This design comes from an exercise in tuning for small area and a short achievable clock period on the open sky130 flow, not from production work. RTL that was checked went through simulation tests only; none was proved equivalent to the original. Some runs may be left out. An edit can pass the tests and still lose a function that they never use. The RTL of run 15 was laid out without a check of its function. No activity file was given, so power comes from the tool's default toggle rates.

==> design/flow/design.v <==
module Convolution_with_pipeline(clk, rst_n, in_valid, weight_valid, In_IFM_1, In_IFM_2, In_IFM_3, In_IFM_4, In_IFM_5, In_IFM_6, In_IFM_7, In_IFM_8, In_IFM_9, In_Weight_1, In_Weight_2, In_Weight_3, In_Weight_4, In_Weight_5, In_Weight_6, In_Weight_7, In_Weight_8, In_Weight_9, out_valid, Out_OFM);
input clk, rst_n, in_valid, weight_valid;
input [7:0] In_IFM_1;
input [7:0] In_IFM_2;
input [7:0] In_IFM_3;
input [7:0] In_IFM_4;
input [7:0] In_IFM_5;
input [7:0] In_IFM_6;
input [7:0] In_IFM_7;
input [7:0] In_IFM_8;
input [7:0] In_IFM_9;
input [7:0] In_Weight_1;
input [7:0] In_Weight_2;
input [7:0] In_Weight_3;
input [7:0] In_Weight_4;
input [7:0] In_Weight_5;
input [7:0] In_Weight_6;
input [7:0] In_Weight_7;
input [7:0] In_Weight_8;
input [7:0] In_Weight_9;
output out_valid;
output [20:0] Out_OFM;
reg v1, v2, v3;
always @(posedge clk or negedge rst_n)
  if (!rst_n) begin v1 <= 1'b0; v2 <= 1'b0; v3 <= 1'b0; end
  else begin v1 <= in_valid; v2 <= v1; v3 <= v2; end
assign out_valid = v3;
wire s1, c2;
wire s3, c4;
wire s5, c6;
wire s7, c8;
wire s9, c10;
wire s11, c12;
wire s13, c14;
wire s15, c16;
wire s17, c18;
wire s19, c20;
wire s21, c22;
wire s23, c24;
wire s25, c26;
wire s27, c28;
wire s29, c30;
wire s31, c32;
wire s33, c34;
wire s35, c36;
wire s37, c38;
wire s39, c40;
wire s41, c42;
wire s43, c44;
wire s45, c46;
wire s47, c48;
wire s49, c50;
wire s51, c52;
wire s53, c54;
wire s55, c56;
wire s57, c58;
wire s59, c60;
wire s61, c62;
wire s63, c64;
wire s65, c66;
wire s67, c68;
wire s69, c70;
wire s71, c72;
wire s73, c74;
wire s75, c76;
wire s77, c78;
wire s79, c80;
wire s81, c82;
wire s83, c84;
wire s85, c86;
wire s87, c88;
wire s89, c90;
wire s91, c92;
wire s93, c94;
wire s95, c96;
wire s97, c98;
wire s99, c100;
wire s101, c102;
wire s103, c104;
wire s105, c106;
wire s107, c108;
wire s109, c110;
wire s111, c112;
wire s113, c114;
wire s115, c116;
wire s117, c118;
wire s119, c120;
wire s121, c122;
wire s123, c124;
wire s125, c126;
wire s127, c128;
wire s129, c130;
wire s131, c132;
wire s133, c134;
wire s135, c136;
wire s137, c138;
wire s139, c140;
wire s141, c142;
wire s143, c144;
wire s145, c146;
wire s147, c148;
wire s149, c150;
wire s151, c152;
wire s153, c154;
wire s155, c156;
wire s157, c158;
wire s159, c160;
wire s161, c162;
wire s163, c164;
wire s165, c166;
wire s167, c168;
wire s169, c170;
wire s171, c172;
wire s173, c174;
wire s175, c176;
wire s177, c178;
wire s179, c180;
wire s181, c182;
wire s183, c184;
wire s185, c186;
wire s187, c188;
wire s189, c190;
wire s191, c192;
wire s193, c194;
wire s195, c196;
wire s197, c198;
wire s199, c200;
wire s201, c202;
wire s203, c204;
wire s205, c206;
wire s207, c208;
wire s209, c210;
wire s211, c212;
wire s213, c214;
wire s215, c216;
wire s217, c218;
wire s219, c220;
wire s221, c222;
wire s223, c224;
wire s225, c226;
wire s227, c228;
wire s229, c230;
wire s231, c232;
wire s233, c234;
wire s235, c236;
wire s237, c238;
wire s239, c240;
wire s241, c242;
wire s243, c244;
wire s245, c246;
wire s247, c248;
wire s249, c250;
wire s251, c252;
wire s253, c254;
wire s255, c256;
wire s257, c258;
wire s259, c260;
wire s261, c262;
wire s263, c264;
wire s265, c266;
wire s267, c268;
wire s269, c270;
wire s271, c272;
wire s273, c274;
wire s275, c276;
wire s277, c278;
wire s279, c280;
wire s281, c282;
wire s283, c284;
wire s285, c286;
wire s287, c288;
wire s289, c290;
wire s291, c292;
wire s293, c294;
wire s295, c296;
wire s297, c298;
wire s299, c300;
wire s301, c302;
wire s303, c304;
wire s305, c306;
wire s307, c308;
wire s309, c310;
wire s311, c312;
wire s313, c314;
wire s315, c316;
wire s317, c318;
wire s319, c320;
wire s321, c322;
wire s323, c324;
wire s325, c326;
wire s327, c328;
wire s329, c330;
wire s331, c332;
wire s333, c334;
wire s335, c336;
wire s337, c338;
wire s339, c340;
wire s341, c342;
wire s343, c344;
wire s345, c346;
wire s347, c348;
wire s349, c350;
wire s351, c352;
wire s353, c354;
wire s355, c356;
wire s357, c358;
wire s359, c360;
wire s361, c362;
wire s363, c364;
wire s365, c366;
wire s367, c368;
wire s369, c370;
wire s371, c372;
wire s373, c374;
wire s375, c376;
wire s377, c378;
wire s379, c380;
wire s381, c382;
wire s383, c384;
wire s385, c386;
wire s387, c388;
wire s389, c390;
wire s391, c392;
wire s393, c394;
wire s395, c396;
wire s397, c398;
wire s399, c400;
wire s401, c402;
wire s403, c404;
wire s405, c406;
wire s407, c408;
wire s409, c410;
wire s411, c412;
wire s413, c414;
wire s415, c416;
wire s417, c418;
wire s419, c420;
wire s421, c422;
wire s423, c424;
wire s425, c426;
wire s427, c428;
wire s429, c430;
wire s431, c432;
wire s433, c434;
wire s435, c436;
wire s437, c438;
wire s439, c440;
wire s441, c442;
wire s443, c444;
wire s445, c446;
wire s447, c448;
wire s449, c450;
wire s451, c452;
wire s453, c454;
wire s455, c456;
wire s457, c458;
wire s459, c460;
wire s461, c462;
wire s463, c464;
wire s465, c466;
wire s467, c468;
wire s469, c470;
wire s471, c472;
wire s473, c474;
wire s475, c476;
wire s477, c478;
wire s479, c480;
wire s481, c482;
wire s483, c484;
wire s485, c486;
wire s487, c488;
wire s489, c490;
wire s491, c492;
wire s493, c494;
wire s495, c496;
wire s497, c498;
wire s499, c500;
wire s501, c502;
wire s503, c504;
wire s505, c506;
wire s507, c508;
wire s509, c510;
wire s511, c512;
wire s513, c514;
wire s515, c516;
wire s517, c518;
wire s519, c520;
wire s521, c522;
wire s523, c524;
wire s525, c526;
wire s527, c528;
wire s529, c530;
wire s531, c532;
wire s533, c534;
wire s535, c536;
wire s537, c538;
wire s539, c540;
wire s541, c542;
wire s543, c544;
wire s545, c546;
wire s547, c548;
wire s549, c550;
wire s551, c552;
wire s553, c554;
wire s555, c556;
wire s557, c558;
wire s559, c560;
wire s561, c562;
wire s563, c564;
wire s565, c566;
wire s567, c568;
wire s569, c570;
wire s571, c572;
wire s573, c574;
wire s575, c576;
wire s577, c578;
wire s579, c580;
wire s581, c582;
wire s583, c584;
wire s585, c586;
wire s587, c588;
wire s589, c590;
wire s591, c592;
wire s593, c594;
wire s595, c596;
wire s597, c598;
wire s599, c600;
wire s601, c602;
wire s603, c604;
wire s605, c606;
wire s607, c608;
wire s609, c610;
wire s611, c612;
wire s613, c614;
wire s615, c616;
wire s617, c618;
wire s619, c620;
wire s621, c622;
wire s623, c624;
wire s625, c626;
wire s627, c628;
wire s629, c630;
wire s631, c632;
wire s633, c634;
wire s635, c636;
wire s637, c638;
wire s639, c640;
wire s641, c642;
wire s643, c644;
wire s645, c646;
wire s647, c648;
wire s649, c650;
wire s651, c652;
wire s653, c654;
wire s655, c656;
wire s657, c658;
wire s659, c660;
wire s661, c662;
wire s663, c664;
wire s665, c666;
wire s667, c668;
wire s669, c670;
wire s671, c672;
wire s673, c674;
wire s675, c676;
wire s677, c678;
wire s679, c680;
wire s681, c682;
wire s683, c684;
wire s685, c686;
wire s687, c688;
wire s689, c690;
wire s691, c692;
wire s693, c694;
wire s695, c696;
wire s697, c698;
wire s699, c700;
wire s701, c702;
wire s703, c704;
wire s705, c706;
wire s707, c708;
wire s709, c710;
wire s711, c712;
wire s713, c714;
wire s715, c716;
wire s717, c718;
wire s719, c720;
wire s721, c722;
wire s723, c724;
wire s725, c726;
wire s727, c728;
wire s729, c730;
wire s731, c732;
wire s733, c734;
wire s735, c736;
wire s737, c738;
wire s739, c740;
wire s741, c742;
wire s743, c744;
wire s745, c746;
wire s747, c748;
wire s749, c750;
wire s751, c752;
wire s753, c754;
wire s755, c756;
wire s757, c758;
wire s759, c760;
wire s761, c762;
wire s763, c764;
wire s765, c766;
wire s767, c768;
wire s769, c770;
wire s771, c772;
wire s773, c774;
wire s775, c776;
wire s777, c778;
wire s779, c780;
wire s781, c782;
wire s783, c784;
wire s785, c786;
wire s787, c788;
wire s789, c790;
wire s791, c792;
wire s793, c794;
wire s795, c796;
wire s797, c798;
wire s799, c800;
wire s801, c802;
wire s803, c804;
wire s805, c806;
wire s807, c808;
wire s809, c810;
wire s811, c812;
wire s813, c814;
wire s815, c816;
wire s817, c818;
wire s819, c820;
wire s821, c822;
wire s823, c824;
wire s825, c826;
wire s827, c828;
wire s829, c830;
wire s831, c832;
wire s833, c834;
wire s835, c836;
wire s837, c838;
wire s839, c840;
wire s841, c842;
wire s843, c844;
wire s845, c846;
wire s847, c848;
wire s849, c850;
wire s851, c852;
wire s853, c854;
wire s855, c856;
wire s857, c858;
wire s859, c860;
wire s861, c862;
wire s863, c864;
wire s865, c866;
wire s867, c868;
wire s869, c870;
wire s871, c872;
wire s873, c874;
wire s875, c876;
wire s877, c878;
wire s879, c880;
wire s881, c882;
wire s883, c884;
wire s885, c886;
wire s887, c888;
wire s889, c890;
wire s891, c892;
wire s893, c894;
wire s895, c896;
wire s897, c898;
wire s899, c900;
wire s901, c902;
wire s903, c904;
wire s905, c906;
wire s907, c908;
wire s909, c910;
wire s911, c912;
wire s913, c914;
wire s915, c916;
wire s917, c918;
wire s919, c920;
wire s921, c922;
wire s923, c924;
wire s925, c926;
wire s927, c928;
wire s929, c930;
wire s931, c932;
wire s933, c934;
wire s935, c936;
wire s937, c938;
wire s939, c940;
wire s941, c942;
wire s943, c944;
wire s945, c946;
wire s947, c948;
wire s949, c950;
wire s951, c952;
wire s953, c954;
wire s955, c956;
wire s957, c958;
wire s959, c960;
wire s961, c962;
wire s963, c964;
wire s965, c966;
wire s967, c968;
wire s969, c970;
wire s971, c972;
wire s973, c974;
wire s975, c976;
wire s977, c978;
wire s979, c980;
wire s981, c982;
wire s983, c984;
wire s985, c986;
wire s987, c988;
wire s989, c990;
wire s991, c992;
wire s993, c994;
wire s995, c996;
wire s997, c998;
wire s999, c1000;
wire s1001, c1002;
wire s1003, c1004;
wire s1005, c1006;
wire s1007, c1008;
wire s1009, c1010;
wire s1011, c1012;
wire s1013, c1014;
wire s1015, c1016;
wire s1017, c1018;
wire s1019, c1020;
wire s1021, c1022;
wire s1023, c1024;
wire s1025, c1026;
wire s1027, c1028;
wire s1029, c1030;
wire s1031, c1032;
wire s1033, c1034;
wire s1035, c1036;
wire s1037, c1038;
wire s1039, c1040;
wire s1041, c1042;
wire s1043, c1044;
wire s1045, c1046;
wire s1047, c1048;
wire s1049, c1050;
wire s1051, c1052;
wire s1053, c1054;
wire s1055, c1056;
wire s1057, c1058;
wire s1059, c1060;
wire s1061, c1062;
wire s1063, c1064;
wire s1065, c1066;
wire s1067, c1068;
wire s1069, c1070;
wire s1071, c1072;
wire s1073, c1074;
wire s1075, c1076;
wire s1077, c1078;
wire s1079, c1080;
wire s1081, c1082;
wire s1083, c1084;
wire s1085, c1086;
wire s1087, c1088;
wire s1089, c1090;
wire s1091, c1092;
wire s1093, c1094;
wire s1095, c1096;
wire s1097, c1098;
reg [7:0] w0, w1, w2, w3, w4, w5, w6, w7, w8;
always @(posedge clk) if (weight_valid) begin
  w0 <= In_Weight_1;
  w1 <= In_Weight_2;
  w2 <= In_Weight_3;
  w3 <= In_Weight_4;
  w4 <= In_Weight_5;
  w5 <= In_Weight_6;
  w6 <= In_Weight_7;
  w7 <= In_Weight_8;
  w8 <= In_Weight_9;
end
wire [7:0] we0 = weight_valid ? In_Weight_1 : w0;
wire [7:0] we1 = weight_valid ? In_Weight_2 : w1;
wire [7:0] we2 = weight_valid ? In_Weight_3 : w2;
wire [7:0] we3 = weight_valid ? In_Weight_4 : w3;
wire [7:0] we4 = weight_valid ? In_Weight_5 : w4;
wire [7:0] we5 = weight_valid ? In_Weight_6 : w5;
wire [7:0] we6 = weight_valid ? In_Weight_7 : w6;
wire [7:0] we7 = weight_valid ? In_Weight_8 : w7;
wire [7:0] we8 = weight_valid ? In_Weight_9 : w8;
wire p0_0_0 = ~(In_IFM_1[0] & we0[0]);
wire p0_0_1 = ~(In_IFM_1[0] & we0[1]);
wire p0_0_2 = ~(In_IFM_1[0] & we0[2]);
wire p0_0_3 = ~(In_IFM_1[0] & we0[3]);
wire p0_0_4 = ~(In_IFM_1[0] & we0[4]);
wire p0_0_5 = ~(In_IFM_1[0] & we0[5]);
wire p0_0_6 = ~(In_IFM_1[0] & we0[6]);
wire p0_0_7 = ~(In_IFM_1[0] & we0[7]);
wire p0_1_0 = ~(In_IFM_1[1] & we0[0]);
wire p0_1_1 = ~(In_IFM_1[1] & we0[1]);
wire p0_1_2 = ~(In_IFM_1[1] & we0[2]);
wire p0_1_3 = ~(In_IFM_1[1] & we0[3]);
wire p0_1_4 = ~(In_IFM_1[1] & we0[4]);
wire p0_1_5 = ~(In_IFM_1[1] & we0[5]);
wire p0_1_6 = ~(In_IFM_1[1] & we0[6]);
wire p0_1_7 = ~(In_IFM_1[1] & we0[7]);
wire p0_2_0 = ~(In_IFM_1[2] & we0[0]);
wire p0_2_1 = ~(In_IFM_1[2] & we0[1]);
wire p0_2_2 = ~(In_IFM_1[2] & we0[2]);
wire p0_2_3 = ~(In_IFM_1[2] & we0[3]);
wire p0_2_4 = ~(In_IFM_1[2] & we0[4]);
wire p0_2_5 = ~(In_IFM_1[2] & we0[5]);
wire p0_2_6 = ~(In_IFM_1[2] & we0[6]);
wire p0_2_7 = ~(In_IFM_1[2] & we0[7]);
wire p0_3_0 = ~(In_IFM_1[3] & we0[0]);
wire p0_3_1 = ~(In_IFM_1[3] & we0[1]);
wire p0_3_2 = ~(In_IFM_1[3] & we0[2]);
wire p0_3_3 = ~(In_IFM_1[3] & we0[3]);
wire p0_3_4 = ~(In_IFM_1[3] & we0[4]);
wire p0_3_5 = ~(In_IFM_1[3] & we0[5]);
wire p0_3_6 = ~(In_IFM_1[3] & we0[6]);
wire p0_3_7 = ~(In_IFM_1[3] & we0[7]);
wire p0_4_0 = ~(In_IFM_1[4] & we0[0]);
wire p0_4_1 = ~(In_IFM_1[4] & we0[1]);
wire p0_4_2 = ~(In_IFM_1[4] & we0[2]);
wire p0_4_3 = ~(In_IFM_1[4] & we0[3]);
wire p0_4_4 = ~(In_IFM_1[4] & we0[4]);
wire p0_4_5 = ~(In_IFM_1[4] & we0[5]);
wire p0_4_6 = ~(In_IFM_1[4] & we0[6]);
wire p0_4_7 = ~(In_IFM_1[4] & we0[7]);
wire p0_5_0 = ~(In_IFM_1[5] & we0[0]);
wire p0_5_1 = ~(In_IFM_1[5] & we0[1]);
wire p0_5_2 = ~(In_IFM_1[5] & we0[2]);
wire p0_5_3 = ~(In_IFM_1[5] & we0[3]);
wire p0_5_4 = ~(In_IFM_1[5] & we0[4]);
wire p0_5_5 = ~(In_IFM_1[5] & we0[5]);
wire p0_5_6 = ~(In_IFM_1[5] & we0[6]);
wire p0_5_7 = ~(In_IFM_1[5] & we0[7]);
wire p0_6_0 = ~(In_IFM_1[6] & we0[0]);
wire p0_6_1 = ~(In_IFM_1[6] & we0[1]);
wire p0_6_2 = ~(In_IFM_1[6] & we0[2]);
wire p0_6_3 = ~(In_IFM_1[6] & we0[3]);
wire p0_6_4 = ~(In_IFM_1[6] & we0[4]);
wire p0_6_5 = ~(In_IFM_1[6] & we0[5]);
wire p0_6_6 = ~(In_IFM_1[6] & we0[6]);
wire p0_6_7 = ~(In_IFM_1[6] & we0[7]);
wire p0_7_0 = ~(In_IFM_1[7] & we0[0]);
wire p0_7_1 = ~(In_IFM_1[7] & we0[1]);
wire p0_7_2 = ~(In_IFM_1[7] & we0[2]);
wire p0_7_3 = ~(In_IFM_1[7] & we0[3]);
wire p0_7_4 = ~(In_IFM_1[7] & we0[4]);
wire p0_7_5 = ~(In_IFM_1[7] & we0[5]);
wire p0_7_6 = ~(In_IFM_1[7] & we0[6]);
wire p0_7_7 = ~(In_IFM_1[7] & we0[7]);
wire p1_0_0 = ~(In_IFM_2[0] & we1[0]);
wire p1_0_1 = ~(In_IFM_2[0] & we1[1]);
wire p1_0_2 = ~(In_IFM_2[0] & we1[2]);
wire p1_0_3 = ~(In_IFM_2[0] & we1[3]);
wire p1_0_4 = ~(In_IFM_2[0] & we1[4]);
wire p1_0_5 = ~(In_IFM_2[0] & we1[5]);
wire p1_0_6 = ~(In_IFM_2[0] & we1[6]);
wire p1_0_7 = ~(In_IFM_2[0] & we1[7]);
wire p1_1_0 = ~(In_IFM_2[1] & we1[0]);
wire p1_1_1 = ~(In_IFM_2[1] & we1[1]);
wire p1_1_2 = ~(In_IFM_2[1] & we1[2]);
wire p1_1_3 = ~(In_IFM_2[1] & we1[3]);
wire p1_1_4 = ~(In_IFM_2[1] & we1[4]);
wire p1_1_5 = ~(In_IFM_2[1] & we1[5]);
wire p1_1_6 = ~(In_IFM_2[1] & we1[6]);
wire p1_1_7 = ~(In_IFM_2[1] & we1[7]);
wire p1_2_0 = ~(In_IFM_2[2] & we1[0]);
wire p1_2_1 = ~(In_IFM_2[2] & we1[1]);
wire p1_2_2 = ~(In_IFM_2[2] & we1[2]);
wire p1_2_3 = ~(In_IFM_2[2] & we1[3]);
wire p1_2_4 = ~(In_IFM_2[2] & we1[4]);
wire p1_2_5 = ~(In_IFM_2[2] & we1[5]);
wire p1_2_6 = ~(In_IFM_2[2] & we1[6]);
wire p1_2_7 = ~(In_IFM_2[2] & we1[7]);
wire p1_3_0 = ~(In_IFM_2[3] & we1[0]);
wire p1_3_1 = ~(In_IFM_2[3] & we1[1]);
wire p1_3_2 = ~(In_IFM_2[3] & we1[2]);
wire p1_3_3 = ~(In_IFM_2[3] & we1[3]);
wire p1_3_4 = ~(In_IFM_2[3] & we1[4]);
wire p1_3_5 = ~(In_IFM_2[3] & we1[5]);
wire p1_3_6 = ~(In_IFM_2[3] & we1[6]);
wire p1_3_7 = ~(In_IFM_2[3] & we1[7]);
wire p1_4_0 = ~(In_IFM_2[4] & we1[0]);
wire p1_4_1 = ~(In_IFM_2[4] & we1[1]);
wire p1_4_2 = ~(In_IFM_2[4] & we1[2]);
wire p1_4_3 = ~(In_IFM_2[4] & we1[3]);
wire p1_4_4 = ~(In_IFM_2[4] & we1[4]);
wire p1_4_5 = ~(In_IFM_2[4] & we1[5]);
wire p1_4_6 = ~(In_IFM_2[4] & we1[6]);
wire p1_4_7 = ~(In_IFM_2[4] & we1[7]);
wire p1_5_0 = ~(In_IFM_2[5] & we1[0]);
wire p1_5_1 = ~(In_IFM_2[5] & we1[1]);
wire p1_5_2 = ~(In_IFM_2[5] & we1[2]);
wire p1_5_3 = ~(In_IFM_2[5] & we1[3]);
wire p1_5_4 = ~(In_IFM_2[5] & we1[4]);
wire p1_5_5 = ~(In_IFM_2[5] & we1[5]);
wire p1_5_6 = ~(In_IFM_2[5] & we1[6]);
wire p1_5_7 = ~(In_IFM_2[5] & we1[7]);
wire p1_6_0 = ~(In_IFM_2[6] & we1[0]);
wire p1_6_1 = ~(In_IFM_2[6] & we1[1]);
wire p1_6_2 = ~(In_IFM_2[6] & we1[2]);
wire p1_6_3 = ~(In_IFM_2[6] & we1[3]);
wire p1_6_4 = ~(In_IFM_2[6] & we1[4]);
wire p1_6_5 = ~(In_IFM_2[6] & we1[5]);
wire p1_6_6 = ~(In_IFM_2[6] & we1[6]);
wire p1_6_7 = ~(In_IFM_2[6] & we1[7]);
wire p1_7_0 = ~(In_IFM_2[7] & we1[0]);
wire p1_7_1 = ~(In_IFM_2[7] & we1[1]);
wire p1_7_2 = ~(In_IFM_2[7] & we1[2]);
wire p1_7_3 = ~(In_IFM_2[7] & we1[3]);
wire p1_7_4 = ~(In_IFM_2[7] & we1[4]);
wire p1_7_5 = ~(In_IFM_2[7] & we1[5]);
wire p1_7_6 = ~(In_IFM_2[7] & we1[6]);
wire p1_7_7 = ~(In_IFM_2[7] & we1[7]);
wire p2_0_0 = ~(In_IFM_3[0] & we2[0]);
wire p2_0_1 = ~(In_IFM_3[0] & we2[1]);
wire p2_0_2 = ~(In_IFM_3[0] & we2[2]);
wire p2_0_3 = ~(In_IFM_3[0] & we2[3]);
wire p2_0_4 = ~(In_IFM_3[0] & we2[4]);
wire p2_0_5 = ~(In_IFM_3[0] & we2[5]);
wire p2_0_6 = ~(In_IFM_3[0] & we2[6]);
wire p2_0_7 = ~(In_IFM_3[0] & we2[7]);
wire p2_1_0 = ~(In_IFM_3[1] & we2[0]);
wire p2_1_1 = ~(In_IFM_3[1] & we2[1]);
wire p2_1_2 = ~(In_IFM_3[1] & we2[2]);
wire p2_1_3 = ~(In_IFM_3[1] & we2[3]);
wire p2_1_4 = ~(In_IFM_3[1] & we2[4]);
wire p2_1_5 = ~(In_IFM_3[1] & we2[5]);
wire p2_1_6 = ~(In_IFM_3[1] & we2[6]);
wire p2_1_7 = ~(In_IFM_3[1] & we2[7]);
wire p2_2_0 = ~(In_IFM_3[2] & we2[0]);
wire p2_2_1 = ~(In_IFM_3[2] & we2[1]);
wire p2_2_2 = ~(In_IFM_3[2] & we2[2]);
wire p2_2_3 = ~(In_IFM_3[2] & we2[3]);
wire p2_2_4 = ~(In_IFM_3[2] & we2[4]);
wire p2_2_5 = ~(In_IFM_3[2] & we2[5]);
wire p2_2_6 = ~(In_IFM_3[2] & we2[6]);
wire p2_2_7 = ~(In_IFM_3[2] & we2[7]);
wire p2_3_0 = ~(In_IFM_3[3] & we2[0]);
wire p2_3_1 = ~(In_IFM_3[3] & we2[1]);
wire p2_3_2 = ~(In_IFM_3[3] & we2[2]);
wire p2_3_3 = ~(In_IFM_3[3] & we2[3]);
wire p2_3_4 = ~(In_IFM_3[3] & we2[4]);
wire p2_3_5 = ~(In_IFM_3[3] & we2[5]);
wire p2_3_6 = ~(In_IFM_3[3] & we2[6]);
wire p2_3_7 = ~(In_IFM_3[3] & we2[7]);
wire p2_4_0 = ~(In_IFM_3[4] & we2[0]);
wire p2_4_1 = ~(In_IFM_3[4] & we2[1]);
wire p2_4_2 = ~(In_IFM_3[4] & we2[2]);
wire p2_4_3 = ~(In_IFM_3[4] & we2[3]);
wire p2_4_4 = ~(In_IFM_3[4] & we2[4]);
wire p2_4_5 = ~(In_IFM_3[4] & we2[5]);
wire p2_4_6 = ~(In_IFM_3[4] & we2[6]);
wire p2_4_7 = ~(In_IFM_3[4] & we2[7]);
wire p2_5_0 = ~(In_IFM_3[5] & we2[0]);
wire p2_5_1 = ~(In_IFM_3[5] & we2[1]);
wire p2_5_2 = ~(In_IFM_3[5] & we2[2]);
wire p2_5_3 = ~(In_IFM_3[5] & we2[3]);
wire p2_5_4 = ~(In_IFM_3[5] & we2[4]);
wire p2_5_5 = ~(In_IFM_3[5] & we2[5]);
wire p2_5_6 = ~(In_IFM_3[5] & we2[6]);
wire p2_5_7 = ~(In_IFM_3[5] & we2[7]);
wire p2_6_0 = ~(In_IFM_3[6] & we2[0]);
wire p2_6_1 = ~(In_IFM_3[6] & we2[1]);
wire p2_6_2 = ~(In_IFM_3[6] & we2[2]);
wire p2_6_3 = ~(In_IFM_3[6] & we2[3]);
wire p2_6_4 = ~(In_IFM_3[6] & we2[4]);
wire p2_6_5 = ~(In_IFM_3[6] & we2[5]);
wire p2_6_6 = ~(In_IFM_3[6] & we2[6]);
wire p2_6_7 = ~(In_IFM_3[6] & we2[7]);
wire p2_7_0 = ~(In_IFM_3[7] & we2[0]);
wire p2_7_1 = ~(In_IFM_3[7] & we2[1]);
wire p2_7_2 = ~(In_IFM_3[7] & we2[2]);
wire p2_7_3 = ~(In_IFM_3[7] & we2[3]);
wire p2_7_4 = ~(In_IFM_3[7] & we2[4]);
wire p2_7_5 = ~(In_IFM_3[7] & we2[5]);
wire p2_7_6 = ~(In_IFM_3[7] & we2[6]);
wire p2_7_7 = ~(In_IFM_3[7] & we2[7]);
wire p3_0_0 = ~(In_IFM_4[0] & we3[0]);
wire p3_0_1 = ~(In_IFM_4[0] & we3[1]);
wire p3_0_2 = ~(In_IFM_4[0] & we3[2]);
wire p3_0_3 = ~(In_IFM_4[0] & we3[3]);
wire p3_0_4 = ~(In_IFM_4[0] & we3[4]);
wire p3_0_5 = ~(In_IFM_4[0] & we3[5]);
wire p3_0_6 = ~(In_IFM_4[0] & we3[6]);
wire p3_0_7 = ~(In_IFM_4[0] & we3[7]);
wire p3_1_0 = ~(In_IFM_4[1] & we3[0]);
wire p3_1_1 = ~(In_IFM_4[1] & we3[1]);
wire p3_1_2 = ~(In_IFM_4[1] & we3[2]);
wire p3_1_3 = ~(In_IFM_4[1] & we3[3]);
wire p3_1_4 = ~(In_IFM_4[1] & we3[4]);
wire p3_1_5 = ~(In_IFM_4[1] & we3[5]);
wire p3_1_6 = ~(In_IFM_4[1] & we3[6]);
wire p3_1_7 = ~(In_IFM_4[1] & we3[7]);
wire p3_2_0 = ~(In_IFM_4[2] & we3[0]);
wire p3_2_1 = ~(In_IFM_4[2] & we3[1]);
wire p3_2_2 = ~(In_IFM_4[2] & we3[2]);
wire p3_2_3 = ~(In_IFM_4[2] & we3[3]);
wire p3_2_4 = ~(In_IFM_4[2] & we3[4]);
wire p3_2_5 = ~(In_IFM_4[2] & we3[5]);
wire p3_2_6 = ~(In_IFM_4[2] & we3[6]);
wire p3_2_7 = ~(In_IFM_4[2] & we3[7]);
wire p3_3_0 = ~(In_IFM_4[3] & we3[0]);
wire p3_3_1 = ~(In_IFM_4[3] & we3[1]);
wire p3_3_2 = ~(In_IFM_4[3] & we3[2]);
wire p3_3_3 = ~(In_IFM_4[3] & we3[3]);
wire p3_3_4 = ~(In_IFM_4[3] & we3[4]);
wire p3_3_5 = ~(In_IFM_4[3] & we3[5]);
wire p3_3_6 = ~(In_IFM_4[3] & we3[6]);
wire p3_3_7 = ~(In_IFM_4[3] & we3[7]);
wire p3_4_0 = ~(In_IFM_4[4] & we3[0]);
wire p3_4_1 = ~(In_IFM_4[4] & we3[1]);
wire p3_4_2 = ~(In_IFM_4[4] & we3[2]);
wire p3_4_3 = ~(In_IFM_4[4] & we3[3]);
wire p3_4_4 = ~(In_IFM_4[4] & we3[4]);
wire p3_4_5 = ~(In_IFM_4[4] & we3[5]);
wire p3_4_6 = ~(In_IFM_4[4] & we3[6]);
wire p3_4_7 = ~(In_IFM_4[4] & we3[7]);
wire p3_5_0 = ~(In_IFM_4[5] & we3[0]);
wire p3_5_1 = ~(In_IFM_4[5] & we3[1]);
wire p3_5_2 = ~(In_IFM_4[5] & we3[2]);
wire p3_5_3 = ~(In_IFM_4[5] & we3[3]);
wire p3_5_4 = ~(In_IFM_4[5] & we3[4]);
wire p3_5_5 = ~(In_IFM_4[5] & we3[5]);
wire p3_5_6 = ~(In_IFM_4[5] & we3[6]);
wire p3_5_7 = ~(In_IFM_4[5] & we3[7]);
wire p3_6_0 = ~(In_IFM_4[6] & we3[0]);
wire p3_6_1 = ~(In_IFM_4[6] & we3[1]);
wire p3_6_2 = ~(In_IFM_4[6] & we3[2]);
wire p3_6_3 = ~(In_IFM_4[6] & we3[3]);
wire p3_6_4 = ~(In_IFM_4[6] & we3[4]);
wire p3_6_5 = ~(In_IFM_4[6] & we3[5]);
wire p3_6_6 = ~(In_IFM_4[6] & we3[6]);
wire p3_6_7 = ~(In_IFM_4[6] & we3[7]);
wire p3_7_0 = ~(In_IFM_4[7] & we3[0]);
wire p3_7_1 = ~(In_IFM_4[7] & we3[1]);
wire p3_7_2 = ~(In_IFM_4[7] & we3[2]);
wire p3_7_3 = ~(In_IFM_4[7] & we3[3]);
wire p3_7_4 = ~(In_IFM_4[7] & we3[4]);
wire p3_7_5 = ~(In_IFM_4[7] & we3[5]);
wire p3_7_6 = ~(In_IFM_4[7] & we3[6]);
wire p3_7_7 = ~(In_IFM_4[7] & we3[7]);
wire p4_0_0 = ~(In_IFM_5[0] & we4[0]);
wire p4_0_1 = ~(In_IFM_5[0] & we4[1]);
wire p4_0_2 = ~(In_IFM_5[0] & we4[2]);
wire p4_0_3 = ~(In_IFM_5[0] & we4[3]);
wire p4_0_4 = ~(In_IFM_5[0] & we4[4]);
wire p4_0_5 = ~(In_IFM_5[0] & we4[5]);
wire p4_0_6 = ~(In_IFM_5[0] & we4[6]);
wire p4_0_7 = ~(In_IFM_5[0] & we4[7]);
wire p4_1_0 = ~(In_IFM_5[1] & we4[0]);
wire p4_1_1 = ~(In_IFM_5[1] & we4[1]);
wire p4_1_2 = ~(In_IFM_5[1] & we4[2]);
wire p4_1_3 = ~(In_IFM_5[1] & we4[3]);
wire p4_1_4 = ~(In_IFM_5[1] & we4[4]);
wire p4_1_5 = ~(In_IFM_5[1] & we4[5]);
wire p4_1_6 = ~(In_IFM_5[1] & we4[6]);
wire p4_1_7 = ~(In_IFM_5[1] & we4[7]);
wire p4_2_0 = ~(In_IFM_5[2] & we4[0]);
wire p4_2_1 = ~(In_IFM_5[2] & we4[1]);
wire p4_2_2 = ~(In_IFM_5[2] & we4[2]);
wire p4_2_3 = ~(In_IFM_5[2] & we4[3]);
wire p4_2_4 = ~(In_IFM_5[2] & we4[4]);
wire p4_2_5 = ~(In_IFM_5[2] & we4[5]);
wire p4_2_6 = ~(In_IFM_5[2] & we4[6]);
wire p4_2_7 = ~(In_IFM_5[2] & we4[7]);
wire p4_3_0 = ~(In_IFM_5[3] & we4[0]);
wire p4_3_1 = ~(In_IFM_5[3] & we4[1]);
wire p4_3_2 = ~(In_IFM_5[3] & we4[2]);
wire p4_3_3 = ~(In_IFM_5[3] & we4[3]);
wire p4_3_4 = ~(In_IFM_5[3] & we4[4]);
wire p4_3_5 = ~(In_IFM_5[3] & we4[5]);
wire p4_3_6 = ~(In_IFM_5[3] & we4[6]);
wire p4_3_7 = ~(In_IFM_5[3] & we4[7]);
wire p4_4_0 = ~(In_IFM_5[4] & we4[0]);
wire p4_4_1 = ~(In_IFM_5[4] & we4[1]);
wire p4_4_2 = ~(In_IFM_5[4] & we4[2]);
wire p4_4_3 = ~(In_IFM_5[4] & we4[3]);
wire p4_4_4 = ~(In_IFM_5[4] & we4[4]);
wire p4_4_5 = ~(In_IFM_5[4] & we4[5]);
wire p4_4_6 = ~(In_IFM_5[4] & we4[6]);
wire p4_4_7 = ~(In_IFM_5[4] & we4[7]);
wire p4_5_0 = ~(In_IFM_5[5] & we4[0]);
wire p4_5_1 = ~(In_IFM_5[5] & we4[1]);
wire p4_5_2 = ~(In_IFM_5[5] & we4[2]);
wire p4_5_3 = ~(In_IFM_5[5] & we4[3]);
wire p4_5_4 = ~(In_IFM_5[5] & we4[4]);
wire p4_5_5 = ~(In_IFM_5[5] & we4[5]);
wire p4_5_6 = ~(In_IFM_5[5] & we4[6]);
wire p4_5_7 = ~(In_IFM_5[5] & we4[7]);
wire p4_6_0 = ~(In_IFM_5[6] & we4[0]);
wire p4_6_1 = ~(In_IFM_5[6] & we4[1]);
wire p4_6_2 = ~(In_IFM_5[6] & we4[2]);
wire p4_6_3 = ~(In_IFM_5[6] & we4[3]);
wire p4_6_4 = ~(In_IFM_5[6] & we4[4]);
wire p4_6_5 = ~(In_IFM_5[6] & we4[5]);
wire p4_6_6 = ~(In_IFM_5[6] & we4[6]);
wire p4_6_7 = ~(In_IFM_5[6] & we4[7]);
wire p4_7_0 = ~(In_IFM_5[7] & we4[0]);
wire p4_7_1 = ~(In_IFM_5[7] & we4[1]);
wire p4_7_2 = ~(In_IFM_5[7] & we4[2]);
wire p4_7_3 = ~(In_IFM_5[7] & we4[3]);
wire p4_7_4 = ~(In_IFM_5[7] & we4[4]);
wire p4_7_5 = ~(In_IFM_5[7] & we4[5]);
wire p4_7_6 = ~(In_IFM_5[7] & we4[6]);
wire p4_7_7 = ~(In_IFM_5[7] & we4[7]);
wire p5_0_0 = ~(In_IFM_6[0] & we5[0]);
wire p5_0_1 = ~(In_IFM_6[0] & we5[1]);
wire p5_0_2 = ~(In_IFM_6[0] & we5[2]);
wire p5_0_3 = ~(In_IFM_6[0] & we5[3]);
wire p5_0_4 = ~(In_IFM_6[0] & we5[4]);
wire p5_0_5 = ~(In_IFM_6[0] & we5[5]);
wire p5_0_6 = ~(In_IFM_6[0] & we5[6]);
wire p5_0_7 = ~(In_IFM_6[0] & we5[7]);
wire p5_1_0 = ~(In_IFM_6[1] & we5[0]);
wire p5_1_1 = ~(In_IFM_6[1] & we5[1]);
wire p5_1_2 = ~(In_IFM_6[1] & we5[2]);
wire p5_1_3 = ~(In_IFM_6[1] & we5[3]);
wire p5_1_4 = ~(In_IFM_6[1] & we5[4]);
wire p5_1_5 = ~(In_IFM_6[1] & we5[5]);
wire p5_1_6 = ~(In_IFM_6[1] & we5[6]);
wire p5_1_7 = ~(In_IFM_6[1] & we5[7]);
wire p5_2_0 = ~(In_IFM_6[2] & we5[0]);
wire p5_2_1 = ~(In_IFM_6[2] & we5[1]);
wire p5_2_2 = ~(In_IFM_6[2] & we5[2]);
wire p5_2_3 = ~(In_IFM_6[2] & we5[3]);
wire p5_2_4 = ~(In_IFM_6[2] & we5[4]);
wire p5_2_5 = ~(In_IFM_6[2] & we5[5]);
wire p5_2_6 = ~(In_IFM_6[2] & we5[6]);
wire p5_2_7 = ~(In_IFM_6[2] & we5[7]);
wire p5_3_0 = ~(In_IFM_6[3] & we5[0]);
wire p5_3_1 = ~(In_IFM_6[3] & we5[1]);
wire p5_3_2 = ~(In_IFM_6[3] & we5[2]);
wire p5_3_3 = ~(In_IFM_6[3] & we5[3]);
wire p5_3_4 = ~(In_IFM_6[3] & we5[4]);
wire p5_3_5 = ~(In_IFM_6[3] & we5[5]);
wire p5_3_6 = ~(In_IFM_6[3] & we5[6]);
wire p5_3_7 = ~(In_IFM_6[3] & we5[7]);
wire p5_4_0 = ~(In_IFM_6[4] & we5[0]);
wire p5_4_1 = ~(In_IFM_6[4] & we5[1]);
wire p5_4_2 = ~(In_IFM_6[4] & we5[2]);
wire p5_4_3 = ~(In_IFM_6[4] & we5[3]);
wire p5_4_4 = ~(In_IFM_6[4] & we5[4]);
wire p5_4_5 = ~(In_IFM_6[4] & we5[5]);
wire p5_4_6 = ~(In_IFM_6[4] & we5[6]);
wire p5_4_7 = ~(In_IFM_6[4] & we5[7]);
wire p5_5_0 = ~(In_IFM_6[5] & we5[0]);
wire p5_5_1 = ~(In_IFM_6[5] & we5[1]);
wire p5_5_2 = ~(In_IFM_6[5] & we5[2]);
wire p5_5_3 = ~(In_IFM_6[5] & we5[3]);
wire p5_5_4 = ~(In_IFM_6[5] & we5[4]);
wire p5_5_5 = ~(In_IFM_6[5] & we5[5]);
wire p5_5_6 = ~(In_IFM_6[5] & we5[6]);
wire p5_5_7 = ~(In_IFM_6[5] & we5[7]);
wire p5_6_0 = ~(In_IFM_6[6] & we5[0]);
wire p5_6_1 = ~(In_IFM_6[6] & we5[1]);
wire p5_6_2 = ~(In_IFM_6[6] & we5[2]);
wire p5_6_3 = ~(In_IFM_6[6] & we5[3]);
wire p5_6_4 = ~(In_IFM_6[6] & we5[4]);
wire p5_6_5 = ~(In_IFM_6[6] & we5[5]);
wire p5_6_6 = ~(In_IFM_6[6] & we5[6]);
wire p5_6_7 = ~(In_IFM_6[6] & we5[7]);
wire p5_7_0 = ~(In_IFM_6[7] & we5[0]);
wire p5_7_1 = ~(In_IFM_6[7] & we5[1]);
wire p5_7_2 = ~(In_IFM_6[7] & we5[2]);
wire p5_7_3 = ~(In_IFM_6[7] & we5[3]);
wire p5_7_4 = ~(In_IFM_6[7] & we5[4]);
wire p5_7_5 = ~(In_IFM_6[7] & we5[5]);
wire p5_7_6 = ~(In_IFM_6[7] & we5[6]);
wire p5_7_7 = ~(In_IFM_6[7] & we5[7]);
wire p6_0_0 = ~(In_IFM_7[0] & we6[0]);
wire p6_0_1 = ~(In_IFM_7[0] & we6[1]);
wire p6_0_2 = ~(In_IFM_7[0] & we6[2]);
wire p6_0_3 = ~(In_IFM_7[0] & we6[3]);
wire p6_0_4 = ~(In_IFM_7[0] & we6[4]);
wire p6_0_5 = ~(In_IFM_7[0] & we6[5]);
wire p6_0_6 = ~(In_IFM_7[0] & we6[6]);
wire p6_0_7 = ~(In_IFM_7[0] & we6[7]);
wire p6_1_0 = ~(In_IFM_7[1] & we6[0]);
wire p6_1_1 = ~(In_IFM_7[1] & we6[1]);
wire p6_1_2 = ~(In_IFM_7[1] & we6[2]);
wire p6_1_3 = ~(In_IFM_7[1] & we6[3]);
wire p6_1_4 = ~(In_IFM_7[1] & we6[4]);
wire p6_1_5 = ~(In_IFM_7[1] & we6[5]);
wire p6_1_6 = ~(In_IFM_7[1] & we6[6]);
wire p6_1_7 = ~(In_IFM_7[1] & we6[7]);
wire p6_2_0 = ~(In_IFM_7[2] & we6[0]);
wire p6_2_1 = ~(In_IFM_7[2] & we6[1]);
wire p6_2_2 = ~(In_IFM_7[2] & we6[2]);
wire p6_2_3 = ~(In_IFM_7[2] & we6[3]);
wire p6_2_4 = ~(In_IFM_7[2] & we6[4]);
wire p6_2_5 = ~(In_IFM_7[2] & we6[5]);
wire p6_2_6 = ~(In_IFM_7[2] & we6[6]);
wire p6_2_7 = ~(In_IFM_7[2] & we6[7]);
wire p6_3_0 = ~(In_IFM_7[3] & we6[0]);
wire p6_3_1 = ~(In_IFM_7[3] & we6[1]);
wire p6_3_2 = ~(In_IFM_7[3] & we6[2]);
wire p6_3_3 = ~(In_IFM_7[3] & we6[3]);
wire p6_3_4 = ~(In_IFM_7[3] & we6[4]);
wire p6_3_5 = ~(In_IFM_7[3] & we6[5]);
wire p6_3_6 = ~(In_IFM_7[3] & we6[6]);
wire p6_3_7 = ~(In_IFM_7[3] & we6[7]);
wire p6_4_0 = ~(In_IFM_7[4] & we6[0]);
wire p6_4_1 = ~(In_IFM_7[4] & we6[1]);
wire p6_4_2 = ~(In_IFM_7[4] & we6[2]);
wire p6_4_3 = ~(In_IFM_7[4] & we6[3]);
wire p6_4_4 = ~(In_IFM_7[4] & we6[4]);
wire p6_4_5 = ~(In_IFM_7[4] & we6[5]);
wire p6_4_6 = ~(In_IFM_7[4] & we6[6]);
wire p6_4_7 = ~(In_IFM_7[4] & we6[7]);
wire p6_5_0 = ~(In_IFM_7[5] & we6[0]);
wire p6_5_1 = ~(In_IFM_7[5] & we6[1]);
wire p6_5_2 = ~(In_IFM_7[5] & we6[2]);
wire p6_5_3 = ~(In_IFM_7[5] & we6[3]);
wire p6_5_4 = ~(In_IFM_7[5] & we6[4]);
wire p6_5_5 = ~(In_IFM_7[5] & we6[5]);
wire p6_5_6 = ~(In_IFM_7[5] & we6[6]);
wire p6_5_7 = ~(In_IFM_7[5] & we6[7]);
wire p6_6_0 = ~(In_IFM_7[6] & we6[0]);
wire p6_6_1 = ~(In_IFM_7[6] & we6[1]);
wire p6_6_2 = ~(In_IFM_7[6] & we6[2]);
wire p6_6_3 = ~(In_IFM_7[6] & we6[3]);
wire p6_6_4 = ~(In_IFM_7[6] & we6[4]);
wire p6_6_5 = ~(In_IFM_7[6] & we6[5]);
wire p6_6_6 = ~(In_IFM_7[6] & we6[6]);
wire p6_6_7 = ~(In_IFM_7[6] & we6[7]);
wire p6_7_0 = ~(In_IFM_7[7] & we6[0]);
wire p6_7_1 = ~(In_IFM_7[7] & we6[1]);
wire p6_7_2 = ~(In_IFM_7[7] & we6[2]);
wire p6_7_3 = ~(In_IFM_7[7] & we6[3]);
wire p6_7_4 = ~(In_IFM_7[7] & we6[4]);
wire p6_7_5 = ~(In_IFM_7[7] & we6[5]);
wire p6_7_6 = ~(In_IFM_7[7] & we6[6]);
wire p6_7_7 = ~(In_IFM_7[7] & we6[7]);
wire p7_0_0 = ~(In_IFM_8[0] & we7[0]);
wire p7_0_1 = ~(In_IFM_8[0] & we7[1]);
wire p7_0_2 = ~(In_IFM_8[0] & we7[2]);
wire p7_0_3 = ~(In_IFM_8[0] & we7[3]);
wire p7_0_4 = ~(In_IFM_8[0] & we7[4]);
wire p7_0_5 = ~(In_IFM_8[0] & we7[5]);
wire p7_0_6 = ~(In_IFM_8[0] & we7[6]);
wire p7_0_7 = ~(In_IFM_8[0] & we7[7]);
wire p7_1_0 = ~(In_IFM_8[1] & we7[0]);
wire p7_1_1 = ~(In_IFM_8[1] & we7[1]);
wire p7_1_2 = ~(In_IFM_8[1] & we7[2]);
wire p7_1_3 = ~(In_IFM_8[1] & we7[3]);
wire p7_1_4 = ~(In_IFM_8[1] & we7[4]);
wire p7_1_5 = ~(In_IFM_8[1] & we7[5]);
wire p7_1_6 = ~(In_IFM_8[1] & we7[6]);
wire p7_1_7 = ~(In_IFM_8[1] & we7[7]);
wire p7_2_0 = ~(In_IFM_8[2] & we7[0]);
wire p7_2_1 = ~(In_IFM_8[2] & we7[1]);
wire p7_2_2 = ~(In_IFM_8[2] & we7[2]);
wire p7_2_3 = ~(In_IFM_8[2] & we7[3]);
wire p7_2_4 = ~(In_IFM_8[2] & we7[4]);
wire p7_2_5 = ~(In_IFM_8[2] & we7[5]);
wire p7_2_6 = ~(In_IFM_8[2] & we7[6]);
wire p7_2_7 = ~(In_IFM_8[2] & we7[7]);
wire p7_3_0 = ~(In_IFM_8[3] & we7[0]);
wire p7_3_1 = ~(In_IFM_8[3] & we7[1]);
wire p7_3_2 = ~(In_IFM_8[3] & we7[2]);
wire p7_3_3 = ~(In_IFM_8[3] & we7[3]);
wire p7_3_4 = ~(In_IFM_8[3] & we7[4]);
wire p7_3_5 = ~(In_IFM_8[3] & we7[5]);
wire p7_3_6 = ~(In_IFM_8[3] & we7[6]);
wire p7_3_7 = ~(In_IFM_8[3] & we7[7]);
wire p7_4_0 = ~(In_IFM_8[4] & we7[0]);
wire p7_4_1 = ~(In_IFM_8[4] & we7[1]);
wire p7_4_2 = ~(In_IFM_8[4] & we7[2]);
wire p7_4_3 = ~(In_IFM_8[4] & we7[3]);
wire p7_4_4 = ~(In_IFM_8[4] & we7[4]);
wire p7_4_5 = ~(In_IFM_8[4] & we7[5]);
wire p7_4_6 = ~(In_IFM_8[4] & we7[6]);
wire p7_4_7 = ~(In_IFM_8[4] & we7[7]);
wire p7_5_0 = ~(In_IFM_8[5] & we7[0]);
wire p7_5_1 = ~(In_IFM_8[5] & we7[1]);
wire p7_5_2 = ~(In_IFM_8[5] & we7[2]);
wire p7_5_3 = ~(In_IFM_8[5] & we7[3]);
wire p7_5_4 = ~(In_IFM_8[5] & we7[4]);
wire p7_5_5 = ~(In_IFM_8[5] & we7[5]);
wire p7_5_6 = ~(In_IFM_8[5] & we7[6]);
wire p7_5_7 = ~(In_IFM_8[5] & we7[7]);
wire p7_6_0 = ~(In_IFM_8[6] & we7[0]);
wire p7_6_1 = ~(In_IFM_8[6] & we7[1]);
wire p7_6_2 = ~(In_IFM_8[6] & we7[2]);
wire p7_6_3 = ~(In_IFM_8[6] & we7[3]);
wire p7_6_4 = ~(In_IFM_8[6] & we7[4]);
wire p7_6_5 = ~(In_IFM_8[6] & we7[5]);
wire p7_6_6 = ~(In_IFM_8[6] & we7[6]);
wire p7_6_7 = ~(In_IFM_8[6] & we7[7]);
wire p7_7_0 = ~(In_IFM_8[7] & we7[0]);
wire p7_7_1 = ~(In_IFM_8[7] & we7[1]);
wire p7_7_2 = ~(In_IFM_8[7] & we7[2]);
wire p7_7_3 = ~(In_IFM_8[7] & we7[3]);
wire p7_7_4 = ~(In_IFM_8[7] & we7[4]);
wire p7_7_5 = ~(In_IFM_8[7] & we7[5]);
wire p7_7_6 = ~(In_IFM_8[7] & we7[6]);
wire p7_7_7 = ~(In_IFM_8[7] & we7[7]);
wire p8_0_0 = ~(In_IFM_9[0] & we8[0]);
wire p8_0_1 = ~(In_IFM_9[0] & we8[1]);
wire p8_0_2 = ~(In_IFM_9[0] & we8[2]);
wire p8_0_3 = ~(In_IFM_9[0] & we8[3]);
wire p8_0_4 = ~(In_IFM_9[0] & we8[4]);
wire p8_0_5 = ~(In_IFM_9[0] & we8[5]);
wire p8_0_6 = ~(In_IFM_9[0] & we8[6]);
wire p8_0_7 = ~(In_IFM_9[0] & we8[7]);
wire p8_1_0 = ~(In_IFM_9[1] & we8[0]);
wire p8_1_1 = ~(In_IFM_9[1] & we8[1]);
wire p8_1_2 = ~(In_IFM_9[1] & we8[2]);
wire p8_1_3 = ~(In_IFM_9[1] & we8[3]);
wire p8_1_4 = ~(In_IFM_9[1] & we8[4]);
wire p8_1_5 = ~(In_IFM_9[1] & we8[5]);
wire p8_1_6 = ~(In_IFM_9[1] & we8[6]);
wire p8_1_7 = ~(In_IFM_9[1] & we8[7]);
wire p8_2_0 = ~(In_IFM_9[2] & we8[0]);
wire p8_2_1 = ~(In_IFM_9[2] & we8[1]);
wire p8_2_2 = ~(In_IFM_9[2] & we8[2]);
wire p8_2_3 = ~(In_IFM_9[2] & we8[3]);
wire p8_2_4 = ~(In_IFM_9[2] & we8[4]);
wire p8_2_5 = ~(In_IFM_9[2] & we8[5]);
wire p8_2_6 = ~(In_IFM_9[2] & we8[6]);
wire p8_2_7 = ~(In_IFM_9[2] & we8[7]);
wire p8_3_0 = ~(In_IFM_9[3] & we8[0]);
wire p8_3_1 = ~(In_IFM_9[3] & we8[1]);
wire p8_3_2 = ~(In_IFM_9[3] & we8[2]);
wire p8_3_3 = ~(In_IFM_9[3] & we8[3]);
wire p8_3_4 = ~(In_IFM_9[3] & we8[4]);
wire p8_3_5 = ~(In_IFM_9[3] & we8[5]);
wire p8_3_6 = ~(In_IFM_9[3] & we8[6]);
wire p8_3_7 = ~(In_IFM_9[3] & we8[7]);
wire p8_4_0 = ~(In_IFM_9[4] & we8[0]);
wire p8_4_1 = ~(In_IFM_9[4] & we8[1]);
wire p8_4_2 = ~(In_IFM_9[4] & we8[2]);
wire p8_4_3 = ~(In_IFM_9[4] & we8[3]);
wire p8_4_4 = ~(In_IFM_9[4] & we8[4]);
wire p8_4_5 = ~(In_IFM_9[4] & we8[5]);
wire p8_4_6 = ~(In_IFM_9[4] & we8[6]);
wire p8_4_7 = ~(In_IFM_9[4] & we8[7]);
wire p8_5_0 = ~(In_IFM_9[5] & we8[0]);
wire p8_5_1 = ~(In_IFM_9[5] & we8[1]);
wire p8_5_2 = ~(In_IFM_9[5] & we8[2]);
wire p8_5_3 = ~(In_IFM_9[5] & we8[3]);
wire p8_5_4 = ~(In_IFM_9[5] & we8[4]);
wire p8_5_5 = ~(In_IFM_9[5] & we8[5]);
wire p8_5_6 = ~(In_IFM_9[5] & we8[6]);
wire p8_5_7 = ~(In_IFM_9[5] & we8[7]);
wire p8_6_0 = ~(In_IFM_9[6] & we8[0]);
wire p8_6_1 = ~(In_IFM_9[6] & we8[1]);
wire p8_6_2 = ~(In_IFM_9[6] & we8[2]);
wire p8_6_3 = ~(In_IFM_9[6] & we8[3]);
wire p8_6_4 = ~(In_IFM_9[6] & we8[4]);
wire p8_6_5 = ~(In_IFM_9[6] & we8[5]);
wire p8_6_6 = ~(In_IFM_9[6] & we8[6]);
wire p8_6_7 = ~(In_IFM_9[6] & we8[7]);
wire p8_7_0 = ~(In_IFM_9[7] & we8[0]);
wire p8_7_1 = ~(In_IFM_9[7] & we8[1]);
wire p8_7_2 = ~(In_IFM_9[7] & we8[2]);
wire p8_7_3 = ~(In_IFM_9[7] & we8[3]);
wire p8_7_4 = ~(In_IFM_9[7] & we8[4]);
wire p8_7_5 = ~(In_IFM_9[7] & we8[5]);
wire p8_7_6 = ~(In_IFM_9[7] & we8[6]);
wire p8_7_7 = ~(In_IFM_9[7] & we8[7]);
cv_fa u1 (.a(p0_0_0), .b(p1_0_0), .c(p2_0_0), .s(s1), .co(c2));
cv_fa u3 (.a(p3_0_0), .b(p4_0_0), .c(p5_0_0), .s(s3), .co(c4));
cv_fa u5 (.a(p6_0_0), .b(p7_0_0), .c(p8_0_0), .s(s5), .co(c6));
cv_fa u7 (.a(s1), .b(s3), .c(s5), .s(s7), .co(c8));
cv_fa u9 (.a(p0_0_1), .b(p0_1_0), .c(p1_0_1), .s(s9), .co(c10));
cv_fa u11 (.a(p1_1_0), .b(p2_0_1), .c(p2_1_0), .s(s11), .co(c12));
cv_fa u13 (.a(p3_0_1), .b(p3_1_0), .c(p4_0_1), .s(s13), .co(c14));
cv_fa u15 (.a(p4_1_0), .b(p5_0_1), .c(p5_1_0), .s(s15), .co(c16));
cv_fa u17 (.a(p6_0_1), .b(p6_1_0), .c(p7_0_1), .s(s17), .co(c18));
cv_fa u19 (.a(p7_1_0), .b(p8_0_1), .c(p8_1_0), .s(s19), .co(c20));
cv_fa u21 (.a(c2), .b(c4), .c(c6), .s(s21), .co(c22));
cv_fa u23 (.a(s9), .b(s11), .c(s13), .s(s23), .co(c24));
cv_fa u25 (.a(s15), .b(s17), .c(s19), .s(s25), .co(c26));
cv_fa u27 (.a(c8), .b(s21), .c(s23), .s(s27), .co(c28));
cv_fa u29 (.a(p0_0_2), .b(p0_1_1), .c(p0_2_0), .s(s29), .co(c30));
cv_fa u31 (.a(p1_0_2), .b(p1_1_1), .c(p1_2_0), .s(s31), .co(c32));
cv_fa u33 (.a(p2_0_2), .b(p2_1_1), .c(p2_2_0), .s(s33), .co(c34));
cv_fa u35 (.a(p3_0_2), .b(p3_1_1), .c(p3_2_0), .s(s35), .co(c36));
cv_fa u37 (.a(p4_0_2), .b(p4_1_1), .c(p4_2_0), .s(s37), .co(c38));
cv_fa u39 (.a(p5_0_2), .b(p5_1_1), .c(p5_2_0), .s(s39), .co(c40));
cv_fa u41 (.a(p6_0_2), .b(p6_1_1), .c(p6_2_0), .s(s41), .co(c42));
cv_fa u43 (.a(p7_0_2), .b(p7_1_1), .c(p7_2_0), .s(s43), .co(c44));
cv_fa u45 (.a(p8_0_2), .b(p8_1_1), .c(p8_2_0), .s(s45), .co(c46));
cv_fa u47 (.a(c10), .b(c12), .c(c14), .s(s47), .co(c48));
cv_fa u49 (.a(c16), .b(c18), .c(c20), .s(s49), .co(c50));
cv_fa u51 (.a(s29), .b(s31), .c(s33), .s(s51), .co(c52));
cv_fa u53 (.a(s35), .b(s37), .c(s39), .s(s53), .co(c54));
cv_fa u55 (.a(s41), .b(s43), .c(s45), .s(s55), .co(c56));
cv_fa u57 (.a(c22), .b(c24), .c(c26), .s(s57), .co(c58));
cv_fa u59 (.a(s47), .b(s49), .c(s51), .s(s59), .co(c60));
cv_fa u61 (.a(p0_0_3), .b(p0_1_2), .c(p0_2_1), .s(s61), .co(c62));
cv_fa u63 (.a(p0_3_0), .b(p1_0_3), .c(p1_1_2), .s(s63), .co(c64));
cv_fa u65 (.a(p1_2_1), .b(p1_3_0), .c(p2_0_3), .s(s65), .co(c66));
cv_fa u67 (.a(p2_1_2), .b(p2_2_1), .c(p2_3_0), .s(s67), .co(c68));
cv_fa u69 (.a(p3_0_3), .b(p3_1_2), .c(p3_2_1), .s(s69), .co(c70));
cv_fa u71 (.a(p3_3_0), .b(p4_0_3), .c(p4_1_2), .s(s71), .co(c72));
cv_fa u73 (.a(p4_2_1), .b(p4_3_0), .c(p5_0_3), .s(s73), .co(c74));
cv_fa u75 (.a(p5_1_2), .b(p5_2_1), .c(p5_3_0), .s(s75), .co(c76));
cv_fa u77 (.a(p6_0_3), .b(p6_1_2), .c(p6_2_1), .s(s77), .co(c78));
cv_fa u79 (.a(p6_3_0), .b(p7_0_3), .c(p7_1_2), .s(s79), .co(c80));
cv_fa u81 (.a(p7_2_1), .b(p7_3_0), .c(p8_0_3), .s(s81), .co(c82));
cv_fa u83 (.a(p8_1_2), .b(p8_2_1), .c(p8_3_0), .s(s83), .co(c84));
cv_fa u85 (.a(c30), .b(c32), .c(c34), .s(s85), .co(c86));
cv_fa u87 (.a(c36), .b(c38), .c(c40), .s(s87), .co(c88));
cv_fa u89 (.a(c42), .b(c44), .c(c46), .s(s89), .co(c90));
cv_fa u91 (.a(s61), .b(s63), .c(s65), .s(s91), .co(c92));
cv_fa u93 (.a(s67), .b(s69), .c(s71), .s(s93), .co(c94));
cv_fa u95 (.a(s73), .b(s75), .c(s77), .s(s95), .co(c96));
cv_fa u97 (.a(s79), .b(s81), .c(s83), .s(s97), .co(c98));
cv_fa u99 (.a(c48), .b(c50), .c(c52), .s(s99), .co(c100));
cv_fa u101 (.a(c54), .b(c56), .c(s85), .s(s101), .co(c102));
cv_fa u103 (.a(s87), .b(s89), .c(s91), .s(s103), .co(c104));
cv_fa u105 (.a(s93), .b(s95), .c(s97), .s(s105), .co(c106));
cv_fa u107 (.a(p0_0_4), .b(p0_1_3), .c(p0_2_2), .s(s107), .co(c108));
cv_fa u109 (.a(p0_3_1), .b(p0_4_0), .c(p1_0_4), .s(s109), .co(c110));
cv_fa u111 (.a(p1_1_3), .b(p1_2_2), .c(p1_3_1), .s(s111), .co(c112));
cv_fa u113 (.a(p1_4_0), .b(p2_0_4), .c(p2_1_3), .s(s113), .co(c114));
cv_fa u115 (.a(p2_2_2), .b(p2_3_1), .c(p2_4_0), .s(s115), .co(c116));
cv_fa u117 (.a(p3_0_4), .b(p3_1_3), .c(p3_2_2), .s(s117), .co(c118));
cv_fa u119 (.a(p3_3_1), .b(p3_4_0), .c(p4_0_4), .s(s119), .co(c120));
cv_fa u121 (.a(p4_1_3), .b(p4_2_2), .c(p4_3_1), .s(s121), .co(c122));
cv_fa u123 (.a(p4_4_0), .b(p5_0_4), .c(p5_1_3), .s(s123), .co(c124));
cv_fa u125 (.a(p5_2_2), .b(p5_3_1), .c(p5_4_0), .s(s125), .co(c126));
cv_fa u127 (.a(p6_0_4), .b(p6_1_3), .c(p6_2_2), .s(s127), .co(c128));
cv_fa u129 (.a(p6_3_1), .b(p6_4_0), .c(p7_0_4), .s(s129), .co(c130));
cv_fa u131 (.a(p7_1_3), .b(p7_2_2), .c(p7_3_1), .s(s131), .co(c132));
cv_fa u133 (.a(p7_4_0), .b(p8_0_4), .c(p8_1_3), .s(s133), .co(c134));
cv_fa u135 (.a(p8_2_2), .b(p8_3_1), .c(p8_4_0), .s(s135), .co(c136));
cv_fa u137 (.a(c62), .b(c64), .c(c66), .s(s137), .co(c138));
cv_fa u139 (.a(c68), .b(c70), .c(c72), .s(s139), .co(c140));
cv_fa u141 (.a(c74), .b(c76), .c(c78), .s(s141), .co(c142));
cv_fa u143 (.a(c80), .b(c82), .c(c84), .s(s143), .co(c144));
cv_fa u145 (.a(s107), .b(s109), .c(s111), .s(s145), .co(c146));
cv_fa u147 (.a(s113), .b(s115), .c(s117), .s(s147), .co(c148));
cv_fa u149 (.a(s119), .b(s121), .c(s123), .s(s149), .co(c150));
cv_fa u151 (.a(s125), .b(s127), .c(s129), .s(s151), .co(c152));
cv_fa u153 (.a(s131), .b(s133), .c(s135), .s(s153), .co(c154));
cv_fa u155 (.a(c86), .b(c88), .c(c90), .s(s155), .co(c156));
cv_fa u157 (.a(c92), .b(c94), .c(c96), .s(s157), .co(c158));
cv_fa u159 (.a(c98), .b(s137), .c(s139), .s(s159), .co(c160));
cv_fa u161 (.a(s141), .b(s143), .c(s145), .s(s161), .co(c162));
cv_fa u163 (.a(s147), .b(s149), .c(s151), .s(s163), .co(c164));
cv_fa u165 (.a(p0_0_5), .b(p0_1_4), .c(p0_2_3), .s(s165), .co(c166));
cv_fa u167 (.a(p0_3_2), .b(p0_4_1), .c(p0_5_0), .s(s167), .co(c168));
cv_fa u169 (.a(p1_0_5), .b(p1_1_4), .c(p1_2_3), .s(s169), .co(c170));
cv_fa u171 (.a(p1_3_2), .b(p1_4_1), .c(p1_5_0), .s(s171), .co(c172));
cv_fa u173 (.a(p2_0_5), .b(p2_1_4), .c(p2_2_3), .s(s173), .co(c174));
cv_fa u175 (.a(p2_3_2), .b(p2_4_1), .c(p2_5_0), .s(s175), .co(c176));
cv_fa u177 (.a(p3_0_5), .b(p3_1_4), .c(p3_2_3), .s(s177), .co(c178));
cv_fa u179 (.a(p3_3_2), .b(p3_4_1), .c(p3_5_0), .s(s179), .co(c180));
cv_fa u181 (.a(p4_0_5), .b(p4_1_4), .c(p4_2_3), .s(s181), .co(c182));
cv_fa u183 (.a(p4_3_2), .b(p4_4_1), .c(p4_5_0), .s(s183), .co(c184));
cv_fa u185 (.a(p5_0_5), .b(p5_1_4), .c(p5_2_3), .s(s185), .co(c186));
cv_fa u187 (.a(p5_3_2), .b(p5_4_1), .c(p5_5_0), .s(s187), .co(c188));
cv_fa u189 (.a(p6_0_5), .b(p6_1_4), .c(p6_2_3), .s(s189), .co(c190));
cv_fa u191 (.a(p6_3_2), .b(p6_4_1), .c(p6_5_0), .s(s191), .co(c192));
cv_fa u193 (.a(p7_0_5), .b(p7_1_4), .c(p7_2_3), .s(s193), .co(c194));
cv_fa u195 (.a(p7_3_2), .b(p7_4_1), .c(p7_5_0), .s(s195), .co(c196));
cv_fa u197 (.a(p8_0_5), .b(p8_1_4), .c(p8_2_3), .s(s197), .co(c198));
cv_fa u199 (.a(p8_3_2), .b(p8_4_1), .c(p8_5_0), .s(s199), .co(c200));
cv_fa u201 (.a(c108), .b(c110), .c(c112), .s(s201), .co(c202));
cv_fa u203 (.a(c114), .b(c116), .c(c118), .s(s203), .co(c204));
cv_fa u205 (.a(c120), .b(c122), .c(c124), .s(s205), .co(c206));
cv_fa u207 (.a(c126), .b(c128), .c(c130), .s(s207), .co(c208));
cv_fa u209 (.a(c132), .b(c134), .c(c136), .s(s209), .co(c210));
cv_fa u211 (.a(s165), .b(s167), .c(s169), .s(s211), .co(c212));
cv_fa u213 (.a(s171), .b(s173), .c(s175), .s(s213), .co(c214));
cv_fa u215 (.a(s177), .b(s179), .c(s181), .s(s215), .co(c216));
cv_fa u217 (.a(s183), .b(s185), .c(s187), .s(s217), .co(c218));
cv_fa u219 (.a(s189), .b(s191), .c(s193), .s(s219), .co(c220));
cv_fa u221 (.a(s195), .b(s197), .c(s199), .s(s221), .co(c222));
cv_fa u223 (.a(c138), .b(c140), .c(c142), .s(s223), .co(c224));
cv_fa u225 (.a(c144), .b(c146), .c(c148), .s(s225), .co(c226));
cv_fa u227 (.a(c150), .b(c152), .c(c154), .s(s227), .co(c228));
cv_fa u229 (.a(s201), .b(s203), .c(s205), .s(s229), .co(c230));
cv_fa u231 (.a(s207), .b(s209), .c(s211), .s(s231), .co(c232));
cv_fa u233 (.a(s213), .b(s215), .c(s217), .s(s233), .co(c234));
cv_fa u235 (.a(p0_0_6), .b(p0_1_5), .c(p0_2_4), .s(s235), .co(c236));
cv_fa u237 (.a(p0_3_3), .b(p0_4_2), .c(p0_5_1), .s(s237), .co(c238));
cv_fa u239 (.a(p0_6_0), .b(p1_0_6), .c(p1_1_5), .s(s239), .co(c240));
cv_fa u241 (.a(p1_2_4), .b(p1_3_3), .c(p1_4_2), .s(s241), .co(c242));
cv_fa u243 (.a(p1_5_1), .b(p1_6_0), .c(p2_0_6), .s(s243), .co(c244));
cv_fa u245 (.a(p2_1_5), .b(p2_2_4), .c(p2_3_3), .s(s245), .co(c246));
cv_fa u247 (.a(p2_4_2), .b(p2_5_1), .c(p2_6_0), .s(s247), .co(c248));
cv_fa u249 (.a(p3_0_6), .b(p3_1_5), .c(p3_2_4), .s(s249), .co(c250));
cv_fa u251 (.a(p3_3_3), .b(p3_4_2), .c(p3_5_1), .s(s251), .co(c252));
cv_fa u253 (.a(p3_6_0), .b(p4_0_6), .c(p4_1_5), .s(s253), .co(c254));
cv_fa u255 (.a(p4_2_4), .b(p4_3_3), .c(p4_4_2), .s(s255), .co(c256));
cv_fa u257 (.a(p4_5_1), .b(p4_6_0), .c(p5_0_6), .s(s257), .co(c258));
cv_fa u259 (.a(p5_1_5), .b(p5_2_4), .c(p5_3_3), .s(s259), .co(c260));
cv_fa u261 (.a(p5_4_2), .b(p5_5_1), .c(p5_6_0), .s(s261), .co(c262));
cv_fa u263 (.a(p6_0_6), .b(p6_1_5), .c(p6_2_4), .s(s263), .co(c264));
cv_fa u265 (.a(p6_3_3), .b(p6_4_2), .c(p6_5_1), .s(s265), .co(c266));
cv_fa u267 (.a(p6_6_0), .b(p7_0_6), .c(p7_1_5), .s(s267), .co(c268));
cv_fa u269 (.a(p7_2_4), .b(p7_3_3), .c(p7_4_2), .s(s269), .co(c270));
cv_fa u271 (.a(p7_5_1), .b(p7_6_0), .c(p8_0_6), .s(s271), .co(c272));
cv_fa u273 (.a(p8_1_5), .b(p8_2_4), .c(p8_3_3), .s(s273), .co(c274));
cv_fa u275 (.a(p8_4_2), .b(p8_5_1), .c(p8_6_0), .s(s275), .co(c276));
cv_fa u277 (.a(c166), .b(c168), .c(c170), .s(s277), .co(c278));
cv_fa u279 (.a(c172), .b(c174), .c(c176), .s(s279), .co(c280));
cv_fa u281 (.a(c178), .b(c180), .c(c182), .s(s281), .co(c282));
cv_fa u283 (.a(c184), .b(c186), .c(c188), .s(s283), .co(c284));
cv_fa u285 (.a(c190), .b(c192), .c(c194), .s(s285), .co(c286));
cv_fa u287 (.a(c196), .b(c198), .c(c200), .s(s287), .co(c288));
cv_fa u289 (.a(s235), .b(s237), .c(s239), .s(s289), .co(c290));
cv_fa u291 (.a(s241), .b(s243), .c(s245), .s(s291), .co(c292));
cv_fa u293 (.a(s247), .b(s249), .c(s251), .s(s293), .co(c294));
cv_fa u295 (.a(s253), .b(s255), .c(s257), .s(s295), .co(c296));
cv_fa u297 (.a(s259), .b(s261), .c(s263), .s(s297), .co(c298));
cv_fa u299 (.a(s265), .b(s267), .c(s269), .s(s299), .co(c300));
cv_fa u301 (.a(s271), .b(s273), .c(s275), .s(s301), .co(c302));
cv_fa u303 (.a(c202), .b(c204), .c(c206), .s(s303), .co(c304));
cv_fa u305 (.a(c208), .b(c210), .c(c212), .s(s305), .co(c306));
cv_fa u307 (.a(c214), .b(c216), .c(c218), .s(s307), .co(c308));
cv_fa u309 (.a(c220), .b(c222), .c(s277), .s(s309), .co(c310));
cv_fa u311 (.a(s279), .b(s281), .c(s283), .s(s311), .co(c312));
cv_fa u313 (.a(s285), .b(s287), .c(s289), .s(s313), .co(c314));
cv_fa u315 (.a(s291), .b(s293), .c(s295), .s(s315), .co(c316));
cv_fa u317 (.a(s297), .b(s299), .c(s301), .s(s317), .co(c318));
cv_fa u319 (.a(p0_0_7), .b(p0_1_6), .c(p0_2_5), .s(s319), .co(c320));
cv_fa u321 (.a(p0_3_4), .b(p0_4_3), .c(p0_5_2), .s(s321), .co(c322));
cv_fa u323 (.a(p0_6_1), .b(p0_7_0), .c(p1_0_7), .s(s323), .co(c324));
cv_fa u325 (.a(p1_1_6), .b(p1_2_5), .c(p1_3_4), .s(s325), .co(c326));
cv_fa u327 (.a(p1_4_3), .b(p1_5_2), .c(p1_6_1), .s(s327), .co(c328));
cv_fa u329 (.a(p1_7_0), .b(p2_0_7), .c(p2_1_6), .s(s329), .co(c330));
cv_fa u331 (.a(p2_2_5), .b(p2_3_4), .c(p2_4_3), .s(s331), .co(c332));
cv_fa u333 (.a(p2_5_2), .b(p2_6_1), .c(p2_7_0), .s(s333), .co(c334));
cv_fa u335 (.a(p3_0_7), .b(p3_1_6), .c(p3_2_5), .s(s335), .co(c336));
cv_fa u337 (.a(p3_3_4), .b(p3_4_3), .c(p3_5_2), .s(s337), .co(c338));
cv_fa u339 (.a(p3_6_1), .b(p3_7_0), .c(p4_0_7), .s(s339), .co(c340));
cv_fa u341 (.a(p4_1_6), .b(p4_2_5), .c(p4_3_4), .s(s341), .co(c342));
cv_fa u343 (.a(p4_4_3), .b(p4_5_2), .c(p4_6_1), .s(s343), .co(c344));
cv_fa u345 (.a(p4_7_0), .b(p5_0_7), .c(p5_1_6), .s(s345), .co(c346));
cv_fa u347 (.a(p5_2_5), .b(p5_3_4), .c(p5_4_3), .s(s347), .co(c348));
cv_fa u349 (.a(p5_5_2), .b(p5_6_1), .c(p5_7_0), .s(s349), .co(c350));
cv_fa u351 (.a(p6_0_7), .b(p6_1_6), .c(p6_2_5), .s(s351), .co(c352));
cv_fa u353 (.a(p6_3_4), .b(p6_4_3), .c(p6_5_2), .s(s353), .co(c354));
cv_fa u355 (.a(p6_6_1), .b(p6_7_0), .c(p7_0_7), .s(s355), .co(c356));
cv_fa u357 (.a(p7_1_6), .b(p7_2_5), .c(p7_3_4), .s(s357), .co(c358));
cv_fa u359 (.a(p7_4_3), .b(p7_5_2), .c(p7_6_1), .s(s359), .co(c360));
cv_fa u361 (.a(p7_7_0), .b(p8_0_7), .c(p8_1_6), .s(s361), .co(c362));
cv_fa u363 (.a(p8_2_5), .b(p8_3_4), .c(p8_4_3), .s(s363), .co(c364));
cv_fa u365 (.a(p8_5_2), .b(p8_6_1), .c(p8_7_0), .s(s365), .co(c366));
cv_fa u367 (.a(c236), .b(c238), .c(c240), .s(s367), .co(c368));
cv_fa u369 (.a(c242), .b(c244), .c(c246), .s(s369), .co(c370));
cv_fa u371 (.a(c248), .b(c250), .c(c252), .s(s371), .co(c372));
cv_fa u373 (.a(c254), .b(c256), .c(c258), .s(s373), .co(c374));
cv_fa u375 (.a(c260), .b(c262), .c(c264), .s(s375), .co(c376));
cv_fa u377 (.a(c266), .b(c268), .c(c270), .s(s377), .co(c378));
cv_fa u379 (.a(c272), .b(c274), .c(c276), .s(s379), .co(c380));
cv_fa u381 (.a(s319), .b(s321), .c(s323), .s(s381), .co(c382));
cv_fa u383 (.a(s325), .b(s327), .c(s329), .s(s383), .co(c384));
cv_fa u385 (.a(s331), .b(s333), .c(s335), .s(s385), .co(c386));
cv_fa u387 (.a(s337), .b(s339), .c(s341), .s(s387), .co(c388));
cv_fa u389 (.a(s343), .b(s345), .c(s347), .s(s389), .co(c390));
cv_fa u391 (.a(s349), .b(s351), .c(s353), .s(s391), .co(c392));
cv_fa u393 (.a(s355), .b(s357), .c(s359), .s(s393), .co(c394));
cv_fa u395 (.a(s361), .b(s363), .c(s365), .s(s395), .co(c396));
cv_fa u397 (.a(c278), .b(c280), .c(c282), .s(s397), .co(c398));
cv_fa u399 (.a(c284), .b(c286), .c(c288), .s(s399), .co(c400));
cv_fa u401 (.a(c290), .b(c292), .c(c294), .s(s401), .co(c402));
cv_fa u403 (.a(c296), .b(c298), .c(c300), .s(s403), .co(c404));
cv_fa u405 (.a(c302), .b(s367), .c(s369), .s(s405), .co(c406));
cv_fa u407 (.a(s371), .b(s373), .c(s375), .s(s407), .co(c408));
cv_fa u409 (.a(s377), .b(s379), .c(s381), .s(s409), .co(c410));
cv_fa u411 (.a(s383), .b(s385), .c(s387), .s(s411), .co(c412));
cv_fa u413 (.a(s389), .b(s391), .c(s393), .s(s413), .co(c414));
cv_fa u415 (.a(p0_1_7), .b(p0_2_6), .c(p0_3_5), .s(s415), .co(c416));
cv_fa u417 (.a(p0_4_4), .b(p0_5_3), .c(p0_6_2), .s(s417), .co(c418));
cv_fa u419 (.a(p0_7_1), .b(p1_1_7), .c(p1_2_6), .s(s419), .co(c420));
cv_fa u421 (.a(p1_3_5), .b(p1_4_4), .c(p1_5_3), .s(s421), .co(c422));
cv_fa u423 (.a(p1_6_2), .b(p1_7_1), .c(p2_1_7), .s(s423), .co(c424));
cv_fa u425 (.a(p2_2_6), .b(p2_3_5), .c(p2_4_4), .s(s425), .co(c426));
cv_fa u427 (.a(p2_5_3), .b(p2_6_2), .c(p2_7_1), .s(s427), .co(c428));
cv_fa u429 (.a(p3_1_7), .b(p3_2_6), .c(p3_3_5), .s(s429), .co(c430));
cv_fa u431 (.a(p3_4_4), .b(p3_5_3), .c(p3_6_2), .s(s431), .co(c432));
cv_fa u433 (.a(p3_7_1), .b(p4_1_7), .c(p4_2_6), .s(s433), .co(c434));
cv_fa u435 (.a(p4_3_5), .b(p4_4_4), .c(p4_5_3), .s(s435), .co(c436));
cv_fa u437 (.a(p4_6_2), .b(p4_7_1), .c(p5_1_7), .s(s437), .co(c438));
cv_fa u439 (.a(p5_2_6), .b(p5_3_5), .c(p5_4_4), .s(s439), .co(c440));
cv_fa u441 (.a(p5_5_3), .b(p5_6_2), .c(p5_7_1), .s(s441), .co(c442));
cv_fa u443 (.a(p6_1_7), .b(p6_2_6), .c(p6_3_5), .s(s443), .co(c444));
cv_fa u445 (.a(p6_4_4), .b(p6_5_3), .c(p6_6_2), .s(s445), .co(c446));
cv_fa u447 (.a(p6_7_1), .b(p7_1_7), .c(p7_2_6), .s(s447), .co(c448));
cv_fa u449 (.a(p7_3_5), .b(p7_4_4), .c(p7_5_3), .s(s449), .co(c450));
cv_fa u451 (.a(p7_6_2), .b(p7_7_1), .c(p8_1_7), .s(s451), .co(c452));
cv_fa u453 (.a(p8_2_6), .b(p8_3_5), .c(p8_4_4), .s(s453), .co(c454));
cv_fa u455 (.a(p8_5_3), .b(p8_6_2), .c(p8_7_1), .s(s455), .co(c456));
cv_fa u457 (.a(c320), .b(c322), .c(c324), .s(s457), .co(c458));
cv_fa u459 (.a(c326), .b(c328), .c(c330), .s(s459), .co(c460));
cv_fa u461 (.a(c332), .b(c334), .c(c336), .s(s461), .co(c462));
cv_fa u463 (.a(c338), .b(c340), .c(c342), .s(s463), .co(c464));
cv_fa u465 (.a(c344), .b(c346), .c(c348), .s(s465), .co(c466));
cv_fa u467 (.a(c350), .b(c352), .c(c354), .s(s467), .co(c468));
cv_fa u469 (.a(c356), .b(c358), .c(c360), .s(s469), .co(c470));
cv_fa u471 (.a(c362), .b(c364), .c(c366), .s(s471), .co(c472));
cv_fa u473 (.a(s415), .b(s417), .c(s419), .s(s473), .co(c474));
cv_fa u475 (.a(s421), .b(s423), .c(s425), .s(s475), .co(c476));
cv_fa u477 (.a(s427), .b(s429), .c(s431), .s(s477), .co(c478));
cv_fa u479 (.a(s433), .b(s435), .c(s437), .s(s479), .co(c480));
cv_fa u481 (.a(s439), .b(s441), .c(s443), .s(s481), .co(c482));
cv_fa u483 (.a(s445), .b(s447), .c(s449), .s(s483), .co(c484));
cv_fa u485 (.a(s451), .b(s453), .c(s455), .s(s485), .co(c486));
cv_fa u487 (.a(c368), .b(c370), .c(c372), .s(s487), .co(c488));
cv_fa u489 (.a(c374), .b(c376), .c(c378), .s(s489), .co(c490));
cv_fa u491 (.a(c380), .b(c382), .c(c384), .s(s491), .co(c492));
cv_fa u493 (.a(c386), .b(c388), .c(c390), .s(s493), .co(c494));
cv_fa u495 (.a(c392), .b(c394), .c(c396), .s(s495), .co(c496));
cv_fa u497 (.a(s457), .b(s459), .c(s461), .s(s497), .co(c498));
cv_fa u499 (.a(s463), .b(s465), .c(s467), .s(s499), .co(c500));
cv_fa u501 (.a(s469), .b(s471), .c(s473), .s(s501), .co(c502));
cv_fa u503 (.a(s475), .b(s477), .c(s479), .s(s503), .co(c504));
cv_fa u505 (.a(s481), .b(s483), .c(s485), .s(s505), .co(c506));
cv_fa u507 (.a(p0_2_7), .b(p0_3_6), .c(p0_4_5), .s(s507), .co(c508));
cv_fa u509 (.a(p0_5_4), .b(p0_6_3), .c(p0_7_2), .s(s509), .co(c510));
cv_fa u511 (.a(p1_2_7), .b(p1_3_6), .c(p1_4_5), .s(s511), .co(c512));
cv_fa u513 (.a(p1_5_4), .b(p1_6_3), .c(p1_7_2), .s(s513), .co(c514));
cv_fa u515 (.a(p2_2_7), .b(p2_3_6), .c(p2_4_5), .s(s515), .co(c516));
cv_fa u517 (.a(p2_5_4), .b(p2_6_3), .c(p2_7_2), .s(s517), .co(c518));
cv_fa u519 (.a(p3_2_7), .b(p3_3_6), .c(p3_4_5), .s(s519), .co(c520));
cv_fa u521 (.a(p3_5_4), .b(p3_6_3), .c(p3_7_2), .s(s521), .co(c522));
cv_fa u523 (.a(p4_2_7), .b(p4_3_6), .c(p4_4_5), .s(s523), .co(c524));
cv_fa u525 (.a(p4_5_4), .b(p4_6_3), .c(p4_7_2), .s(s525), .co(c526));
cv_fa u527 (.a(p5_2_7), .b(p5_3_6), .c(p5_4_5), .s(s527), .co(c528));
cv_fa u529 (.a(p5_5_4), .b(p5_6_3), .c(p5_7_2), .s(s529), .co(c530));
cv_fa u531 (.a(p6_2_7), .b(p6_3_6), .c(p6_4_5), .s(s531), .co(c532));
cv_fa u533 (.a(p6_5_4), .b(p6_6_3), .c(p6_7_2), .s(s533), .co(c534));
cv_fa u535 (.a(p7_2_7), .b(p7_3_6), .c(p7_4_5), .s(s535), .co(c536));
cv_fa u537 (.a(p7_5_4), .b(p7_6_3), .c(p7_7_2), .s(s537), .co(c538));
cv_fa u539 (.a(p8_2_7), .b(p8_3_6), .c(p8_4_5), .s(s539), .co(c540));
cv_fa u541 (.a(p8_5_4), .b(p8_6_3), .c(p8_7_2), .s(s541), .co(c542));
cv_fa u543 (.a(c416), .b(c418), .c(c420), .s(s543), .co(c544));
cv_fa u545 (.a(c422), .b(c424), .c(c426), .s(s545), .co(c546));
cv_fa u547 (.a(c428), .b(c430), .c(c432), .s(s547), .co(c548));
cv_fa u549 (.a(c434), .b(c436), .c(c438), .s(s549), .co(c550));
cv_fa u551 (.a(c440), .b(c442), .c(c444), .s(s551), .co(c552));
cv_fa u553 (.a(c446), .b(c448), .c(c450), .s(s553), .co(c554));
cv_fa u555 (.a(c452), .b(c454), .c(c456), .s(s555), .co(c556));
cv_fa u557 (.a(s507), .b(s509), .c(s511), .s(s557), .co(c558));
cv_fa u559 (.a(s513), .b(s515), .c(s517), .s(s559), .co(c560));
cv_fa u561 (.a(s519), .b(s521), .c(s523), .s(s561), .co(c562));
cv_fa u563 (.a(s525), .b(s527), .c(s529), .s(s563), .co(c564));
cv_fa u565 (.a(s531), .b(s533), .c(s535), .s(s565), .co(c566));
cv_fa u567 (.a(s537), .b(s539), .c(s541), .s(s567), .co(c568));
cv_fa u569 (.a(c458), .b(c460), .c(c462), .s(s569), .co(c570));
cv_fa u571 (.a(c464), .b(c466), .c(c468), .s(s571), .co(c572));
cv_fa u573 (.a(c470), .b(c472), .c(c474), .s(s573), .co(c574));
cv_fa u575 (.a(c476), .b(c478), .c(c480), .s(s575), .co(c576));
cv_fa u577 (.a(c482), .b(c484), .c(c486), .s(s577), .co(c578));
cv_fa u579 (.a(s543), .b(s545), .c(s547), .s(s579), .co(c580));
cv_fa u581 (.a(s549), .b(s551), .c(s553), .s(s581), .co(c582));
cv_fa u583 (.a(s555), .b(s557), .c(s559), .s(s583), .co(c584));
cv_fa u585 (.a(s561), .b(s563), .c(s565), .s(s585), .co(c586));
cv_fa u587 (.a(p0_3_7), .b(p0_4_6), .c(p0_5_5), .s(s587), .co(c588));
cv_fa u589 (.a(p0_6_4), .b(p0_7_3), .c(p1_3_7), .s(s589), .co(c590));
cv_fa u591 (.a(p1_4_6), .b(p1_5_5), .c(p1_6_4), .s(s591), .co(c592));
cv_fa u593 (.a(p1_7_3), .b(p2_3_7), .c(p2_4_6), .s(s593), .co(c594));
cv_fa u595 (.a(p2_5_5), .b(p2_6_4), .c(p2_7_3), .s(s595), .co(c596));
cv_fa u597 (.a(p3_3_7), .b(p3_4_6), .c(p3_5_5), .s(s597), .co(c598));
cv_fa u599 (.a(p3_6_4), .b(p3_7_3), .c(p4_3_7), .s(s599), .co(c600));
cv_fa u601 (.a(p4_4_6), .b(p4_5_5), .c(p4_6_4), .s(s601), .co(c602));
cv_fa u603 (.a(p4_7_3), .b(p5_3_7), .c(p5_4_6), .s(s603), .co(c604));
cv_fa u605 (.a(p5_5_5), .b(p5_6_4), .c(p5_7_3), .s(s605), .co(c606));
cv_fa u607 (.a(p6_3_7), .b(p6_4_6), .c(p6_5_5), .s(s607), .co(c608));
cv_fa u609 (.a(p6_6_4), .b(p6_7_3), .c(p7_3_7), .s(s609), .co(c610));
cv_fa u611 (.a(p7_4_6), .b(p7_5_5), .c(p7_6_4), .s(s611), .co(c612));
cv_fa u613 (.a(p7_7_3), .b(p8_3_7), .c(p8_4_6), .s(s613), .co(c614));
cv_fa u615 (.a(p8_5_5), .b(p8_6_4), .c(p8_7_3), .s(s615), .co(c616));
cv_fa u617 (.a(c508), .b(c510), .c(c512), .s(s617), .co(c618));
cv_fa u619 (.a(c514), .b(c516), .c(c518), .s(s619), .co(c620));
cv_fa u621 (.a(c520), .b(c522), .c(c524), .s(s621), .co(c622));
cv_fa u623 (.a(c526), .b(c528), .c(c530), .s(s623), .co(c624));
cv_fa u625 (.a(c532), .b(c534), .c(c536), .s(s625), .co(c626));
cv_fa u627 (.a(c538), .b(c540), .c(c542), .s(s627), .co(c628));
cv_fa u629 (.a(s587), .b(s589), .c(s591), .s(s629), .co(c630));
cv_fa u631 (.a(s593), .b(s595), .c(s597), .s(s631), .co(c632));
cv_fa u633 (.a(s599), .b(s601), .c(s603), .s(s633), .co(c634));
cv_fa u635 (.a(s605), .b(s607), .c(s609), .s(s635), .co(c636));
cv_fa u637 (.a(s611), .b(s613), .c(s615), .s(s637), .co(c638));
cv_fa u639 (.a(c544), .b(c546), .c(c548), .s(s639), .co(c640));
cv_fa u641 (.a(c550), .b(c552), .c(c554), .s(s641), .co(c642));
cv_fa u643 (.a(c556), .b(c558), .c(c560), .s(s643), .co(c644));
cv_fa u645 (.a(c562), .b(c564), .c(c566), .s(s645), .co(c646));
cv_fa u647 (.a(c568), .b(s617), .c(s619), .s(s647), .co(c648));
cv_fa u649 (.a(s621), .b(s623), .c(s625), .s(s649), .co(c650));
cv_fa u651 (.a(s627), .b(s629), .c(s631), .s(s651), .co(c652));
cv_fa u653 (.a(s633), .b(s635), .c(s637), .s(s653), .co(c654));
cv_fa u655 (.a(p0_4_7), .b(p0_5_6), .c(p0_6_5), .s(s655), .co(c656));
cv_fa u657 (.a(p0_7_4), .b(p1_4_7), .c(p1_5_6), .s(s657), .co(c658));
cv_fa u659 (.a(p1_6_5), .b(p1_7_4), .c(p2_4_7), .s(s659), .co(c660));
cv_fa u661 (.a(p2_5_6), .b(p2_6_5), .c(p2_7_4), .s(s661), .co(c662));
cv_fa u663 (.a(p3_4_7), .b(p3_5_6), .c(p3_6_5), .s(s663), .co(c664));
cv_fa u665 (.a(p3_7_4), .b(p4_4_7), .c(p4_5_6), .s(s665), .co(c666));
cv_fa u667 (.a(p4_6_5), .b(p4_7_4), .c(p5_4_7), .s(s667), .co(c668));
cv_fa u669 (.a(p5_5_6), .b(p5_6_5), .c(p5_7_4), .s(s669), .co(c670));
cv_fa u671 (.a(p6_4_7), .b(p6_5_6), .c(p6_6_5), .s(s671), .co(c672));
cv_fa u673 (.a(p6_7_4), .b(p7_4_7), .c(p7_5_6), .s(s673), .co(c674));
cv_fa u675 (.a(p7_6_5), .b(p7_7_4), .c(p8_4_7), .s(s675), .co(c676));
cv_fa u677 (.a(p8_5_6), .b(p8_6_5), .c(p8_7_4), .s(s677), .co(c678));
cv_fa u679 (.a(c588), .b(c590), .c(c592), .s(s679), .co(c680));
cv_fa u681 (.a(c594), .b(c596), .c(c598), .s(s681), .co(c682));
cv_fa u683 (.a(c600), .b(c602), .c(c604), .s(s683), .co(c684));
cv_fa u685 (.a(c606), .b(c608), .c(c610), .s(s685), .co(c686));
cv_fa u687 (.a(c612), .b(c614), .c(c616), .s(s687), .co(c688));
cv_fa u689 (.a(s655), .b(s657), .c(s659), .s(s689), .co(c690));
cv_fa u691 (.a(s661), .b(s663), .c(s665), .s(s691), .co(c692));
cv_fa u693 (.a(s667), .b(s669), .c(s671), .s(s693), .co(c694));
cv_fa u695 (.a(s673), .b(s675), .c(s677), .s(s695), .co(c696));
cv_fa u697 (.a(c618), .b(c620), .c(c622), .s(s697), .co(c698));
cv_fa u699 (.a(c624), .b(c626), .c(c628), .s(s699), .co(c700));
cv_fa u701 (.a(c630), .b(c632), .c(c634), .s(s701), .co(c702));
cv_fa u703 (.a(c636), .b(c638), .c(s679), .s(s703), .co(c704));
cv_fa u705 (.a(s681), .b(s683), .c(s685), .s(s705), .co(c706));
cv_fa u707 (.a(s687), .b(s689), .c(s691), .s(s707), .co(c708));
cv_fa u709 (.a(p0_5_7), .b(p0_6_6), .c(p0_7_5), .s(s709), .co(c710));
cv_fa u711 (.a(p1_5_7), .b(p1_6_6), .c(p1_7_5), .s(s711), .co(c712));
cv_fa u713 (.a(p2_5_7), .b(p2_6_6), .c(p2_7_5), .s(s713), .co(c714));
cv_fa u715 (.a(p3_5_7), .b(p3_6_6), .c(p3_7_5), .s(s715), .co(c716));
cv_fa u717 (.a(p4_5_7), .b(p4_6_6), .c(p4_7_5), .s(s717), .co(c718));
cv_fa u719 (.a(p5_5_7), .b(p5_6_6), .c(p5_7_5), .s(s719), .co(c720));
cv_fa u721 (.a(p6_5_7), .b(p6_6_6), .c(p6_7_5), .s(s721), .co(c722));
cv_fa u723 (.a(p7_5_7), .b(p7_6_6), .c(p7_7_5), .s(s723), .co(c724));
cv_fa u725 (.a(p8_5_7), .b(p8_6_6), .c(p8_7_5), .s(s725), .co(c726));
cv_fa u727 (.a(c656), .b(c658), .c(c660), .s(s727), .co(c728));
cv_fa u729 (.a(c662), .b(c664), .c(c666), .s(s729), .co(c730));
cv_fa u731 (.a(c668), .b(c670), .c(c672), .s(s731), .co(c732));
cv_fa u733 (.a(c674), .b(c676), .c(c678), .s(s733), .co(c734));
cv_fa u735 (.a(s709), .b(s711), .c(s713), .s(s735), .co(c736));
cv_fa u737 (.a(s715), .b(s717), .c(s719), .s(s737), .co(c738));
cv_fa u739 (.a(s721), .b(s723), .c(s725), .s(s739), .co(c740));
cv_fa u741 (.a(c680), .b(c682), .c(c684), .s(s741), .co(c742));
cv_fa u743 (.a(c686), .b(c688), .c(c690), .s(s743), .co(c744));
cv_fa u745 (.a(c692), .b(c694), .c(c696), .s(s745), .co(c746));
cv_fa u747 (.a(s727), .b(s729), .c(s731), .s(s747), .co(c748));
cv_fa u749 (.a(s733), .b(s735), .c(s737), .s(s749), .co(c750));
cv_fa u751 (.a(p0_6_7), .b(p0_7_6), .c(p1_6_7), .s(s751), .co(c752));
cv_fa u753 (.a(p1_7_6), .b(p2_6_7), .c(p2_7_6), .s(s753), .co(c754));
cv_fa u755 (.a(p3_6_7), .b(p3_7_6), .c(p4_6_7), .s(s755), .co(c756));
cv_fa u757 (.a(p4_7_6), .b(p5_6_7), .c(p5_7_6), .s(s757), .co(c758));
cv_fa u759 (.a(p6_6_7), .b(p6_7_6), .c(p7_6_7), .s(s759), .co(c760));
cv_fa u761 (.a(p7_7_6), .b(p8_6_7), .c(p8_7_6), .s(s761), .co(c762));
cv_fa u763 (.a(c710), .b(c712), .c(c714), .s(s763), .co(c764));
cv_fa u765 (.a(c716), .b(c718), .c(c720), .s(s765), .co(c766));
cv_fa u767 (.a(c722), .b(c724), .c(c726), .s(s767), .co(c768));
cv_fa u769 (.a(s751), .b(s753), .c(s755), .s(s769), .co(c770));
cv_fa u771 (.a(s757), .b(s759), .c(s761), .s(s771), .co(c772));
cv_fa u773 (.a(c728), .b(c730), .c(c732), .s(s773), .co(c774));
cv_fa u775 (.a(c734), .b(c736), .c(c738), .s(s775), .co(c776));
cv_fa u777 (.a(c740), .b(s763), .c(s765), .s(s777), .co(c778));
cv_fa u779 (.a(s767), .b(s769), .c(s771), .s(s779), .co(c780));
cv_fa u781 (.a(p0_7_7), .b(p1_7_7), .c(p2_7_7), .s(s781), .co(c782));
cv_fa u783 (.a(p3_7_7), .b(p4_7_7), .c(p5_7_7), .s(s783), .co(c784));
cv_fa u785 (.a(p6_7_7), .b(p7_7_7), .c(p8_7_7), .s(s785), .co(c786));
cv_fa u787 (.a(c752), .b(c754), .c(c756), .s(s787), .co(c788));
cv_fa u789 (.a(c758), .b(c760), .c(c762), .s(s789), .co(c790));
cv_fa u791 (.a(s781), .b(s783), .c(s785), .s(s791), .co(c792));
cv_fa u793 (.a(c764), .b(c766), .c(c768), .s(s793), .co(c794));
cv_fa u795 (.a(c770), .b(c772), .c(s787), .s(s795), .co(c796));
cv_fa u797 (.a(c782), .b(c784), .c(c786), .s(s797), .co(c798));
cv_fa u799 (.a(c788), .b(c790), .c(c792), .s(s799), .co(c800));
reg [175:0] r1;
always @(posedge clk) begin
  r1[0] <= s7;
  r1[1] <= s25;
  r1[2] <= s27;
  r1[3] <= s53;
  r1[4] <= s55;
  r1[5] <= c28;
  r1[6] <= s57;
  r1[7] <= s59;
  r1[8] <= c58;
  r1[9] <= c60;
  r1[10] <= s99;
  r1[11] <= s101;
  r1[12] <= s103;
  r1[13] <= s105;
  r1[14] <= s153;
  r1[15] <= c100;
  r1[16] <= c102;
  r1[17] <= c104;
  r1[18] <= c106;
  r1[19] <= s155;
  r1[20] <= s157;
  r1[21] <= s159;
  r1[22] <= s161;
  r1[23] <= s163;
  r1[24] <= s219;
  r1[25] <= s221;
  r1[26] <= c156;
  r1[27] <= c158;
  r1[28] <= c160;
  r1[29] <= c162;
  r1[30] <= c164;
  r1[31] <= s223;
  r1[32] <= s225;
  r1[33] <= s227;
  r1[34] <= s229;
  r1[35] <= s231;
  r1[36] <= s233;
  r1[37] <= c224;
  r1[38] <= c226;
  r1[39] <= c228;
  r1[40] <= c230;
  r1[41] <= c232;
  r1[42] <= c234;
  r1[43] <= s303;
  r1[44] <= s305;
  r1[45] <= s307;
  r1[46] <= s309;
  r1[47] <= s311;
  r1[48] <= s313;
  r1[49] <= s315;
  r1[50] <= s317;
  r1[51] <= s395;
  r1[52] <= c304;
  r1[53] <= c306;
  r1[54] <= c308;
  r1[55] <= c310;
  r1[56] <= c312;
  r1[57] <= c314;
  r1[58] <= c316;
  r1[59] <= c318;
  r1[60] <= s397;
  r1[61] <= s399;
  r1[62] <= s401;
  r1[63] <= s403;
  r1[64] <= s405;
  r1[65] <= s407;
  r1[66] <= s409;
  r1[67] <= s411;
  r1[68] <= s413;
  r1[69] <= c398;
  r1[70] <= c400;
  r1[71] <= c402;
  r1[72] <= c404;
  r1[73] <= c406;
  r1[74] <= c408;
  r1[75] <= c410;
  r1[76] <= c412;
  r1[77] <= c414;
  r1[78] <= s487;
  r1[79] <= s489;
  r1[80] <= s491;
  r1[81] <= s493;
  r1[82] <= s495;
  r1[83] <= s497;
  r1[84] <= s499;
  r1[85] <= s501;
  r1[86] <= s503;
  r1[87] <= s505;
  r1[88] <= s567;
  r1[89] <= c488;
  r1[90] <= c490;
  r1[91] <= c492;
  r1[92] <= c494;
  r1[93] <= c496;
  r1[94] <= c498;
  r1[95] <= c500;
  r1[96] <= c502;
  r1[97] <= c504;
  r1[98] <= c506;
  r1[99] <= s569;
  r1[100] <= s571;
  r1[101] <= s573;
  r1[102] <= s575;
  r1[103] <= s577;
  r1[104] <= s579;
  r1[105] <= s581;
  r1[106] <= s583;
  r1[107] <= s585;
  r1[108] <= c570;
  r1[109] <= c572;
  r1[110] <= c574;
  r1[111] <= c576;
  r1[112] <= c578;
  r1[113] <= c580;
  r1[114] <= c582;
  r1[115] <= c584;
  r1[116] <= c586;
  r1[117] <= s639;
  r1[118] <= s641;
  r1[119] <= s643;
  r1[120] <= s645;
  r1[121] <= s647;
  r1[122] <= s649;
  r1[123] <= s651;
  r1[124] <= s653;
  r1[125] <= s693;
  r1[126] <= s695;
  r1[127] <= c640;
  r1[128] <= c642;
  r1[129] <= c644;
  r1[130] <= c646;
  r1[131] <= c648;
  r1[132] <= c650;
  r1[133] <= c652;
  r1[134] <= c654;
  r1[135] <= s697;
  r1[136] <= s699;
  r1[137] <= s701;
  r1[138] <= s703;
  r1[139] <= s705;
  r1[140] <= s707;
  r1[141] <= s739;
  r1[142] <= c698;
  r1[143] <= c700;
  r1[144] <= c702;
  r1[145] <= c704;
  r1[146] <= c706;
  r1[147] <= c708;
  r1[148] <= s741;
  r1[149] <= s743;
  r1[150] <= s745;
  r1[151] <= s747;
  r1[152] <= s749;
  r1[153] <= c742;
  r1[154] <= c744;
  r1[155] <= c746;
  r1[156] <= c748;
  r1[157] <= c750;
  r1[158] <= s773;
  r1[159] <= s775;
  r1[160] <= s777;
  r1[161] <= s779;
  r1[162] <= s789;
  r1[163] <= s791;
  r1[164] <= c774;
  r1[165] <= c776;
  r1[166] <= c778;
  r1[167] <= c780;
  r1[168] <= s793;
  r1[169] <= s795;
  r1[170] <= s797;
  r1[171] <= c794;
  r1[172] <= c796;
  r1[173] <= s799;
  r1[174] <= c798;
  r1[175] <= c800;
end
cv_fa u801 (.a(r1[3]), .b(r1[4]), .c(r1[5]), .s(s801), .co(c802));
cv_fa u803 (.a(r1[6]), .b(r1[7]), .c(s801), .s(s803), .co(c804));
cv_fa u805 (.a(r1[8]), .b(r1[9]), .c(r1[10]), .s(s805), .co(c806));
cv_fa u807 (.a(r1[11]), .b(r1[12]), .c(r1[13]), .s(s807), .co(c808));
cv_fa u809 (.a(c802), .b(s805), .c(s807), .s(s809), .co(c810));
cv_fa u811 (.a(r1[14]), .b(r1[15]), .c(r1[16]), .s(s811), .co(c812));
cv_fa u813 (.a(r1[17]), .b(r1[18]), .c(r1[19]), .s(s813), .co(c814));
cv_fa u815 (.a(r1[20]), .b(r1[21]), .c(r1[22]), .s(s815), .co(c816));
cv_fa u817 (.a(r1[23]), .b(c806), .c(c808), .s(s817), .co(c818));
cv_fa u819 (.a(s811), .b(s813), .c(s815), .s(s819), .co(c820));
cv_fa u821 (.a(c810), .b(s817), .c(s819), .s(s821), .co(c822));
cv_fa u823 (.a(r1[24]), .b(r1[25]), .c(r1[26]), .s(s823), .co(c824));
cv_fa u825 (.a(r1[27]), .b(r1[28]), .c(r1[29]), .s(s825), .co(c826));
cv_fa u827 (.a(r1[30]), .b(r1[31]), .c(r1[32]), .s(s827), .co(c828));
cv_fa u829 (.a(r1[33]), .b(r1[34]), .c(r1[35]), .s(s829), .co(c830));
cv_fa u831 (.a(r1[36]), .b(c812), .c(c814), .s(s831), .co(c832));
cv_fa u833 (.a(c816), .b(s823), .c(s825), .s(s833), .co(c834));
cv_fa u835 (.a(s827), .b(s829), .c(c818), .s(s835), .co(c836));
cv_fa u837 (.a(c820), .b(s831), .c(s833), .s(s837), .co(c838));
cv_fa u839 (.a(s835), .b(c822), .c(s837), .s(s839), .co(c840));
cv_fa u841 (.a(r1[37]), .b(r1[38]), .c(r1[39]), .s(s841), .co(c842));
cv_fa u843 (.a(r1[40]), .b(r1[41]), .c(r1[42]), .s(s843), .co(c844));
cv_fa u845 (.a(r1[43]), .b(r1[44]), .c(r1[45]), .s(s845), .co(c846));
cv_fa u847 (.a(r1[46]), .b(r1[47]), .c(r1[48]), .s(s847), .co(c848));
cv_fa u849 (.a(r1[49]), .b(r1[50]), .c(c824), .s(s849), .co(c850));
cv_fa u851 (.a(c826), .b(c828), .c(c830), .s(s851), .co(c852));
cv_fa u853 (.a(s841), .b(s843), .c(s845), .s(s853), .co(c854));
cv_fa u855 (.a(s847), .b(s849), .c(c832), .s(s855), .co(c856));
cv_fa u857 (.a(c834), .b(s851), .c(s853), .s(s857), .co(c858));
cv_fa u859 (.a(c836), .b(s855), .c(c838), .s(s859), .co(c860));
cv_fa u861 (.a(s857), .b(s859), .c(c840), .s(s861), .co(c862));
cv_fa u863 (.a(r1[51]), .b(r1[52]), .c(r1[53]), .s(s863), .co(c864));
cv_fa u865 (.a(r1[54]), .b(r1[55]), .c(r1[56]), .s(s865), .co(c866));
cv_fa u867 (.a(r1[57]), .b(r1[58]), .c(r1[59]), .s(s867), .co(c868));
cv_fa u869 (.a(r1[60]), .b(r1[61]), .c(r1[62]), .s(s869), .co(c870));
cv_fa u871 (.a(r1[63]), .b(r1[64]), .c(r1[65]), .s(s871), .co(c872));
cv_fa u873 (.a(r1[66]), .b(r1[67]), .c(r1[68]), .s(s873), .co(c874));
cv_fa u875 (.a(c842), .b(c844), .c(c846), .s(s875), .co(c876));
cv_fa u877 (.a(c848), .b(s863), .c(s865), .s(s877), .co(c878));
cv_fa u879 (.a(s867), .b(s869), .c(s871), .s(s879), .co(c880));
cv_fa u881 (.a(s873), .b(c850), .c(c852), .s(s881), .co(c882));
cv_fa u883 (.a(c854), .b(s875), .c(s877), .s(s883), .co(c884));
cv_fa u885 (.a(s879), .b(c856), .c(s881), .s(s885), .co(c886));
cv_fa u887 (.a(c858), .b(s883), .c(c860), .s(s887), .co(c888));
cv_fa u889 (.a(r1[69]), .b(r1[70]), .c(r1[71]), .s(s889), .co(c890));
cv_fa u891 (.a(r1[72]), .b(r1[73]), .c(r1[74]), .s(s891), .co(c892));
cv_fa u893 (.a(r1[75]), .b(r1[76]), .c(r1[77]), .s(s893), .co(c894));
cv_fa u895 (.a(r1[78]), .b(r1[79]), .c(r1[80]), .s(s895), .co(c896));
cv_fa u897 (.a(r1[81]), .b(r1[82]), .c(r1[83]), .s(s897), .co(c898));
cv_fa u899 (.a(r1[84]), .b(r1[85]), .c(r1[86]), .s(s899), .co(c900));
cv_fa u901 (.a(r1[87]), .b(c864), .c(c866), .s(s901), .co(c902));
cv_fa u903 (.a(c868), .b(c870), .c(c872), .s(s903), .co(c904));
cv_fa u905 (.a(c874), .b(s889), .c(s891), .s(s905), .co(c906));
cv_fa u907 (.a(s893), .b(s895), .c(s897), .s(s907), .co(c908));
cv_fa u909 (.a(s899), .b(c876), .c(c878), .s(s909), .co(c910));
cv_fa u911 (.a(c880), .b(s901), .c(s903), .s(s911), .co(c912));
cv_fa u913 (.a(s905), .b(s907), .c(c882), .s(s913), .co(c914));
cv_fa u915 (.a(c884), .b(s909), .c(s911), .s(s915), .co(c916));
cv_fa u917 (.a(s913), .b(c886), .c(s915), .s(s917), .co(c918));
cv_fa u919 (.a(r1[88]), .b(r1[89]), .c(r1[90]), .s(s919), .co(c920));
cv_fa u921 (.a(r1[91]), .b(r1[92]), .c(r1[93]), .s(s921), .co(c922));
cv_fa u923 (.a(r1[94]), .b(r1[95]), .c(r1[96]), .s(s923), .co(c924));
cv_fa u925 (.a(r1[97]), .b(r1[98]), .c(r1[99]), .s(s925), .co(c926));
cv_fa u927 (.a(r1[100]), .b(r1[101]), .c(r1[102]), .s(s927), .co(c928));
cv_fa u929 (.a(r1[103]), .b(r1[104]), .c(r1[105]), .s(s929), .co(c930));
cv_fa u931 (.a(r1[106]), .b(r1[107]), .c(c890), .s(s931), .co(c932));
cv_fa u933 (.a(c892), .b(c894), .c(c896), .s(s933), .co(c934));
cv_fa u935 (.a(c898), .b(c900), .c(s919), .s(s935), .co(c936));
cv_fa u937 (.a(s921), .b(s923), .c(s925), .s(s937), .co(c938));
cv_fa u939 (.a(s927), .b(s929), .c(s931), .s(s939), .co(c940));
cv_fa u941 (.a(c902), .b(c904), .c(c906), .s(s941), .co(c942));
cv_fa u943 (.a(c908), .b(s933), .c(s935), .s(s943), .co(c944));
cv_fa u945 (.a(s937), .b(s939), .c(c910), .s(s945), .co(c946));
cv_fa u947 (.a(c912), .b(s941), .c(s943), .s(s947), .co(c948));
cv_fa u949 (.a(c914), .b(s945), .c(c916), .s(s949), .co(c950));
cv_fa u951 (.a(r1[108]), .b(r1[109]), .c(r1[110]), .s(s951), .co(c952));
cv_fa u953 (.a(r1[111]), .b(r1[112]), .c(r1[113]), .s(s953), .co(c954));
cv_fa u955 (.a(r1[114]), .b(r1[115]), .c(r1[116]), .s(s955), .co(c956));
cv_fa u957 (.a(r1[117]), .b(r1[118]), .c(r1[119]), .s(s957), .co(c958));
cv_fa u959 (.a(r1[120]), .b(r1[121]), .c(r1[122]), .s(s959), .co(c960));
cv_fa u961 (.a(r1[123]), .b(r1[124]), .c(c920), .s(s961), .co(c962));
cv_fa u963 (.a(c922), .b(c924), .c(c926), .s(s963), .co(c964));
cv_fa u965 (.a(c928), .b(c930), .c(s951), .s(s965), .co(c966));
cv_fa u967 (.a(s953), .b(s955), .c(s957), .s(s967), .co(c968));
cv_fa u969 (.a(s959), .b(c932), .c(s961), .s(s969), .co(c970));
cv_fa u971 (.a(c934), .b(c936), .c(c938), .s(s971), .co(c972));
cv_fa u973 (.a(s963), .b(s965), .c(s967), .s(s973), .co(c974));
cv_fa u975 (.a(c940), .b(s969), .c(c942), .s(s975), .co(c976));
cv_fa u977 (.a(c944), .b(s971), .c(s973), .s(s977), .co(c978));
cv_fa u979 (.a(c946), .b(s975), .c(c948), .s(s979), .co(c980));
cv_fa u981 (.a(r1[125]), .b(r1[126]), .c(r1[127]), .s(s981), .co(c982));
cv_fa u983 (.a(r1[128]), .b(r1[129]), .c(r1[130]), .s(s983), .co(c984));
cv_fa u985 (.a(r1[131]), .b(r1[132]), .c(r1[133]), .s(s985), .co(c986));
cv_fa u987 (.a(r1[134]), .b(r1[135]), .c(r1[136]), .s(s987), .co(c988));
cv_fa u989 (.a(r1[137]), .b(r1[138]), .c(r1[139]), .s(s989), .co(c990));
cv_fa u991 (.a(r1[140]), .b(c952), .c(c954), .s(s991), .co(c992));
cv_fa u993 (.a(c956), .b(c958), .c(c960), .s(s993), .co(c994));
cv_fa u995 (.a(s981), .b(s983), .c(s985), .s(s995), .co(c996));
cv_fa u997 (.a(s987), .b(s989), .c(c962), .s(s997), .co(c998));
cv_fa u999 (.a(c964), .b(c966), .c(c968), .s(s999), .co(c1000));
cv_fa u1001 (.a(s991), .b(s993), .c(s995), .s(s1001), .co(c1002));
cv_fa u1003 (.a(s997), .b(c970), .c(c972), .s(s1003), .co(c1004));
cv_fa u1005 (.a(c974), .b(s999), .c(s1001), .s(s1005), .co(c1006));
cv_fa u1007 (.a(c976), .b(s1003), .c(c978), .s(s1007), .co(c1008));
cv_fa u1009 (.a(r1[141]), .b(r1[142]), .c(r1[143]), .s(s1009), .co(c1010));
cv_fa u1011 (.a(r1[144]), .b(r1[145]), .c(r1[146]), .s(s1011), .co(c1012));
cv_fa u1013 (.a(r1[147]), .b(r1[148]), .c(r1[149]), .s(s1013), .co(c1014));
cv_fa u1015 (.a(r1[150]), .b(r1[151]), .c(r1[152]), .s(s1015), .co(c1016));
cv_fa u1017 (.a(c982), .b(c984), .c(c986), .s(s1017), .co(c1018));
cv_fa u1019 (.a(c988), .b(c990), .c(s1009), .s(s1019), .co(c1020));
cv_fa u1021 (.a(s1011), .b(s1013), .c(s1015), .s(s1021), .co(c1022));
cv_fa u1023 (.a(c992), .b(c994), .c(c996), .s(s1023), .co(c1024));
cv_fa u1025 (.a(s1017), .b(s1019), .c(s1021), .s(s1025), .co(c1026));
cv_fa u1027 (.a(c998), .b(c1000), .c(c1002), .s(s1027), .co(c1028));
cv_fa u1029 (.a(s1023), .b(s1025), .c(c1004), .s(s1029), .co(c1030));
cv_fa u1031 (.a(r1[153]), .b(r1[154]), .c(r1[155]), .s(s1031), .co(c1032));
cv_fa u1033 (.a(r1[156]), .b(r1[157]), .c(r1[158]), .s(s1033), .co(c1034));
cv_fa u1035 (.a(r1[159]), .b(r1[160]), .c(r1[161]), .s(s1035), .co(c1036));
cv_fa u1037 (.a(c1010), .b(c1012), .c(c1014), .s(s1037), .co(c1038));
cv_fa u1039 (.a(c1016), .b(s1031), .c(s1033), .s(s1039), .co(c1040));
cv_fa u1041 (.a(s1035), .b(c1018), .c(c1020), .s(s1041), .co(c1042));
cv_fa u1043 (.a(c1022), .b(s1037), .c(s1039), .s(s1043), .co(c1044));
cv_fa u1045 (.a(c1024), .b(c1026), .c(s1041), .s(s1045), .co(c1046));
cv_fa u1047 (.a(s1043), .b(c1028), .c(s1045), .s(s1047), .co(c1048));
cv_fa u1049 (.a(r1[162]), .b(r1[163]), .c(r1[164]), .s(s1049), .co(c1050));
cv_fa u1051 (.a(r1[165]), .b(r1[166]), .c(r1[167]), .s(s1051), .co(c1052));
cv_fa u1053 (.a(r1[168]), .b(r1[169]), .c(c1032), .s(s1053), .co(c1054));
cv_fa u1055 (.a(c1034), .b(c1036), .c(s1049), .s(s1055), .co(c1056));
cv_fa u1057 (.a(s1051), .b(s1053), .c(c1038), .s(s1057), .co(c1058));
cv_fa u1059 (.a(c1040), .b(s1055), .c(s1057), .s(s1059), .co(c1060));
cv_fa u1061 (.a(c1042), .b(c1044), .c(s1059), .s(s1061), .co(c1062));
cv_fa u1063 (.a(r1[170]), .b(r1[171]), .c(r1[172]), .s(s1063), .co(c1064));
cv_fa u1065 (.a(r1[173]), .b(c1050), .c(c1052), .s(s1065), .co(c1066));
cv_fa u1067 (.a(s1063), .b(c1054), .c(c1056), .s(s1067), .co(c1068));
cv_fa u1069 (.a(s1065), .b(c1058), .c(s1067), .s(s1069), .co(c1070));
cv_fa u1071 (.a(r1[174]), .b(r1[175]), .c(c1064), .s(s1071), .co(c1072));
cv_fa u1073 (.a(s1071), .b(c1066), .c(c1068), .s(s1073), .co(c1074));
reg [38:0] r2;
always @(posedge clk) begin
  r2[0] <= r1[0];
  r2[1] <= r1[1];
  r2[2] <= r1[2];
  r2[3] <= s803;
  r2[4] <= c804;
  r2[5] <= s809;
  r2[6] <= s821;
  r2[7] <= s839;
  r2[8] <= s861;
  r2[9] <= s885;
  r2[10] <= c862;
  r2[11] <= s887;
  r2[12] <= c888;
  r2[13] <= s917;
  r2[14] <= s947;
  r2[15] <= c918;
  r2[16] <= s949;
  r2[17] <= s977;
  r2[18] <= c950;
  r2[19] <= s979;
  r2[20] <= s1005;
  r2[21] <= c980;
  r2[22] <= s1007;
  r2[23] <= c1006;
  r2[24] <= s1027;
  r2[25] <= c1008;
  r2[26] <= s1029;
  r2[27] <= c1030;
  r2[28] <= s1047;
  r2[29] <= c1046;
  r2[30] <= c1048;
  r2[31] <= s1061;
  r2[32] <= c1060;
  r2[33] <= c1062;
  r2[34] <= s1069;
  r2[35] <= c1070;
  r2[36] <= s1073;
  r2[37] <= c1072;
  r2[38] <= c1074;
end
cv_fa u1075 (.a(r2[9]), .b(r2[10]), .c(r2[11]), .s(s1075), .co(c1076));
cv_fa u1077 (.a(r2[12]), .b(r2[13]), .c(c1076), .s(s1077), .co(c1078));
cv_fa u1079 (.a(r2[14]), .b(r2[15]), .c(r2[16]), .s(s1079), .co(c1080));
cv_fa u1081 (.a(r2[17]), .b(r2[18]), .c(r2[19]), .s(s1081), .co(c1082));
cv_fa u1083 (.a(r2[20]), .b(r2[21]), .c(r2[22]), .s(s1083), .co(c1084));
cv_fa u1085 (.a(r2[23]), .b(r2[24]), .c(r2[25]), .s(s1085), .co(c1086));
cv_fa u1087 (.a(r2[26]), .b(c1084), .c(s1085), .s(s1087), .co(c1088));
cv_fa u1089 (.a(r2[27]), .b(r2[28]), .c(c1086), .s(s1089), .co(c1090));
cv_fa u1091 (.a(r2[29]), .b(r2[30]), .c(r2[31]), .s(s1091), .co(c1092));
cv_fa u1093 (.a(r2[32]), .b(r2[33]), .c(r2[34]), .s(s1093), .co(c1094));
cv_fa u1095 (.a(r2[35]), .b(r2[36]), .c(c1094), .s(s1095), .co(c1096));
cv_fa u1097 (.a(r2[37]), .b(r2[38]), .c(c1096), .s(s1097), .co(c1098));
wire [19:0] sum1099 = ~{1'b1, c1098, s1097, s1095, c1092, c1090, c1088, s1087, c1082, c1080, c1078, s1077, s1075, r2[8], r2[7], r2[6], r2[4], r2[3], r2[1], r2[0]} + ~{1'b1, 1'b1, 1'b1, 1'b1, s1093, s1091, s1089, 1'b1, s1083, s1081, s1079, 1'b1, 1'b1, 1'b1, 1'b1, 1'b1, r2[5], 1'b1, r2[2], 1'b1};
reg [19:0] r3;
always @(posedge clk) begin
  r3[0] <= sum1099[0];
  r3[1] <= sum1099[1];
  r3[2] <= sum1099[2];
  r3[3] <= sum1099[3];
  r3[4] <= sum1099[4];
  r3[5] <= sum1099[5];
  r3[6] <= sum1099[6];
  r3[7] <= sum1099[7];
  r3[8] <= sum1099[8];
  r3[9] <= sum1099[9];
  r3[10] <= sum1099[10];
  r3[11] <= sum1099[11];
  r3[12] <= sum1099[12];
  r3[13] <= sum1099[13];
  r3[14] <= sum1099[14];
  r3[15] <= sum1099[15];
  r3[16] <= sum1099[16];
  r3[17] <= sum1099[17];
  r3[18] <= sum1099[18];
  r3[19] <= sum1099[19];
end
assign Out_OFM = {1'b0, {r3[19], r3[18], r3[17], r3[16], r3[15], r3[14], r3[13], r3[12], r3[11], r3[10], r3[9], r3[8], r3[7], r3[6], r3[5], r3[4], r3[3], r3[2], r3[1], r3[0]}};
endmodule
module cv_fa(input a, input b, input c, output s, output co);
assign s = a ^ b ^ c;
assign co = (a & b) | (a & c) | (b & c);
endmodule
==> design/flow/flow/run.sh <==
#!/bin/bash
# The standard layout, with plain buffers on the ports instead of the
# delay cells buffer_ports picks by default. Each tool's log stays in orfs/logs;
# make's own output goes to standard.log.
set -euo pipefail
export BUFFER_PORTS_ARGS="-buffer_cell sky130_fd_sc_hd__buf_2"
export CTS_ARGS="-sink_clustering_enable -repair_clock_nets -dont_use_dummy_load -sink_clustering_size 20 -sink_clustering_max_diameter 100"
bash standard.sh > standard.log 2>&1
==> design/flow/standard.sh <==
#!/bin/bash
# synth_recipe.tcl (not shown) runs the flow's synth.tcl, then flattens the netlist and writes it again
# the make line also repeats each setting of config.mk as NAME=value (left out here)
make -C /OpenROAD-flow-scripts/flow DESIGN_CONFIG=/design/flow/config.mk WORK_HOME=/design/flow/orfs CLKGATE_MAP_FILE= SYNTH_SCRIPT=/design/flow/synth_recipe.tcl "${@:-finish}"
==> design/flow/config.mk <==
export PLATFORM = sky130hd
export DESIGN_NAME = Convolution_with_pipeline
export DESIGN_NICKNAME = Convolution_with_pipeline
export VERILOG_FILES = /design/flow/design.v
export SDC_FILE = /design/flow/constraint.sdc
export NUM_CORES = 4
export LEC_CHECK = 0
export CAP_MARGIN = 20
export CORE_MARGIN = 2
export CORE_UTILIZATION = 50
export PLACE_DENSITY = 0.7
export SETUP_SLACK_MARGIN = 2.1
export SLEW_MARGIN = 20
export SYNTH_HIERARCHICAL = 1
==> design/flow/constraint.sdc <==
create_clock -name core_clock -period 5.0 [get_ports {clk}]
set_input_delay 1.0000 -clock core_clock [delete_from_list [all_inputs] [get_ports {clk}]]
set_output_delay 1.0000 -clock core_clock [all_outputs]
set_load 0.01 [all_outputs]
Figure 1. Wiring by layer (run 1).
Drawn at 2 px/micron. Only two layers are drawn.
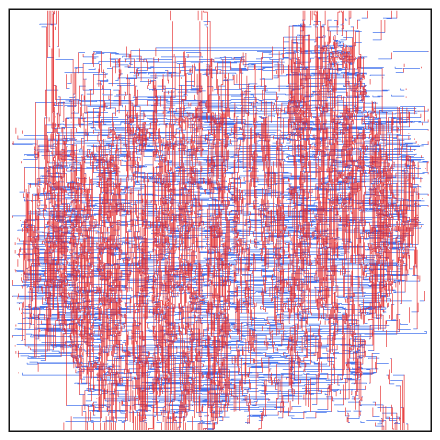
[met2] red | wire length: 32.5 mm
[met1] blue | wire length: 26.2 mm

Figure 2. Nets reached from selected ports (run 1).
Drawn at 2 px/micron.
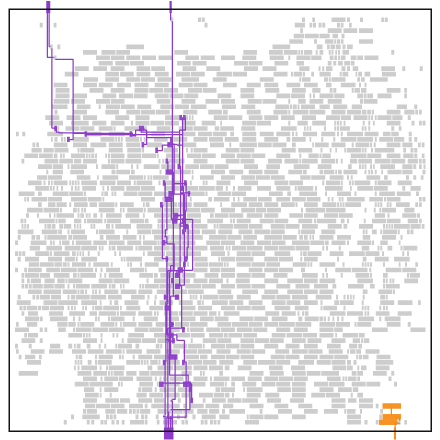
[`In_IFM_5`] purple | bits: 8 | direction: input | end cells: 64 | buffers: 8 | wire: 1390 microns
[`rst_n`] orange | bits: 1 | direction: input | end cells: 3 | buffers: 1 | wire: 16.9 microns

Figure 3. Routing view (run 1).
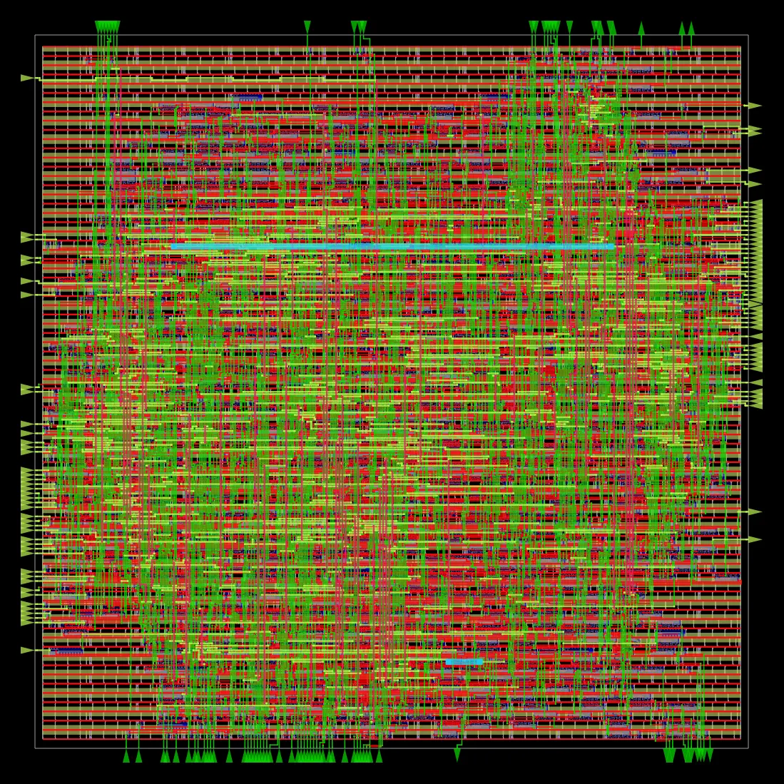
wire length on met3: 7.72 mm
wire per inst: 29.2 microns
top layer in use: met5
final wirelength: 70.2 mm

Figure 4. Final layout (run 1).
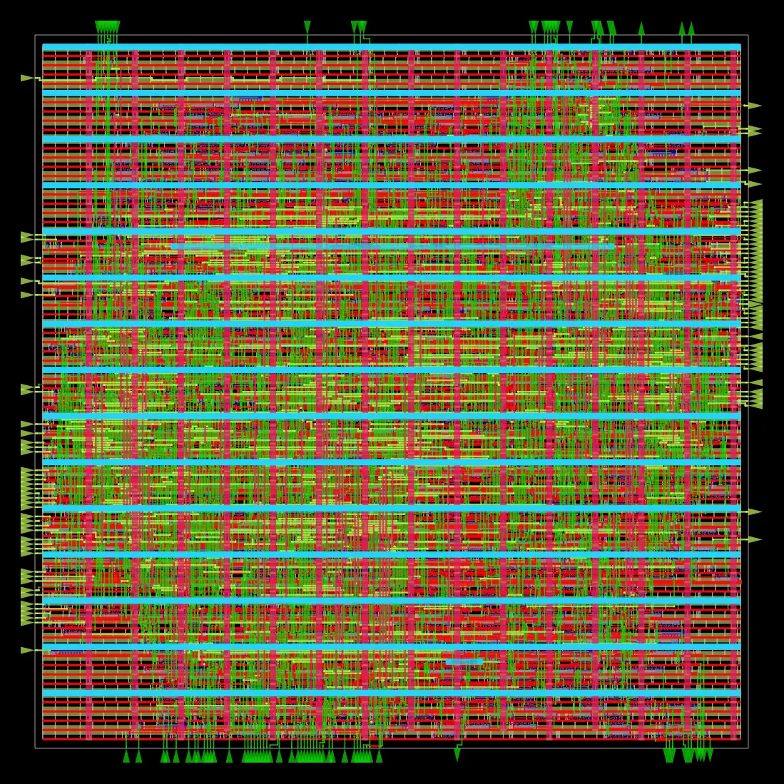
standard-cell row count: 75
final instance area: 24700 sq um

[run 1: flip-flops by register name, indices dropped and copies added (netlist names), 8 cells and up]
signal,flops
r1,176
r2,39
r3,20
w0,8
w1,8
w2,8
w3,8
w4,8
w5,8
w6,8
w7,8
w8,8
[run 1: metrics by stage]
| stage | hold slack [ps] | setup WS [ps] |
|---|---|---|
| finish | 235 | 2020 |
| global route | 219 | 2030 |
| CTS | 222 | 2010 |
| detailed placement | 320 | 1080 |
| global placement | 313 | 1120 |
| floorplan | 310 | 1730 |
[run 1: power by group through the flow]
| stage | registers [mW] | logic [mW] | clock network, mW |
|---|---|---|---|
| final | 4.29 | 11.3 | 1.57 |
| after global routing | 4.37 | 12.7 | 1.69 |
| after CTS | 4.27 | 11.2 | 1.60 |
| after detailed placement | 4.31 | 11.0 | 0 |
| after global placement | 4.30 | 10.6 | 0 |
| after floorplan | 4.18 | 7.36 | 0 |
[run 1: Yosys stat by module, one instance, submodules excluded]
module,copies in the design,cell area (sq um)
Convolution_with_pipeline,1,10300
cv_fa,549,20.0
[run 1: worst max-delay path by stage]
stage,startpoint,to,slack (ps)
floorplan,weight_valid,r1[107]$_DFF_P_,1730
global placement,weight_valid,r1[68]$_DFF_P_,1120
detailed placement,weight_valid,r1[161]$_DFF_P_,1080
CTS,weight_valid,r1[87]$_DFF_P_,2010
global route,weight_valid,r1[23]$_DFF_P_,2030
finish,weight_valid,r1[87]$_DFF_P_,2020
[run 1: cell families after synthesis]
group / Yosys count / share of synthesized area [%]
and+or+nand+nor: 616 / 11.4
adders and majority gates: 558 / 52.2
DFF: 310 / 29.3
buffers and inverters: 106 / 1.97
muxes: 72 / 3.81
AOI/OAI and AO/OA: 25 / 0.842
xor gates and xnor gates: 12 / 0.494
other: 1 / 0.0176
[run 1: cell type report]
cell class / count / area, sq um / share of cell area [%]
inverter: 23 / 86.3 / 0.349
tap: 539 / 674 / 2.73
sequential: 310 / 6230 / 25.2
timing repair buffer: 198 / 1390 / 5.61
multi-input combinational: 1316 / 15800 / 64.1
clock buffer: 20 / 500 / 2.03
[run 1: layer usage]
layer	vias to the layer above	wire length [microns]	GRT usage (%)
li1	5568	-	-
met1	7460	26200	41.8
met2	999	32500	48.6
met3	199	7720	7.66
met4	4	3690	9.81
met5	-	138	0
[run 1: timing repair]
item,4_1_cts,5_1_grt
endpoints found under the setup margin,165,46
setup buffers,13,2
pin swaps,16,56
resized for setup,37,71
cloned,15,29
[run 1: critical path: stages]
cell and delay, ps:
buf_16 140, buf_16 170, mux2_4 330, nand2_4 70
fa_2 620, fa_2 460, fa_1 530
[run 1: cells in the final DEF (no fill, tap or decap), types with 2 or more instances in the layout]
cell         n
nand2_1    511
fa_1       402
dfxtp_1    303
buf_2      167
fa_2       147
mux2_4      79
nand2_2     71
clkbuf_16   25
mux2_2      25
inv_1       23
buf_4       13
ha_1         9
buf_16       9
nor2_1       7
xnor2_1      7
a21oi_1      7
xor2_1       5
nor3_1       4
dfxtp_2      4
or3_1        3
o221ai_1     3
dfrtp_1      3
nand2b_1     2
o31ai_1      2
nand3_1      2
o21ai_0      2
o211ai_1     2
==> out/metrics.yaml, run 1 <==
sta:
  tns_ps: 0
  setup_violations: 0
  clock.fmax_mhz: 336
  maxSlewViolCount: 0
  hold_viol: 0
  finalCritPeriodShare_pct: 59.5
  period_needed_ps: 2980
  fin_worst_skew_ps: 40.6
  rsz0062_at_grt: "yes"
  slew_headroom_pct: 32.5
  tightest_slew_ps: 1010
placed_design:
  gp_congestion: 0.964
  place_area_sq_um: 23100
  portBuffers: 168
  place_inst: 2327
  hpwl_mm: 52.5
die:
  ios: 170
  die_area_sq_um: 44200
  coreArea_sq_um: 41900
  initial_utilization_pct: 50.7
  die_x_microns: 210
  die_h_microns: 210
yosys:
  ys_types: 50
  yosysSeqAreaShare_pct: 29.3
  synth_top_area_share_pct: 51.7
  synth_seq_cells: 310
  synth.top_cells.by_area: "fa_1 52%, dfxtp_1 29%, nand2_1 10%"
  yosysTopAreaCell: "fa_1"
  yosysWarnings: 7
  async_flop_share_pct: 0.968
  yosys-top-cells-count: "583 x nand2_1, 549 x fa_1, 307 x dfxtp_1"
  yosysMostFrequentCell: "nand2_1"
  syn_area_sq_um: 21300
  netlist_instances: 1700
  ys.flop_type: "dfxtp_1"
  synth-edff-count: 0
  avgSynthCellArea_sq_um: 12.5
finish:
  layout-drive-gt1-share_pct: 29.5
  fillers: 3316
  syn2layout_area_growth_pct: 16.2
  final_util_pct: 58.9
  nets: 2575
  finalNonFillerCells: 2406
  diodes: 0
clock_tree:
  hold_buffers: 0
  cts_buffers: 20
  clock_latency_ps: 540
  clk_pin_slew_worst_paths_ps: 90
  cts.sinks: 310
  ctsLongestPathBuffers: 3
  cts_tree: "built"
  h-tree-depth: 1
  clock_tree.root_cell: "clkbuf_16"
power_and_ir_drop:
  comb_power_share_pct: 65.9
  p_total_mw: 17.2
  power.internal_mw: 9.63
  total_leakage_power_nw: 9.16
  p_switching_mw: 7.56
  p_clk_share_pct: 9.1
  p_seq_share_pct: 25.0
  power.share.switching_pct: 44.0
  powerDensity_nw_per_um2: 696
  ir_drop_mv: 0.674
run:
  maxCapViolCount: 0
setup_path:
  reg2reg_to: "r2[16]$_DFF_P_"
  cp-end-kind: "flip-flop"
  required_ps: 5390
  ff2ff_setup_slack_ps: 2070
  worstPathMaxFanout: 8
  startpoint_type: "input pin"
  worst_r2r_path_depth: 5
  worstPathArrival_ps: 3370
  r2r-start: "r1[69]$_DFF_P_"
  crit_type: "in2reg"
status:
  status: "finished clean"
route:
  dr.pass1.iters: 5
  postRouteAntennaNets: 0
  drc: 0
  num_vias: 14200
  drt_iter0_drc: 1424
  via_per_inst: 5.91
global_route:
  grtUsageTotal_pct: 30.6
  grt-ovfl-total: 0
  grt_pass1_vias: 15100
  grt_max_degree: 21
  grt_antenna_before_repair: 1
  grt_pass1_wl_mm: 96.7
hold_path:
  min-delay-path-class: "in2async"
Figure 5. Cell sizes after repair (run 1).
Drawn at 2 px/micron.
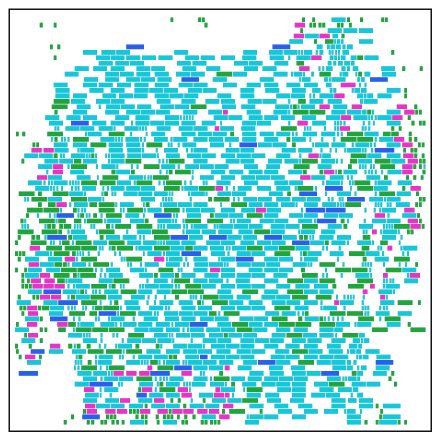

==> run 2, diff against run 1 <==
--- a/design/flow/flow/run.sh
+++ b/design/flow/flow/run.sh
@@ -5,4 +5,5 @@
 set -euo pipefail
 export BUFFER_PORTS_ARGS="-buffer_cell sky130_fd_sc_hd__buf_2"
 export CTS_ARGS="-sink_clustering_enable -repair_clock_nets -dont_use_dummy_load -sink_clustering_size 20 -sink_clustering_max_diameter 100"
+export RECOVER_POWER=100
 bash standard.sh > standard.log 2>&1
--- a/design/flow/config.mk
+++ b/design/flow/config.mk
@@ -7,8 +7,8 @@
 export LEC_CHECK = 0
 export CAP_MARGIN = 20
 export CORE_MARGIN = 2
-export CORE_UTILIZATION = 50
-export PLACE_DENSITY = 0.7
+export CORE_UTILIZATION = 60
+export PLACE_DENSITY = 0.75
 export SETUP_SLACK_MARGIN = 2.1
 export SLEW_MARGIN = 20
 export SYNTH_HIERARCHICAL = 1
Figure 6. Cell sizes after repair (run 2).
Drawn at 2 px/micron.
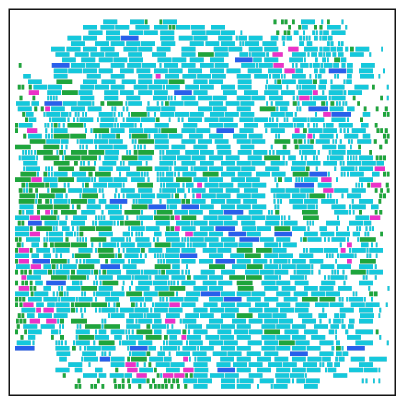
[drive 2] green | cells: 322 | share: 17% | most used: buf_2
[drive 6 and up] blue | cells: 33 | share: 1.8% | most used: clkbuf_16
[drive 1 or less] cyan | cells: 1470 | share: 78% | most used: nand2_1
[drive 3 to 4] magenta | cells: 50 | share: 2.7% | most used: mux2_4
final instance area: 24200 sq um
number of non-clock buffers in the layout: 208
Worst Setup Slack, final: 1250 ps
area delta synth->final: 13.8%

Figure 7. Wiring by layer (run 2).
Drawn at 2 px/micron. Only two layers are drawn.
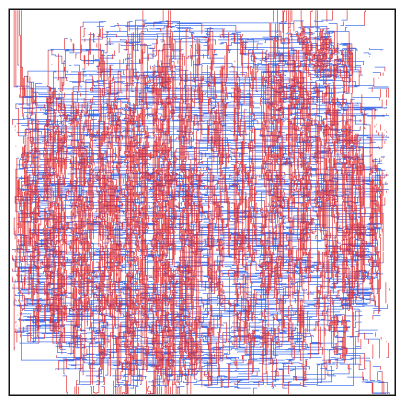
via count: 14600
final wirelength: 69.5 mm
gr usage total: 38.2%
wire per inst: 29.8 microns

==> out/metrics.yaml, run 2 <==
status:
  status: "finished clean"
setup_path:
  required_ps: 5410  # +20 ps
  cpLargestDelayFamily: "adder cells"
  slowest_stage: "clkbuf_1"
  cp_cell_sequence: "buf_16 > clkbuf_1 > mux2_1 > clkbuf_4 > nand2_1 > fa_1 > fa_1 > fa_1"
  worstPathArrival_ps: 4160  # +790 ps
  reg2reg_to: "r3[17]$_DFF_P_"
  startpoint_type: "input pin"
  worstPathMaxFanout: 8  # unchanged
  r2r-start: "r2[23]$_DFF_P_"
  ff2ff_setup_slack_ps: 1940  # -130 ps
  critPathMaxStageDelay_ps: 650  # +30 ps
  worst_r2r_path_depth: 8  # +3
  path_buf_inv: 3  # +1
  cp-end-kind: "flip-flop"
  cp-startpoint: "weight_valid"
  crit_type: "in2reg"
  crit_top_cell: "fa_1"
finish:
  diodes: 0  # unchanged
  mostFrequentLayoutCell: "nand2_1"
  layout-drive-gt1-share_pct: 21.6  # -7.9 points
  top_register: "r1"
  final_util_pct: 69.7  # +11 points
  nets: 2583  # +0.31%
  largest_reg_flops: 176  # unchanged
  reg_top3: "r1 (176), r2 (39), r3 (20)"
  finalNonFillerCells: 2330  # -3.2%
  most-common-layout-cells: "514 x nand2_1, 445 x fa_1, 304 x dfxtp_1"
route:
  drc: 0  # unchanged
  dr.pass1.iters: 5  # unchanged
  via_per_inst: 6.27  # +6.1%
  drt_iter0_drc: 1475  # +3.6%
  postRouteAntennaNets: 0  # unchanged
sta:
  fin_worst_skew_ps: 22.0  # -18.6 ps
  setup_violations: 0  # unchanged
  tightest_slew_ps: 991  # -21.2 ps
  tns_ps: 0  # unchanged
  hold_viol: 0  # unchanged
  finalCritPeriodShare_pct: 75.0  # +15 points
  slew_headroom_pct: 33.9  # +1.4 points
  clock.fmax_mhz: 267  # -21%
  rsz0062_at_grt: "yes"
  maxSlewViolCount: 0  # unchanged
  period_needed_ps: 3750  # +772 ps
yosys:
  synth_seq_cells: 310  # unchanged
  synth-edff-count: 0  # unchanged
  syn_area_sq_um: 21300  # unchanged
  synth_top_area_share_pct: 51.7  # unchanged
  async_flop_share_pct: 0.968  # unchanged
  yosysMostFrequentCell: "nand2_1"
  yosysSeqAreaShare_pct: 29.3  # unchanged
  yosysTopAreaCell: "fa_1"
  yosysWarnings: 7  # unchanged
  ys_types: 50  # unchanged
  ys.flop_type: "dfxtp_1"
  netlist_instances: 1700  # unchanged
  synth.top_cells.by_area: "fa_1 52%, dfxtp_1 29%, nand2_1 10%"
  avgSynthCellArea_sq_um: 12.5  # unchanged
  yosys-top-cells-count: "583 x nand2_1, 549 x fa_1, 307 x dfxtp_1"
global_route:
  grt_pass1_vias: 15800  # +4.8%
  grt-ovfl-total: 0  # unchanged
  grt_pass1_wl_mm: 99.7  # +3.1%
  grt_max_degree: 21  # unchanged
  grt_antenna_before_repair: 1  # unchanged
hold_path:
  min-delay-path-class: "in2async"
clock_tree:
  clock_tree.root_cell: "clkbuf_16"
  cts_buffers: 19  # -5.0%
  h-tree-depth: 1  # unchanged
  clk_pin_slew_worst_paths_ps: 80  # about the same
  hold_buffers: 0  # unchanged
  cts.sinks: 310  # unchanged
  ctsLongestPathBuffers: 3  # unchanged
  clock_latency_ps: 530  # about the same
  cts_tree: "built"
die:
  num_rows: 68  # -9.3%
  initial_utilization_pct: 61.3  # +11 points
  die_x_microns: 192  # -8.5%
  die_area_sq_um: 37000  # -16%
  coreArea_sq_um: 34700  # -17%
  die_h_microns: 192  # -8.5%
  ios: 170  # unchanged
placed_design:
  place_inst: 2243  # -3.6%
  pre_cts_ws_ps: 1030  # -51.7 ps
  hpwl_mm: 51.3  # -2.2%
  gp_congestion: 0.980  # +1.6%
  portBuffers: 168  # unchanged
power_and_ir_drop:
  total_leakage_power_nw: 8.86  # -3.3%
  powerDensity_nw_per_um2: 721  # +3.6%
  ir_drop_mv: 0.685  # +1.6%
run:
  maxCapViolCount: 0  # unchanged
-- run 2: worst max path at each step --
stage	to	slack (ps)	depth (start not counted)
after floorplan	r1[107]$_DFF_P_	1730	7
after global placement	r1[13]$_DFF_P_	1030	7
after detailed placement	r1[13]$_DFF_P_	1030	7
after CTS	r2[16]$_DFF_P_	2090	5
after global routing	r1[12]$_DFF_P_	1310	8
final	r1[12]$_DFF_P_	1250	8
-- run 2: area by class of cell --
| type | instances | area (sq um) |
|---|---|---|
| Multi-Input combinational cell | 1315 | 15500 |
| Fill cell | 2436 | 10500 |
| Sequential cell | 310 | 6220 |
| Timing Repair Buffer | 208 | 1340 |
| Tap cell | 455 | 569 |
| Clock buffer | 19 | 475 |
| Inverter | 23 | 86.3 |
-- run 2: cells by family after synthesis --
kind of cell / after synthesis / synth area share [%]
other: 1 / 0.0176
xor gates and xnor gates: 12 / 0.494
adders and majority gates: 558 / 52.2
AOI/OAI and AO/OA: 25 / 0.842
and+or+nand+nor: 616 / 11.4
DFF: 310 / 29.3
muxes: 72 / 3.81
buffers and inverters: 106 / 1.97
-- run 2: report_power, final --
| part | switching, mW | internal [mW] | leakage [nW] | total, mW |
|---|---|---|---|---|
| clock network | 0.838 | 0.678 | 0.234 | 1.52 |
| registers | 0.582 | 3.72 | 2.61 | 4.30 |
| logic | 6.38 | 5.24 | 6.02 | 11.6 |
| total | 7.81 | 9.64 | 8.86 | 17.4 |
-- run 2: repair_timing --
action | CTS | global route
pin swaps | 35 | 44
buffers inserted | 20 | 5
resized for setup | 58 | 48
setup endpoints to repair | 166 | 43
cloned | 27 | 16
-- run 2: per-layer routing --
layer | wire length, microns | vias to the layer above | track usage (%)
li1 | - | 5601 | -
met1 | 24500 | 7518 | 51.0
met2 | 31300 | 1163 | 60.4
met3 | 8290 | 332 | 8.49
met4 | 5340 | 2 | 18.2
met5 | 11 | - | 0
-- run 2: modules after synthesis (local to each module, per instance) --
module | cells inside | cell area (sq um) | flip-flops and latches
Convolution_with_pipeline | 1151 | 10300 | 310
cv_fa | 1 | 20.0 | 0
-- run 2: stage by stage --
step / power, mW / hold WS (ps) / cell area (sq um)
floorplan: 11.5 / 310 / 22000
global placement: 15.1 / 310 / 23000
detailed placement: 15.6 / 313 / 23000
CTS: 17.5 / 230 / 24300
global route: 18.9 / 265 / 24200
finish: 17.4 / 261 / 24200
-- run 2: worst reg2reg max path: stages, from the launching register on --
cell and delay, ps:
dfxtp_1 330, fa_1 450, fa_1 510, inv_1 50
ha_1 390, nand4b_1 170, nor4_1 690, o211ai_1 200
nor3b_1 170
Figure 8. Routing view (run 2).
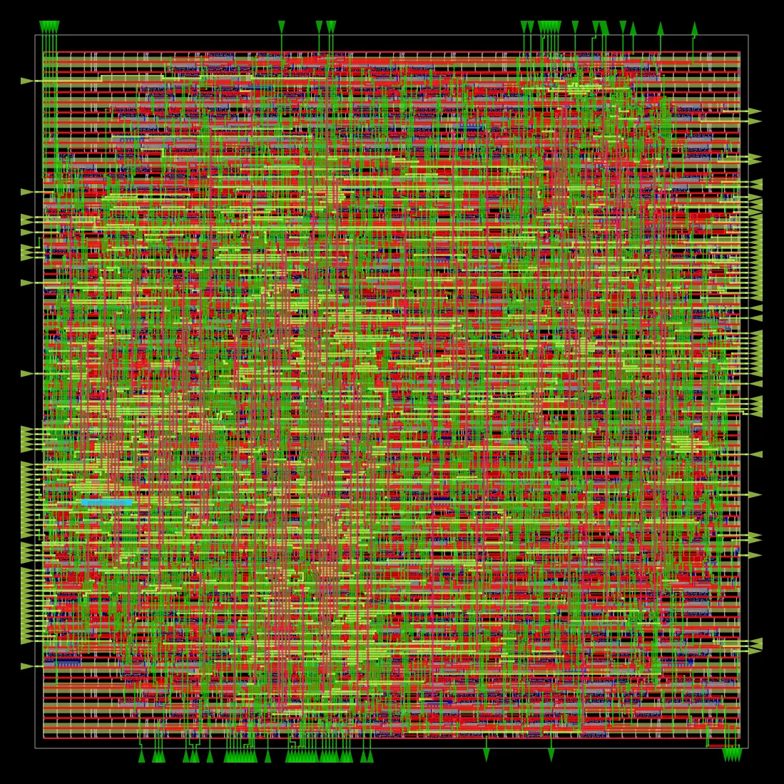

==> run 3, diff against run 2 <==
--- a/design/flow/flow/run.sh
+++ b/design/flow/flow/run.sh
@@ -5,5 +5,4 @@
 set -euo pipefail
 export BUFFER_PORTS_ARGS="-buffer_cell sky130_fd_sc_hd__buf_2"
 export CTS_ARGS="-sink_clustering_enable -repair_clock_nets -dont_use_dummy_load -sink_clustering_size 20 -sink_clustering_max_diameter 100"
-export RECOVER_POWER=100
 bash standard.sh > standard.log 2>&1
--- a/design/flow/config.mk
+++ b/design/flow/config.mk
@@ -9,6 +9,6 @@
 export CORE_MARGIN = 2
 export CORE_UTILIZATION = 60
 export PLACE_DENSITY = 0.75
-export SETUP_SLACK_MARGIN = 2.1
+export SETUP_SLACK_MARGIN = 2.2
 export SLEW_MARGIN = 20
 export SYNTH_HIERARCHICAL = 1
Figure 9. Routing view (run 3).
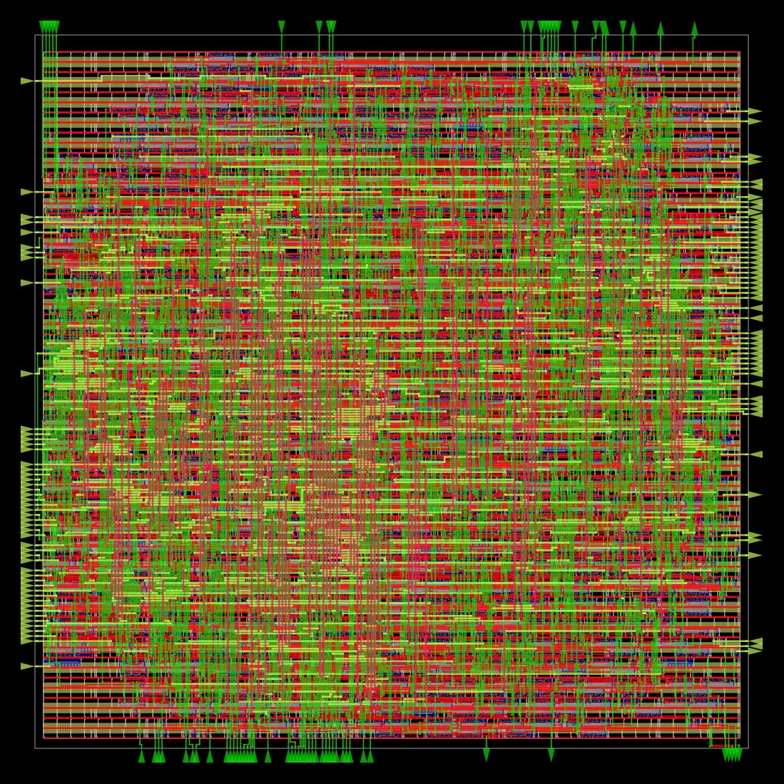
top layer in use: met4
gr usage total: 41.1%
final wirelength: 71.9 mm

Figure 10. Wiring by layer (run 3).
Drawn at 2 px/micron. Only two layers are drawn.
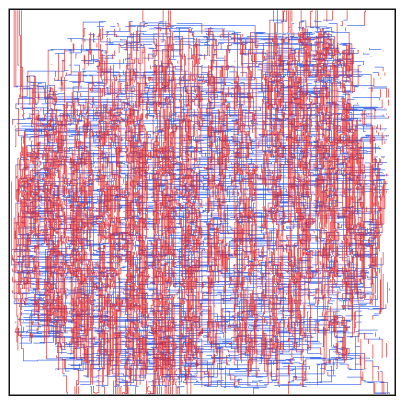
via count: 14800
wire per inst: 30.7 microns

==> out/metrics.yaml, run 3 <==
placed_design:
  gp_congestion: 0.980  # unchanged
  portBuffers: 168  # unchanged
  hpwl_mm: 51.3  # unchanged
clock_tree:
  h-tree-depth: 1  # unchanged
  cts.sinks: 310  # unchanged
  clock_latency_ps: 530  # about the same
  clk_pin_slew_worst_paths_ps: 80  # about the same
  ctsLongestPathBuffers: 3  # unchanged
  cts_tree: "built"
  cts_buffers: 19  # unchanged
  clock_tree.root_cell: "clkbuf_16"
die:
  ios: 170  # unchanged
  die_h_microns: 192  # unchanged
  num_rows: 68  # unchanged
  coreArea_sq_um: 34700  # unchanged
  initial_utilization_pct: 61.3  # unchanged
  die_area_sq_um: 37000  # unchanged
  die_x_microns: 192  # unchanged
yosys:
  ys.flop_type: "dfxtp_1"
  yosys-top-cells-count: "583 x nand2_1, 549 x fa_1, 307 x dfxtp_1"
  yosysTopAreaCell: "fa_1"
  synth_seq_cells: 310  # unchanged
  syn_area_sq_um: 21300  # unchanged
  netlist_instances: 1700  # unchanged
  async_flop_share_pct: 0.968  # unchanged
  yosysWarnings: 7  # unchanged
  synth.top_cells.by_area: "fa_1 52%, dfxtp_1 29%, nand2_1 10%"
  avgSynthCellArea_sq_um: 12.5  # unchanged
  ys_types: 50  # unchanged
  synth-edff-count: 0  # unchanged
  synth_top_area_share_pct: 51.7  # unchanged
  yosysMostFrequentCell: "nand2_1"
  yosysSeqAreaShare_pct: 29.3  # unchanged
setup_path:
  crit_top_cell: "fa_2"
  cp.depth: 7  # -1
  cp-end-kind: "flip-flop"
  timing.critical_path.to: "r1[66]$_DFF_P_"
  path_buf_inv: 2  # -1
  worst_r2r_path_depth: 5  # -3
  critPathMaxStageDelay_ps: 670  # +20 ps
  startpoint_type: "input pin"
  worstPathArrival_ps: 3380  # -780 ps
  cp_cell_sequence: "buf_16 > buf_8 > mux2_4 > nand2_1 > fa_2 > fa_2 > fa_1"
  r2r-start: "r1[69]$_DFF_P_"
  crit_type: "in2reg"
  worstPathMaxFanout: 7  # -1
  ff2ff_setup_slack_ps: 2090  # +150 ps
  cpLargestDelayFamily: "adder cells"
  slowest_stage: "fa_2"
  required_ps: 5400  # about the same
  cp-startpoint: "weight_valid"
  reg2reg_to: "r2[16]$_DFF_P_"
finish:
  most-common-layout-cells: "486 x nand2_1, 343 x fa_1, 295 x dfxtp_1"
  syn2layout_area_growth_pct: 18.3
  layout-drive-gt1-share_pct: 35.4  # +14 points
  diodes: 0  # unchanged
  top_register: "r1"
  largest_reg_flops: 176  # unchanged
  reg_top3: "r1 (176), r2 (39), r3 (20)"
  nets: 2598  # +0.58%
  mostFrequentLayoutCell: "nand2_1"
run:
  maxCapViolCount: 0  # unchanged
power_and_ir_drop:
  total_leakage_power_nw: 9.32  # +5.2%
  powerDensity_nw_per_um2: 723  # +0.32%
  ir_drop_mv: 0.713  # +4.2%
  p_total_mw: 18.2  # +4.3%
global_route:
  grt-ovfl-total: 0  # unchanged
  grt_max_degree: 21  # unchanged
  grt_pass1_wl_mm: 106  # +6.2%
  grt_pass1_vias: 16600  # +4.7%
  grt_antenna_before_repair: 0  # -1
sta:
  tns_ps: 0  # unchanged
  tightest_slew_ps: 1100  # +112 ps
  period_needed_ps: 2990  # -764 ps
  hold_viol: 0  # unchanged
  maxSlewViolCount: 0  # unchanged
  setup_violations: 0  # unchanged
  clock.fmax_mhz: 335  # +26%
  fin_worst_skew_ps: 27.3  # +5.28 ps
  finalCritPeriodShare_pct: 59.7  # -15 points
  rsz0062_at_grt: "yes"
  slew_headroom_pct: 26.5  # -7.4 points
hold_path:
  min-delay-path-class: "in2async"
route:
  drt_iter0_drc: 1635  # +11%
  via_per_inst: 6.32  # +0.82%
  drc: 0  # unchanged
  dr.pass1.iters: 6  # +1
  postRouteAntennaNets: 0  # unchanged
status:
  status: "finished clean"
run 3: cell counts after synthesis:
No cell type changed its count.
run 3: cell families after synthesis:
group	after synthesis	share of synthesized area, %
other	1	0.0176
adders and majority gates	558	52.2
DFF	310	29.3
xor gates and xnor gates	12	0.494
buffers and inverters	106	1.97
muxes	72	3.81
and+or+nand+nor	616	11.4
AOI/OAI and AO/OA	25	0.842
run 3: layout make-up:
type	count	area (sq um)
well taps	455	569
clock buffers	19	475
repair buffers	213	1560
multi-input cells	1325	16200
fillers	2265	9550
inverters	23	86.3
flip-flops and latches	310	6240
run 3: what timing repair did:
| action | 4_1_cts | 5_1_grt |
|---|---|---|
| cloned | 52 | 0 |
| hold buffers | 0 | 0 |
| endpoints found under the setup margin | 185 | 101 |
| buffers inserted | 28 | 3 |
| resized for setup | 148 | 89 |
| pin swaps | 92 | 67 |
run 3: stage by stage:
step	util [%]	area [sq um]	hold slack [ps]	cells	setup slack, ps
6_report	72.5	25200	245	2345	2010
5_1_grt	72.5	25200	236	2345	2040
4_1_cts	71.7	24900	230	2342	2100
3_5_place_dp	66.3	23000	313	2243	1030
3_3_place_gp	66.3	23000	310	2243	1030
2_1_floorplan	-	22000	310	1700	1730
run 3: power by group:
part / total (mW) / internal [mW] / switching, mW
combinational: 12.4 / 5.71 / 6.65
sequential: 4.32 / 3.73 / 0.590
clock: 1.52 / 0.678 / 0.846
total: 18.2 / 10.1 / 8.08
run 3: Yosys stat by module, one instance, submodules excluded:
module | flops+latches | area, sq um
Convolution_with_pipeline | 310 | 10300
cv_fa | 0 | 20.0
run 3: how the worst min path moves through the flow:
| stage | to | cells past startpoint | slack [ps] |
|---|---|---|---|
| after global placement | r2[0]$_DFF_P_ | 0 | 310 |
| final | v1$_DFF_PN0_ | 1 | 240 |
| after detailed placement | r2[1]$_DFF_P_ | 0 | 310 |
| after global routing | v1$_DFF_PN0_ | 1 | 240 |
| after floorplan | r2[0]$_DFF_P_ | 0 | 310 |
| after CTS | v1$_DFF_PN0_ | 1 | 230 |
run 3: per-layer routing:
metal | wire (microns) | vias to the layer above | GRT usage, %
met1 | 24600 | 7610 | 51.1
met4 | 6040 | 0 | 25.1
li1 | - | 5636 | -
met2 | 32600 | 1201 | 64.8
met5 | 0 | - | 0
met3 | 8650 | 383 | 11.2
Figure 11. Cell sizes after repair (run 3).
Drawn at 2 px/micron.
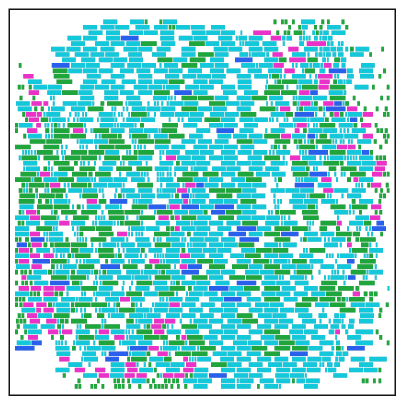

==> run 4, diff against run 3 <==
--- a/design/flow/config.mk
+++ b/design/flow/config.mk
@@ -9,6 +9,6 @@
 export CORE_MARGIN = 2
 export CORE_UTILIZATION = 60
 export PLACE_DENSITY = 0.75
-export SETUP_SLACK_MARGIN = 2.2
+export SETUP_SLACK_MARGIN = 1.8
 export SLEW_MARGIN = 20
 export SYNTH_HIERARCHICAL = 1
Figure 12. Cell sizes after repair (run 4).
Drawn at 2 px/micron.
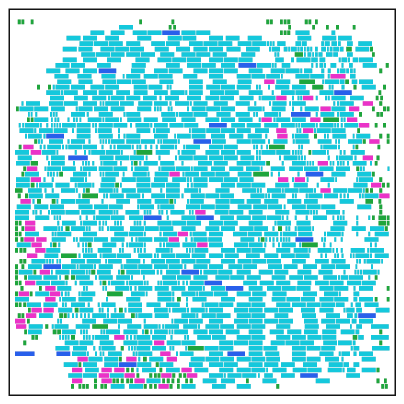
[drive 2] green | cells: 217 | share: 12% | most used: buf_2
[drive 1 or less] cyan | cells: 1499 | share: 83% | most used: nand2_1
[drive 6 and up] blue | cells: 23 | share: 1.3% | most used: clkbuf_16
[drive 3 to 4] magenta | cells: 68 | share: 3.8% | most used: mux2_4

Figure 13. Cell area per tile (run 4).
Drawn at 2 px/micron. The die is cut into 19 by 19 equal tiles; dark purple is low, yellow is high, 0 to 100% covered.
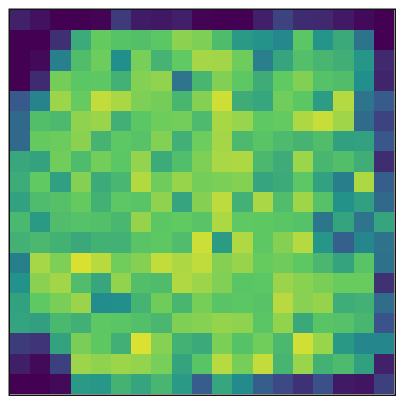
fullest tile: 95%
tiles over 75% full: 35%
mean over tiles: 61%
nearly empty tiles: 3.9%

==> out/metrics.yaml, run 4 <==
setup_path:
  cp-end-kind: "flip-flop"
  slowest_stage: "fa_1"
  cp_cell_sequence: "buf_16 > buf_16 > mux2_4 > nand2_1 > fa_1 > fa_1 > fa_1"
  path_buf_inv: 2  # unchanged
  crit_top_cell: "fa_1"
  startpoint_type: "input pin"
  critPathMaxStageDelay_ps: 700  # +30 ps
  worstPathMaxFanout: 28  # +21
hold_path:
  min-delay-path-class: "in2async"
power_and_ir_drop:
  ir_drop_mv: 0.889  # +25%
  total_leakage_power_nw: 8.73  # -6.3%
  power.internal_mw: 9.49  # -6.2%
  p_switching_mw: 7.69  # -4.9%
  power.share.switching_pct: 44.8  # +0.35 points
  p_total_mw: 17.2  # -5.6%
  p_seq_share_pct: 25.0  # +1.3 points
  comb_power_share_pct: 66.1  # -1.8 points
  powerDensity_nw_per_um2: 738  # +2.1%
yosys:
  syn_area_sq_um: 21300  # unchanged
  synth-edff-count: 0  # unchanged
  synth_seq_cells: 310  # unchanged
  synthSimpleGateAreaFrac_pct: 11.4  # unchanged
  yosysTopAreaCell: "fa_1"
  yosys-top-cells-count: "583 x nand2_1, 549 x fa_1, 307 x dfxtp_1"
  async_flop_share_pct: 0.968  # unchanged
  yosysMostFrequentCell: "nand2_1"
  synth_xor_xnor_area_share_pct: 0.494  # unchanged
  synth-compound-area-share_pct: 0.841  # unchanged
  synth_top_area_share_pct: 51.7  # unchanged
  netlist_instances: 1700  # unchanged
  ys.flop_type: "dfxtp_1"
  synth.top_cells.by_area: "fa_1 52%, dfxtp_1 29%, nand2_1 10%"
  synthAdderAreaFrac_pct: 52.2  # unchanged
  yosysWarnings: 7  # unchanged
  yosysSeqAreaShare_pct: 29.3  # unchanged
global_route:
  grt_antenna_before_repair: 0  # unchanged
  grt_pass1_vias: 15100  # -9.2%
  grt-ovfl-total: 0  # unchanged
  grtUsageTotal_pct: 35.4  # -5.7 points
  grt_pass1_wl_mm: 92.7  # -12%
sta:
  hold_viol: 0  # unchanged
  tightest_slew_ps: 954  # -148 ps
  slew_headroom_pct: 36.4  # +9.9 points
  setup_violations: 0  # unchanged
  rsz0062_at_grt: "no"
  finalCritPeriodShare_pct: 62.6  # +2.9 points
  hold_ws_ps: 244  # -0.338 ps
  tns_ps: 0  # unchanged
  period_needed_ps: 3130  # +143 ps
  clock.fmax_mhz: 320  # -4.6%
  maxSlewViolCount: 0  # unchanged
route:
  postRouteAntennaNets: 0  # unchanged
  dr.pass1.iters: 7  # +1
  via_per_inst: 5.97  # -5.6%
finish:
  syn2layout_area_growth_pct: 9.42
  final_cell_area_sq_um: 23300  # -7.5%
  top_register: "r1"
  diodes: 0  # unchanged
  final_util_pct: 67.0  # -5.5 points
  reg_top3: "r1 (176), r2 (39), r3 (20)"
  layout-drive-gt1-share_pct: 17.0  # -18 points
  most-common-layout-cells: "554 x nand2_1, 538 x fa_1, 307 x dfxtp_1"
placed_design:
  place_area_sq_um: 22700  # -1.2%
  portBuffers: 168  # unchanged
  gp_congestion: 0.976  # -0.44%
die:
  coreArea_sq_um: 34700  # unchanged
  die_h_microns: 192  # unchanged
  num_rows: 68  # unchanged
  die_x_microns: 192  # unchanged
  initial_utilization_pct: 61.3  # unchanged
  ios: 170  # unchanged
clock_tree:
  clock_latency_ps: 530  # about the same
  cts.sinks: 310  # unchanged
  clk_pin_slew_worst_paths_ps: 80  # about the same
  ctsLongestPathBuffers: 3  # unchanged
  cts_buffers: 19  # unchanged
  h-tree-depth: 1  # unchanged
status:
  status: "finished clean"
==> run 4: cell counts after synthesis <==
Identical to the previous run, type by type.
==> run 4: Yosys stat by module (local to each module, per instance) <==
module / cells / flip-flops and latches / area, sq um
Convolution_with_pipeline: 1151 / 310 / 10300
cv_fa: 1 / 0 / 20.0
==> run 4: cell type report <==
| cell class | instances | area (sq um) |
|---|---|---|
| multi-input combinational | 1284 | 15000 |
| fill | 2566 | 11400 |
| sequential | 310 | 6220 |
| timing repair buffer | 171 | 938 |
| tap | 455 | 569 |
| clock buffer | 19 | 475 |
| inverter | 23 | 86.3 |
==> run 4: worst reg2reg max path: cells and delay by family, from the launching register on <==
kind                       cells  cell delay, ps
adders and majority gates      5            2590
DFF                            1             350
==> run 4: layer usage <==
metal / track usage [%] / part of all wire, % / up-vias
met5: 0 / 0 / -
met4: 12.7 / 4.1 / 0
met3: 8.26 / 11 / 162
met2: 56.1 / 46 / 921
met1: 48.8 / 38 / 7039
li1: - / - / 5378
==> run 4: worst paths after layout <==
check                             endpoint      startpoint  slack [ps]  depth (start not counted)
max                        r1[124]$_DFF_P_    weight_valid        1870                          7
min                           v3$_DFF_PN0_           rst_n         240                          1
max reg2reg                 r2[18]$_DFF_P_  r1[69]$_DFF_P_        1900                          5
min reg2reg                  r2[1]$_DFF_P_   r1[1]$_DFF_P_         320                          0
max in group asynchronous     v2$_DFF_PN0_           rst_n        4640                          1
min in group core_clock      r2[1]$_DFF_P_   r1[1]$_DFF_P_         320                          0
==> run 4: timing repair <==
item | CTS | global route
setup buffers | 0 | 0
setup endpoints to repair | 83 | 13
gates resized for setup | 4 | 4
cloned | 1 | 0
hold buffers | 0 | 0
==> run 4: logic make-up after synthesis <==
family | count (synthesis)
mux | 72
simple gates | 616
flops | 310
buf+inv | 106
xor+xnor | 12
other cells | 1
fa+ha+maj | 558
compound gates | 25
==> run 4: power by group through the flow <==
stage          Sequential [mW]  Clock (mW)  Combinational (mW)
4_1_cts                   4.30        1.56                11.4
3_5_place_dp              4.33           0                11.3
5_1_grt                   4.38        1.63                12.7
3_3_place_gp              4.31           0                10.8
2_1_floorplan             4.18           0                7.30
6_report                  4.30        1.53                11.3
==> run 4: stage by stage <==
stage          instances  worst slack (ps)
2_1_floorplan       1700              1730
3_3_place_gp        2242              1080
3_5_place_dp        2242              1040
4_1_cts             2262              1830
5_1_grt             2262              1830
6_report            2262              1870
Figure 14. Wiring by layer (run 4).
Drawn at 2 px/micron. Only two layers are drawn.
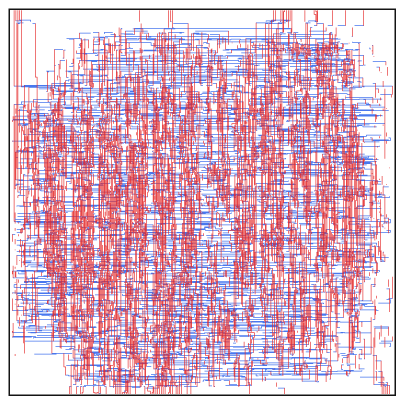

==> run 5, diff against run 4 <==
--- a/design/flow/config.mk
+++ b/design/flow/config.mk
@@ -9,6 +9,6 @@
 export CORE_MARGIN = 2
 export CORE_UTILIZATION = 60
 export PLACE_DENSITY = 0.75
-export SETUP_SLACK_MARGIN = 1.8
+export SETUP_SLACK_MARGIN = 1.9
 export SLEW_MARGIN = 20
 export SYNTH_HIERARCHICAL = 1
Figure 15. Wiring by layer (run 5).
Drawn at 2 px/micron. Only two layers are drawn.
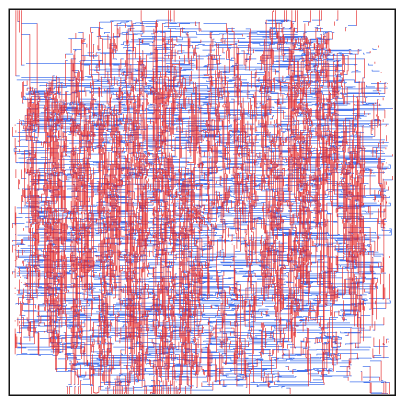
[met2] red | wire length: 28.4 mm
[met1] blue | wire length: 23.7 mm
final wirelength: 61.8 mm
wire per inst: 27.3 microns
gr usage total: 34.8%

Figure 16. Cell sizes after repair (run 5).
Drawn at 2 px/micron.
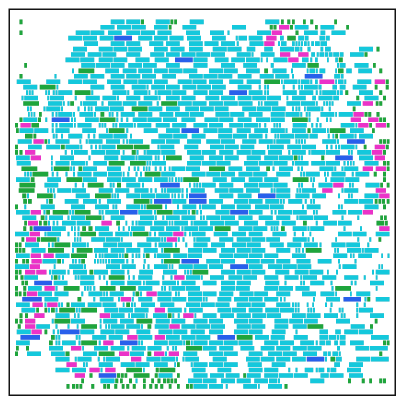
[drive 3 to 4] magenta | cells: 70 | share: 3.9% | most used: mux2_4
[drive 1 or less] cyan | cells: 1434 | share: 79% | most used: nand2_1
[drive 2] green | cells: 280 | share: 15% | most used: buf_2
[drive 6 and up] blue | cells: 27 | share: 1.5% | most used: clkbuf_16
number of non-clock buffers in the layout: 175
Worst Setup Slack, final: 1860 ps

==> out/metrics.yaml, run 5 <==
setup_path:
  ff2ff_setup_slack_ps: 1990  # +90 ps
  critPathMaxStageDelay_ps: 680  # -20 ps
  crit_top_cell: "fa_1"
  crit_type: "in2reg"
  reg2reg_to: "r2[16]$_DFF_P_"
  slowest_stage: "fa_1"
  worstPathArrival_ps: 3540
  worstPathMaxFanout: 11  # -61%
  path_buf_inv: 2  # unchanged
  cp-end-kind: "flip-flop"
  required_ps: 5400
  cpLargestDelayFamily: "adder cells"
  cp_cell_sequence: "buf_16 > clkbuf_16 > mux2_4 > nand2_1 > fa_2 > fa_1 > fa_1"
  startpoint_type: "input pin"
  worst_r2r_path_depth: 5  # unchanged
  r2r-start: "r1[69]$_DFF_P_"
yosys:
  yosysTopAreaCell: "fa_1"
  yosysMostFrequentCell: "nand2_1"
  avgSynthCellArea_sq_um: 12.5
  yosysWarnings: 7  # unchanged
  async_flop_share_pct: 0.968  # unchanged
  yosysSeqAreaShare_pct: 29.3  # unchanged
  yosys-top-cells-count: "583 x nand2_1, 549 x fa_1, 307 x dfxtp_1"
  synth_top_area_share_pct: 51.7  # unchanged
  synth_seq_cells: 310  # unchanged
  ys.flop_type: "dfxtp_1"
  ys_types: 50
  synth-edff-count: 0  # unchanged
  synth.top_cells.by_area: "fa_1 52%, dfxtp_1 29%, nand2_1 10%"
  netlist_instances: 1700  # unchanged
  syn_area_sq_um: 21300  # unchanged
die:
  die_x_microns: 192  # unchanged
  ios: 170  # unchanged
  num_rows: 68  # unchanged
  die_h_microns: 192  # unchanged
  initial_utilization_pct: 61.3  # unchanged
  die_area_sq_um: 37000
  coreArea_sq_um: 34700  # unchanged
power_and_ir_drop:
  total_leakage_power_nw: 8.79  # +0.65%
  ir_drop_mv: 0.515  # -42%
  powerDensity_nw_per_um2: 717  # -2.9%
clock_tree:
  clk_pin_slew_worst_paths_ps: 80  # about the same
  cts_buffers: 19  # unchanged
  hold_buffers: 0  # unchanged
  clock_tree.root_cell: "clkbuf_16"
  postCtsSetupBuffers: 0  # unchanged
  clock_latency_ps: 540  # about the same
  cts.sinks: 310  # unchanged
  h-tree-depth: 1  # unchanged
  cts_tree: "built"
  ctsLongestPathBuffers: 3  # unchanged
route:
  dr.pass1.iters: 6  # -1
  drc: 0
  postRouteAntennaNets: 0  # unchanged
  drt_iter0_drc: 1454
  via_per_inst: 5.92  # -0.82%
  num_vias: 13400
sta:
  hold_ws_ps: 241  # -2.90 ps
  tns_ps: 0  # unchanged
  period_needed_ps: 3140  # +9.13 ps
  setup_violations: 0  # unchanged
  rsz0062_at_grt: "no"
  clock.fmax_mhz: 319  # -0.29%
  slew_headroom_pct: 32.4  # -4.0 points
  fin_worst_skew_ps: 42.6
  hold_viol: 0  # unchanged
  finalCritPeriodShare_pct: 62.8  # +0.18 points
  maxSlewViolCount: 0  # unchanged
  tightest_slew_ps: 1010  # +59.7 ps
placed_design:
  hpwl_mm: 51.2
  gp_congestion: 0.950  # -2.6%
  portBuffers: 168  # unchanged
finish:
  nets: 2519
  layout-drive-gt1-share_pct: 20.8  # +3.8 points
  diodes: 0  # unchanged
  top_register: "r1"
  most-common-layout-cells: "543 x nand2_1, 484 x fa_1, 307 x dfxtp_1"
  mostFrequentLayoutCell: "nand2_1"
  reg_top3: "r1 (176), r2 (39), r3 (20)"
  largest_reg_flops: 176
  syn2layout_area_growth_pct: 10.7
global_route:
  grt_antenna_before_repair: 0  # unchanged
  grt-ovfl-total: 0  # unchanged
  grt_pass1_vias: 14800  # -1.5%
  grt_max_degree: 22
  grt_pass1_wl_mm: 91.3  # -1.5%
hold_path:
  min-delay-path-class: "in2async"
status:
  status: "finished clean"
run:
  maxCapViolCount: 0
[run 5: cell counts after synthesis]
Identical to the previous run, type by type.
[run 5: cells by family (layout without fill, tap and decap cells)]
family | after synthesis | after routing | share of synthesized area [%]
compound gates | 25 | 25 | 0.842
xor+xnor | 12 | 12 | 0.494
fa+ha+maj | 558 | 558 | 52.2
buf+inv | 106 | 217 | 1.97
flops | 310 | 310 | 29.3
mux | 72 | 72 | 3.81
other cells | 1 | 1 | 0.0176
simple gates | 616 | 616 | 11.4
[run 5: modules after synthesis (local to each module, per instance)]
module                     copies in the design  area (sq um)  flip-flops and latches
Convolution_with_pipeline                     1         10300                     310
cv_fa                                       549          20.0                       0
[run 5: area by class of cell]
type | count | area [sq um]
fill | 2526 | 11200
clock buffer | 19 | 475
multi-input combinational | 1284 | 15100
inverter | 23 | 86.3
tap | 455 | 569
sequential | 310 | 6220
timing repair buffer | 175 | 1050
[run 5: metal layers]
| layer | global-route usage, % | wire, microns | part of all wire (%) | vias up |
|---|---|---|---|---|
| met5 | 0 | 0 | 0 | - |
| met4 | 11.2 | 2390 | 3.9 | 0 |
| met3 | 8.38 | 7270 | 12 | 144 |
| met2 | 54.7 | 28400 | 46 | 865 |
| met1 | 48.6 | 23700 | 38 | 7009 |
| li1 | - | - | - | 5395 |
[run 5: metrics by stage]
step                cell area (sq um)  util [%]  power [mW]  instances  setup WS (ps)
detailed placement              22900      65.9        15.4       2242           1090
CTS                             23400      67.5        17.0       2262           1900
finish                          23500      67.8        16.9       2266           1860
global route                    23500      67.8        18.5       2266           1880
floorplan                       21900         -        11.5       1700           1730
global placement                22900      65.9        14.9       2242           1090
[run 5: timing repair]
item	4_1_cts	5_1_grt
setup endpoints to repair	145	10
resized for setup	11	4
hold endpoints to repair	0	0
cloned	1	4
[run 5: power by group]
group	leakage (nW)	switching [mW]	internal, mW
combinational	5.94	6.06	5.04
clock	0.234	0.842	0.678
sequential	2.61	0.544	3.72
[run 5: worst reg2reg max path, stage by stage (launching register included)]
cell	delay, ps
dfxtp_1	340
fa_1	540
fa_1	560
fa_1	460
fa_1	590
fa_1	440
[run 5: worst max-delay path by stage]
stage / start / cells past startpoint / endpoint
final: weight_valid / 7 / r1[68]$_DFF_P_
after global routing: weight_valid / 7 / r1[68]$_DFF_P_
after CTS: weight_valid / 7 / r1[124]$_DFF_P_
after detailed placement: weight_valid / 7 / r1[50]$_DFF_P_
after global placement: weight_valid / 7 / r1[13]$_DFF_P_
after floorplan: weight_valid / 7 / r1[107]$_DFF_P_
Figure 17. Cell area per tile (run 5).
Drawn at 2 px/micron. The die is cut into 19 by 19 equal tiles; dark purple is low, yellow is high, 0 to 100% covered.
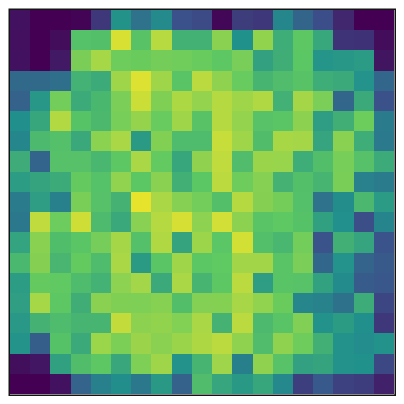

==> run 6, diff against run 5 <==
--- a/design/flow/config.mk
+++ b/design/flow/config.mk
@@ -9,6 +9,6 @@
 export CORE_MARGIN = 2
 export CORE_UTILIZATION = 60
 export PLACE_DENSITY = 0.75
-export SETUP_SLACK_MARGIN = 1.9
+export SETUP_SLACK_MARGIN = 2.1
 export SLEW_MARGIN = 20
 export SYNTH_HIERARCHICAL = 1
Figure 18. Cell area per tile (run 6).
Drawn at 2 px/micron. The die is cut into 19 by 19 equal tiles; dark purple is low, yellow is high, 0 to 100% covered.
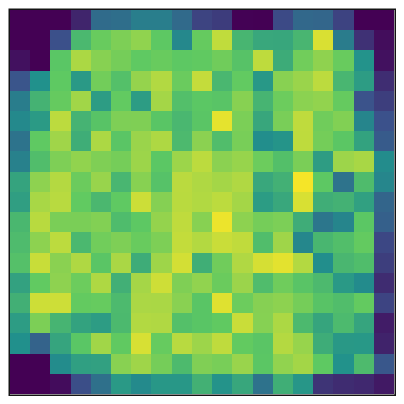
mean over tiles: 65%
tiles over 75% full: 47%
nearly empty tiles: 3.9%
fullest tile: 99%

Figure 19. Nets reached from selected ports (run 6).
Drawn at 2 px/micron.
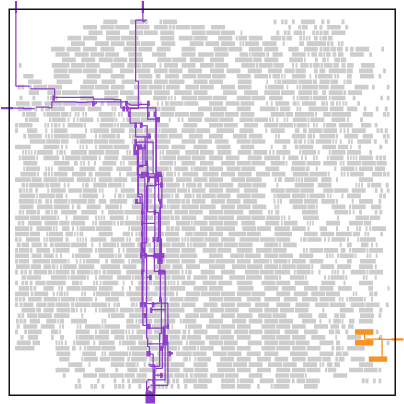
Top Ports: 170
# port buffers: 168

==> out/metrics.yaml, run 6 <==
sta:
  fin_worst_skew_ps: 22.6  # -20.0 ps
  slew_headroom_pct: 27.1  # -5.3 points
  tns_ps: 0  # unchanged
  maxSlewViolCount: 0  # unchanged
  rsz0062_at_grt: "yes"
  hold_viol: 0  # unchanged
  tightest_slew_ps: 1090  # +80.0 ps
  hold_ws_ps: 249  # +7.66 ps
  period_needed_ps: 2940  # -195 ps
  clock.fmax_mhz: 340  # +6.6%
  finalCritPeriodShare_pct: 58.9  # -3.9 points
  setup_violations: 0  # unchanged
setup_path:
  cp-end-kind: "flip-flop"
  crit_top_cell: "fa_1"
  worst_r2r_path_depth: 5  # unchanged
  crit_type: "in2reg"
  ff2ff_setup_slack_ps: 2070  # +80 ps
  startpoint_type: "input pin"
  critPathMaxStageDelay_ps: 590  # -90 ps
  reg2reg_to: "r2[16]$_DFF_P_"
  cp-startpoint: "weight_valid"
  slowest_stage: "fa_2"
  worstPathMaxFanout: 9  # -2
  required_ps: 5410  # about the same
  cp_cell_sequence: "buf_16 > buf_8 > mux2_4 > nand2_1 > fa_1 > fa_2 > fa_1"
  timing.critical_path.to: "r1[124]$_DFF_P_"
  r2r-start: "r1[69]$_DFF_P_"
finish:
  diodes: 0  # unchanged
  syn2layout_area_growth_pct: 16.0
  final_cell_area_sq_um: 24700  # +4.7%
  reg_top3: "r1 (176), r2 (39), r3 (20)"
  nets: 2583  # +2.5%
  most-common-layout-cells: "511 x nand2_1, 411 x fa_1, 304 x dfxtp_1"
  top_register: "r1"
  mostFrequentLayoutCell: "nand2_1"
  largest_reg_flops: 176  # unchanged
  layout-drive-gt1-share_pct: 29.3  # +8.5 points
global_route:
  grt_max_degree: 21  # -4.5%
  grt_pass1_wl_mm: 99.7  # +9.2%
  grtUsageTotal_pct: 38.2  # +3.4 points
  grt_antenna_before_repair: 1  # +1
  grt-ovfl-total: 0  # unchanged
  grt_pass1_vias: 15800  # +6.7%
clock_tree:
  cts_buffers: 19  # unchanged
  clock_tree.root_cell: "clkbuf_16"
  ctsLongestPathBuffers: 3  # unchanged
  cts.sinks: 310  # unchanged
  cts_tree: "built"
  clk_pin_slew_worst_paths_ps: 80  # about the same
  hold_buffers: 0  # unchanged
  h-tree-depth: 1  # unchanged
route:
  routedWlPerCell_microns: 29.9  # +9.5%
  drt_iter0_drc: 1438  # -1.1%
  postRouteAntennaNets: 0  # unchanged
  drc: 0  # unchanged
  via_per_inst: 6.27  # +5.9%
  routed_wirelength_mm: 69.6  # +13%
  num_vias: 14600  # +8.9%
  dr.pass1.iters: 6  # unchanged
placed_design:
  place_area_sq_um: 23000  # +0.56%
  hpwl_mm: 51.3  # +0.21%
  gp_congestion: 0.980  # +3.1%
yosys:
  ys_types: 50  # unchanged
  yosysTopAreaCell: "fa_1"
  yosysWarnings: 7  # unchanged
  synth-edff-count: 0  # unchanged
  yosysMostFrequentCell: "nand2_1"
  yosysSeqAreaShare_pct: 29.3  # unchanged
  synth.top_cells.by_area: "fa_1 52%, dfxtp_1 29%, nand2_1 10%"
  netlist_instances: 1700  # unchanged
  async_flop_share_pct: 0.968  # unchanged
  synth_seq_cells: 310  # unchanged
  yosys-top-cells-count: "583 x nand2_1, 549 x fa_1, 307 x dfxtp_1"
  ys.flop_type: "dfxtp_1"
  avgSynthCellArea_sq_um: 12.5  # unchanged
  syn_area_sq_um: 21300  # unchanged
  synth_top_area_share_pct: 51.7  # unchanged
power_and_ir_drop:
  p_clk_share_pct: 8.6  # -0.4 points
  comb_power_share_pct: 67.2  # +1.5 points
  power.internal_mw: 9.84  # +4.2%
  power.share.switching_pct: 44.6  # +0.51 points
  p_seq_share_pct: 24.2  # -1.1 points
  powerDensity_nw_per_um2: 720  # +0.44%
  ir_drop_mv: 0.714  # +39%
  p_switching_mw: 7.92  # +6.4%
  total_leakage_power_nw: 9.20  # +4.7%
  p_total_mw: 17.8  # +5.2%
status:
  status: "finished clean"
hold_path:
  min-delay-path-class: "in2async"
die:
  coreArea_sq_um: 34700  # unchanged
  initial_utilization_pct: 61.3  # unchanged
  die_area_sq_um: 37000  # unchanged
  num_rows: 68  # unchanged
  die_x_microns: 192  # unchanged
run:
  maxCapViolCount: 0  # unchanged
run 6: changes by cell type in the layout (fill, tap and decap cells not counted), sizes merged:
cell and delta:
buf +36, mux2 +31, clkbuf -3
run 6: worst min-delay path by stage:
stage                              from       endpoint
after global routing              rst_n   v1$_DFF_PN0_
after CTS                         rst_n   v1$_DFF_PN0_
after global placement    r1[0]$_DFF_P_  r2[0]$_DFF_P_
final                             rst_n   v1$_DFF_PN0_
after floorplan           r1[0]$_DFF_P_  r2[0]$_DFF_P_
after detailed placement  r1[1]$_DFF_P_  r2[1]$_DFF_P_
run 6: cell families (layout without fill, tap and decap cells):
| logic type | after synthesis | after routing | synth area share, % |
|---|---|---|---|
| AND/OR/NAND/NOR | 616 | 616 | 11.4 |
| XOR/XNOR | 12 | 12 | 0.494 |
| flip-flops | 310 | 310 | 29.3 |
| adder cells (fa/ha/maj) | 558 | 558 | 52.2 |
| other | 1 | 1 | 0.0176 |
| buffers and inverters | 106 | 250 | 1.97 |
| multiplexers | 72 | 103 | 3.81 |
| AO/OA/AOI/OAI | 25 | 25 | 0.842 |
run 6: modules after synthesis (local to each module, per instance):
module	cells inside	flip-flops and latches	times used	area, sq um
Convolution_with_pipeline	1151	310	1	10300
cv_fa	1	0	549	20.0
run 6: worst max-delay path: cells and delay by family:
| family | cells | cell delay, ps |
|---|---|---|
| simple gates | 1 | 150 |
| buf+inv | 2 | 320 |
| mux | 1 | 400 |
| fa+ha+maj | 3 | 1470 |
run 6: metrics by stage:
stage	cells	utilization, %	setup WS, ps
after global routing	2330	71.0	2050
after floorplan	1700	-	1730
after CTS	2309	70.0	2090
after detailed placement	2243	66.3	1030
final	2330	71.0	2060
after global placement	2243	66.3	1030
run 6: power groups by stage:
stage	Combinational, mW	Clock, mW	Sequential, mW
2_1_floorplan	7.36	0	4.18
3_3_place_gp	10.8	0	4.29
3_5_place_dp	11.3	0	4.31
4_1_cts	11.6	1.54	4.27
5_1_grt	13.2	1.61	4.38
6_report	11.9	1.52	4.30
run 6: repair_timing:
item | in CTS | in global routing
pin swaps | 35 | 44
cloned | 27 | 16
gates resized for setup | 58 | 48
endpoints found under the setup margin | 166 | 43
buffers inserted | 20 | 5
run 6: metal layers:
metal | up-vias | global-route usage, % | share of wire [%]
met2 | 1149 | 60.4 | 45
met1 | 7527 | 51.0 | 36
met5 | - | 0 | 0.016
met3 | 328 | 8.49 | 11
li1 | 5595 | - | -
met4 | 2 | 18.2 | 7.7
run 6: final cells by class:
cell class                 instances  area (sq um)
clock buffer                      19           475
timing repair buffer             208          1480
tap                              455           569
fill                            2316         10100
sequential                       310          6220
multi-input combinational       1315         15800
inverter                          23          86.3
Figure 20. Routing view (run 6).
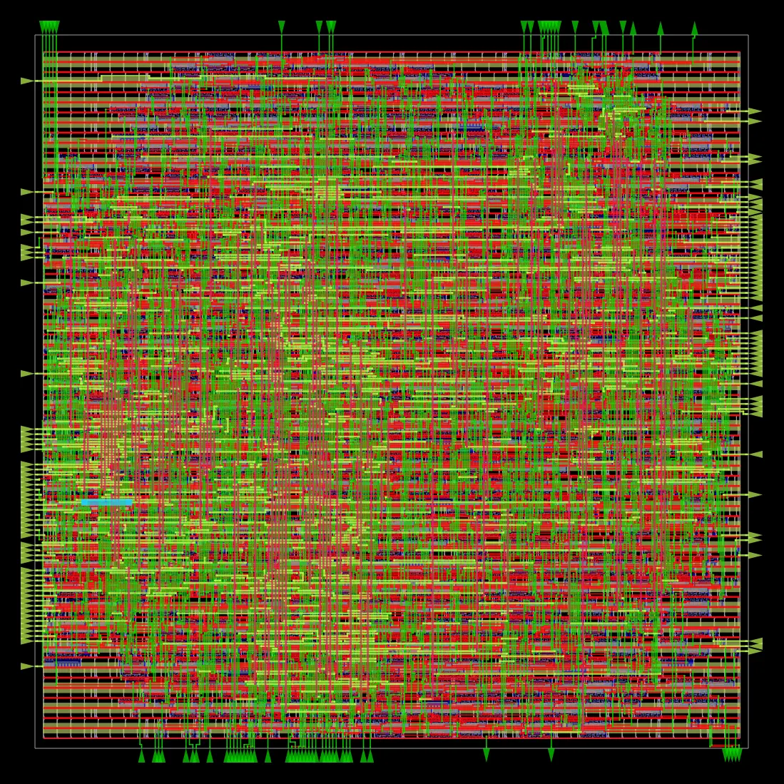

==> run 7, diff against run 6 <==
--- a/design/flow/config.mk
+++ b/design/flow/config.mk
@@ -9,6 +9,6 @@
 export CORE_MARGIN = 2
 export CORE_UTILIZATION = 60
 export PLACE_DENSITY = 0.75
-export SETUP_SLACK_MARGIN = 2.1
+export SETUP_SLACK_MARGIN = 2.0
 export SLEW_MARGIN = 20
 export SYNTH_HIERARCHICAL = 1
Figure 21. Routing view (run 7).
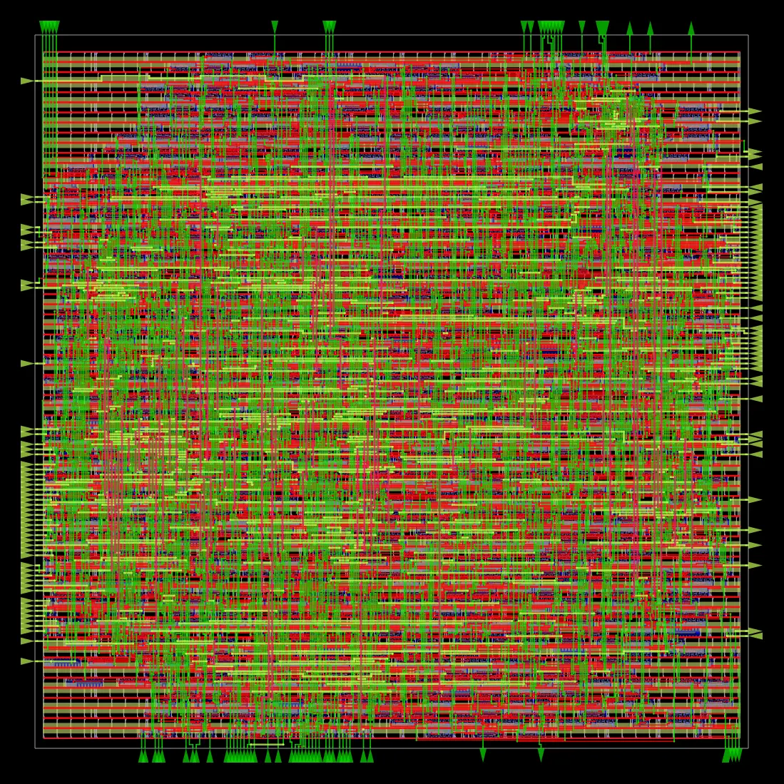
gr usage total: 35.7%
Post-Route M1 WL: 23.9 mm

==> out/metrics.yaml, run 7 <==
yosys:
  synth_seq_cells: 310  # unchanged
  yosysWarnings: 7  # unchanged
  ys.flop_type: "dfxtp_1"
  yosysTopAreaCell: "fa_1"
  yosys-top-cells-count: "583 x nand2_1, 549 x fa_1, 307 x dfxtp_1"
  synth.top_cells.by_area: "fa_1 52%, dfxtp_1 29%, nand2_1 10%"
  synth_top_area_share_pct: 51.7  # unchanged
  ys_types: 50  # unchanged
  synth-edff-count: 0  # unchanged
  netlist_instances: 1700  # unchanged
  yosysMostFrequentCell: "nand2_1"
  avgSynthCellArea_sq_um: 12.5  # unchanged
  syn_area_sq_um: 21300  # unchanged
  async_flop_share_pct: 0.968  # unchanged
  yosysSeqAreaShare_pct: 29.3  # unchanged
sta:
  hold_viol: 0  # unchanged
  fin_worst_skew_ps: 22.5  # -0.0582 ps
  clock.fmax_mhz: 336  # -1.2%
  slew_headroom_pct: 30.3  # +3.2 points
  tns_ps: 0  # unchanged
  finalCritPeriodShare_pct: 59.6  # +0.71 points
  rsz0062_at_grt: "yes"
  period_needed_ps: 2980  # +35.7 ps
  maxSlewViolCount: 0  # unchanged
  tightest_slew_ps: 1050  # -47.9 ps
  setup_violations: 0  # unchanged
die:
  ios: 170  # unchanged
  die_h_microns: 192
  die_x_microns: 192  # unchanged
  initial_utilization_pct: 61.3  # unchanged
  num_rows: 68  # unchanged
  coreArea_sq_um: 34700  # unchanged
  die_area_sq_um: 37000  # unchanged
clock_tree:
  clock_latency_ps: 540
  clk_pin_slew_worst_paths_ps: 90  # about the same
  cts.sinks: 310  # unchanged
  ctsLongestPathBuffers: 3  # unchanged
  clock_tree.root_cell: "clkbuf_16"
  cts_tree: "built"
  h-tree-depth: 1  # unchanged
  hold_buffers: 0  # unchanged
  cts_buffers: 19  # unchanged
placed_design:
  hpwl_mm: 51.2  # -0.35%
  gp_congestion: 0.981  # about the same
  portBuffers: 168  # unchanged
route:
  num_vias: 13700  # -6.1%
  dr.pass1.iters: 6  # unchanged
  drt_iter0_drc: 1294  # -10%
  via_per_inst: 6.02  # -4.0%
  routed_wirelength_mm: 62.9  # -9.6%
  postRouteAntennaNets: 0  # unchanged
  drc: 0  # unchanged
  routedWlPerCell_microns: 27.6  # -7.5%
power_and_ir_drop:
  p_total_mw: 17.2  # -3.3%
  total_leakage_power_nw: 8.88  # -3.6%
  ir_drop_mv: 0.611  # -14%
  powerDensity_nw_per_um2: 720  # about the same
setup_path:
  required_ps: 5410  # about the same
  crit_type: "reg2reg"
  worstPathArrival_ps: 3390
  cp-end-kind: "flip-flop"
  startpoint_type: "flip-flop"
  worstPathMaxFanout: 1  # -8
finish:
  mostFrequentLayoutCell: "nand2_1"
  nets: 2532  # -2.0%
  ff_latch_area_sq_um: 6220  # about the same
  layout-drive-gt1-share_pct: 24.0  # -5.3 points
  diodes: 0  # unchanged
  fillers: 2481  # +7.1%
  top_register: "r1"
  reg_top3: "r1 (176), r2 (39), r3 (20)"
  multi_input_area_sq_um: 15400  # -2.9%
  syn2layout_area_growth_pct: 12.1
  largest_reg_flops: 176  # unchanged
  most-common-layout-cells: "537 x nand2_1, 442 x fa_1, 307 x dfxtp_1"
global_route:
  grt_pass1_vias: 15100  # -4.4%
  grt_pass1_wl_mm: 94.0  # -5.8%
  grt_antenna_before_repair: 1  # unchanged
  grt_max_degree: 21  # unchanged
  grt-ovfl-total: 0  # unchanged
status:
  status: "finished clean"
hold_path:
  min-delay-path-class: "in2async"
run:
  maxCapViolCount: 0  # unchanged
Figure 22. Cell area per tile (run 7).
Drawn at 2 px/micron. The die is cut into 19 by 19 equal tiles; dark purple is low, yellow is high, 0 to 100% covered.
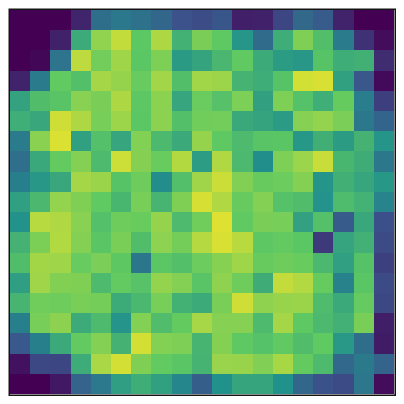
tiles over 75% full: 41%
mean over tiles: 63%
fullest tile: 95%
nearly empty tiles: 3.0%

==> run 7: cell counts after synthesis <==
No cell type changed its count.
==> run 7: timing repair <==
item                       in CTS  in global routing
pin swaps                       5                  7
cloned                          6                  9
resized for setup              18                  4
setup endpoints to repair     132                 21
buffers inserted                2                  1
==> run 7: critical path, cell delays in order (launching register included) <==
cell and delay (ps):
dfxtp_1 360, fa_2 430, fa_1 550, fa_1 480
fa_2 600, fa_2 430
==> run 7: cell families (layout without fill, tap and decap cells) <==
kind of cell	after synthesis	count (layout)	synth area share, %
mux	72	80	3.81
fa+ha+maj	558	558	52.2
other cells	1	1	0.0176
compound gates	25	25	0.842
flops	310	310	29.3
xor+xnor	12	12	0.494
buf+inv	106	222	1.97
simple gates	616	616	11.4
==> run 7: final cells by class <==
| type | count | share of cell area, % |
|---|---|---|
| clock buffers | 19 | 2.00 |
| flip-flops and latches | 310 | 26.1 |
| multi-input cells | 1292 | 64.5 |
| well taps | 455 | 2.39 |
| inverters | 23 | 0.362 |
| repair buffers | 180 | 4.67 |
==> run 7: through the flow <==
step                      area [sq um]  utilization [%]  hold slack (ps)  setup WS, ps  cells
after floorplan                  22000                -              310          1730   1700
after global routing             23800             68.7              249          2000   2279
after CTS                        23700             68.2              249          2000   2269
after detailed placement         23000             66.3              315          1120   2242
final                            23800             68.7              256          2020   2279
after global placement           23000             66.3              312          1150   2242
==> run 7: per-module statistics from Yosys (local to each module, per instance) <==
module                     times used  cell area, sq um
cv_fa                             549              20.0
Convolution_with_pipeline           1             10300
==> run 7: worst paths after layout <==
path	from	endpoint	slack (ps)	depth (start not counted)
setup / recovery	r1[69]$_DFF_P_	r2[16]$_DFF_P_	2020	5
hold / removal	rst_n	v3$_DFF_PN0_	260	1
setup reg to reg	r1[69]$_DFF_P_	r2[16]$_DFF_P_	2020	5
hold reg to reg	r1[1]$_DFF_P_	r2[1]$_DFF_P_	330	0
max in group asynchronous	rst_n	v2$_DFF_PN0_	4630	1
min in group core_clock	r1[1]$_DFF_P_	r2[1]$_DFF_P_	330	0
==> run 7: routing by layer <==
metal  global-route usage [%]  up-vias  wire (microns)
li1                         -     5440               -
met1                     49.1     7238           23900
met2                     57.3      858           29500
met3                     8.62      179            7020
met4                     10.4        0            2540
met5                        0        -               0
==> run 7: power breakdown <==
group          switching, mW  internal, mW  total [mW]  leakage, nW
registers              0.546          3.72        4.26         2.61
clock network          0.861         0.679        1.54        0.234
logic                   6.21          5.15        11.4         6.03
total                   7.62          9.55        17.2         8.88
Figure 23. Nets reached from selected ports (run 7).
Drawn at 2 px/micron.
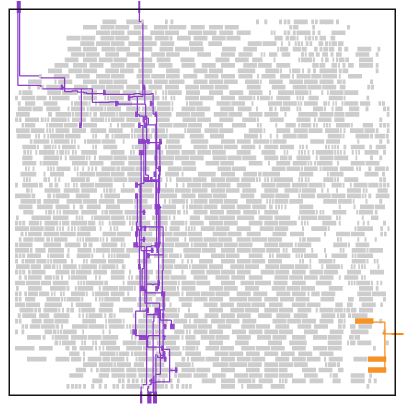

==> run 8, diff against run 7 <==
--- a/design/flow/config.mk
+++ b/design/flow/config.mk
@@ -8,6 +8,7 @@
 export CAP_MARGIN = 20
 export CORE_MARGIN = 2
 export CORE_UTILIZATION = 60
+export GPL_ROUTABILITY_DRIVEN = 0
 export PLACE_DENSITY = 0.75
 export SETUP_SLACK_MARGIN = 2.0
 export SLEW_MARGIN = 20
Figure 24. Nets reached from selected ports (run 8).
Drawn at 2 px/micron.
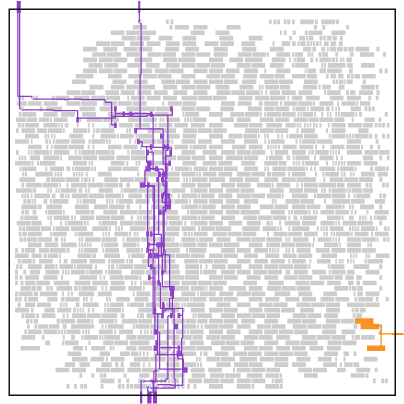
[`In_IFM_5`] purple | bits: 8 | direction: input | end cells: 64 | buffers: 8 | wire: 1350 microns
[`rst_n`] orange | bits: 1 | direction: input | end cells: 3 | buffers: 1 | wire: 24.1 microns

==> out/metrics.yaml, run 8 <==
finish:
  layout-drive-gt1-share_pct: 24.3  # +0.26 points
  finalNonFillerCells: 2280  # +0.044%
  diodes: 0  # unchanged
  syn2layout_area_growth_pct: 12.2  # about the same
  top_register: "r1"
  nets: 2533  # +0.039%
  largest_reg_flops: 176  # unchanged
  most-common-layout-cells: "536 x nand2_1, 441 x fa_1, 305 x dfxtp_1"
  mostFrequentLayoutCell: "nand2_1"
  reg_top3: "r1 (176), r2 (39), r3 (20)"
sta:
  period_needed_ps: 3000  # +25.5 ps
  final.setup.worst_slack_ps: 2000  # -25.5 ps
  finalCritPeriodShare_pct: 60.1  # +0.51 points
  hold_viol: 0  # unchanged
  slew_headroom_pct: 32.5  # +2.2 points
  tightest_slew_ps: 1010  # -33.1 ps
  clock.fmax_mhz: 333  # -0.85%
  tns_ps: 0  # unchanged
  rsz0062_at_grt: "yes"
  fin_worst_skew_ps: 27.8  # +5.28 ps
  setup_violations: 0  # unchanged
  maxSlewViolCount: 0  # unchanged
yosys:
  syn_area_sq_um: 21300  # unchanged
  yosysSeqAreaShare_pct: 29.3  # unchanged
  synth_top_family_by_area: "adder cells"
  yosysTopAreaCell: "fa_1"
  yosysWarnings: 7  # unchanged
  synth_seq_cells: 310  # unchanged
  synth-compound-area-share_pct: 0.841  # unchanged
  netlist_instances: 1700  # unchanged
  synth.area.mux_share_pct: 3.81  # unchanged
  synth_xor_xnor_area_share_pct: 0.494  # unchanged
  synth_top_area_share_pct: 51.7  # unchanged
  synthSimpleGateAreaFrac_pct: 11.4  # unchanged
  ys.flop_type: "dfxtp_1"
  async_flop_share_pct: 0.968  # unchanged
  synthAdderAreaFrac_pct: 52.2  # unchanged
  yosys-top-cells-count: "583 x nand2_1, 549 x fa_1, 307 x dfxtp_1"
  ys_types: 50  # unchanged
  synth.top_cells.by_area: "fa_1 52%, dfxtp_1 29%, nand2_1 10%"
  yosysMostFrequentCell: "nand2_1"
  synth-edff-count: 0  # unchanged
  avgSynthCellArea_sq_um: 12.5  # unchanged
die:
  die_x_microns: 192  # unchanged
  num_rows: 68  # unchanged
  ios: 170  # unchanged
  die_area_sq_um: 37000  # unchanged
  initial_utilization_pct: 61.3  # unchanged
  die_h_microns: 192  # unchanged
  coreArea_sq_um: 34700  # unchanged
clock_tree:
  ctsLongestPathBuffers: 3  # unchanged
  hold_buffers: 0  # unchanged
  clock_latency_ps: 530  # about the same
  h-tree-depth: 1  # unchanged
  cts.sinks: 310  # unchanged
  clk_pin_slew_worst_paths_ps: 80  # about the same
  clock_tree.root_cell: "clkbuf_16"
  cts_tree: "built"
  cts_buffers: 19  # unchanged
power_and_ir_drop:
  power.share.switching_pct: 44.5  # +0.13 points
  total_leakage_power_nw: 8.90  # +0.30%
  ir_drop_mv: 0.832  # +36%
  power.internal_mw: 9.66  # +1.2%
  p_switching_mw: 7.75  # +1.7%
  comb_power_share_pct: 66.6  # +0.4 points
  powerDensity_nw_per_um2: 730  # +1.3%
  p_seq_share_pct: 24.7  # about the same
  p_clk_share_pct: 8.8  # -0.2 points
global_route:
  grt_max_degree: 21  # unchanged
  grt_pass1_vias: 15300  # +0.97%
  grtUsageTotal_pct: 35.9  # +0.21 points
  grt_antenna_before_repair: 0  # -1
  grt-ovfl-total: 0  # unchanged
  grt_pass1_wl_mm: 94.6  # +0.62%
placed_design:
  pre_cts_ws_ps: 978  # -140 ps
  portBuffers: 168  # unchanged
  hpwl_mm: 51.5  # +0.59%
  place_inst: 2243  # +0.045%
setup_path:
  cp-end-kind: "flip-flop"
  worstPathArrival_ps: 3410  # +20 ps
  required_ps: 5400  # about the same
  startpoint_type: "input pin"
  crit_type: "in2reg"
  worstPathMaxFanout: 9  # +8
hold_path:
  min-delay-path-class: "in2async"
route:
  drc: 0  # unchanged
  routedWlPerCell_microns: 27.7  # +0.37%
  num_vias: 13800  # +0.89%
  routed_wirelength_mm: 63.2  # +0.42%
  drt_iter0_drc: 1376  # +6.3%
  postRouteAntennaNets: 0  # unchanged
  dr.pass1.iters: 8  # +2
  via_per_inst: 6.07  # +0.85%
status:
  status: "finished clean"
run:
  maxCapViolCount: 0  # unchanged
Figure 25. Wiring by layer (run 8).
Drawn at 2 px/micron. Only two layers are drawn.
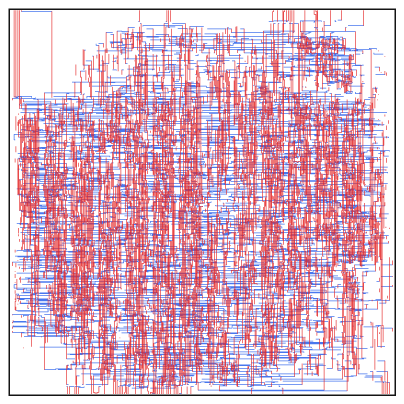
[met1] blue | wire length: 23.3 mm
[met2] red | wire length: 29.2 mm

## run 8: cell families after synthesis
kind of cell / after synthesis
AO/OA/AOI/OAI: 25
XOR/XNOR: 12
adder cells (fa/ha/maj): 558
buffers and inverters: 106
flip-flops: 310
multiplexers: 72
other: 1
AND/OR/NAND/NOR: 616
## run 8: layout make-up
cell class | count | area [sq um]
flip-flops and latches | 310 | 6220
multi-input cells | 1286 | 15300
clock buffers | 19 | 475
fillers | 2457 | 10900
inverters | 23 | 86.3
well taps | 455 | 569
repair buffers | 187 | 1190
## run 8: worst max-delay path: stages
cell and delay [ps]:
buf_16 150, buf_4 160, mux2_4 380, nand2_1 120, fa_2 460, fa_2 650
fa_1 480
## run 8: routing by layer
layer  global-route usage [%]  vias up  part of all wire (%)
met1                     48.8     7219                    37
met3                     8.93      209                    12
met5                        0        -                     0
li1                         -     5423                     -
met2                     57.0      986                    46
met4                     13.0        0                   5.0
## run 8: stage by stage
step	instance area, sq um	power, mW	hold WS (ps)	utilization [%]
4_1_cts	23600	17.3	232	68.0
3_5_place_dp	23000	15.6	316	66.2
5_1_grt	23900	19.0	232	68.7
3_3_place_gp	23000	15.0	312	66.2
6_report	23900	17.4	237	68.7
2_1_floorplan	22000	11.5	310	-
## run 8: timing repair
item	4_1_cts	5_1_grt
endpoints found under the setup margin	153	34
hold endpoints to repair	0	0
cloned	3	7
buffers inserted	0	8
gates resized for setup	15	12
pin swaps	2	6
## run 8: worst paths after layout
check / start / endpoint / slack [ps] / cells past startpoint
hold reg to reg: r1[1]$_DFF_P_ / r2[1]$_DFF_P_ / 330 / 0
hold / removal: rst_n / v2$_DFF_PN0_ / 240 / 1
min in group core_clock: r1[1]$_DFF_P_ / r2[1]$_DFF_P_ / 330 / 0
setup reg to reg: r1[88]$_DFF_P_ / r2[19]$_DFF_P_ / 2000 / 5
setup / recovery: weight_valid / r1[66]$_DFF_P_ / 2000 / 7
max in group asynchronous: rst_n / v1$_DFF_PN0_ / 4650 / 1
## run 8: power groups by stage
stage	Combinational [mW]	Clock [mW]	Sequential, mW
6_report	11.6	1.53	4.29
5_1_grt	13.0	1.63	4.38
4_1_cts	11.4	1.54	4.29
3_5_place_dp	11.3	0	4.33
3_3_place_gp	10.7	0	4.30
2_1_floorplan	7.36	0	4.18
## run 8: modules after synthesis, one instance, submodules excluded
module                     copies in the design  cells  area, sq um  flops+latches
Convolution_with_pipeline                     1   1151        10300            310
cv_fa                                       549      1         20.0              0
Figure 26. Cell area per tile (run 8).
Drawn at 2 px/micron. The die is cut into 19 by 19 equal tiles; dark purple is low, yellow is high, 0 to 100% covered.
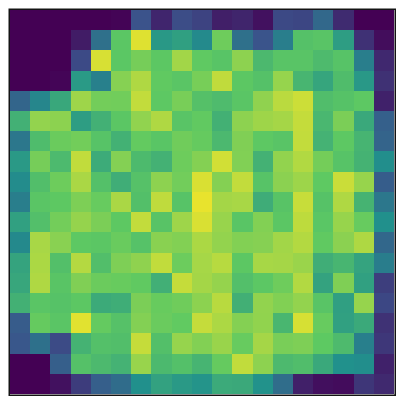

==> run 9, diff against run 8 <==
==> design/flow/flow/run.sh (replaced) <==
#!/bin/bash
# The standard layout, with plain buffers on the ports instead of the
# delay cells buffer_ports picks by default. Each tool's log stays in orfs/logs;
# make's own output goes to standard.log.
set -euo pipefail
export BUFFER_PORTS_ARGS="-buffer_cell sky130_fd_sc_hd__buf_1"
export CTS_ARGS="-sink_clustering_enable -repair_clock_nets -dont_use_dummy_load -sink_clustering_size 20 -sink_clustering_max_diameter 100"
bash standard.sh > standard.log 2>&1
--- a/design/flow/config.mk
+++ b/design/flow/config.mk
@@ -8,8 +8,7 @@
 export CAP_MARGIN = 20
 export CORE_MARGIN = 2
 export CORE_UTILIZATION = 60
-export GPL_ROUTABILITY_DRIVEN = 0
 export PLACE_DENSITY = 0.75
-export SETUP_SLACK_MARGIN = 2.0
+export SETUP_SLACK_MARGIN = 2.1
 export SLEW_MARGIN = 20
 export SYNTH_HIERARCHICAL = 1
Figure 27. Cell area per tile (run 9).
Drawn at 2 px/micron. The die is cut into 19 by 19 equal tiles; dark purple is low, yellow is high, 0 to 100% covered.
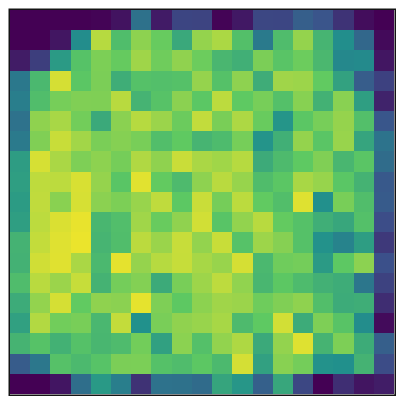
nearly empty tiles: 3.3%
fullest tile: 97%
mean over tiles: 66%
tiles over 75% full: 46%
final core utilization: 71.4%
core footprint: 34700 sq um
starting density of the core: 61.3%

Figure 28. Nets reached from selected ports (run 9).
Drawn at 2 px/micron.
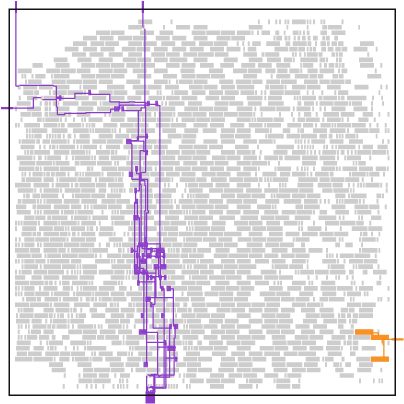

==> out/metrics.yaml, run 9 <==
status:
  status: "finished clean"
placed_design:
  hpwl_mm: 51.7  # +0.40%
  gp_congestion: 0.971
  portBuffers: 168  # unchanged
power_and_ir_drop:
  p_switching_mw: 8.08  # +4.3%
  p_seq_share_pct: 24.1  # -0.6 points
  powerDensity_nw_per_um2: 724  # -0.76%
  p_clk_share_pct: 8.6  # -0.2 points
  ir_drop_mv: 0.682  # -18%
  power.share.switching_pct: 45.0  # +0.50 points
  p_total_mw: 18.0  # +3.2%
  total_leakage_power_nw: 8.88  # -0.23%
  comb_power_share_pct: 67.4  # +0.8 points
  power.internal_mw: 9.88  # +2.2%
global_route:
  grtUsageTotal_pct: 39.2  # +3.3 points
  grt_pass1_wl_mm: 101  # +7.0%
  grt_pass1_vias: 15900  # +3.7%
  grt_antenna_before_repair: 2  # +2
  grt_max_degree: 21  # unchanged
  grt-ovfl-total: 0  # unchanged
clock_tree:
  ctsLongestPathBuffers: 3  # unchanged
  clock_tree.root_cell: "clkbuf_16"
  cts_tree: "built"
  hold_buffers: 0  # unchanged
  h-tree-depth: 1  # unchanged
  cts_buffers: 19  # unchanged
  clk_pin_slew_worst_paths_ps: 80  # about the same
  cts.sinks: 310  # unchanged
  clock_latency_ps: 530  # about the same
setup_path:
  required_ps: 5400  # about the same
  startpoint_type: "input pin"
  worstPathArrival_ps: 3490  # +80 ps
  worstPathMaxFanout: 8  # -1
  crit_type: "in2reg"
  cp-end-kind: "flip-flop"
sta:
  finalCritPeriodShare_pct: 61.8  # +1.7 points
  period_needed_ps: 3090  # +85.7 ps
  setup_violations: 0  # unchanged
  tightest_slew_ps: 1020  # +10.5 ps
  rsz0062_at_grt: "yes"
  fin_worst_skew_ps: 19.6  # -8.17 ps
  tns_ps: 0  # unchanged
  maxSlewViolCount: 0  # unchanged
  slew_headroom_pct: 31.8  # -0.70 points
  clock.fmax_mhz: 324  # -2.8%
  hold_viol: 0  # unchanged
finish:
  multi_input_area_sq_um: 16200  # +5.6%
  mostFrequentLayoutCell: "nand2_1"
  ff_latch_area_sq_um: 6230  # +0.16%
  most-common-layout-cells: "507 x nand2_1, 394 x fa_1, 297 x dfxtp_1"
  reg_top3: "r1 (176), r2 (39), r3 (20)"
  nets: 2597  # +2.5%
  top_register: "r1"
  largest_reg_flops: 176  # unchanged
  layout-drive-gt1-share_pct: 22.6  # -1.7 points
  syn2layout_area_growth_pct: 16.6
  fillers: 2351  # -4.3%
yosys:
  synth_top_area_share_pct: 51.7  # unchanged
  syn_area_sq_um: 21300  # unchanged
  yosysSeqAreaShare_pct: 29.3  # unchanged
  avgSynthCellArea_sq_um: 12.5  # unchanged
  synth.top_cells.by_area: "fa_1 52%, dfxtp_1 29%, nand2_1 10%"
  synth-edff-count: 0  # unchanged
  netlist_instances: 1700  # unchanged
  ys.flop_type: "dfxtp_1"
  yosysTopAreaCell: "fa_1"
  async_flop_share_pct: 0.968  # unchanged
  synth_seq_cells: 310  # unchanged
  yosys-top-cells-count: "583 x nand2_1, 549 x fa_1, 307 x dfxtp_1"
  ys_types: 50  # unchanged
  yosysMostFrequentCell: "nand2_1"
  yosysWarnings: 7  # unchanged
route:
  routed_wirelength_mm: 74.0  # +17%
  drc: 0  # unchanged
  drt_iter0_drc: 1612  # +17%
  num_vias: 15000  # +8.1%
  routedWlPerCell_microns: 31.6  # +14%
  dr.pass1.iters: 6  # -2
  postRouteAntennaNets: 0  # unchanged
  via_per_inst: 6.37  # +5.0%
hold_path:
  min-delay-path-class: "in2async"
die:
  die_area_sq_um: 37000  # unchanged
  die_h_microns: 192  # unchanged
  num_rows: 68  # unchanged
  ios: 170  # unchanged
  die_x_microns: 192  # unchanged
run:
  maxCapViolCount: 0  # unchanged
-- run 9: cell count changes in the layout (fill, tap and decap cells not counted), sizes merged --
cell    previous run  this run
buf              181       193
bufbuf             1         0
diode              0         2
clkbuf            24        28
mux2              74       123
-- run 9: stage by stage --
step           utilization (%)  std cells  instance area, sq um  setup WS (ps)  hold WS (ps)
6_report                  71.4       2346                 24800           1910           268
5_1_grt                   71.4       2345                 24800           1800           274
4_1_cts                   69.3       2303                 24100           1960           262
3_5_place_dp              65.7       2242                 22800           1160           313
3_3_place_gp              65.7       2242                 22800           1220           310
2_1_floorplan                -       1700                 22000           1730           310
-- run 9: cells by family after synthesis --
| kind of cell | synth area share (%) |
|---|---|
| xor+xnor | 0.494 |
| other cells | 0.0176 |
| fa+ha+maj | 52.2 |
| simple gates | 11.4 |
| buf+inv | 1.97 |
| compound gates | 0.842 |
| flops | 29.3 |
| mux | 3.81 |
-- run 9: area by class of cell --
type                       count  area share [%]
sequential                   310            25.1
clock buffer                  19            1.92
antenna                        2          0.0202
inverter                      23           0.348
multi-input combinational   1335            65.2
tap                          455            2.30
timing repair buffer         202            5.12
-- run 9: timing repair --
action                     CTS  global route
hold endpoints to repair     0             0
gates cloned                37            32
gates resized for setup     73            72
pin swaps                   32            60
buffers inserted             5             9
setup endpoints to repair  151            97
-- run 9: worst paths after layout --
check / from / to / slack [ps] / cells past startpoint
worst max-delay path: In_IFM_1[1] / r1[7]$_DFF_P_ / 1910 / 5
worst min register to register: r1[1]$_DFF_P_ / r2[1]$_DFF_P_ / 330 / 0
worst max register to register: r1[60]$_DFF_P_ / r2[13]$_DFF_P_ / 2100 / 5
worst min-delay path: rst_n / v2$_DFF_PN0_ / 270 / 1
min in group core_clock: r1[1]$_DFF_P_ / r2[1]$_DFF_P_ / 330 / 0
max in group asynchronous: rst_n / v3$_DFF_PN0_ / 4580 / 1
-- run 9: power by group through the flow --
stage | logic, mW | clock network, mW | registers, mW
after global routing | 13.3 | 1.63 | 4.40
after floorplan | 7.36 | 0 | 4.18
after detailed placement | 11.5 | 0 | 4.32
final | 12.1 | 1.54 | 4.32
after CTS | 11.8 | 1.55 | 4.30
after global placement | 10.8 | 0 | 4.31
-- run 9: metal layers --
layer  GRT usage [%]  wire, microns
met5               0              0
met4            22.0           6810
met3            9.80           9620
met2            60.6          32300
met1            51.3          25300
-- run 9: Yosys stat by module (local to each module, per instance) --
module                     times used  area [sq um]  flip-flops and latches
Convolution_with_pipeline           1         10300                     310
cv_fa                             549          20.0                       0
-- run 9: worst max-delay path: stages --
cell	delay [ps]
buf_1	660
nand2_1	170
fa_1	570
fa_2	650
fa_1	430
Figure 29. Final layout (run 9).
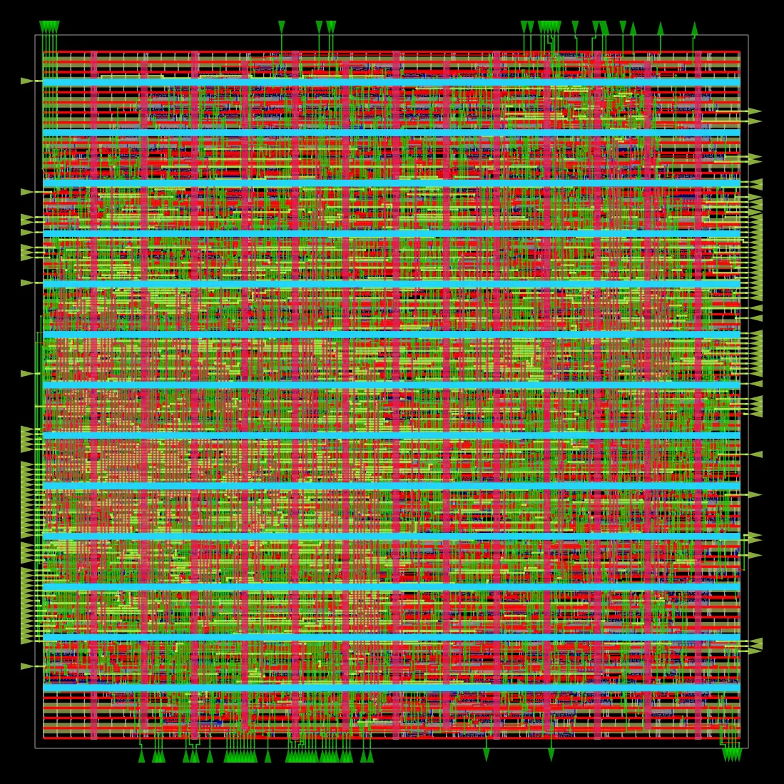

==> run 10, diff against run 9 <==
==> design/flow/flow/run.sh (replaced) <==
#!/bin/bash
# The standard layout, with plain buffers on the ports instead of the
# delay cells buffer_ports picks by default. Each tool's log stays in orfs/logs;
# make's own output goes to standard.log.
set -euo pipefail
export BUFFER_PORTS_ARGS="-buffer_cell sky130_fd_sc_hd__buf_2"
export CTS_ARGS="-sink_clustering_enable -repair_clock_nets -dont_use_dummy_load -sink_clustering_size 12 -sink_clustering_max_diameter 60 -buf_list sky130_fd_sc_hd__clkbuf_8"
bash standard.sh > standard.log 2>&1
--- a/design/flow/config.mk
+++ b/design/flow/config.mk
@@ -9,6 +9,6 @@
 export CORE_MARGIN = 2
 export CORE_UTILIZATION = 60
 export PLACE_DENSITY = 0.75
-export SETUP_SLACK_MARGIN = 2.1
+export SETUP_SLACK_MARGIN = 2.0
 export SLEW_MARGIN = 20
 export SYNTH_HIERARCHICAL = 1
Figure 30. Final layout (run 10).
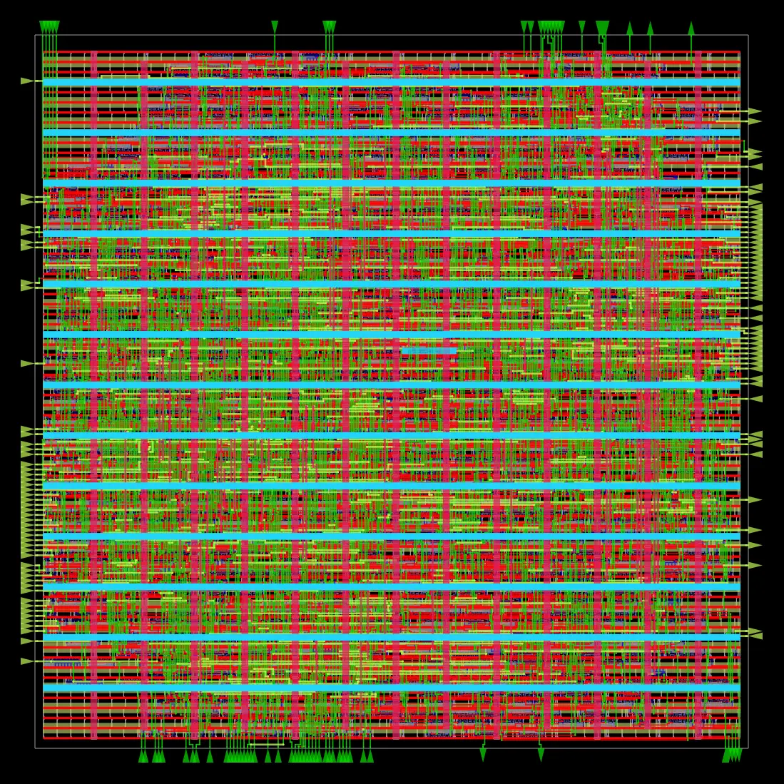
final instance area: 23700 sq um
standard-cell row count: 68
die area: 37000 sq um

==> out/metrics.yaml, run 10 <==
status:
  status: "finished clean"
global_route:
  grtUsageTotal_pct: 35.5  # -3.7 points
  grt_max_degree: 26  # +24%
  grt-ovfl-total: 0  # unchanged
  grt_pass1_vias: 15100  # -4.7%
  grt_antenna_before_repair: 1  # -1
  grt_pass1_wl_mm: 92.8  # -8.3%
clock_tree:
  clock_latency_ps: 610  # +80 ps
  ctsLongestPathBuffers: 3  # unchanged
  cts_tree: "built"
  hold_buffers: 0  # unchanged
  clk_pin_slew_worst_paths_ps: 80  # about the same
  clock_tree.root_cell: "clkbuf_8"
  postCtsSetupBuffers: 0  # -5
  cts.sinks: 310  # unchanged
  cts_buffers: 35  # +16
  h-tree-depth: 2  # +1
setup_path:
  required_ps: 5460  # +60 ps
  path_buf_inv: 2  # +1
  cp-end-kind: "flip-flop"
  cp.depth: 7  # +2
  reg2reg_to: "r2[19]$_DFF_P_"
  cp_cell_sequence: "buf_16 > clkbuf_16 > mux2_4 > nand2_1 > fa_1 > fa_2 > fa_1"
  worstPathMaxFanout: 12  # +4
  crit_top_cell: "fa_1"
  crit_type: "in2reg"
  worst_r2r_path_depth: 5  # unchanged
  ff2ff_setup_slack_ps: 2040  # -60 ps
  cpLargestDelayFamily: "adder cells"
  worstPathArrival_ps: 3410  # -80 ps
  critPathMaxStageDelay_ps: 620  # -40 ps
  r2r-start: "r1[60]$_DFF_P_"
  slowest_stage: "fa_2"
  startpoint_type: "input pin"
power_and_ir_drop:
  ir_drop_mv: 0.603  # -12%
  p_total_mw: 17.1  # -4.7%
  powerDensity_nw_per_um2: 723  # -0.24%
  total_leakage_power_nw: 8.83  # -0.62%
die:
  initial_utilization_pct: 61.3  # unchanged
  coreArea_sq_um: 34700  # unchanged
  ios: 170  # unchanged
  die_x_microns: 192  # unchanged
  die_h_microns: 192  # unchanged
yosys:
  yosys-top-cells-count: "583 x nand2_1, 549 x fa_1, 307 x dfxtp_1"
  synth_seq_cells: 310  # unchanged
  ys.flop_type: "dfxtp_1"
  ys_types: 50  # unchanged
  synth-edff-count: 0  # unchanged
  avgSynthCellArea_sq_um: 12.5  # unchanged
  yosysSeqAreaShare_pct: 29.3  # unchanged
  async_flop_share_pct: 0.968  # unchanged
  syn_area_sq_um: 21300  # unchanged
  synth.top_cells.by_area: "fa_1 52%, dfxtp_1 29%, nand2_1 10%"
  yosysTopAreaCell: "fa_1"
  yosysWarnings: 7  # unchanged
  netlist_instances: 1700  # unchanged
  yosysMostFrequentCell: "nand2_1"
  synth_top_area_share_pct: 51.7  # unchanged
sta:
  tns_ps: 0  # unchanged
  period_needed_ps: 2960  # -133 ps
  slew_headroom_pct: 30.5  # -1.3 points
  maxSlewViolCount: 0  # unchanged
  setup_violations: 0  # unchanged
  tightest_slew_ps: 1040  # +19.4 ps
  finalCritPeriodShare_pct: 59.1  # -2.7 points
  hold_viol: 0  # unchanged
  rsz0062_at_grt: "yes"
  clock.fmax_mhz: 338  # +4.5%
  fin_worst_skew_ps: 56.9  # +37.3 ps
route:
  via_per_inst: 5.91  # -7.2%
  routed_wirelength_mm: 61.2  # -17%
  num_vias: 13500  # -9.7%
  dr.pass1.iters: 6  # unchanged
  drt_iter0_drc: 1274  # -21%
  postRouteAntennaNets: 0  # unchanged
  drc: 0  # unchanged
finish:
  multi_input_area_sq_um: 15300  # -5.5%
  most-common-layout-cells: "537 x nand2_1, 442 x fa_1, 307 x dfxtp_1"
  syn2layout_area_growth_pct: 11.4
  mostFrequentLayoutCell: "nand2_1"
  fillers: 2517  # +7.1%
  top_register: "r1"
  layout-drive-gt1-share_pct: 24.1  # +1.6 points
  reg_top3: "r1 (176), r2 (39), r3 (20)"
  nets: 2535  # -2.4%
  finalNonFillerCells: 2284  # -2.6%
  ff_latch_area_sq_um: 6220  # -0.20%
  largest_reg_flops: 176  # unchanged
placed_design:
  place_inst: 2242  # unchanged
  gp_congestion: 0.981  # +1.1%
  portBuffers: 168  # unchanged
  hpwl_mm: 51.2  # -0.97%
run:
  maxCapViolCount: 0  # unchanged
hold_path:
  min-delay-path-class: "in2async"
Figure 31. Routing view (run 10).
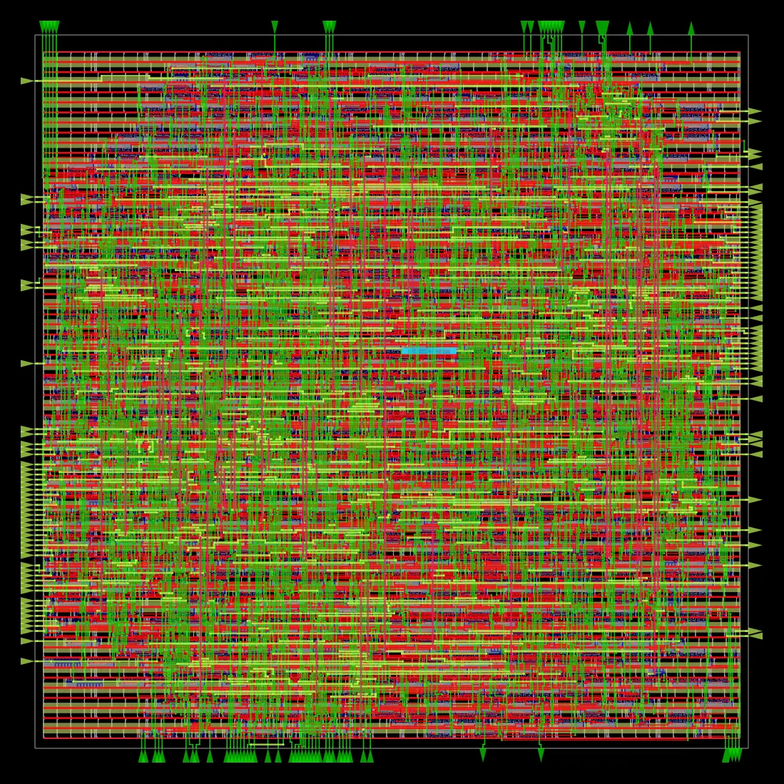
wire per inst: 26.8 microns
met2 WL: 28.3 mm

-- run 10: metrics by stage --
step / area, sq um / hold slack (ps) / utilization (%) / setup slack (ps)
after floorplan: 22000 / 310 / - / 1730
after global placement: 23000 / 312 / 66.3 / 1150
after detailed placement: 23000 / 315 / 66.3 / 1120
after CTS: 23600 / 136 / 67.8 / 1990
after global routing: 23700 / 139 / 68.2 / 2000
final: 23700 / 180 / 68.2 / 2040
-- run 10: worst register-to-register path: cells and delay by family, from the launching register on --
family	cells	cell delay, ps
adder cells (fa/ha/maj)	5	2440
flip-flops	1	340
-- run 10: final cells by class --
| cell class | instances | area share, % |
|---|---|---|
| diodes | 2 | 0.0211 |
| clock buffers | 35 | 2.03 |
| inverters | 23 | 0.365 |
| multi-input cells | 1284 | 64.5 |
| flip-flops and latches | 310 | 26.3 |
| well taps | 455 | 2.40 |
| repair buffers | 175 | 4.42 |
-- run 10: worst max-delay path by stage --
stage                              start              end  slack, ps
after global routing      r1[57]$_DFF_P_   r2[19]$_DFF_P_       2000
after global placement      weight_valid   r1[13]$_DFF_P_       1150
after floorplan             weight_valid  r1[107]$_DFF_P_       1730
after detailed placement    weight_valid   r1[13]$_DFF_P_       1120
after CTS                   weight_valid   r1[13]$_DFF_P_       1990
final                       weight_valid   r1[49]$_DFF_P_       2040
-- run 10: report_power, final --
| part | internal [mW] | leakage, nW | switching [mW] |
|---|---|---|---|
| sequential | 3.72 | 2.61 | 0.535 |
| combinational | 5.14 | 5.96 | 6.20 |
| clock | 0.625 | 0.252 | 0.883 |
-- run 10: logic make-up (layout without fill, tap and decap cells) --
group	count (synthesis)	after routing	synth area share, %
and+or+nand+nor	616	616	11.4
other	1	3	0.0176
AOI/OAI and AO/OA	25	25	0.842
muxes	72	72	3.81
adders and majority gates	558	558	52.2
DFF	310	310	29.3
xor gates and xnor gates	12	12	0.494
buffers and inverters	106	233	1.97
-- run 10: modules after synthesis, one instance, submodules excluded --
module                     area (sq um)  flip-flops and latches
Convolution_with_pipeline         10300                     310
cv_fa                              20.0                       0
-- run 10: repair_timing --
| action | CTS | global route |
|---|---|---|
| endpoints found under the setup margin | 83 | 21 |
| pin swaps | 0 | 1 |
| gates resized for setup | 10 | 9 |
| gates cloned | 1 | 4 |
-- run 10: metal layers --
metal	wire length (microns)	vias up	share of wire [%]	global-route usage, %
met5	12	-	0.020	0
li1	-	5428	-	-
met3	7300	152	12	9.67
met4	2360	2	3.9	12.4
met1	23200	7067	38	48.6
met2	28300	859	46	55.6
Figure 32. Wiring by layer (run 10).
Drawn at 2 px/micron. Only two layers are drawn.
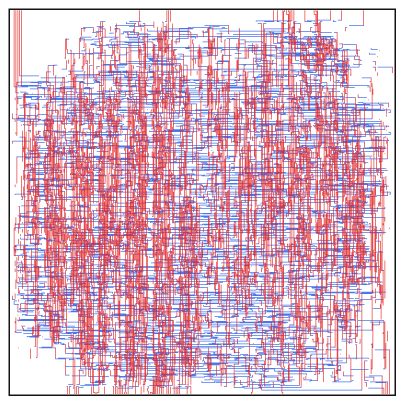

==> run 11, diff against run 10 <==
--- a/design/flow/config.mk
+++ b/design/flow/config.mk
@@ -12,3 +12,4 @@
 export SETUP_SLACK_MARGIN = 2.0
 export SLEW_MARGIN = 20
 export SYNTH_HIERARCHICAL = 1
+export TNS_END_PERCENT = 5
Figure 33. Wiring by layer (run 11).
Drawn at 2 px/micron. Only two layers are drawn.
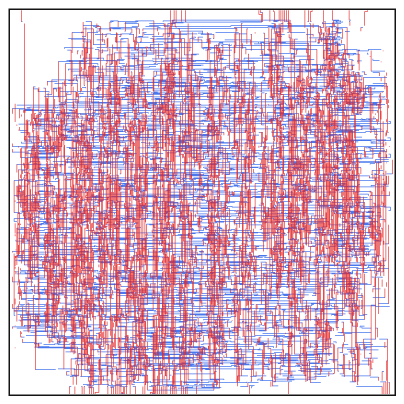
[met1] blue | wire length: 24.1 mm
[met2] red | wire length: 28.3 mm
wire per inst: 27.1 microns
final wirelength: 61.8 mm
gr usage total: 35.7%
via count: 13500

Figure 34. Cell sizes after repair (run 11).
Drawn at 2 px/micron.
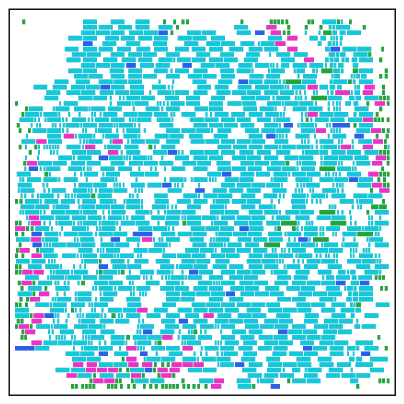
[drive 6 and up] blue | cells: 42 | share: 2.3% | most used: clkbuf_8
[drive 3 to 4] magenta | cells: 71 | share: 3.9% | most used: mux2_4
[drive 2] green | cells: 197 | share: 11% | most used: buf_2
[drive 1 or less] cyan | cells: 1516 | share: 83% | most used: nand2_1
area delta synth->final: 9.44%
number of non-clock buffers in the layout: 173
Worst Setup Slack, final: 1940 ps
final instance area: 23300 sq um

==> out/metrics.yaml, run 11 <==
status:
  status: "finished clean"
setup_path:
  worst_r2r_path_depth: 5  # unchanged
  startpoint_type: "input pin"
  required_ps: 5450  # about the same
  crit_top_cell: "fa_1"
  cp-end-kind: "flip-flop"
  worstPathMaxFanout: 28  # +16
  crit_type: "in2reg"
  reg2reg_to: "r2[18]$_DFF_P_"
  critPathMaxStageDelay_ps: 610  # about the same
  slowest_stage: "fa_1"
finish:
  largest_reg_flops: 176  # unchanged
  top_register: "r1"
  nets: 2534  # -0.039%
  multi_input_area_sq_um: 14900  # -2.2%
  reg_top3: "r1 (176), r2 (39), r3 (20)"
  mostFrequentLayoutCell: "nand2_1"
  layout-drive-gt1-share_pct: 17.0  # -7.2 points
yosys:
  yosysTopAreaCell: "fa_1"
  async_flop_share_pct: 0.968  # unchanged
  ys_types: 50  # unchanged
  synth_top_area_share_pct: 51.7  # unchanged
  synth_seq_cells: 310  # unchanged
  yosysWarnings: 7  # unchanged
  syn_area_sq_um: 21300  # unchanged
  yosysMostFrequentCell: "nand2_1"
  avgSynthCellArea_sq_um: 12.5  # unchanged
  synth-edff-count: 0  # unchanged
  netlist_instances: 1700  # unchanged
global_route:
  grt_pass1_vias: 14900  # -1.2%
  grt_antenna_before_repair: 0  # -1
  grt_pass1_wl_mm: 92.8  # about the same
  grt-ovfl-total: 0  # unchanged
  grt_max_degree: 28  # +7.7%
sta:
  tns_ps: 0  # unchanged
  rsz0062_at_grt: "yes"
  finalCritPeriodShare_pct: 61.2  # +2.1 points
  slew_headroom_pct: 39.1  # +8.6 points
  fin_worst_skew_ps: 75.7  # +18.7 ps
  clock.fmax_mhz: 327  # -3.4%
  period_needed_ps: 3060  # +104 ps
  maxSlewViolCount: 0  # unchanged
  setup_violations: 0  # unchanged
  tightest_slew_ps: 914  # -129 ps
  hold_viol: 0  # unchanged
die:
  die_h_microns: 192  # unchanged
  die_x_microns: 192  # unchanged
  ios: 170  # unchanged
  num_rows: 68  # unchanged
  die_area_sq_um: 37000  # unchanged
  initial_utilization_pct: 61.3  # unchanged
  coreArea_sq_um: 34700  # unchanged
route:
  postRouteAntennaNets: 0  # unchanged
  dr.pass1.iters: 8  # +2
  via_per_inst: 5.90  # -0.24%
  drc: 0  # unchanged
  drt_iter0_drc: 1134  # -11%
clock_tree:
  cts_tree: "built"
  clk_pin_slew_worst_paths_ps: 70  # about the same
  postCtsSetupBuffers: 0  # unchanged
  ctsLongestPathBuffers: 3  # unchanged
  h-tree-depth: 2  # unchanged
power_and_ir_drop:
  ir_drop_mv: 0.525  # -13%
  p_total_mw: 16.8  # -2.0%
  total_leakage_power_nw: 8.78  # -0.49%
  powerDensity_nw_per_um2: 721  # -0.27%
placed_design:
  place_area_sq_um: 22700  # -1.4%
  hpwl_mm: 52.0  # +1.7%
[run 11: final cells by class]
class / count / share of cell area [%]
Timing Repair Buffer: 173 / 4.10
Inverter: 23 / 0.371
Sequential cell: 310 / 26.7
Tap cell: 455 / 2.45
Antenna cell: 1 / 0.0108
Multi-Input combinational cell: 1284 / 64.2
Clock buffer: 36 / 2.13
[run 11: logic make-up (layout without fill, tap and decap cells)]
group | Yosys count | in the layout | synth area share [%]
and+or+nand+nor | 616 | 616 | 11.4
muxes | 72 | 72 | 3.81
buffers and inverters | 106 | 232 | 1.97
AOI/OAI and AO/OA | 25 | 25 | 0.842
xor gates and xnor gates | 12 | 12 | 0.494
DFF | 310 | 310 | 29.3
adders and majority gates | 558 | 558 | 52.2
other | 1 | 2 | 0.0176
[run 11: how the worst max path moves through the flow]
| stage | start | end | cells past startpoint |
|---|---|---|---|
| final | weight_valid | r1[107]$_DFF_P_ | 7 |
| after detailed placement | weight_valid | r1[124]$_DFF_P_ | 7 |
| after global routing | weight_valid | r1[152]$_DFF_P_ | 7 |
| after floorplan | weight_valid | r1[107]$_DFF_P_ | 7 |
| after global placement | weight_valid | r1[124]$_DFF_P_ | 7 |
| after CTS | weight_valid | r1[107]$_DFF_P_ | 7 |
[run 11: routing by layer]
metal / up-vias / GRT usage (%) / part of all wire [%]
li1: 5415 / - / -
met1: 7110 / 48.9 / 39
met2: 809 / 56.0 / 46
met3: 130 / 10.2 / 12
met4: 0 / 11.1 / 3.4
met5: - / 0 / 0
[run 11: metrics by stage]
step	setup WS (ps)	util [%]	hold slack (ps)	instances
global placement	1060	65.3	316	2244
global route	1920	67.0	142	2281
finish	1940	67.0	162	2282
detailed placement	1030	65.3	319	2244
CTS	1970	66.9	135	2280
floorplan	1730	-	310	1700
[run 11: per-module statistics from Yosys (local to each module, per instance)]
module / copies in the design / cells / cell area, sq um
Convolution_with_pipeline: 1 / 1151 / 10300
cv_fa: 549 / 1 / 20.0
[run 11: power breakdown]
part	switching [mW]	internal, mW	total (mW)
combinational	6.01	4.95	11.0
sequential	0.548	3.72	4.27
clock	0.895	0.642	1.54
total	7.46	9.31	16.8
[run 11: timing repair]
item | 4_1_cts | 5_1_grt
endpoints found under the setup margin | 151 | 50
cloned | 0 | 1
resized for setup | 11 | 10
[run 11: worst max-delay path, delay by kind of cell]
family	cells	cell delay, ps
adders and majority gates	3	1490
buffers and inverters	2	480
muxes	1	380
and+or+nand+nor	1	130
Figure 35. Nets reached from selected ports (run 11).
Drawn at 2 px/micron.
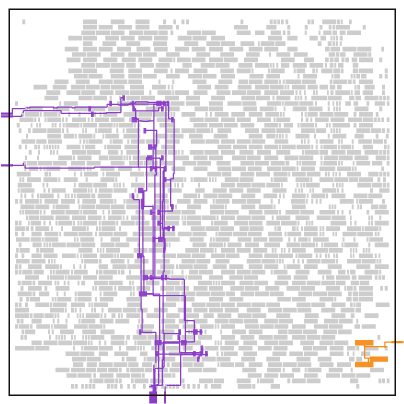

==> run 12, diff against run 11 <==
--- a/design/flow/config.mk
+++ b/design/flow/config.mk
@@ -9,7 +9,6 @@
 export CORE_MARGIN = 2
 export CORE_UTILIZATION = 60
 export PLACE_DENSITY = 0.75
-export SETUP_SLACK_MARGIN = 2.0
+export SETUP_SLACK_MARGIN = 2.05
 export SLEW_MARGIN = 20
 export SYNTH_HIERARCHICAL = 1
-export TNS_END_PERCENT = 5
Figure 36. Nets reached from selected ports (run 12).
Drawn at 2 px/micron.
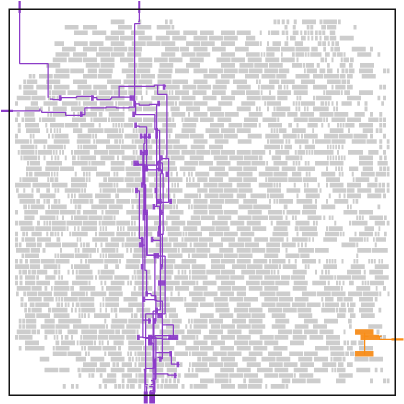
[`In_IFM_5`] purple | bits: 8 | direction: input | end cells: 64 | buffers: 8 | wire: 1310 microns
[`rst_n`] orange | bits: 1 | direction: input | end cells: 3 | buffers: 1 | wire: 24.1 microns

==> out/metrics.yaml, run 12 <==
sta:
  slew_headroom_pct: 36.1  # -3.0 points
  rsz0062_at_grt: "yes"
  period_needed_ps: 2930  # -126 ps
  fin_worst_skew_ps: 50.1  # -25.6 ps
  hold_viol: 0  # unchanged
  finalCritPeriodShare_pct: 58.7  # -2.5 points
  hold_ws_ps: 190  # +28.0 ps
  setup_violations: 0  # unchanged
  tns_ps: 0  # unchanged
  clock.fmax_mhz: 341  # +4.3%
  maxSlewViolCount: 0  # unchanged
  tightest_slew_ps: 959  # +44.9 ps
finish:
  nets: 2551  # +0.67%
  top_register: "r1"
  mostFrequentLayoutCell: "nand2_1"
  final_util_pct: 68.8  # +1.8 points
  largest_reg_flops: 176  # unchanged
  layout-drive-gt1-share_pct: 25.2  # +8.3 points
  diodes: 0  # -1
  reg_top3: "r1 (176), r2 (39), r3 (20)"
yosys:
  ys_types: 50  # unchanged
  synth_xor_xnor_area_share_pct: 0.494  # unchanged
  synth.area.mux_share_pct: 3.81  # unchanged
  yosysWarnings: 7  # unchanged
  yosysSeqAreaShare_pct: 29.3
  synthSimpleGateAreaFrac_pct: 11.4  # unchanged
  synth.top_cells.by_area: "fa_1 52%, dfxtp_1 29%, nand2_1 10%"
  synth-edff-count: 0  # unchanged
  yosys-top-cells-count: "583 x nand2_1, 549 x fa_1, 307 x dfxtp_1"
  async_flop_share_pct: 0.968  # unchanged
  yosysTopAreaCell: "fa_1"
  yosysMostFrequentCell: "nand2_1"
  synth-compound-area-share_pct: 0.841  # unchanged
  syn_area_sq_um: 21300  # unchanged
  synth_top_area_share_pct: 51.7  # unchanged
  synth_seq_cells: 310  # unchanged
  synth_top_family_by_area: "adder cells"
  avgSynthCellArea_sq_um: 12.5  # unchanged
  netlist_instances: 1700  # unchanged
  synthAdderAreaFrac_pct: 52.2  # unchanged
power_and_ir_drop:
  power.share.switching_pct: 44.5  # about the same
  p_total_mw: 17.2  # +2.8%
  ir_drop_mv: 0.573  # +9.2%
  total_leakage_power_nw: 8.92  # +1.6%
  p_switching_mw: 7.67  # +2.9%
  p_seq_share_pct: 24.9  # -0.6 points
  power.internal_mw: 9.57  # +2.7%
  powerDensity_nw_per_um2: 722  # +0.15%
  comb_power_share_pct: 66.3  # +0.9 points
  p_clk_share_pct: 8.8  # -0.4 points
die:
  coreArea_sq_um: 34700  # unchanged
  die_area_sq_um: 37000  # unchanged
  ios: 170  # unchanged
  num_rows: 68  # unchanged
  initial_utilization_pct: 61.3  # unchanged
  die_x_microns: 192  # unchanged
  die_h_microns: 192  # unchanged
setup_path:
  required_ps: 5430  # -20 ps
  worstPathArrival_ps: 3370
  crit_top_cell: "fa_2"
  startpoint_type: "flip-flop"
  critPathMaxStageDelay_ps: 620  # about the same
  worstPathMaxFanout: 1  # -96%
  slowest_stage: "fa_2"
  cp-end-kind: "flip-flop"
  crit_type: "reg2reg"
  cp_cell_sequence: "fa_2 > fa_1 > fa_1 > fa_2 > fa_2"
global_route:
  gr-usage-met3_pct: 8.62  # -1.6 points
  grt-ovfl-total: 0  # unchanged
  met1_usage_pct: 49.3  # +0.37 points
  gr-max-usage-layer: "met2"
  grt_pass1_vias: 15200  # +1.6%
  grtUsageTotal_pct: 35.8  # +0.068 points
  met2_usage_pct: 56.3  # +0.25 points
  grt_antenna_before_repair: 0  # unchanged
  grt_pass1_wl_mm: 93.5  # +0.75%
  grt_max_degree: 16  # -43%
placed_design:
  pre_cts_ws_ps: 994  # -36.3 ps
  portBuffers: 168
  gp_congestion: 0.959
  hpwl_mm: 51.4  # -1.1%
route:
  num_vias: 13800  # +2.8%
  dr.pass1.iters: 6  # -2
  routed_wirelength_mm: 63.2  # +2.4%
  routedWlPerCell_microns: 27.5  # +1.6%
  postRouteAntennaNets: 0  # unchanged
  via_per_inst: 6.02  # +2.1%
  drc: 0  # unchanged
  drt_iter0_drc: 1365  # +20%
clock_tree:
  hold_buffers: 0
  h-tree-depth: 2  # unchanged
  clock_latency_ps: 590
  cts.sinks: 310
  cts_tree: "built"
  cts_buffers: 35
  clk_pin_slew_worst_paths_ps: 80  # about the same
  ctsLongestPathBuffers: 3  # unchanged
status:
  status: "finished clean"
Figure 37. Cell sizes after repair (run 12).
Drawn at 2 px/micron.
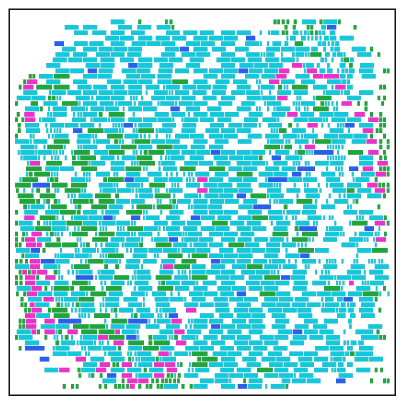
[drive 3 to 4] magenta | cells: 80 | share: 4.3% | most used: mux2_4
[drive 6 and up] blue | cells: 47 | share: 2.6% | most used: clkbuf_8
[drive 2] green | cells: 338 | share: 18% | most used: buf_2
[drive 1 or less] cyan | cells: 1378 | share: 75% | most used: nand2_1
area delta synth->final: 12.4%
Worst Setup Slack, final: 2070 ps
number of non-clock buffers in the layout: 187

-- run 12: final cells by class --
| type | count | area (sq um) |
|---|---|---|
| multi-input cells | 1288 | 15300 |
| well taps | 455 | 569 |
| repair buffers | 187 | 1200 |
| fillers | 2506 | 10800 |
| inverters | 23 | 86.3 |
| flip-flops and latches | 310 | 6230 |
| clock buffers | 35 | 482 |
-- run 12: through the flow --
| stage | std cells | instance area, sq um |
|---|---|---|
| 5_1_grt | 2298 | 23900 |
| 3_3_place_gp | 2243 | 23000 |
| 6_report | 2298 | 23900 |
| 4_1_cts | 2281 | 23600 |
| 3_5_place_dp | 2243 | 23000 |
| 2_1_floorplan | 1700 | 22000 |
-- run 12: path summary, 6_finish.rpt --
path	cells past startpoint	startpoint	slack, ps	end
max in group asynchronous	1	rst_n	4700	v2$_DFF_PN0_
max reg2reg	5	r1[70]$_DFF_P_	2070	r2[16]$_DFF_P_
min in group core_clock	0	r1[0]$_DFF_P_	320	r2[0]$_DFF_P_
min reg2reg	0	r1[0]$_DFF_P_	320	r2[0]$_DFF_P_
min	1	rst_n	190	v3$_DFF_PN0_
max	5	r1[70]$_DFF_P_	2070	r2[16]$_DFF_P_
-- run 12: per-module statistics from Yosys (local to each module, per instance) --
module                     area, sq um  cells  times used  flops+latches
Convolution_with_pipeline        10300   1151           1            310
cv_fa                             20.0      1         549              0
-- run 12: logic make-up (layout without fill, tap and decap cells) --
group,Yosys count,count (layout)
AND/OR/NAND/NOR,616,616
adder cells (fa/ha/maj),558,558
flip-flops,310,310
buffers and inverters,106,245
multiplexers,72,76
AO/OA/AOI/OAI,25,25
XOR/XNOR,12,12
other,1,1
-- run 12: layer usage --
layer / routed length [microns] / share of wire (%)
met1: 23700 / 37
met2: 28800 / 46
met3: 7580 / 12
met4: 3160 / 5.0
met5: 0 / 0
-- run 12: repair_timing --
action	in CTS	in global routing
buffers inserted	0	8
gates cloned	3	9
resized for setup	21	8
endpoints found under the setup margin	153	23
pin swaps	8	6
-- run 12: worst max-delay path, delay by kind of cell (launching register included) --
family | cells | cell delay [ps]
flip-flops | 1 | 330
adder cells (fa/ha/maj) | 5 | 2480
-- run 12: power by group through the flow --
stage	logic, mW	clock network, mW	registers [mW]
after floorplan	7.36	0	4.18
after global placement	10.8	0	4.30
after detailed placement	11.2	0	4.34
after CTS	11.4	1.55	4.29
after global routing	12.8	1.63	4.38
final	11.4	1.52	4.29
Figure 38. Routing view (run 12).
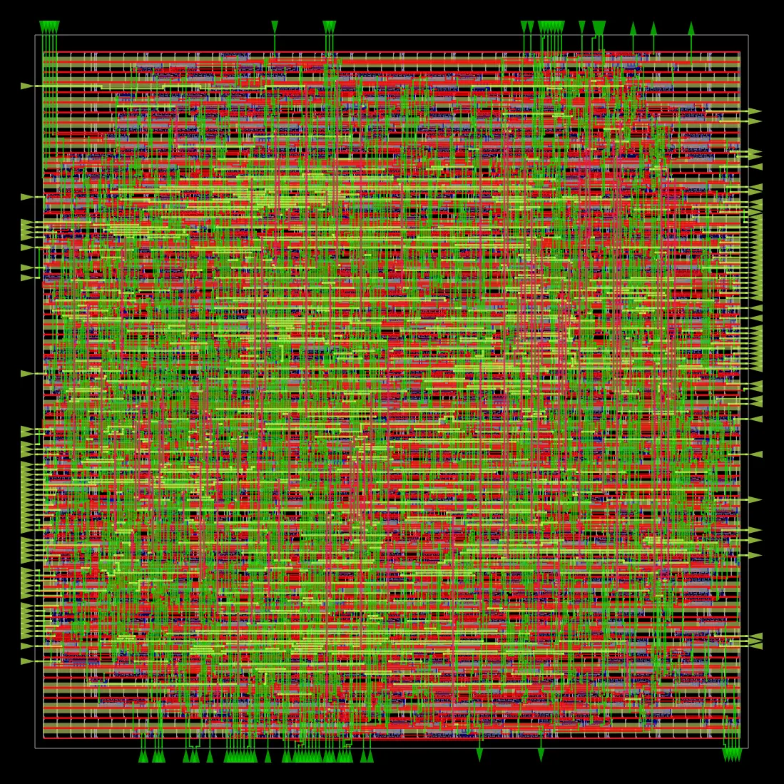

==> run 13, diff against run 12 <==
--- a/design/flow/config.mk
+++ b/design/flow/config.mk
@@ -9,6 +9,7 @@
 export CORE_MARGIN = 2
 export CORE_UTILIZATION = 60
 export PLACE_DENSITY = 0.75
-export SETUP_SLACK_MARGIN = 2.05
+export SETUP_SLACK_MARGIN = 2.1
 export SLEW_MARGIN = 20
 export SYNTH_HIERARCHICAL = 1
+export TNS_END_PERCENT = 20
Figure 39. Routing view (run 13).
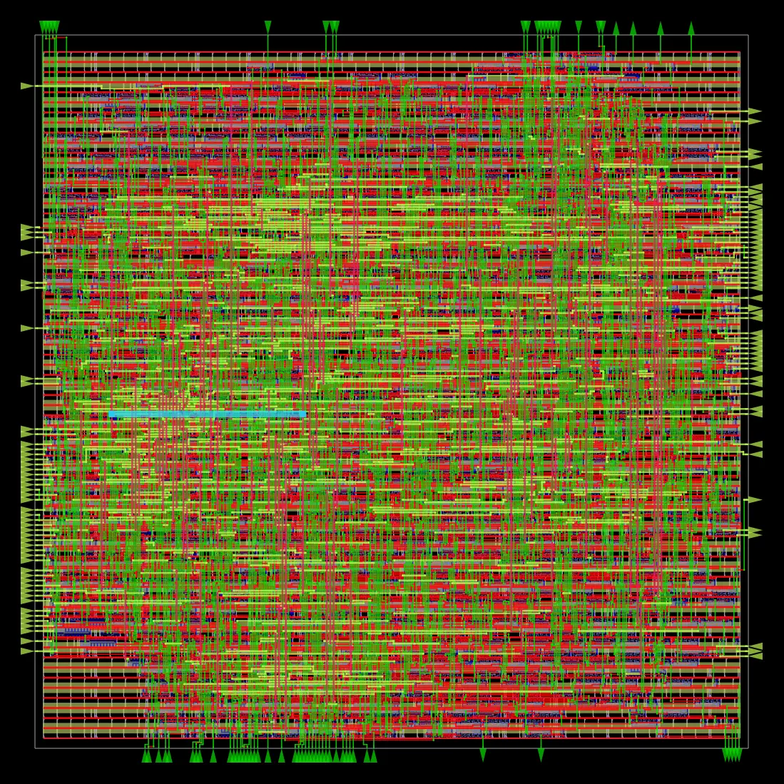
Post-Route M1 WL: 24.4 mm
met2 WL: 29.9 mm

Figure 40. Final layout (run 13).
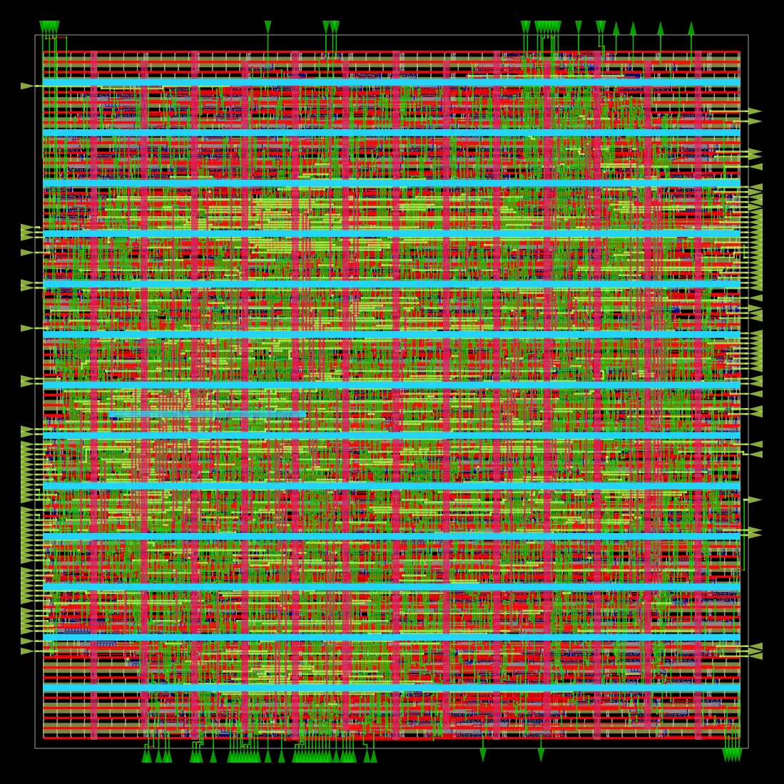
Layout Cells excl Fill: 2315
final instance area: 24000 sq um
Die Width: 192 microns

==> out/metrics.yaml, run 13 <==
yosys:
  synth-compound-area-share_pct: 0.841  # unchanged
  netlist_instances: 1700  # unchanged
  synth-edff-count: 0  # unchanged
  ys_types: 50  # unchanged
  yosysMostFrequentCell: "nand2_1"
  synth.area.mux_share_pct: 3.81  # unchanged
  ys.flop_type: "dfxtp_1"
  synth_top_family_by_area: "adder cells"
  yosysSeqAreaShare_pct: 29.3  # unchanged
  yosysTopAreaCell: "fa_1"
  yosys-top-cells-count: "583 x nand2_1, 549 x fa_1, 307 x dfxtp_1"
  yosysWarnings: 7  # unchanged
  synth_seq_cells: 310  # unchanged
  async_flop_share_pct: 0.968  # unchanged
  avgSynthCellArea_sq_um: 12.5  # unchanged
  synth_top_area_share_pct: 51.7  # unchanged
  synth_xor_xnor_area_share_pct: 0.494  # unchanged
  syn_area_sq_um: 21300  # unchanged
  synthAdderAreaFrac_pct: 52.2  # unchanged
  synthSimpleGateAreaFrac_pct: 11.4  # unchanged
  synth.top_cells.by_area: "fa_1 52%, dfxtp_1 29%, nand2_1 10%"
clock_tree:
  cts.sinks: 310  # unchanged
  clk_pin_slew_worst_paths_ps: 80  # about the same
  cts_tree: "built"
  clock_tree.root_cell: "clkbuf_8"
  cts_buffers: 37  # +5.7%
  clock_latency_ps: 580  # about the same
  h-tree-depth: 2  # unchanged
  ctsLongestPathBuffers: 3  # unchanged
  hold_buffers: 0  # unchanged
setup_path:
  startpoint_type: "input pin"
  ff2ff_setup_slack_ps: 2030  # -40 ps
  crit_type: "in2reg"
  cp_cell_sequence: "buf_16 > buf_16 > clkbuf_16 > mux2_4 > nand2_2 > fa_1 > fa_2 > fa_1"
  worstPathMaxFanout: 8  # +7
  cpLargestDelayFamily: "adder cells"
  cp-end-kind: "flip-flop"
  worstPathArrival_ps: 3470  # +100 ps
  critPathMaxStageDelay_ps: 640  # +20 ps
  slowest_stage: "fa_2"
  path_buf_inv: 3  # +3
  required_ps: 5460  # +30 ps
finish:
  mostFrequentLayoutCell: "nand2_1"
  final_util_pct: 69.0  # +0.18 points
  fillers: 2471  # -1.4%
  reg_top3: "r1 (176), r2 (39), r3 (20)"
  nets: 2568  # +0.67%
  largest_reg_flops: 176  # unchanged
  top_register: "r1"
  syn2layout_area_growth_pct: 12.7
  layout-drive-gt1-share_pct: 21.2  # -4.0 points
  most-common-layout-cells: "545 x nand2_1, 514 x fa_1, 306 x dfxtp_1"
  multi_input_area_sq_um: 15300  # -0.37%
  ff_latch_area_sq_um: 6220  # about the same
  diodes: 0  # unchanged
status:
  status: "finished clean"
run:
  maxCapViolCount: 0
sta:
  tightest_slew_ps: 1030  # +76.0 ps
  slew_headroom_pct: 31.0  # -5.1 points
  clock.fmax_mhz: 333  # -2.4%
  maxSlewViolCount: 0  # unchanged
  hold_viol: 0  # unchanged
  tns_ps: 0  # unchanged
  setup_violations: 0  # unchanged
  period_needed_ps: 3010  # +71.1 ps
  rsz0062_at_grt: "yes"
  fin_worst_skew_ps: 44.4  # -5.67 ps
  finalCritPeriodShare_pct: 60.1  # +1.4 points
power_and_ir_drop:
  powerDensity_nw_per_um2: 715  # -0.86%
  ir_drop_mv: 0.683  # +19%
  total_leakage_power_nw: 9.05  # +1.4%
die:
  coreArea_sq_um: 34700  # unchanged
  num_rows: 68  # unchanged
  ios: 170  # unchanged
  die_area_sq_um: 37000  # unchanged
  initial_utilization_pct: 61.3  # unchanged
global_route:
  grt_antenna_before_repair: 0  # unchanged
  grt-ovfl-total: 0  # unchanged
  grt_pass1_wl_mm: 94.4  # +1.0%
  grtUsageTotal_pct: 36.1  # +0.32 points
  grt_max_degree: 26  # +10
  grt_pass1_vias: 15300  # +0.67%
route:
  dr.pass1.iters: 6  # unchanged
  routedWlPerCell_microns: 28.4  # +3.2%
  routed_wirelength_mm: 65.7  # +3.9%
  num_vias: 14100  # +2.1%
  via_per_inst: 6.10  # +1.3%
  drt_iter0_drc: 1457  # +6.7%
  drc: 0  # unchanged
  postRouteAntennaNets: 0  # unchanged
placed_design:
  place_inst: 2242  # -0.045%
  gp_congestion: 0.970  # +1.2%
  place_area_sq_um: 22700  # -1.3%
  hpwl_mm: 51.0  # -0.82%
  portBuffers: 168  # unchanged
hold_path:
  min-delay-path-class: "in2async"
-- run 13: cell counts after synthesis --
No cell type changed its count.
-- run 13: cell type report --
cell class                      instances  area share [%]
Tap cell                              455            2.38
Clock buffer                           37            2.13
Sequential cell                       310            26.0
Multi-Input combinational cell       1299            63.8
Timing Repair Buffer                  191            5.41
Inverter                               23           0.360
-- run 13: path summary, 6_finish.rpt --
check                                from  depth (start not counted)        endpoint
max reg2reg                r1[69]$_DFF_P_                          5  r2[16]$_DFF_P_
max in group asynchronous           rst_n                          1    v3$_DFF_PN0_
min in group core_clock     r1[2]$_DFF_P_                          0   r2[2]$_DFF_P_
min                                 rst_n                          1    v1$_DFF_PN0_
min reg2reg                 r1[2]$_DFF_P_                          0   r2[2]$_DFF_P_
max                          weight_valid                          8  r1[13]$_DFF_P_
-- run 13: worst reg2reg max path, delay by kind of cell (launching register included) --
| kind | cells | cell delay, ps |
|---|---|---|
| fa+ha+maj | 5 | 2490 |
| flops | 1 | 340 |
-- run 13: routing by layer --
metal | track usage (%) | routed length [microns]
met1 | 48.9 | 24400
met2 | 56.4 | 29900
met3 | 9.84 | 7850
met4 | 13.9 | 3480
met5 | 0 | 51
-- run 13: modules after synthesis (local to each module, per instance) --
| module | times used | cells |
|---|---|---|
| Convolution_with_pipeline | 1 | 1151 |
| cv_fa | 549 | 1 |
-- run 13: logic make-up after synthesis --
logic type	after synthesis
xor gates and xnor gates	12
and+or+nand+nor	616
other	1
DFF	310
muxes	72
adders and majority gates	558
AOI/OAI and AO/OA	25
buffers and inverters	106
-- run 13: report_power, final --
part	switching [mW]	internal [mW]	total, mW
combinational	6.19	5.11	11.3
sequential	0.564	3.72	4.28
clock	0.899	0.658	1.56
total	7.65	9.49	17.1
-- run 13: stage by stage --
stage	setup slack, ps	hold WS (ps)	power (mW)
floorplan	1730	310	11.5
global placement	1300	313	14.8
detailed placement	1260	312	15.3
CTS	2030	185	17.0
global route	1990	186	18.6
finish	1990	198	17.1
-- run 13: timing repair --
action | CTS | global route
pin swaps | 10 | 32
setup endpoints to repair | 132 | 90
gates resized for setup | 31 | 34
buffers inserted | 4 | 7
gates cloned | 8 | 17
Figure 41. Cell area per tile (run 13).
Drawn at 2 px/micron. The die is cut into 19 by 19 equal tiles; dark purple is low, yellow is high, 0 to 100% covered.
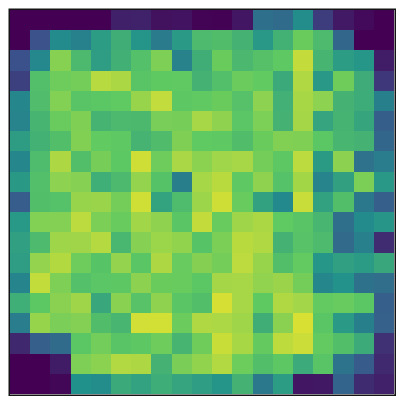

==> run 14, diff against run 13 <==
--- a/design/flow/config.mk
+++ b/design/flow/config.mk
@@ -7,9 +7,8 @@
 export LEC_CHECK = 0
 export CAP_MARGIN = 20
 export CORE_MARGIN = 2
-export CORE_UTILIZATION = 60
-export PLACE_DENSITY = 0.75
-export SETUP_SLACK_MARGIN = 2.1
+export CORE_UTILIZATION = 65
+export PLACE_DENSITY = 0.8
+export SETUP_SLACK_MARGIN = 2.0
 export SLEW_MARGIN = 20
 export SYNTH_HIERARCHICAL = 1
-export TNS_END_PERCENT = 20
Figure 42. Cell area per tile (run 14).
Drawn at 2 px/micron. The die is cut into 18 by 18 equal tiles; dark purple is low, yellow is high, 0 to 100% covered.
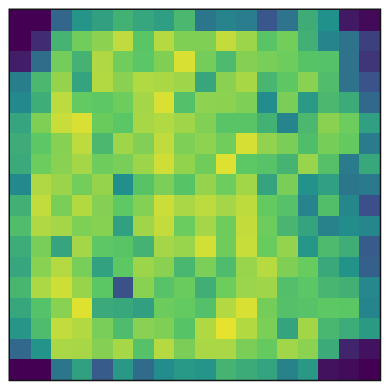
fullest tile: 96%
densest ninth of the die: centre
nearly empty tiles: 1.9%
tiles over 75% full: 49%
mean over tiles: 68%

Figure 43. Final layout (run 14).
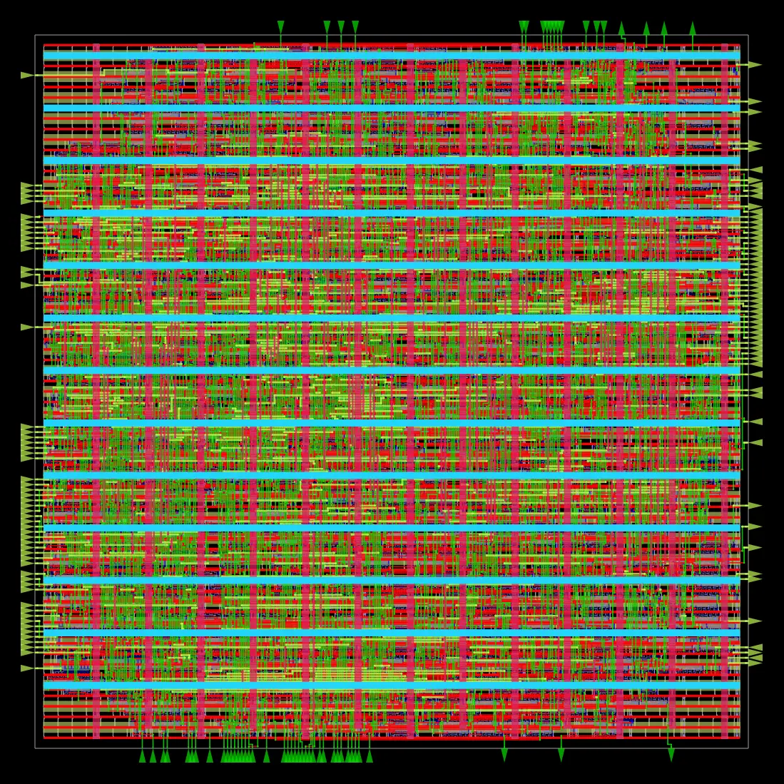
final core utilization: 73.3%
final wirelength: 61.5 mm
Die Width: 185 microns

==> out/metrics.yaml, run 14 <==
status:
  status: "finished clean"
setup_path:
  startpoint_type: "input pin"
  worstPathArrival_ps: 3430  # -40 ps
  ff2ff_setup_slack_ps: 2020  # about the same
  reg2reg_to: "r2[16]$_DFF_P_"
  r2r-start: "r1[70]$_DFF_P_"
  cp-end-kind: "flip-flop"
  required_ps: 5410  # -50 ps
  crit_type: "in2reg"
  worstPathMaxFanout: 11  # +3
  worst_r2r_path_depth: 5  # unchanged
yosys:
  synth_seq_cells: 310  # unchanged
  yosysTopAreaCell: "fa_1"
  ys.flop_type: "dfxtp_1"
  async_flop_share_pct: 0.968  # unchanged
  yosysSeqAreaShare_pct: 29.3  # unchanged
  synth.top_cells.by_area: "fa_1 52%, dfxtp_1 29%, nand2_1 10%"
  yosysMostFrequentCell: "nand2_1"
  netlist_instances: 1700  # unchanged
  yosys-top-cells-count: "583 x nand2_1, 549 x fa_1, 307 x dfxtp_1"
  syn_area_sq_um: 21300  # unchanged
  yosysWarnings: 7  # unchanged
  avgSynthCellArea_sq_um: 12.5  # unchanged
  ys_types: 50  # unchanged
  synth-edff-count: 0  # unchanged
  synth_top_area_share_pct: 51.7  # unchanged
clock_tree:
  cts_buffers: 35  # -5.4%
  cts_tree: "built"
  h-tree-depth: 2  # unchanged
  clock_latency_ps: 560  # -20 ps
  ctsLongestPathBuffers: 3  # unchanged
  clk_pin_slew_worst_paths_ps: 80  # about the same
  cts.sinks: 310  # unchanged
  clock_tree.root_cell: "clkbuf_8"
sta:
  hold_viol: 0  # unchanged
  tns_ps: 0  # unchanged
  fin_worst_skew_ps: 37.8  # -6.62 ps
  period_needed_ps: 3020  # +12.9 ps
  slew_headroom_pct: 34.9  # +3.9 points
  clock.fmax_mhz: 331  # -0.43%
  finalCritPeriodShare_pct: 60.4  # +0.26 points
  setup_violations: 0  # unchanged
  rsz0062_at_grt: "yes"
  tightest_slew_ps: 976  # -58.8 ps
  maxSlewViolCount: 0  # unchanged
finish:
  largest_reg_flops: 176  # unchanged
  reg_top3: "r1 (176), r2 (39), r3 (20)"
  diodes: 0  # unchanged
  ff_latch_area_sq_um: 6220  # unchanged
  syn2layout_area_growth_pct: 11.7
  multi_input_area_sq_um: 15300  # about the same
  mostFrequentLayoutCell: "nand2_1"
  nets: 2540  # -1.1%
  final_cell_area_sq_um: 23700  # -0.88%
  finalNonFillerCells: 2274  # -1.8%
  fillers: 2129  # -14%
  layout-drive-gt1-share_pct: 24.3  # +3.1 points
  most-common-layout-cells: "537 x nand2_1, 443 x fa_1, 306 x dfxtp_1"
  top_register: "r1"
die:
  die_area_sq_um: 34200  # -7.5%
  num_rows: 66  # -2.9%
  coreArea_sq_um: 32400  # -6.7%
  ios: 170  # unchanged
  initial_utilization_pct: 65.7  # +4.4 points
route:
  routedWlPerCell_microns: 27.0  # -4.8%
  drt_iter0_drc: 1384  # -5.0%
  postRouteAntennaNets: 0  # unchanged
  via_per_inst: 6.06  # -0.75%
  num_vias: 13800  # -2.5%
  dr.pass1.iters: 5  # -1
  drc: 0  # unchanged
global_route:
  grt_pass1_vias: 15300  # +0.45%
  grt_max_degree: 17  # -35%
  grtUsageTotal_pct: 38.3  # +2.2 points
  grt_antenna_before_repair: 0  # unchanged
  grt_pass1_wl_mm: 92.7  # -1.8%
  grt-ovfl-total: 0  # unchanged
power_and_ir_drop:
  total_leakage_power_nw: 8.87  # -2.0%
  ir_drop_mv: 0.575  # -16%
  powerDensity_nw_per_um2: 729  # +1.9%
run:
  maxCapViolCount: 0  # unchanged
hold_path:
  min-delay-path-class: "in2async"
placed_design:
  hpwl_mm: 51.0  # about the same
  gp_congestion: 0.965  # -0.47%
  place_inst: 2229  # -0.58%
  place_area_sq_um: 23000  # +1.2%
  portBuffers: 168  # unchanged
-- run 14: cell counts after synthesis --
No cell type changed its count.
-- run 14: stage by stage --
stage               power (mW)  hold slack [ps]  worst slack (ps)  util, %
global route              18.6              209              1980     73.3
detailed placement        15.7              314              1060     71.0
global placement          15.0              310              1100     71.0
CTS                       17.2              201              1980     73.0
floorplan                 11.5              310              1730        -
finish                    17.3              224              1980     73.3
-- run 14: cells by family (layout without fill, tap and decap cells) --
group | count (synthesis) | after routing | share of synthesized area [%]
XOR/XNOR | 12 | 12 | 0.494
buffers and inverters | 106 | 238 | 1.97
AND/OR/NAND/NOR | 616 | 616 | 11.4
flip-flops | 310 | 310 | 29.3
adder cells (fa/ha/maj) | 558 | 558 | 52.2
multiplexers | 72 | 72 | 3.81
AO/OA/AOI/OAI | 25 | 25 | 0.842
other | 1 | 1 | 0.0176
-- run 14: worst max path at each step --
stage	start	endpoint	slack (ps)	depth (start not counted)
2_1_floorplan	weight_valid	r1[107]$_DFF_P_	1730	7
4_1_cts	r1[69]$_DFF_P_	r2[16]$_DFF_P_	1980	5
6_report	weight_valid	r1[68]$_DFF_P_	1980	7
3_3_place_gp	weight_valid	r1[13]$_DFF_P_	1100	7
5_1_grt	r1[70]$_DFF_P_	r2[16]$_DFF_P_	1980	5
3_5_place_dp	weight_valid	r1[13]$_DFF_P_	1060	7
-- run 14: worst max-delay path, cell delays in order --
cell	delay, ps
buf_16	180
buf_16	170
mux2_4	380
nand2_1	140
fa_1	490
fa_1	600
fa_1	440
-- run 14: timing repair --
| action | CTS | global route |
|---|---|---|
| resized for setup | 16 | 8 |
| pin swaps | 1 | 9 |
| cloned | 4 | 2 |
| setup endpoints to repair | 146 | 11 |
| hold buffers | 0 | 0 |
| buffers inserted | 0 | 4 |
-- run 14: cell type report --
| cell class | count | area share [%] |
|---|---|---|
| Multi-Input combinational cell | 1284 | 64.3 |
| Sequential cell | 310 | 26.2 |
| Timing Repair Buffer | 180 | 4.74 |
| Tap cell | 442 | 2.33 |
| Clock buffer | 35 | 2.03 |
| Inverter | 23 | 0.364 |
-- run 14: routing by layer --
metal	GRT usage, %	part of all wire, %
met3	9.61	11
met4	15.8	5.5
met1	51.7	37
met2	60.3	46
met5	0	0
-- run 14: per-module statistics from Yosys, one instance, submodules excluded --
module                     flops+latches  copies in the design  cells
Convolution_with_pipeline            310                     1   1151
cv_fa                                  0                   549      1
-- run 14: power breakdown --
part | internal (mW) | switching (mW) | total (mW) | leakage, nW
clock network | 0.626 | 0.874 | 1.50 | 0.252
registers | 3.72 | 0.553 | 4.27 | 2.61
logic | 5.23 | 6.30 | 11.5 | 6.01
Figure 44. Routing view (run 14).
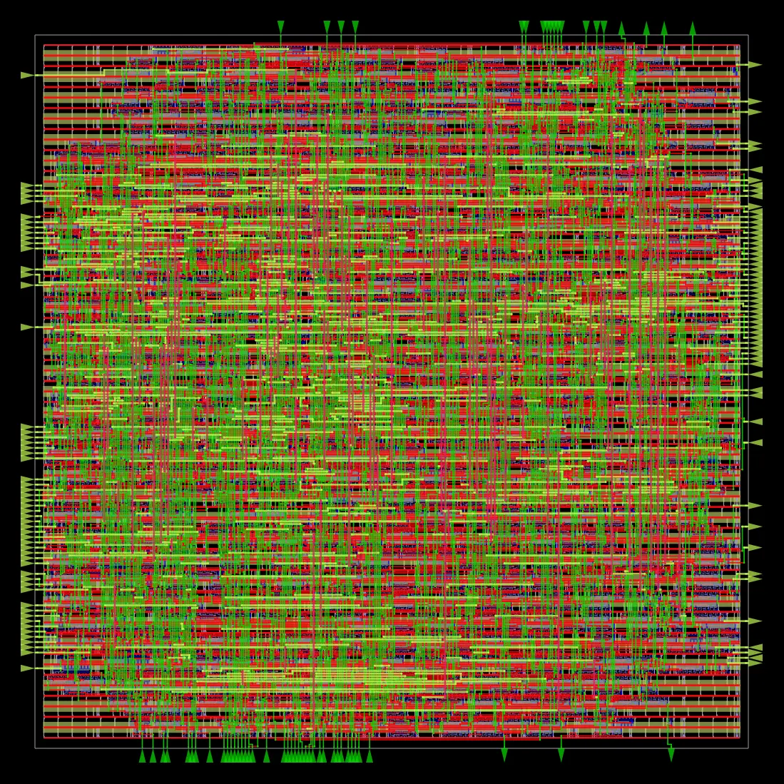

==> run 15: too many edits to list; what changed since run 14 <==
design/flow/design.v: 1973 -> 2246 lines; modules unchanged: 1
  Convolution_with_pipeline: edited, 1969 -> 2236 lines
  cv_g: new, 3 lines
  cv_p: new, 3 lines
==> module cv_p as of run 15 <==
module cv_p(input an, input bn, output p);
assign p = an ^ bn;
endmodule
==> module cv_g as of run 15 <==
module cv_g(input an, input bn, output g);
assign g = ~(an | bn);
endmodule
==> design/flow/flow/run.sh (replaced) <==
#!/bin/bash
# The standard layout, with plain buffers on the ports instead of the
# delay cells buffer_ports picks by default. Each tool's log stays in orfs/logs;
# make's own output goes to standard.log.
set -euo pipefail
export BUFFER_PORTS_ARGS="-buffer_cell sky130_fd_sc_hd__buf_2"
export CTS_ARGS="-sink_clustering_enable -repair_clock_nets -dont_use_dummy_load -sink_clustering_size 20 -sink_clustering_max_diameter 100"
bash standard.sh > standard.log 2>&1
--- a/design/flow/config.mk
+++ b/design/flow/config.mk
@@ -8,7 +8,7 @@
 export CAP_MARGIN = 20
 export CORE_MARGIN = 2
-export CORE_UTILIZATION = 65
-export PLACE_DENSITY = 0.8
-export SETUP_SLACK_MARGIN = 2.0
+export CORE_UTILIZATION = 60
+export PLACE_DENSITY = 0.75
+export SETUP_SLACK_MARGIN = 2.1
 export SLEW_MARGIN = 20
 export SYNTH_HIERARCHICAL = 1
Figure 45. Routing view (run 15).
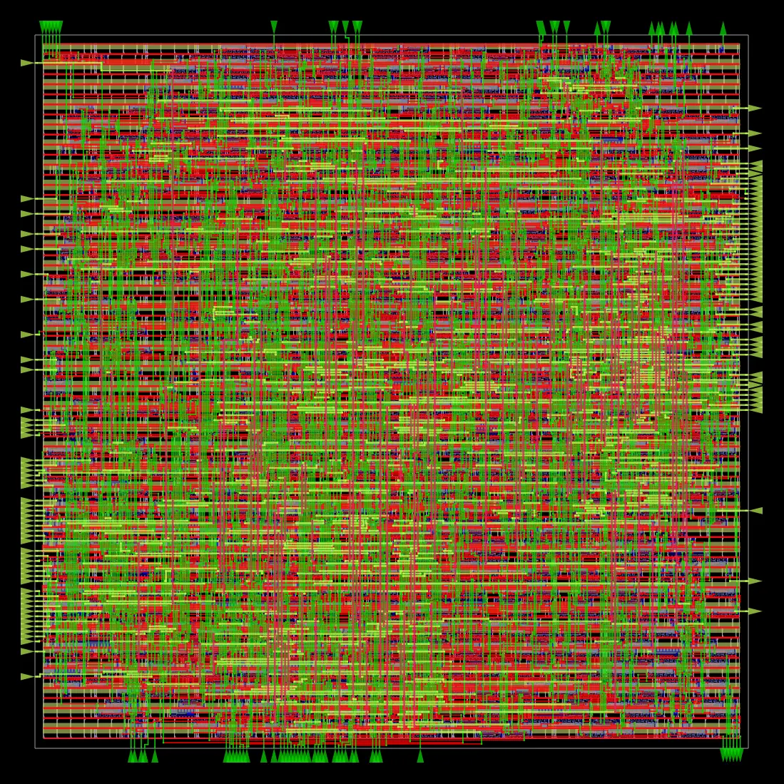
met2 WL: 31.7 mm
wire length on met3: 7.85 mm
Post-Route M1 WL: 25.7 mm
gr usage total: 39.2%

==> out/metrics.yaml, run 15 <==
setup_path:
  crit_type: "in2reg"
  worstPathArrival_ps: 3490  # +60 ps
  startpoint_type: "input pin"
die:
  nWellTaps: 461  # +4.3%
  ios: 170  # unchanged
  initial_utilization_pct: 60.6  # -5.1 points
  die_area_sq_um: 37200  # +8.8%
finish:
  most-common-layout-cells: "521 x nand2_1, 388 x fa_1, 304 x dfxtp_1"
  layout-drive-gt1-share_pct: 29.0  # +4.6 points
  syn2layout_area_growth_pct: 15.8
  largest_reg_flops: 176  # unchanged
  final_cell_area_sq_um: 24800  # +4.4%
  seq_cells: 310  # unchanged
  inverters_excl_clock: 2  # -91%
  buffer_area_share_pct: 5.42  # +0.68 points
  multi_input_area_sq_um: 16200  # +5.8%
route:
  routed_wirelength_mm: 69.3  # +13%
  drc: 0  # unchanged
  routedWlPerCell_microns: 29.2  # +7.9%
  num_vias: 14500  # +5.1%
hold_path:
  min-delay-path-class: "in2async"
clock_tree:
  ctsLongestPathBuffers: 3  # unchanged
  cts.sinks: 310  # unchanged
  clk_pin_slew_worst_paths_ps: 90  # about the same
sta:
  clock.fmax_mhz: 324  # -2.3%
  tightest_slew_ps: 548  # -428 ps
  rsz0062_at_grt: "yes"
  maxSlewViolCount: 0  # unchanged
  slew_headroom_pct: 63.3  # +28 points
global_route:
  grt_pass1_wl_mm: 102  # +9.7%
  grt_antenna_before_repair: 2  # +2
  grt_pass1_vias: 15900  # +3.5%
status:
  status: "finished clean"
yosys:
  ys.flop_type: "dfxtp_1"
  yosysWarnings: 7  # unchanged
  synth.top_cells.by_area: "fa_1 51%, dfxtp_1 29%, nand2_1 10%"
  netlist_instances: 1731  # +1.8%
Figure 46. Cell area per tile (run 15).
Drawn at 2 px/micron. The die is cut into 19 by 19 equal tiles; dark purple is low, yellow is high, 0 to 100% covered.
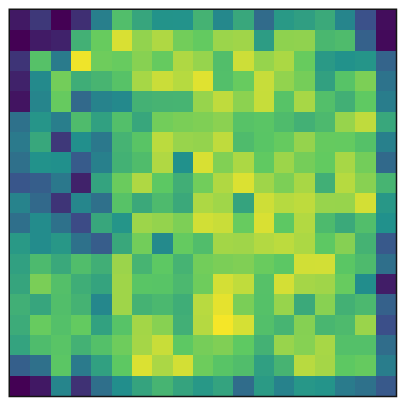
mean over tiles: 65%
tiles over 75% full: 40%
fullest tile: 99%
nearly empty tiles: 0.80%

==> run 15: power breakdown <==
part	leakage [nW]	switching [mW]	total, mW	internal (mW)
clock network	0.234	0.870	1.55	0.679
logic	6.38	6.52	11.9	5.42
registers	2.61	0.580	4.32	3.75
total	9.23	7.97	17.8	9.85
==> run 15: cells by family after synthesis <==
family | count (synthesis) | synth area share (%)
and+or+nand+nor | 630 | 11.3
adders and majority gates | 550 | 51.4
DFF | 310 | 29.1
buffers and inverters | 84 | 1.50
muxes | 72 | 3.79
AOI/OAI and AO/OA | 47 | 1.47
xor gates and xnor gates | 36 | 1.47
other | 2 | 0.0351
==> run 15: metal layers <==
metal  wire length [microns]  share of wire [%]  vias up  GRT usage [%]
met5                       0                  0        -              0
met4                    4030                5.8        0           17.1
met3                    7850                 11      256           10.7
met2                   31700                 46     1032           61.5
met1                   25700                 37     7516           51.7
li1                        -                  -     5671              -
==> run 15: path summary, 6_finish.rpt <==
path,from,end,slack (ps),cells past startpoint
worst max-delay path,weight_valid,r1[7]$_DFF_P_,1910,8
worst min-delay path,rst_n,v1$_DFF_PN0_,240,1
worst max register to register,r1[75]$_DFF_P_,r2[22]$_DFF_P_,2110,5
worst min register to register,r1[1]$_DFF_P_,r2[1]$_DFF_P_,330,0
max in group asynchronous,rst_n,v2$_DFF_PN0_,4630,1
min in group core_clock,r1[1]$_DFF_P_,r2[1]$_DFF_P_,330,0

==> gallery <==
Wiring by layer.
Drawn at 2 px/micron. Only two layers are drawn.
Plate I
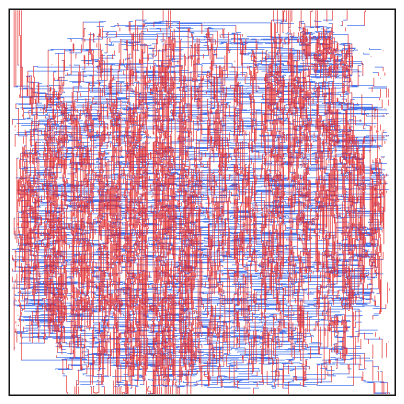
Plate II
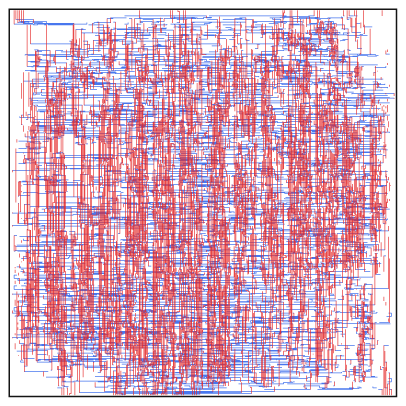
- run 6 = Plate I
- run 15 = Plate II

Key to Plate II:
[met1] blue | wire length: 25.7 mm
[met2] red | wire length: 31.7 mm

-- afterwards: timing with drivers on the ports --
In the flow no input, the clock included, has a driving cell. The finished layouts below were timed again as built, in two steps.
Step 1: set_driving_cell puts a clkbuf_16 on clk and a buf_2 on each other input, an assumption about the parent block.
Step 2 adds t to the input delays and takes it off the output delays; t is the mean of the earliest and latest rising clock arrival at the registers after step 1. Input paths then give back, and output paths get back, about the clock's delay inside the block.
Three values: no drivers, after step 1, after step 2; two values: the first two.
run | shift t [ns] | setup slack, ns | clock arrival spread, ns | slew at the worst register clock pin (ns)
run 1 | 0.578 | 2.023 / 1.789 / 1.212 | 0.041 / 0.041 | 0.09 / 0.09
run 2 | 0.574 | 1.251 / 0.928 / 0.354 | 0.022 / 0.022 | 0.09 / 0.09
run 3 | 0.576 | 2.015 / 1.666 / 1.090 | 0.027 / 0.028 | 0.09 / 0.09
run 4 | 0.581 | 1.871 / 1.843 / 1.262 | 0.015 / 0.016 | 0.09 / 0.09
run 5 | 0.571 | 1.862 / 1.762 / 1.191 | 0.045 / 0.045 | 0.09 / 0.09
run 6 | 0.574 | 2.057 / 1.743 / 1.169 | 0.023 / 0.022 | 0.09 / 0.09
run 7 | 0.579 | 2.022 / 1.906 / 1.328 | 0.023 / 0.023 | 0.10 / 0.10
run 8 | 0.576 | 1.996 / 1.872 / 1.296 | 0.030 / 0.029 | 0.09 / 0.09
run 9 | 0.577 | 1.910 / 1.653 / 1.076 | 0.020 / 0.020 | 0.10 / 0.10
run 10 | 0.637 | 2.044 / 1.939 / 1.302 | 0.057 / 0.056 | 0.09 / 0.09
run 11 | 0.639 | 1.940 / 1.907 / 1.268 | 0.084 / 0.083 | 0.08 / 0.08
run 12 | 0.619 | 2.066 / 1.942 / 1.323 | 0.050 / 0.050 | 0.09 / 0.09
run 13 | 0.613 | 1.995 / 1.890 / 1.277 | 0.045 / 0.045 | 0.08 / 0.08
run 14 | 0.587 | 1.982 / 1.921 / 1.335 | 0.039 / 0.039 | 0.09 / 0.09
run 15 | 0.577 | 1.911 / 1.771 / 1.194 | 0.024 / 0.024 | 0.09 / 0.09
After both steps setup and hold are still met in every run listed. For run 3, which loses most, drivers alone change the setup slack by -0.349 ns; drivers and shift together by -0.925 ns.
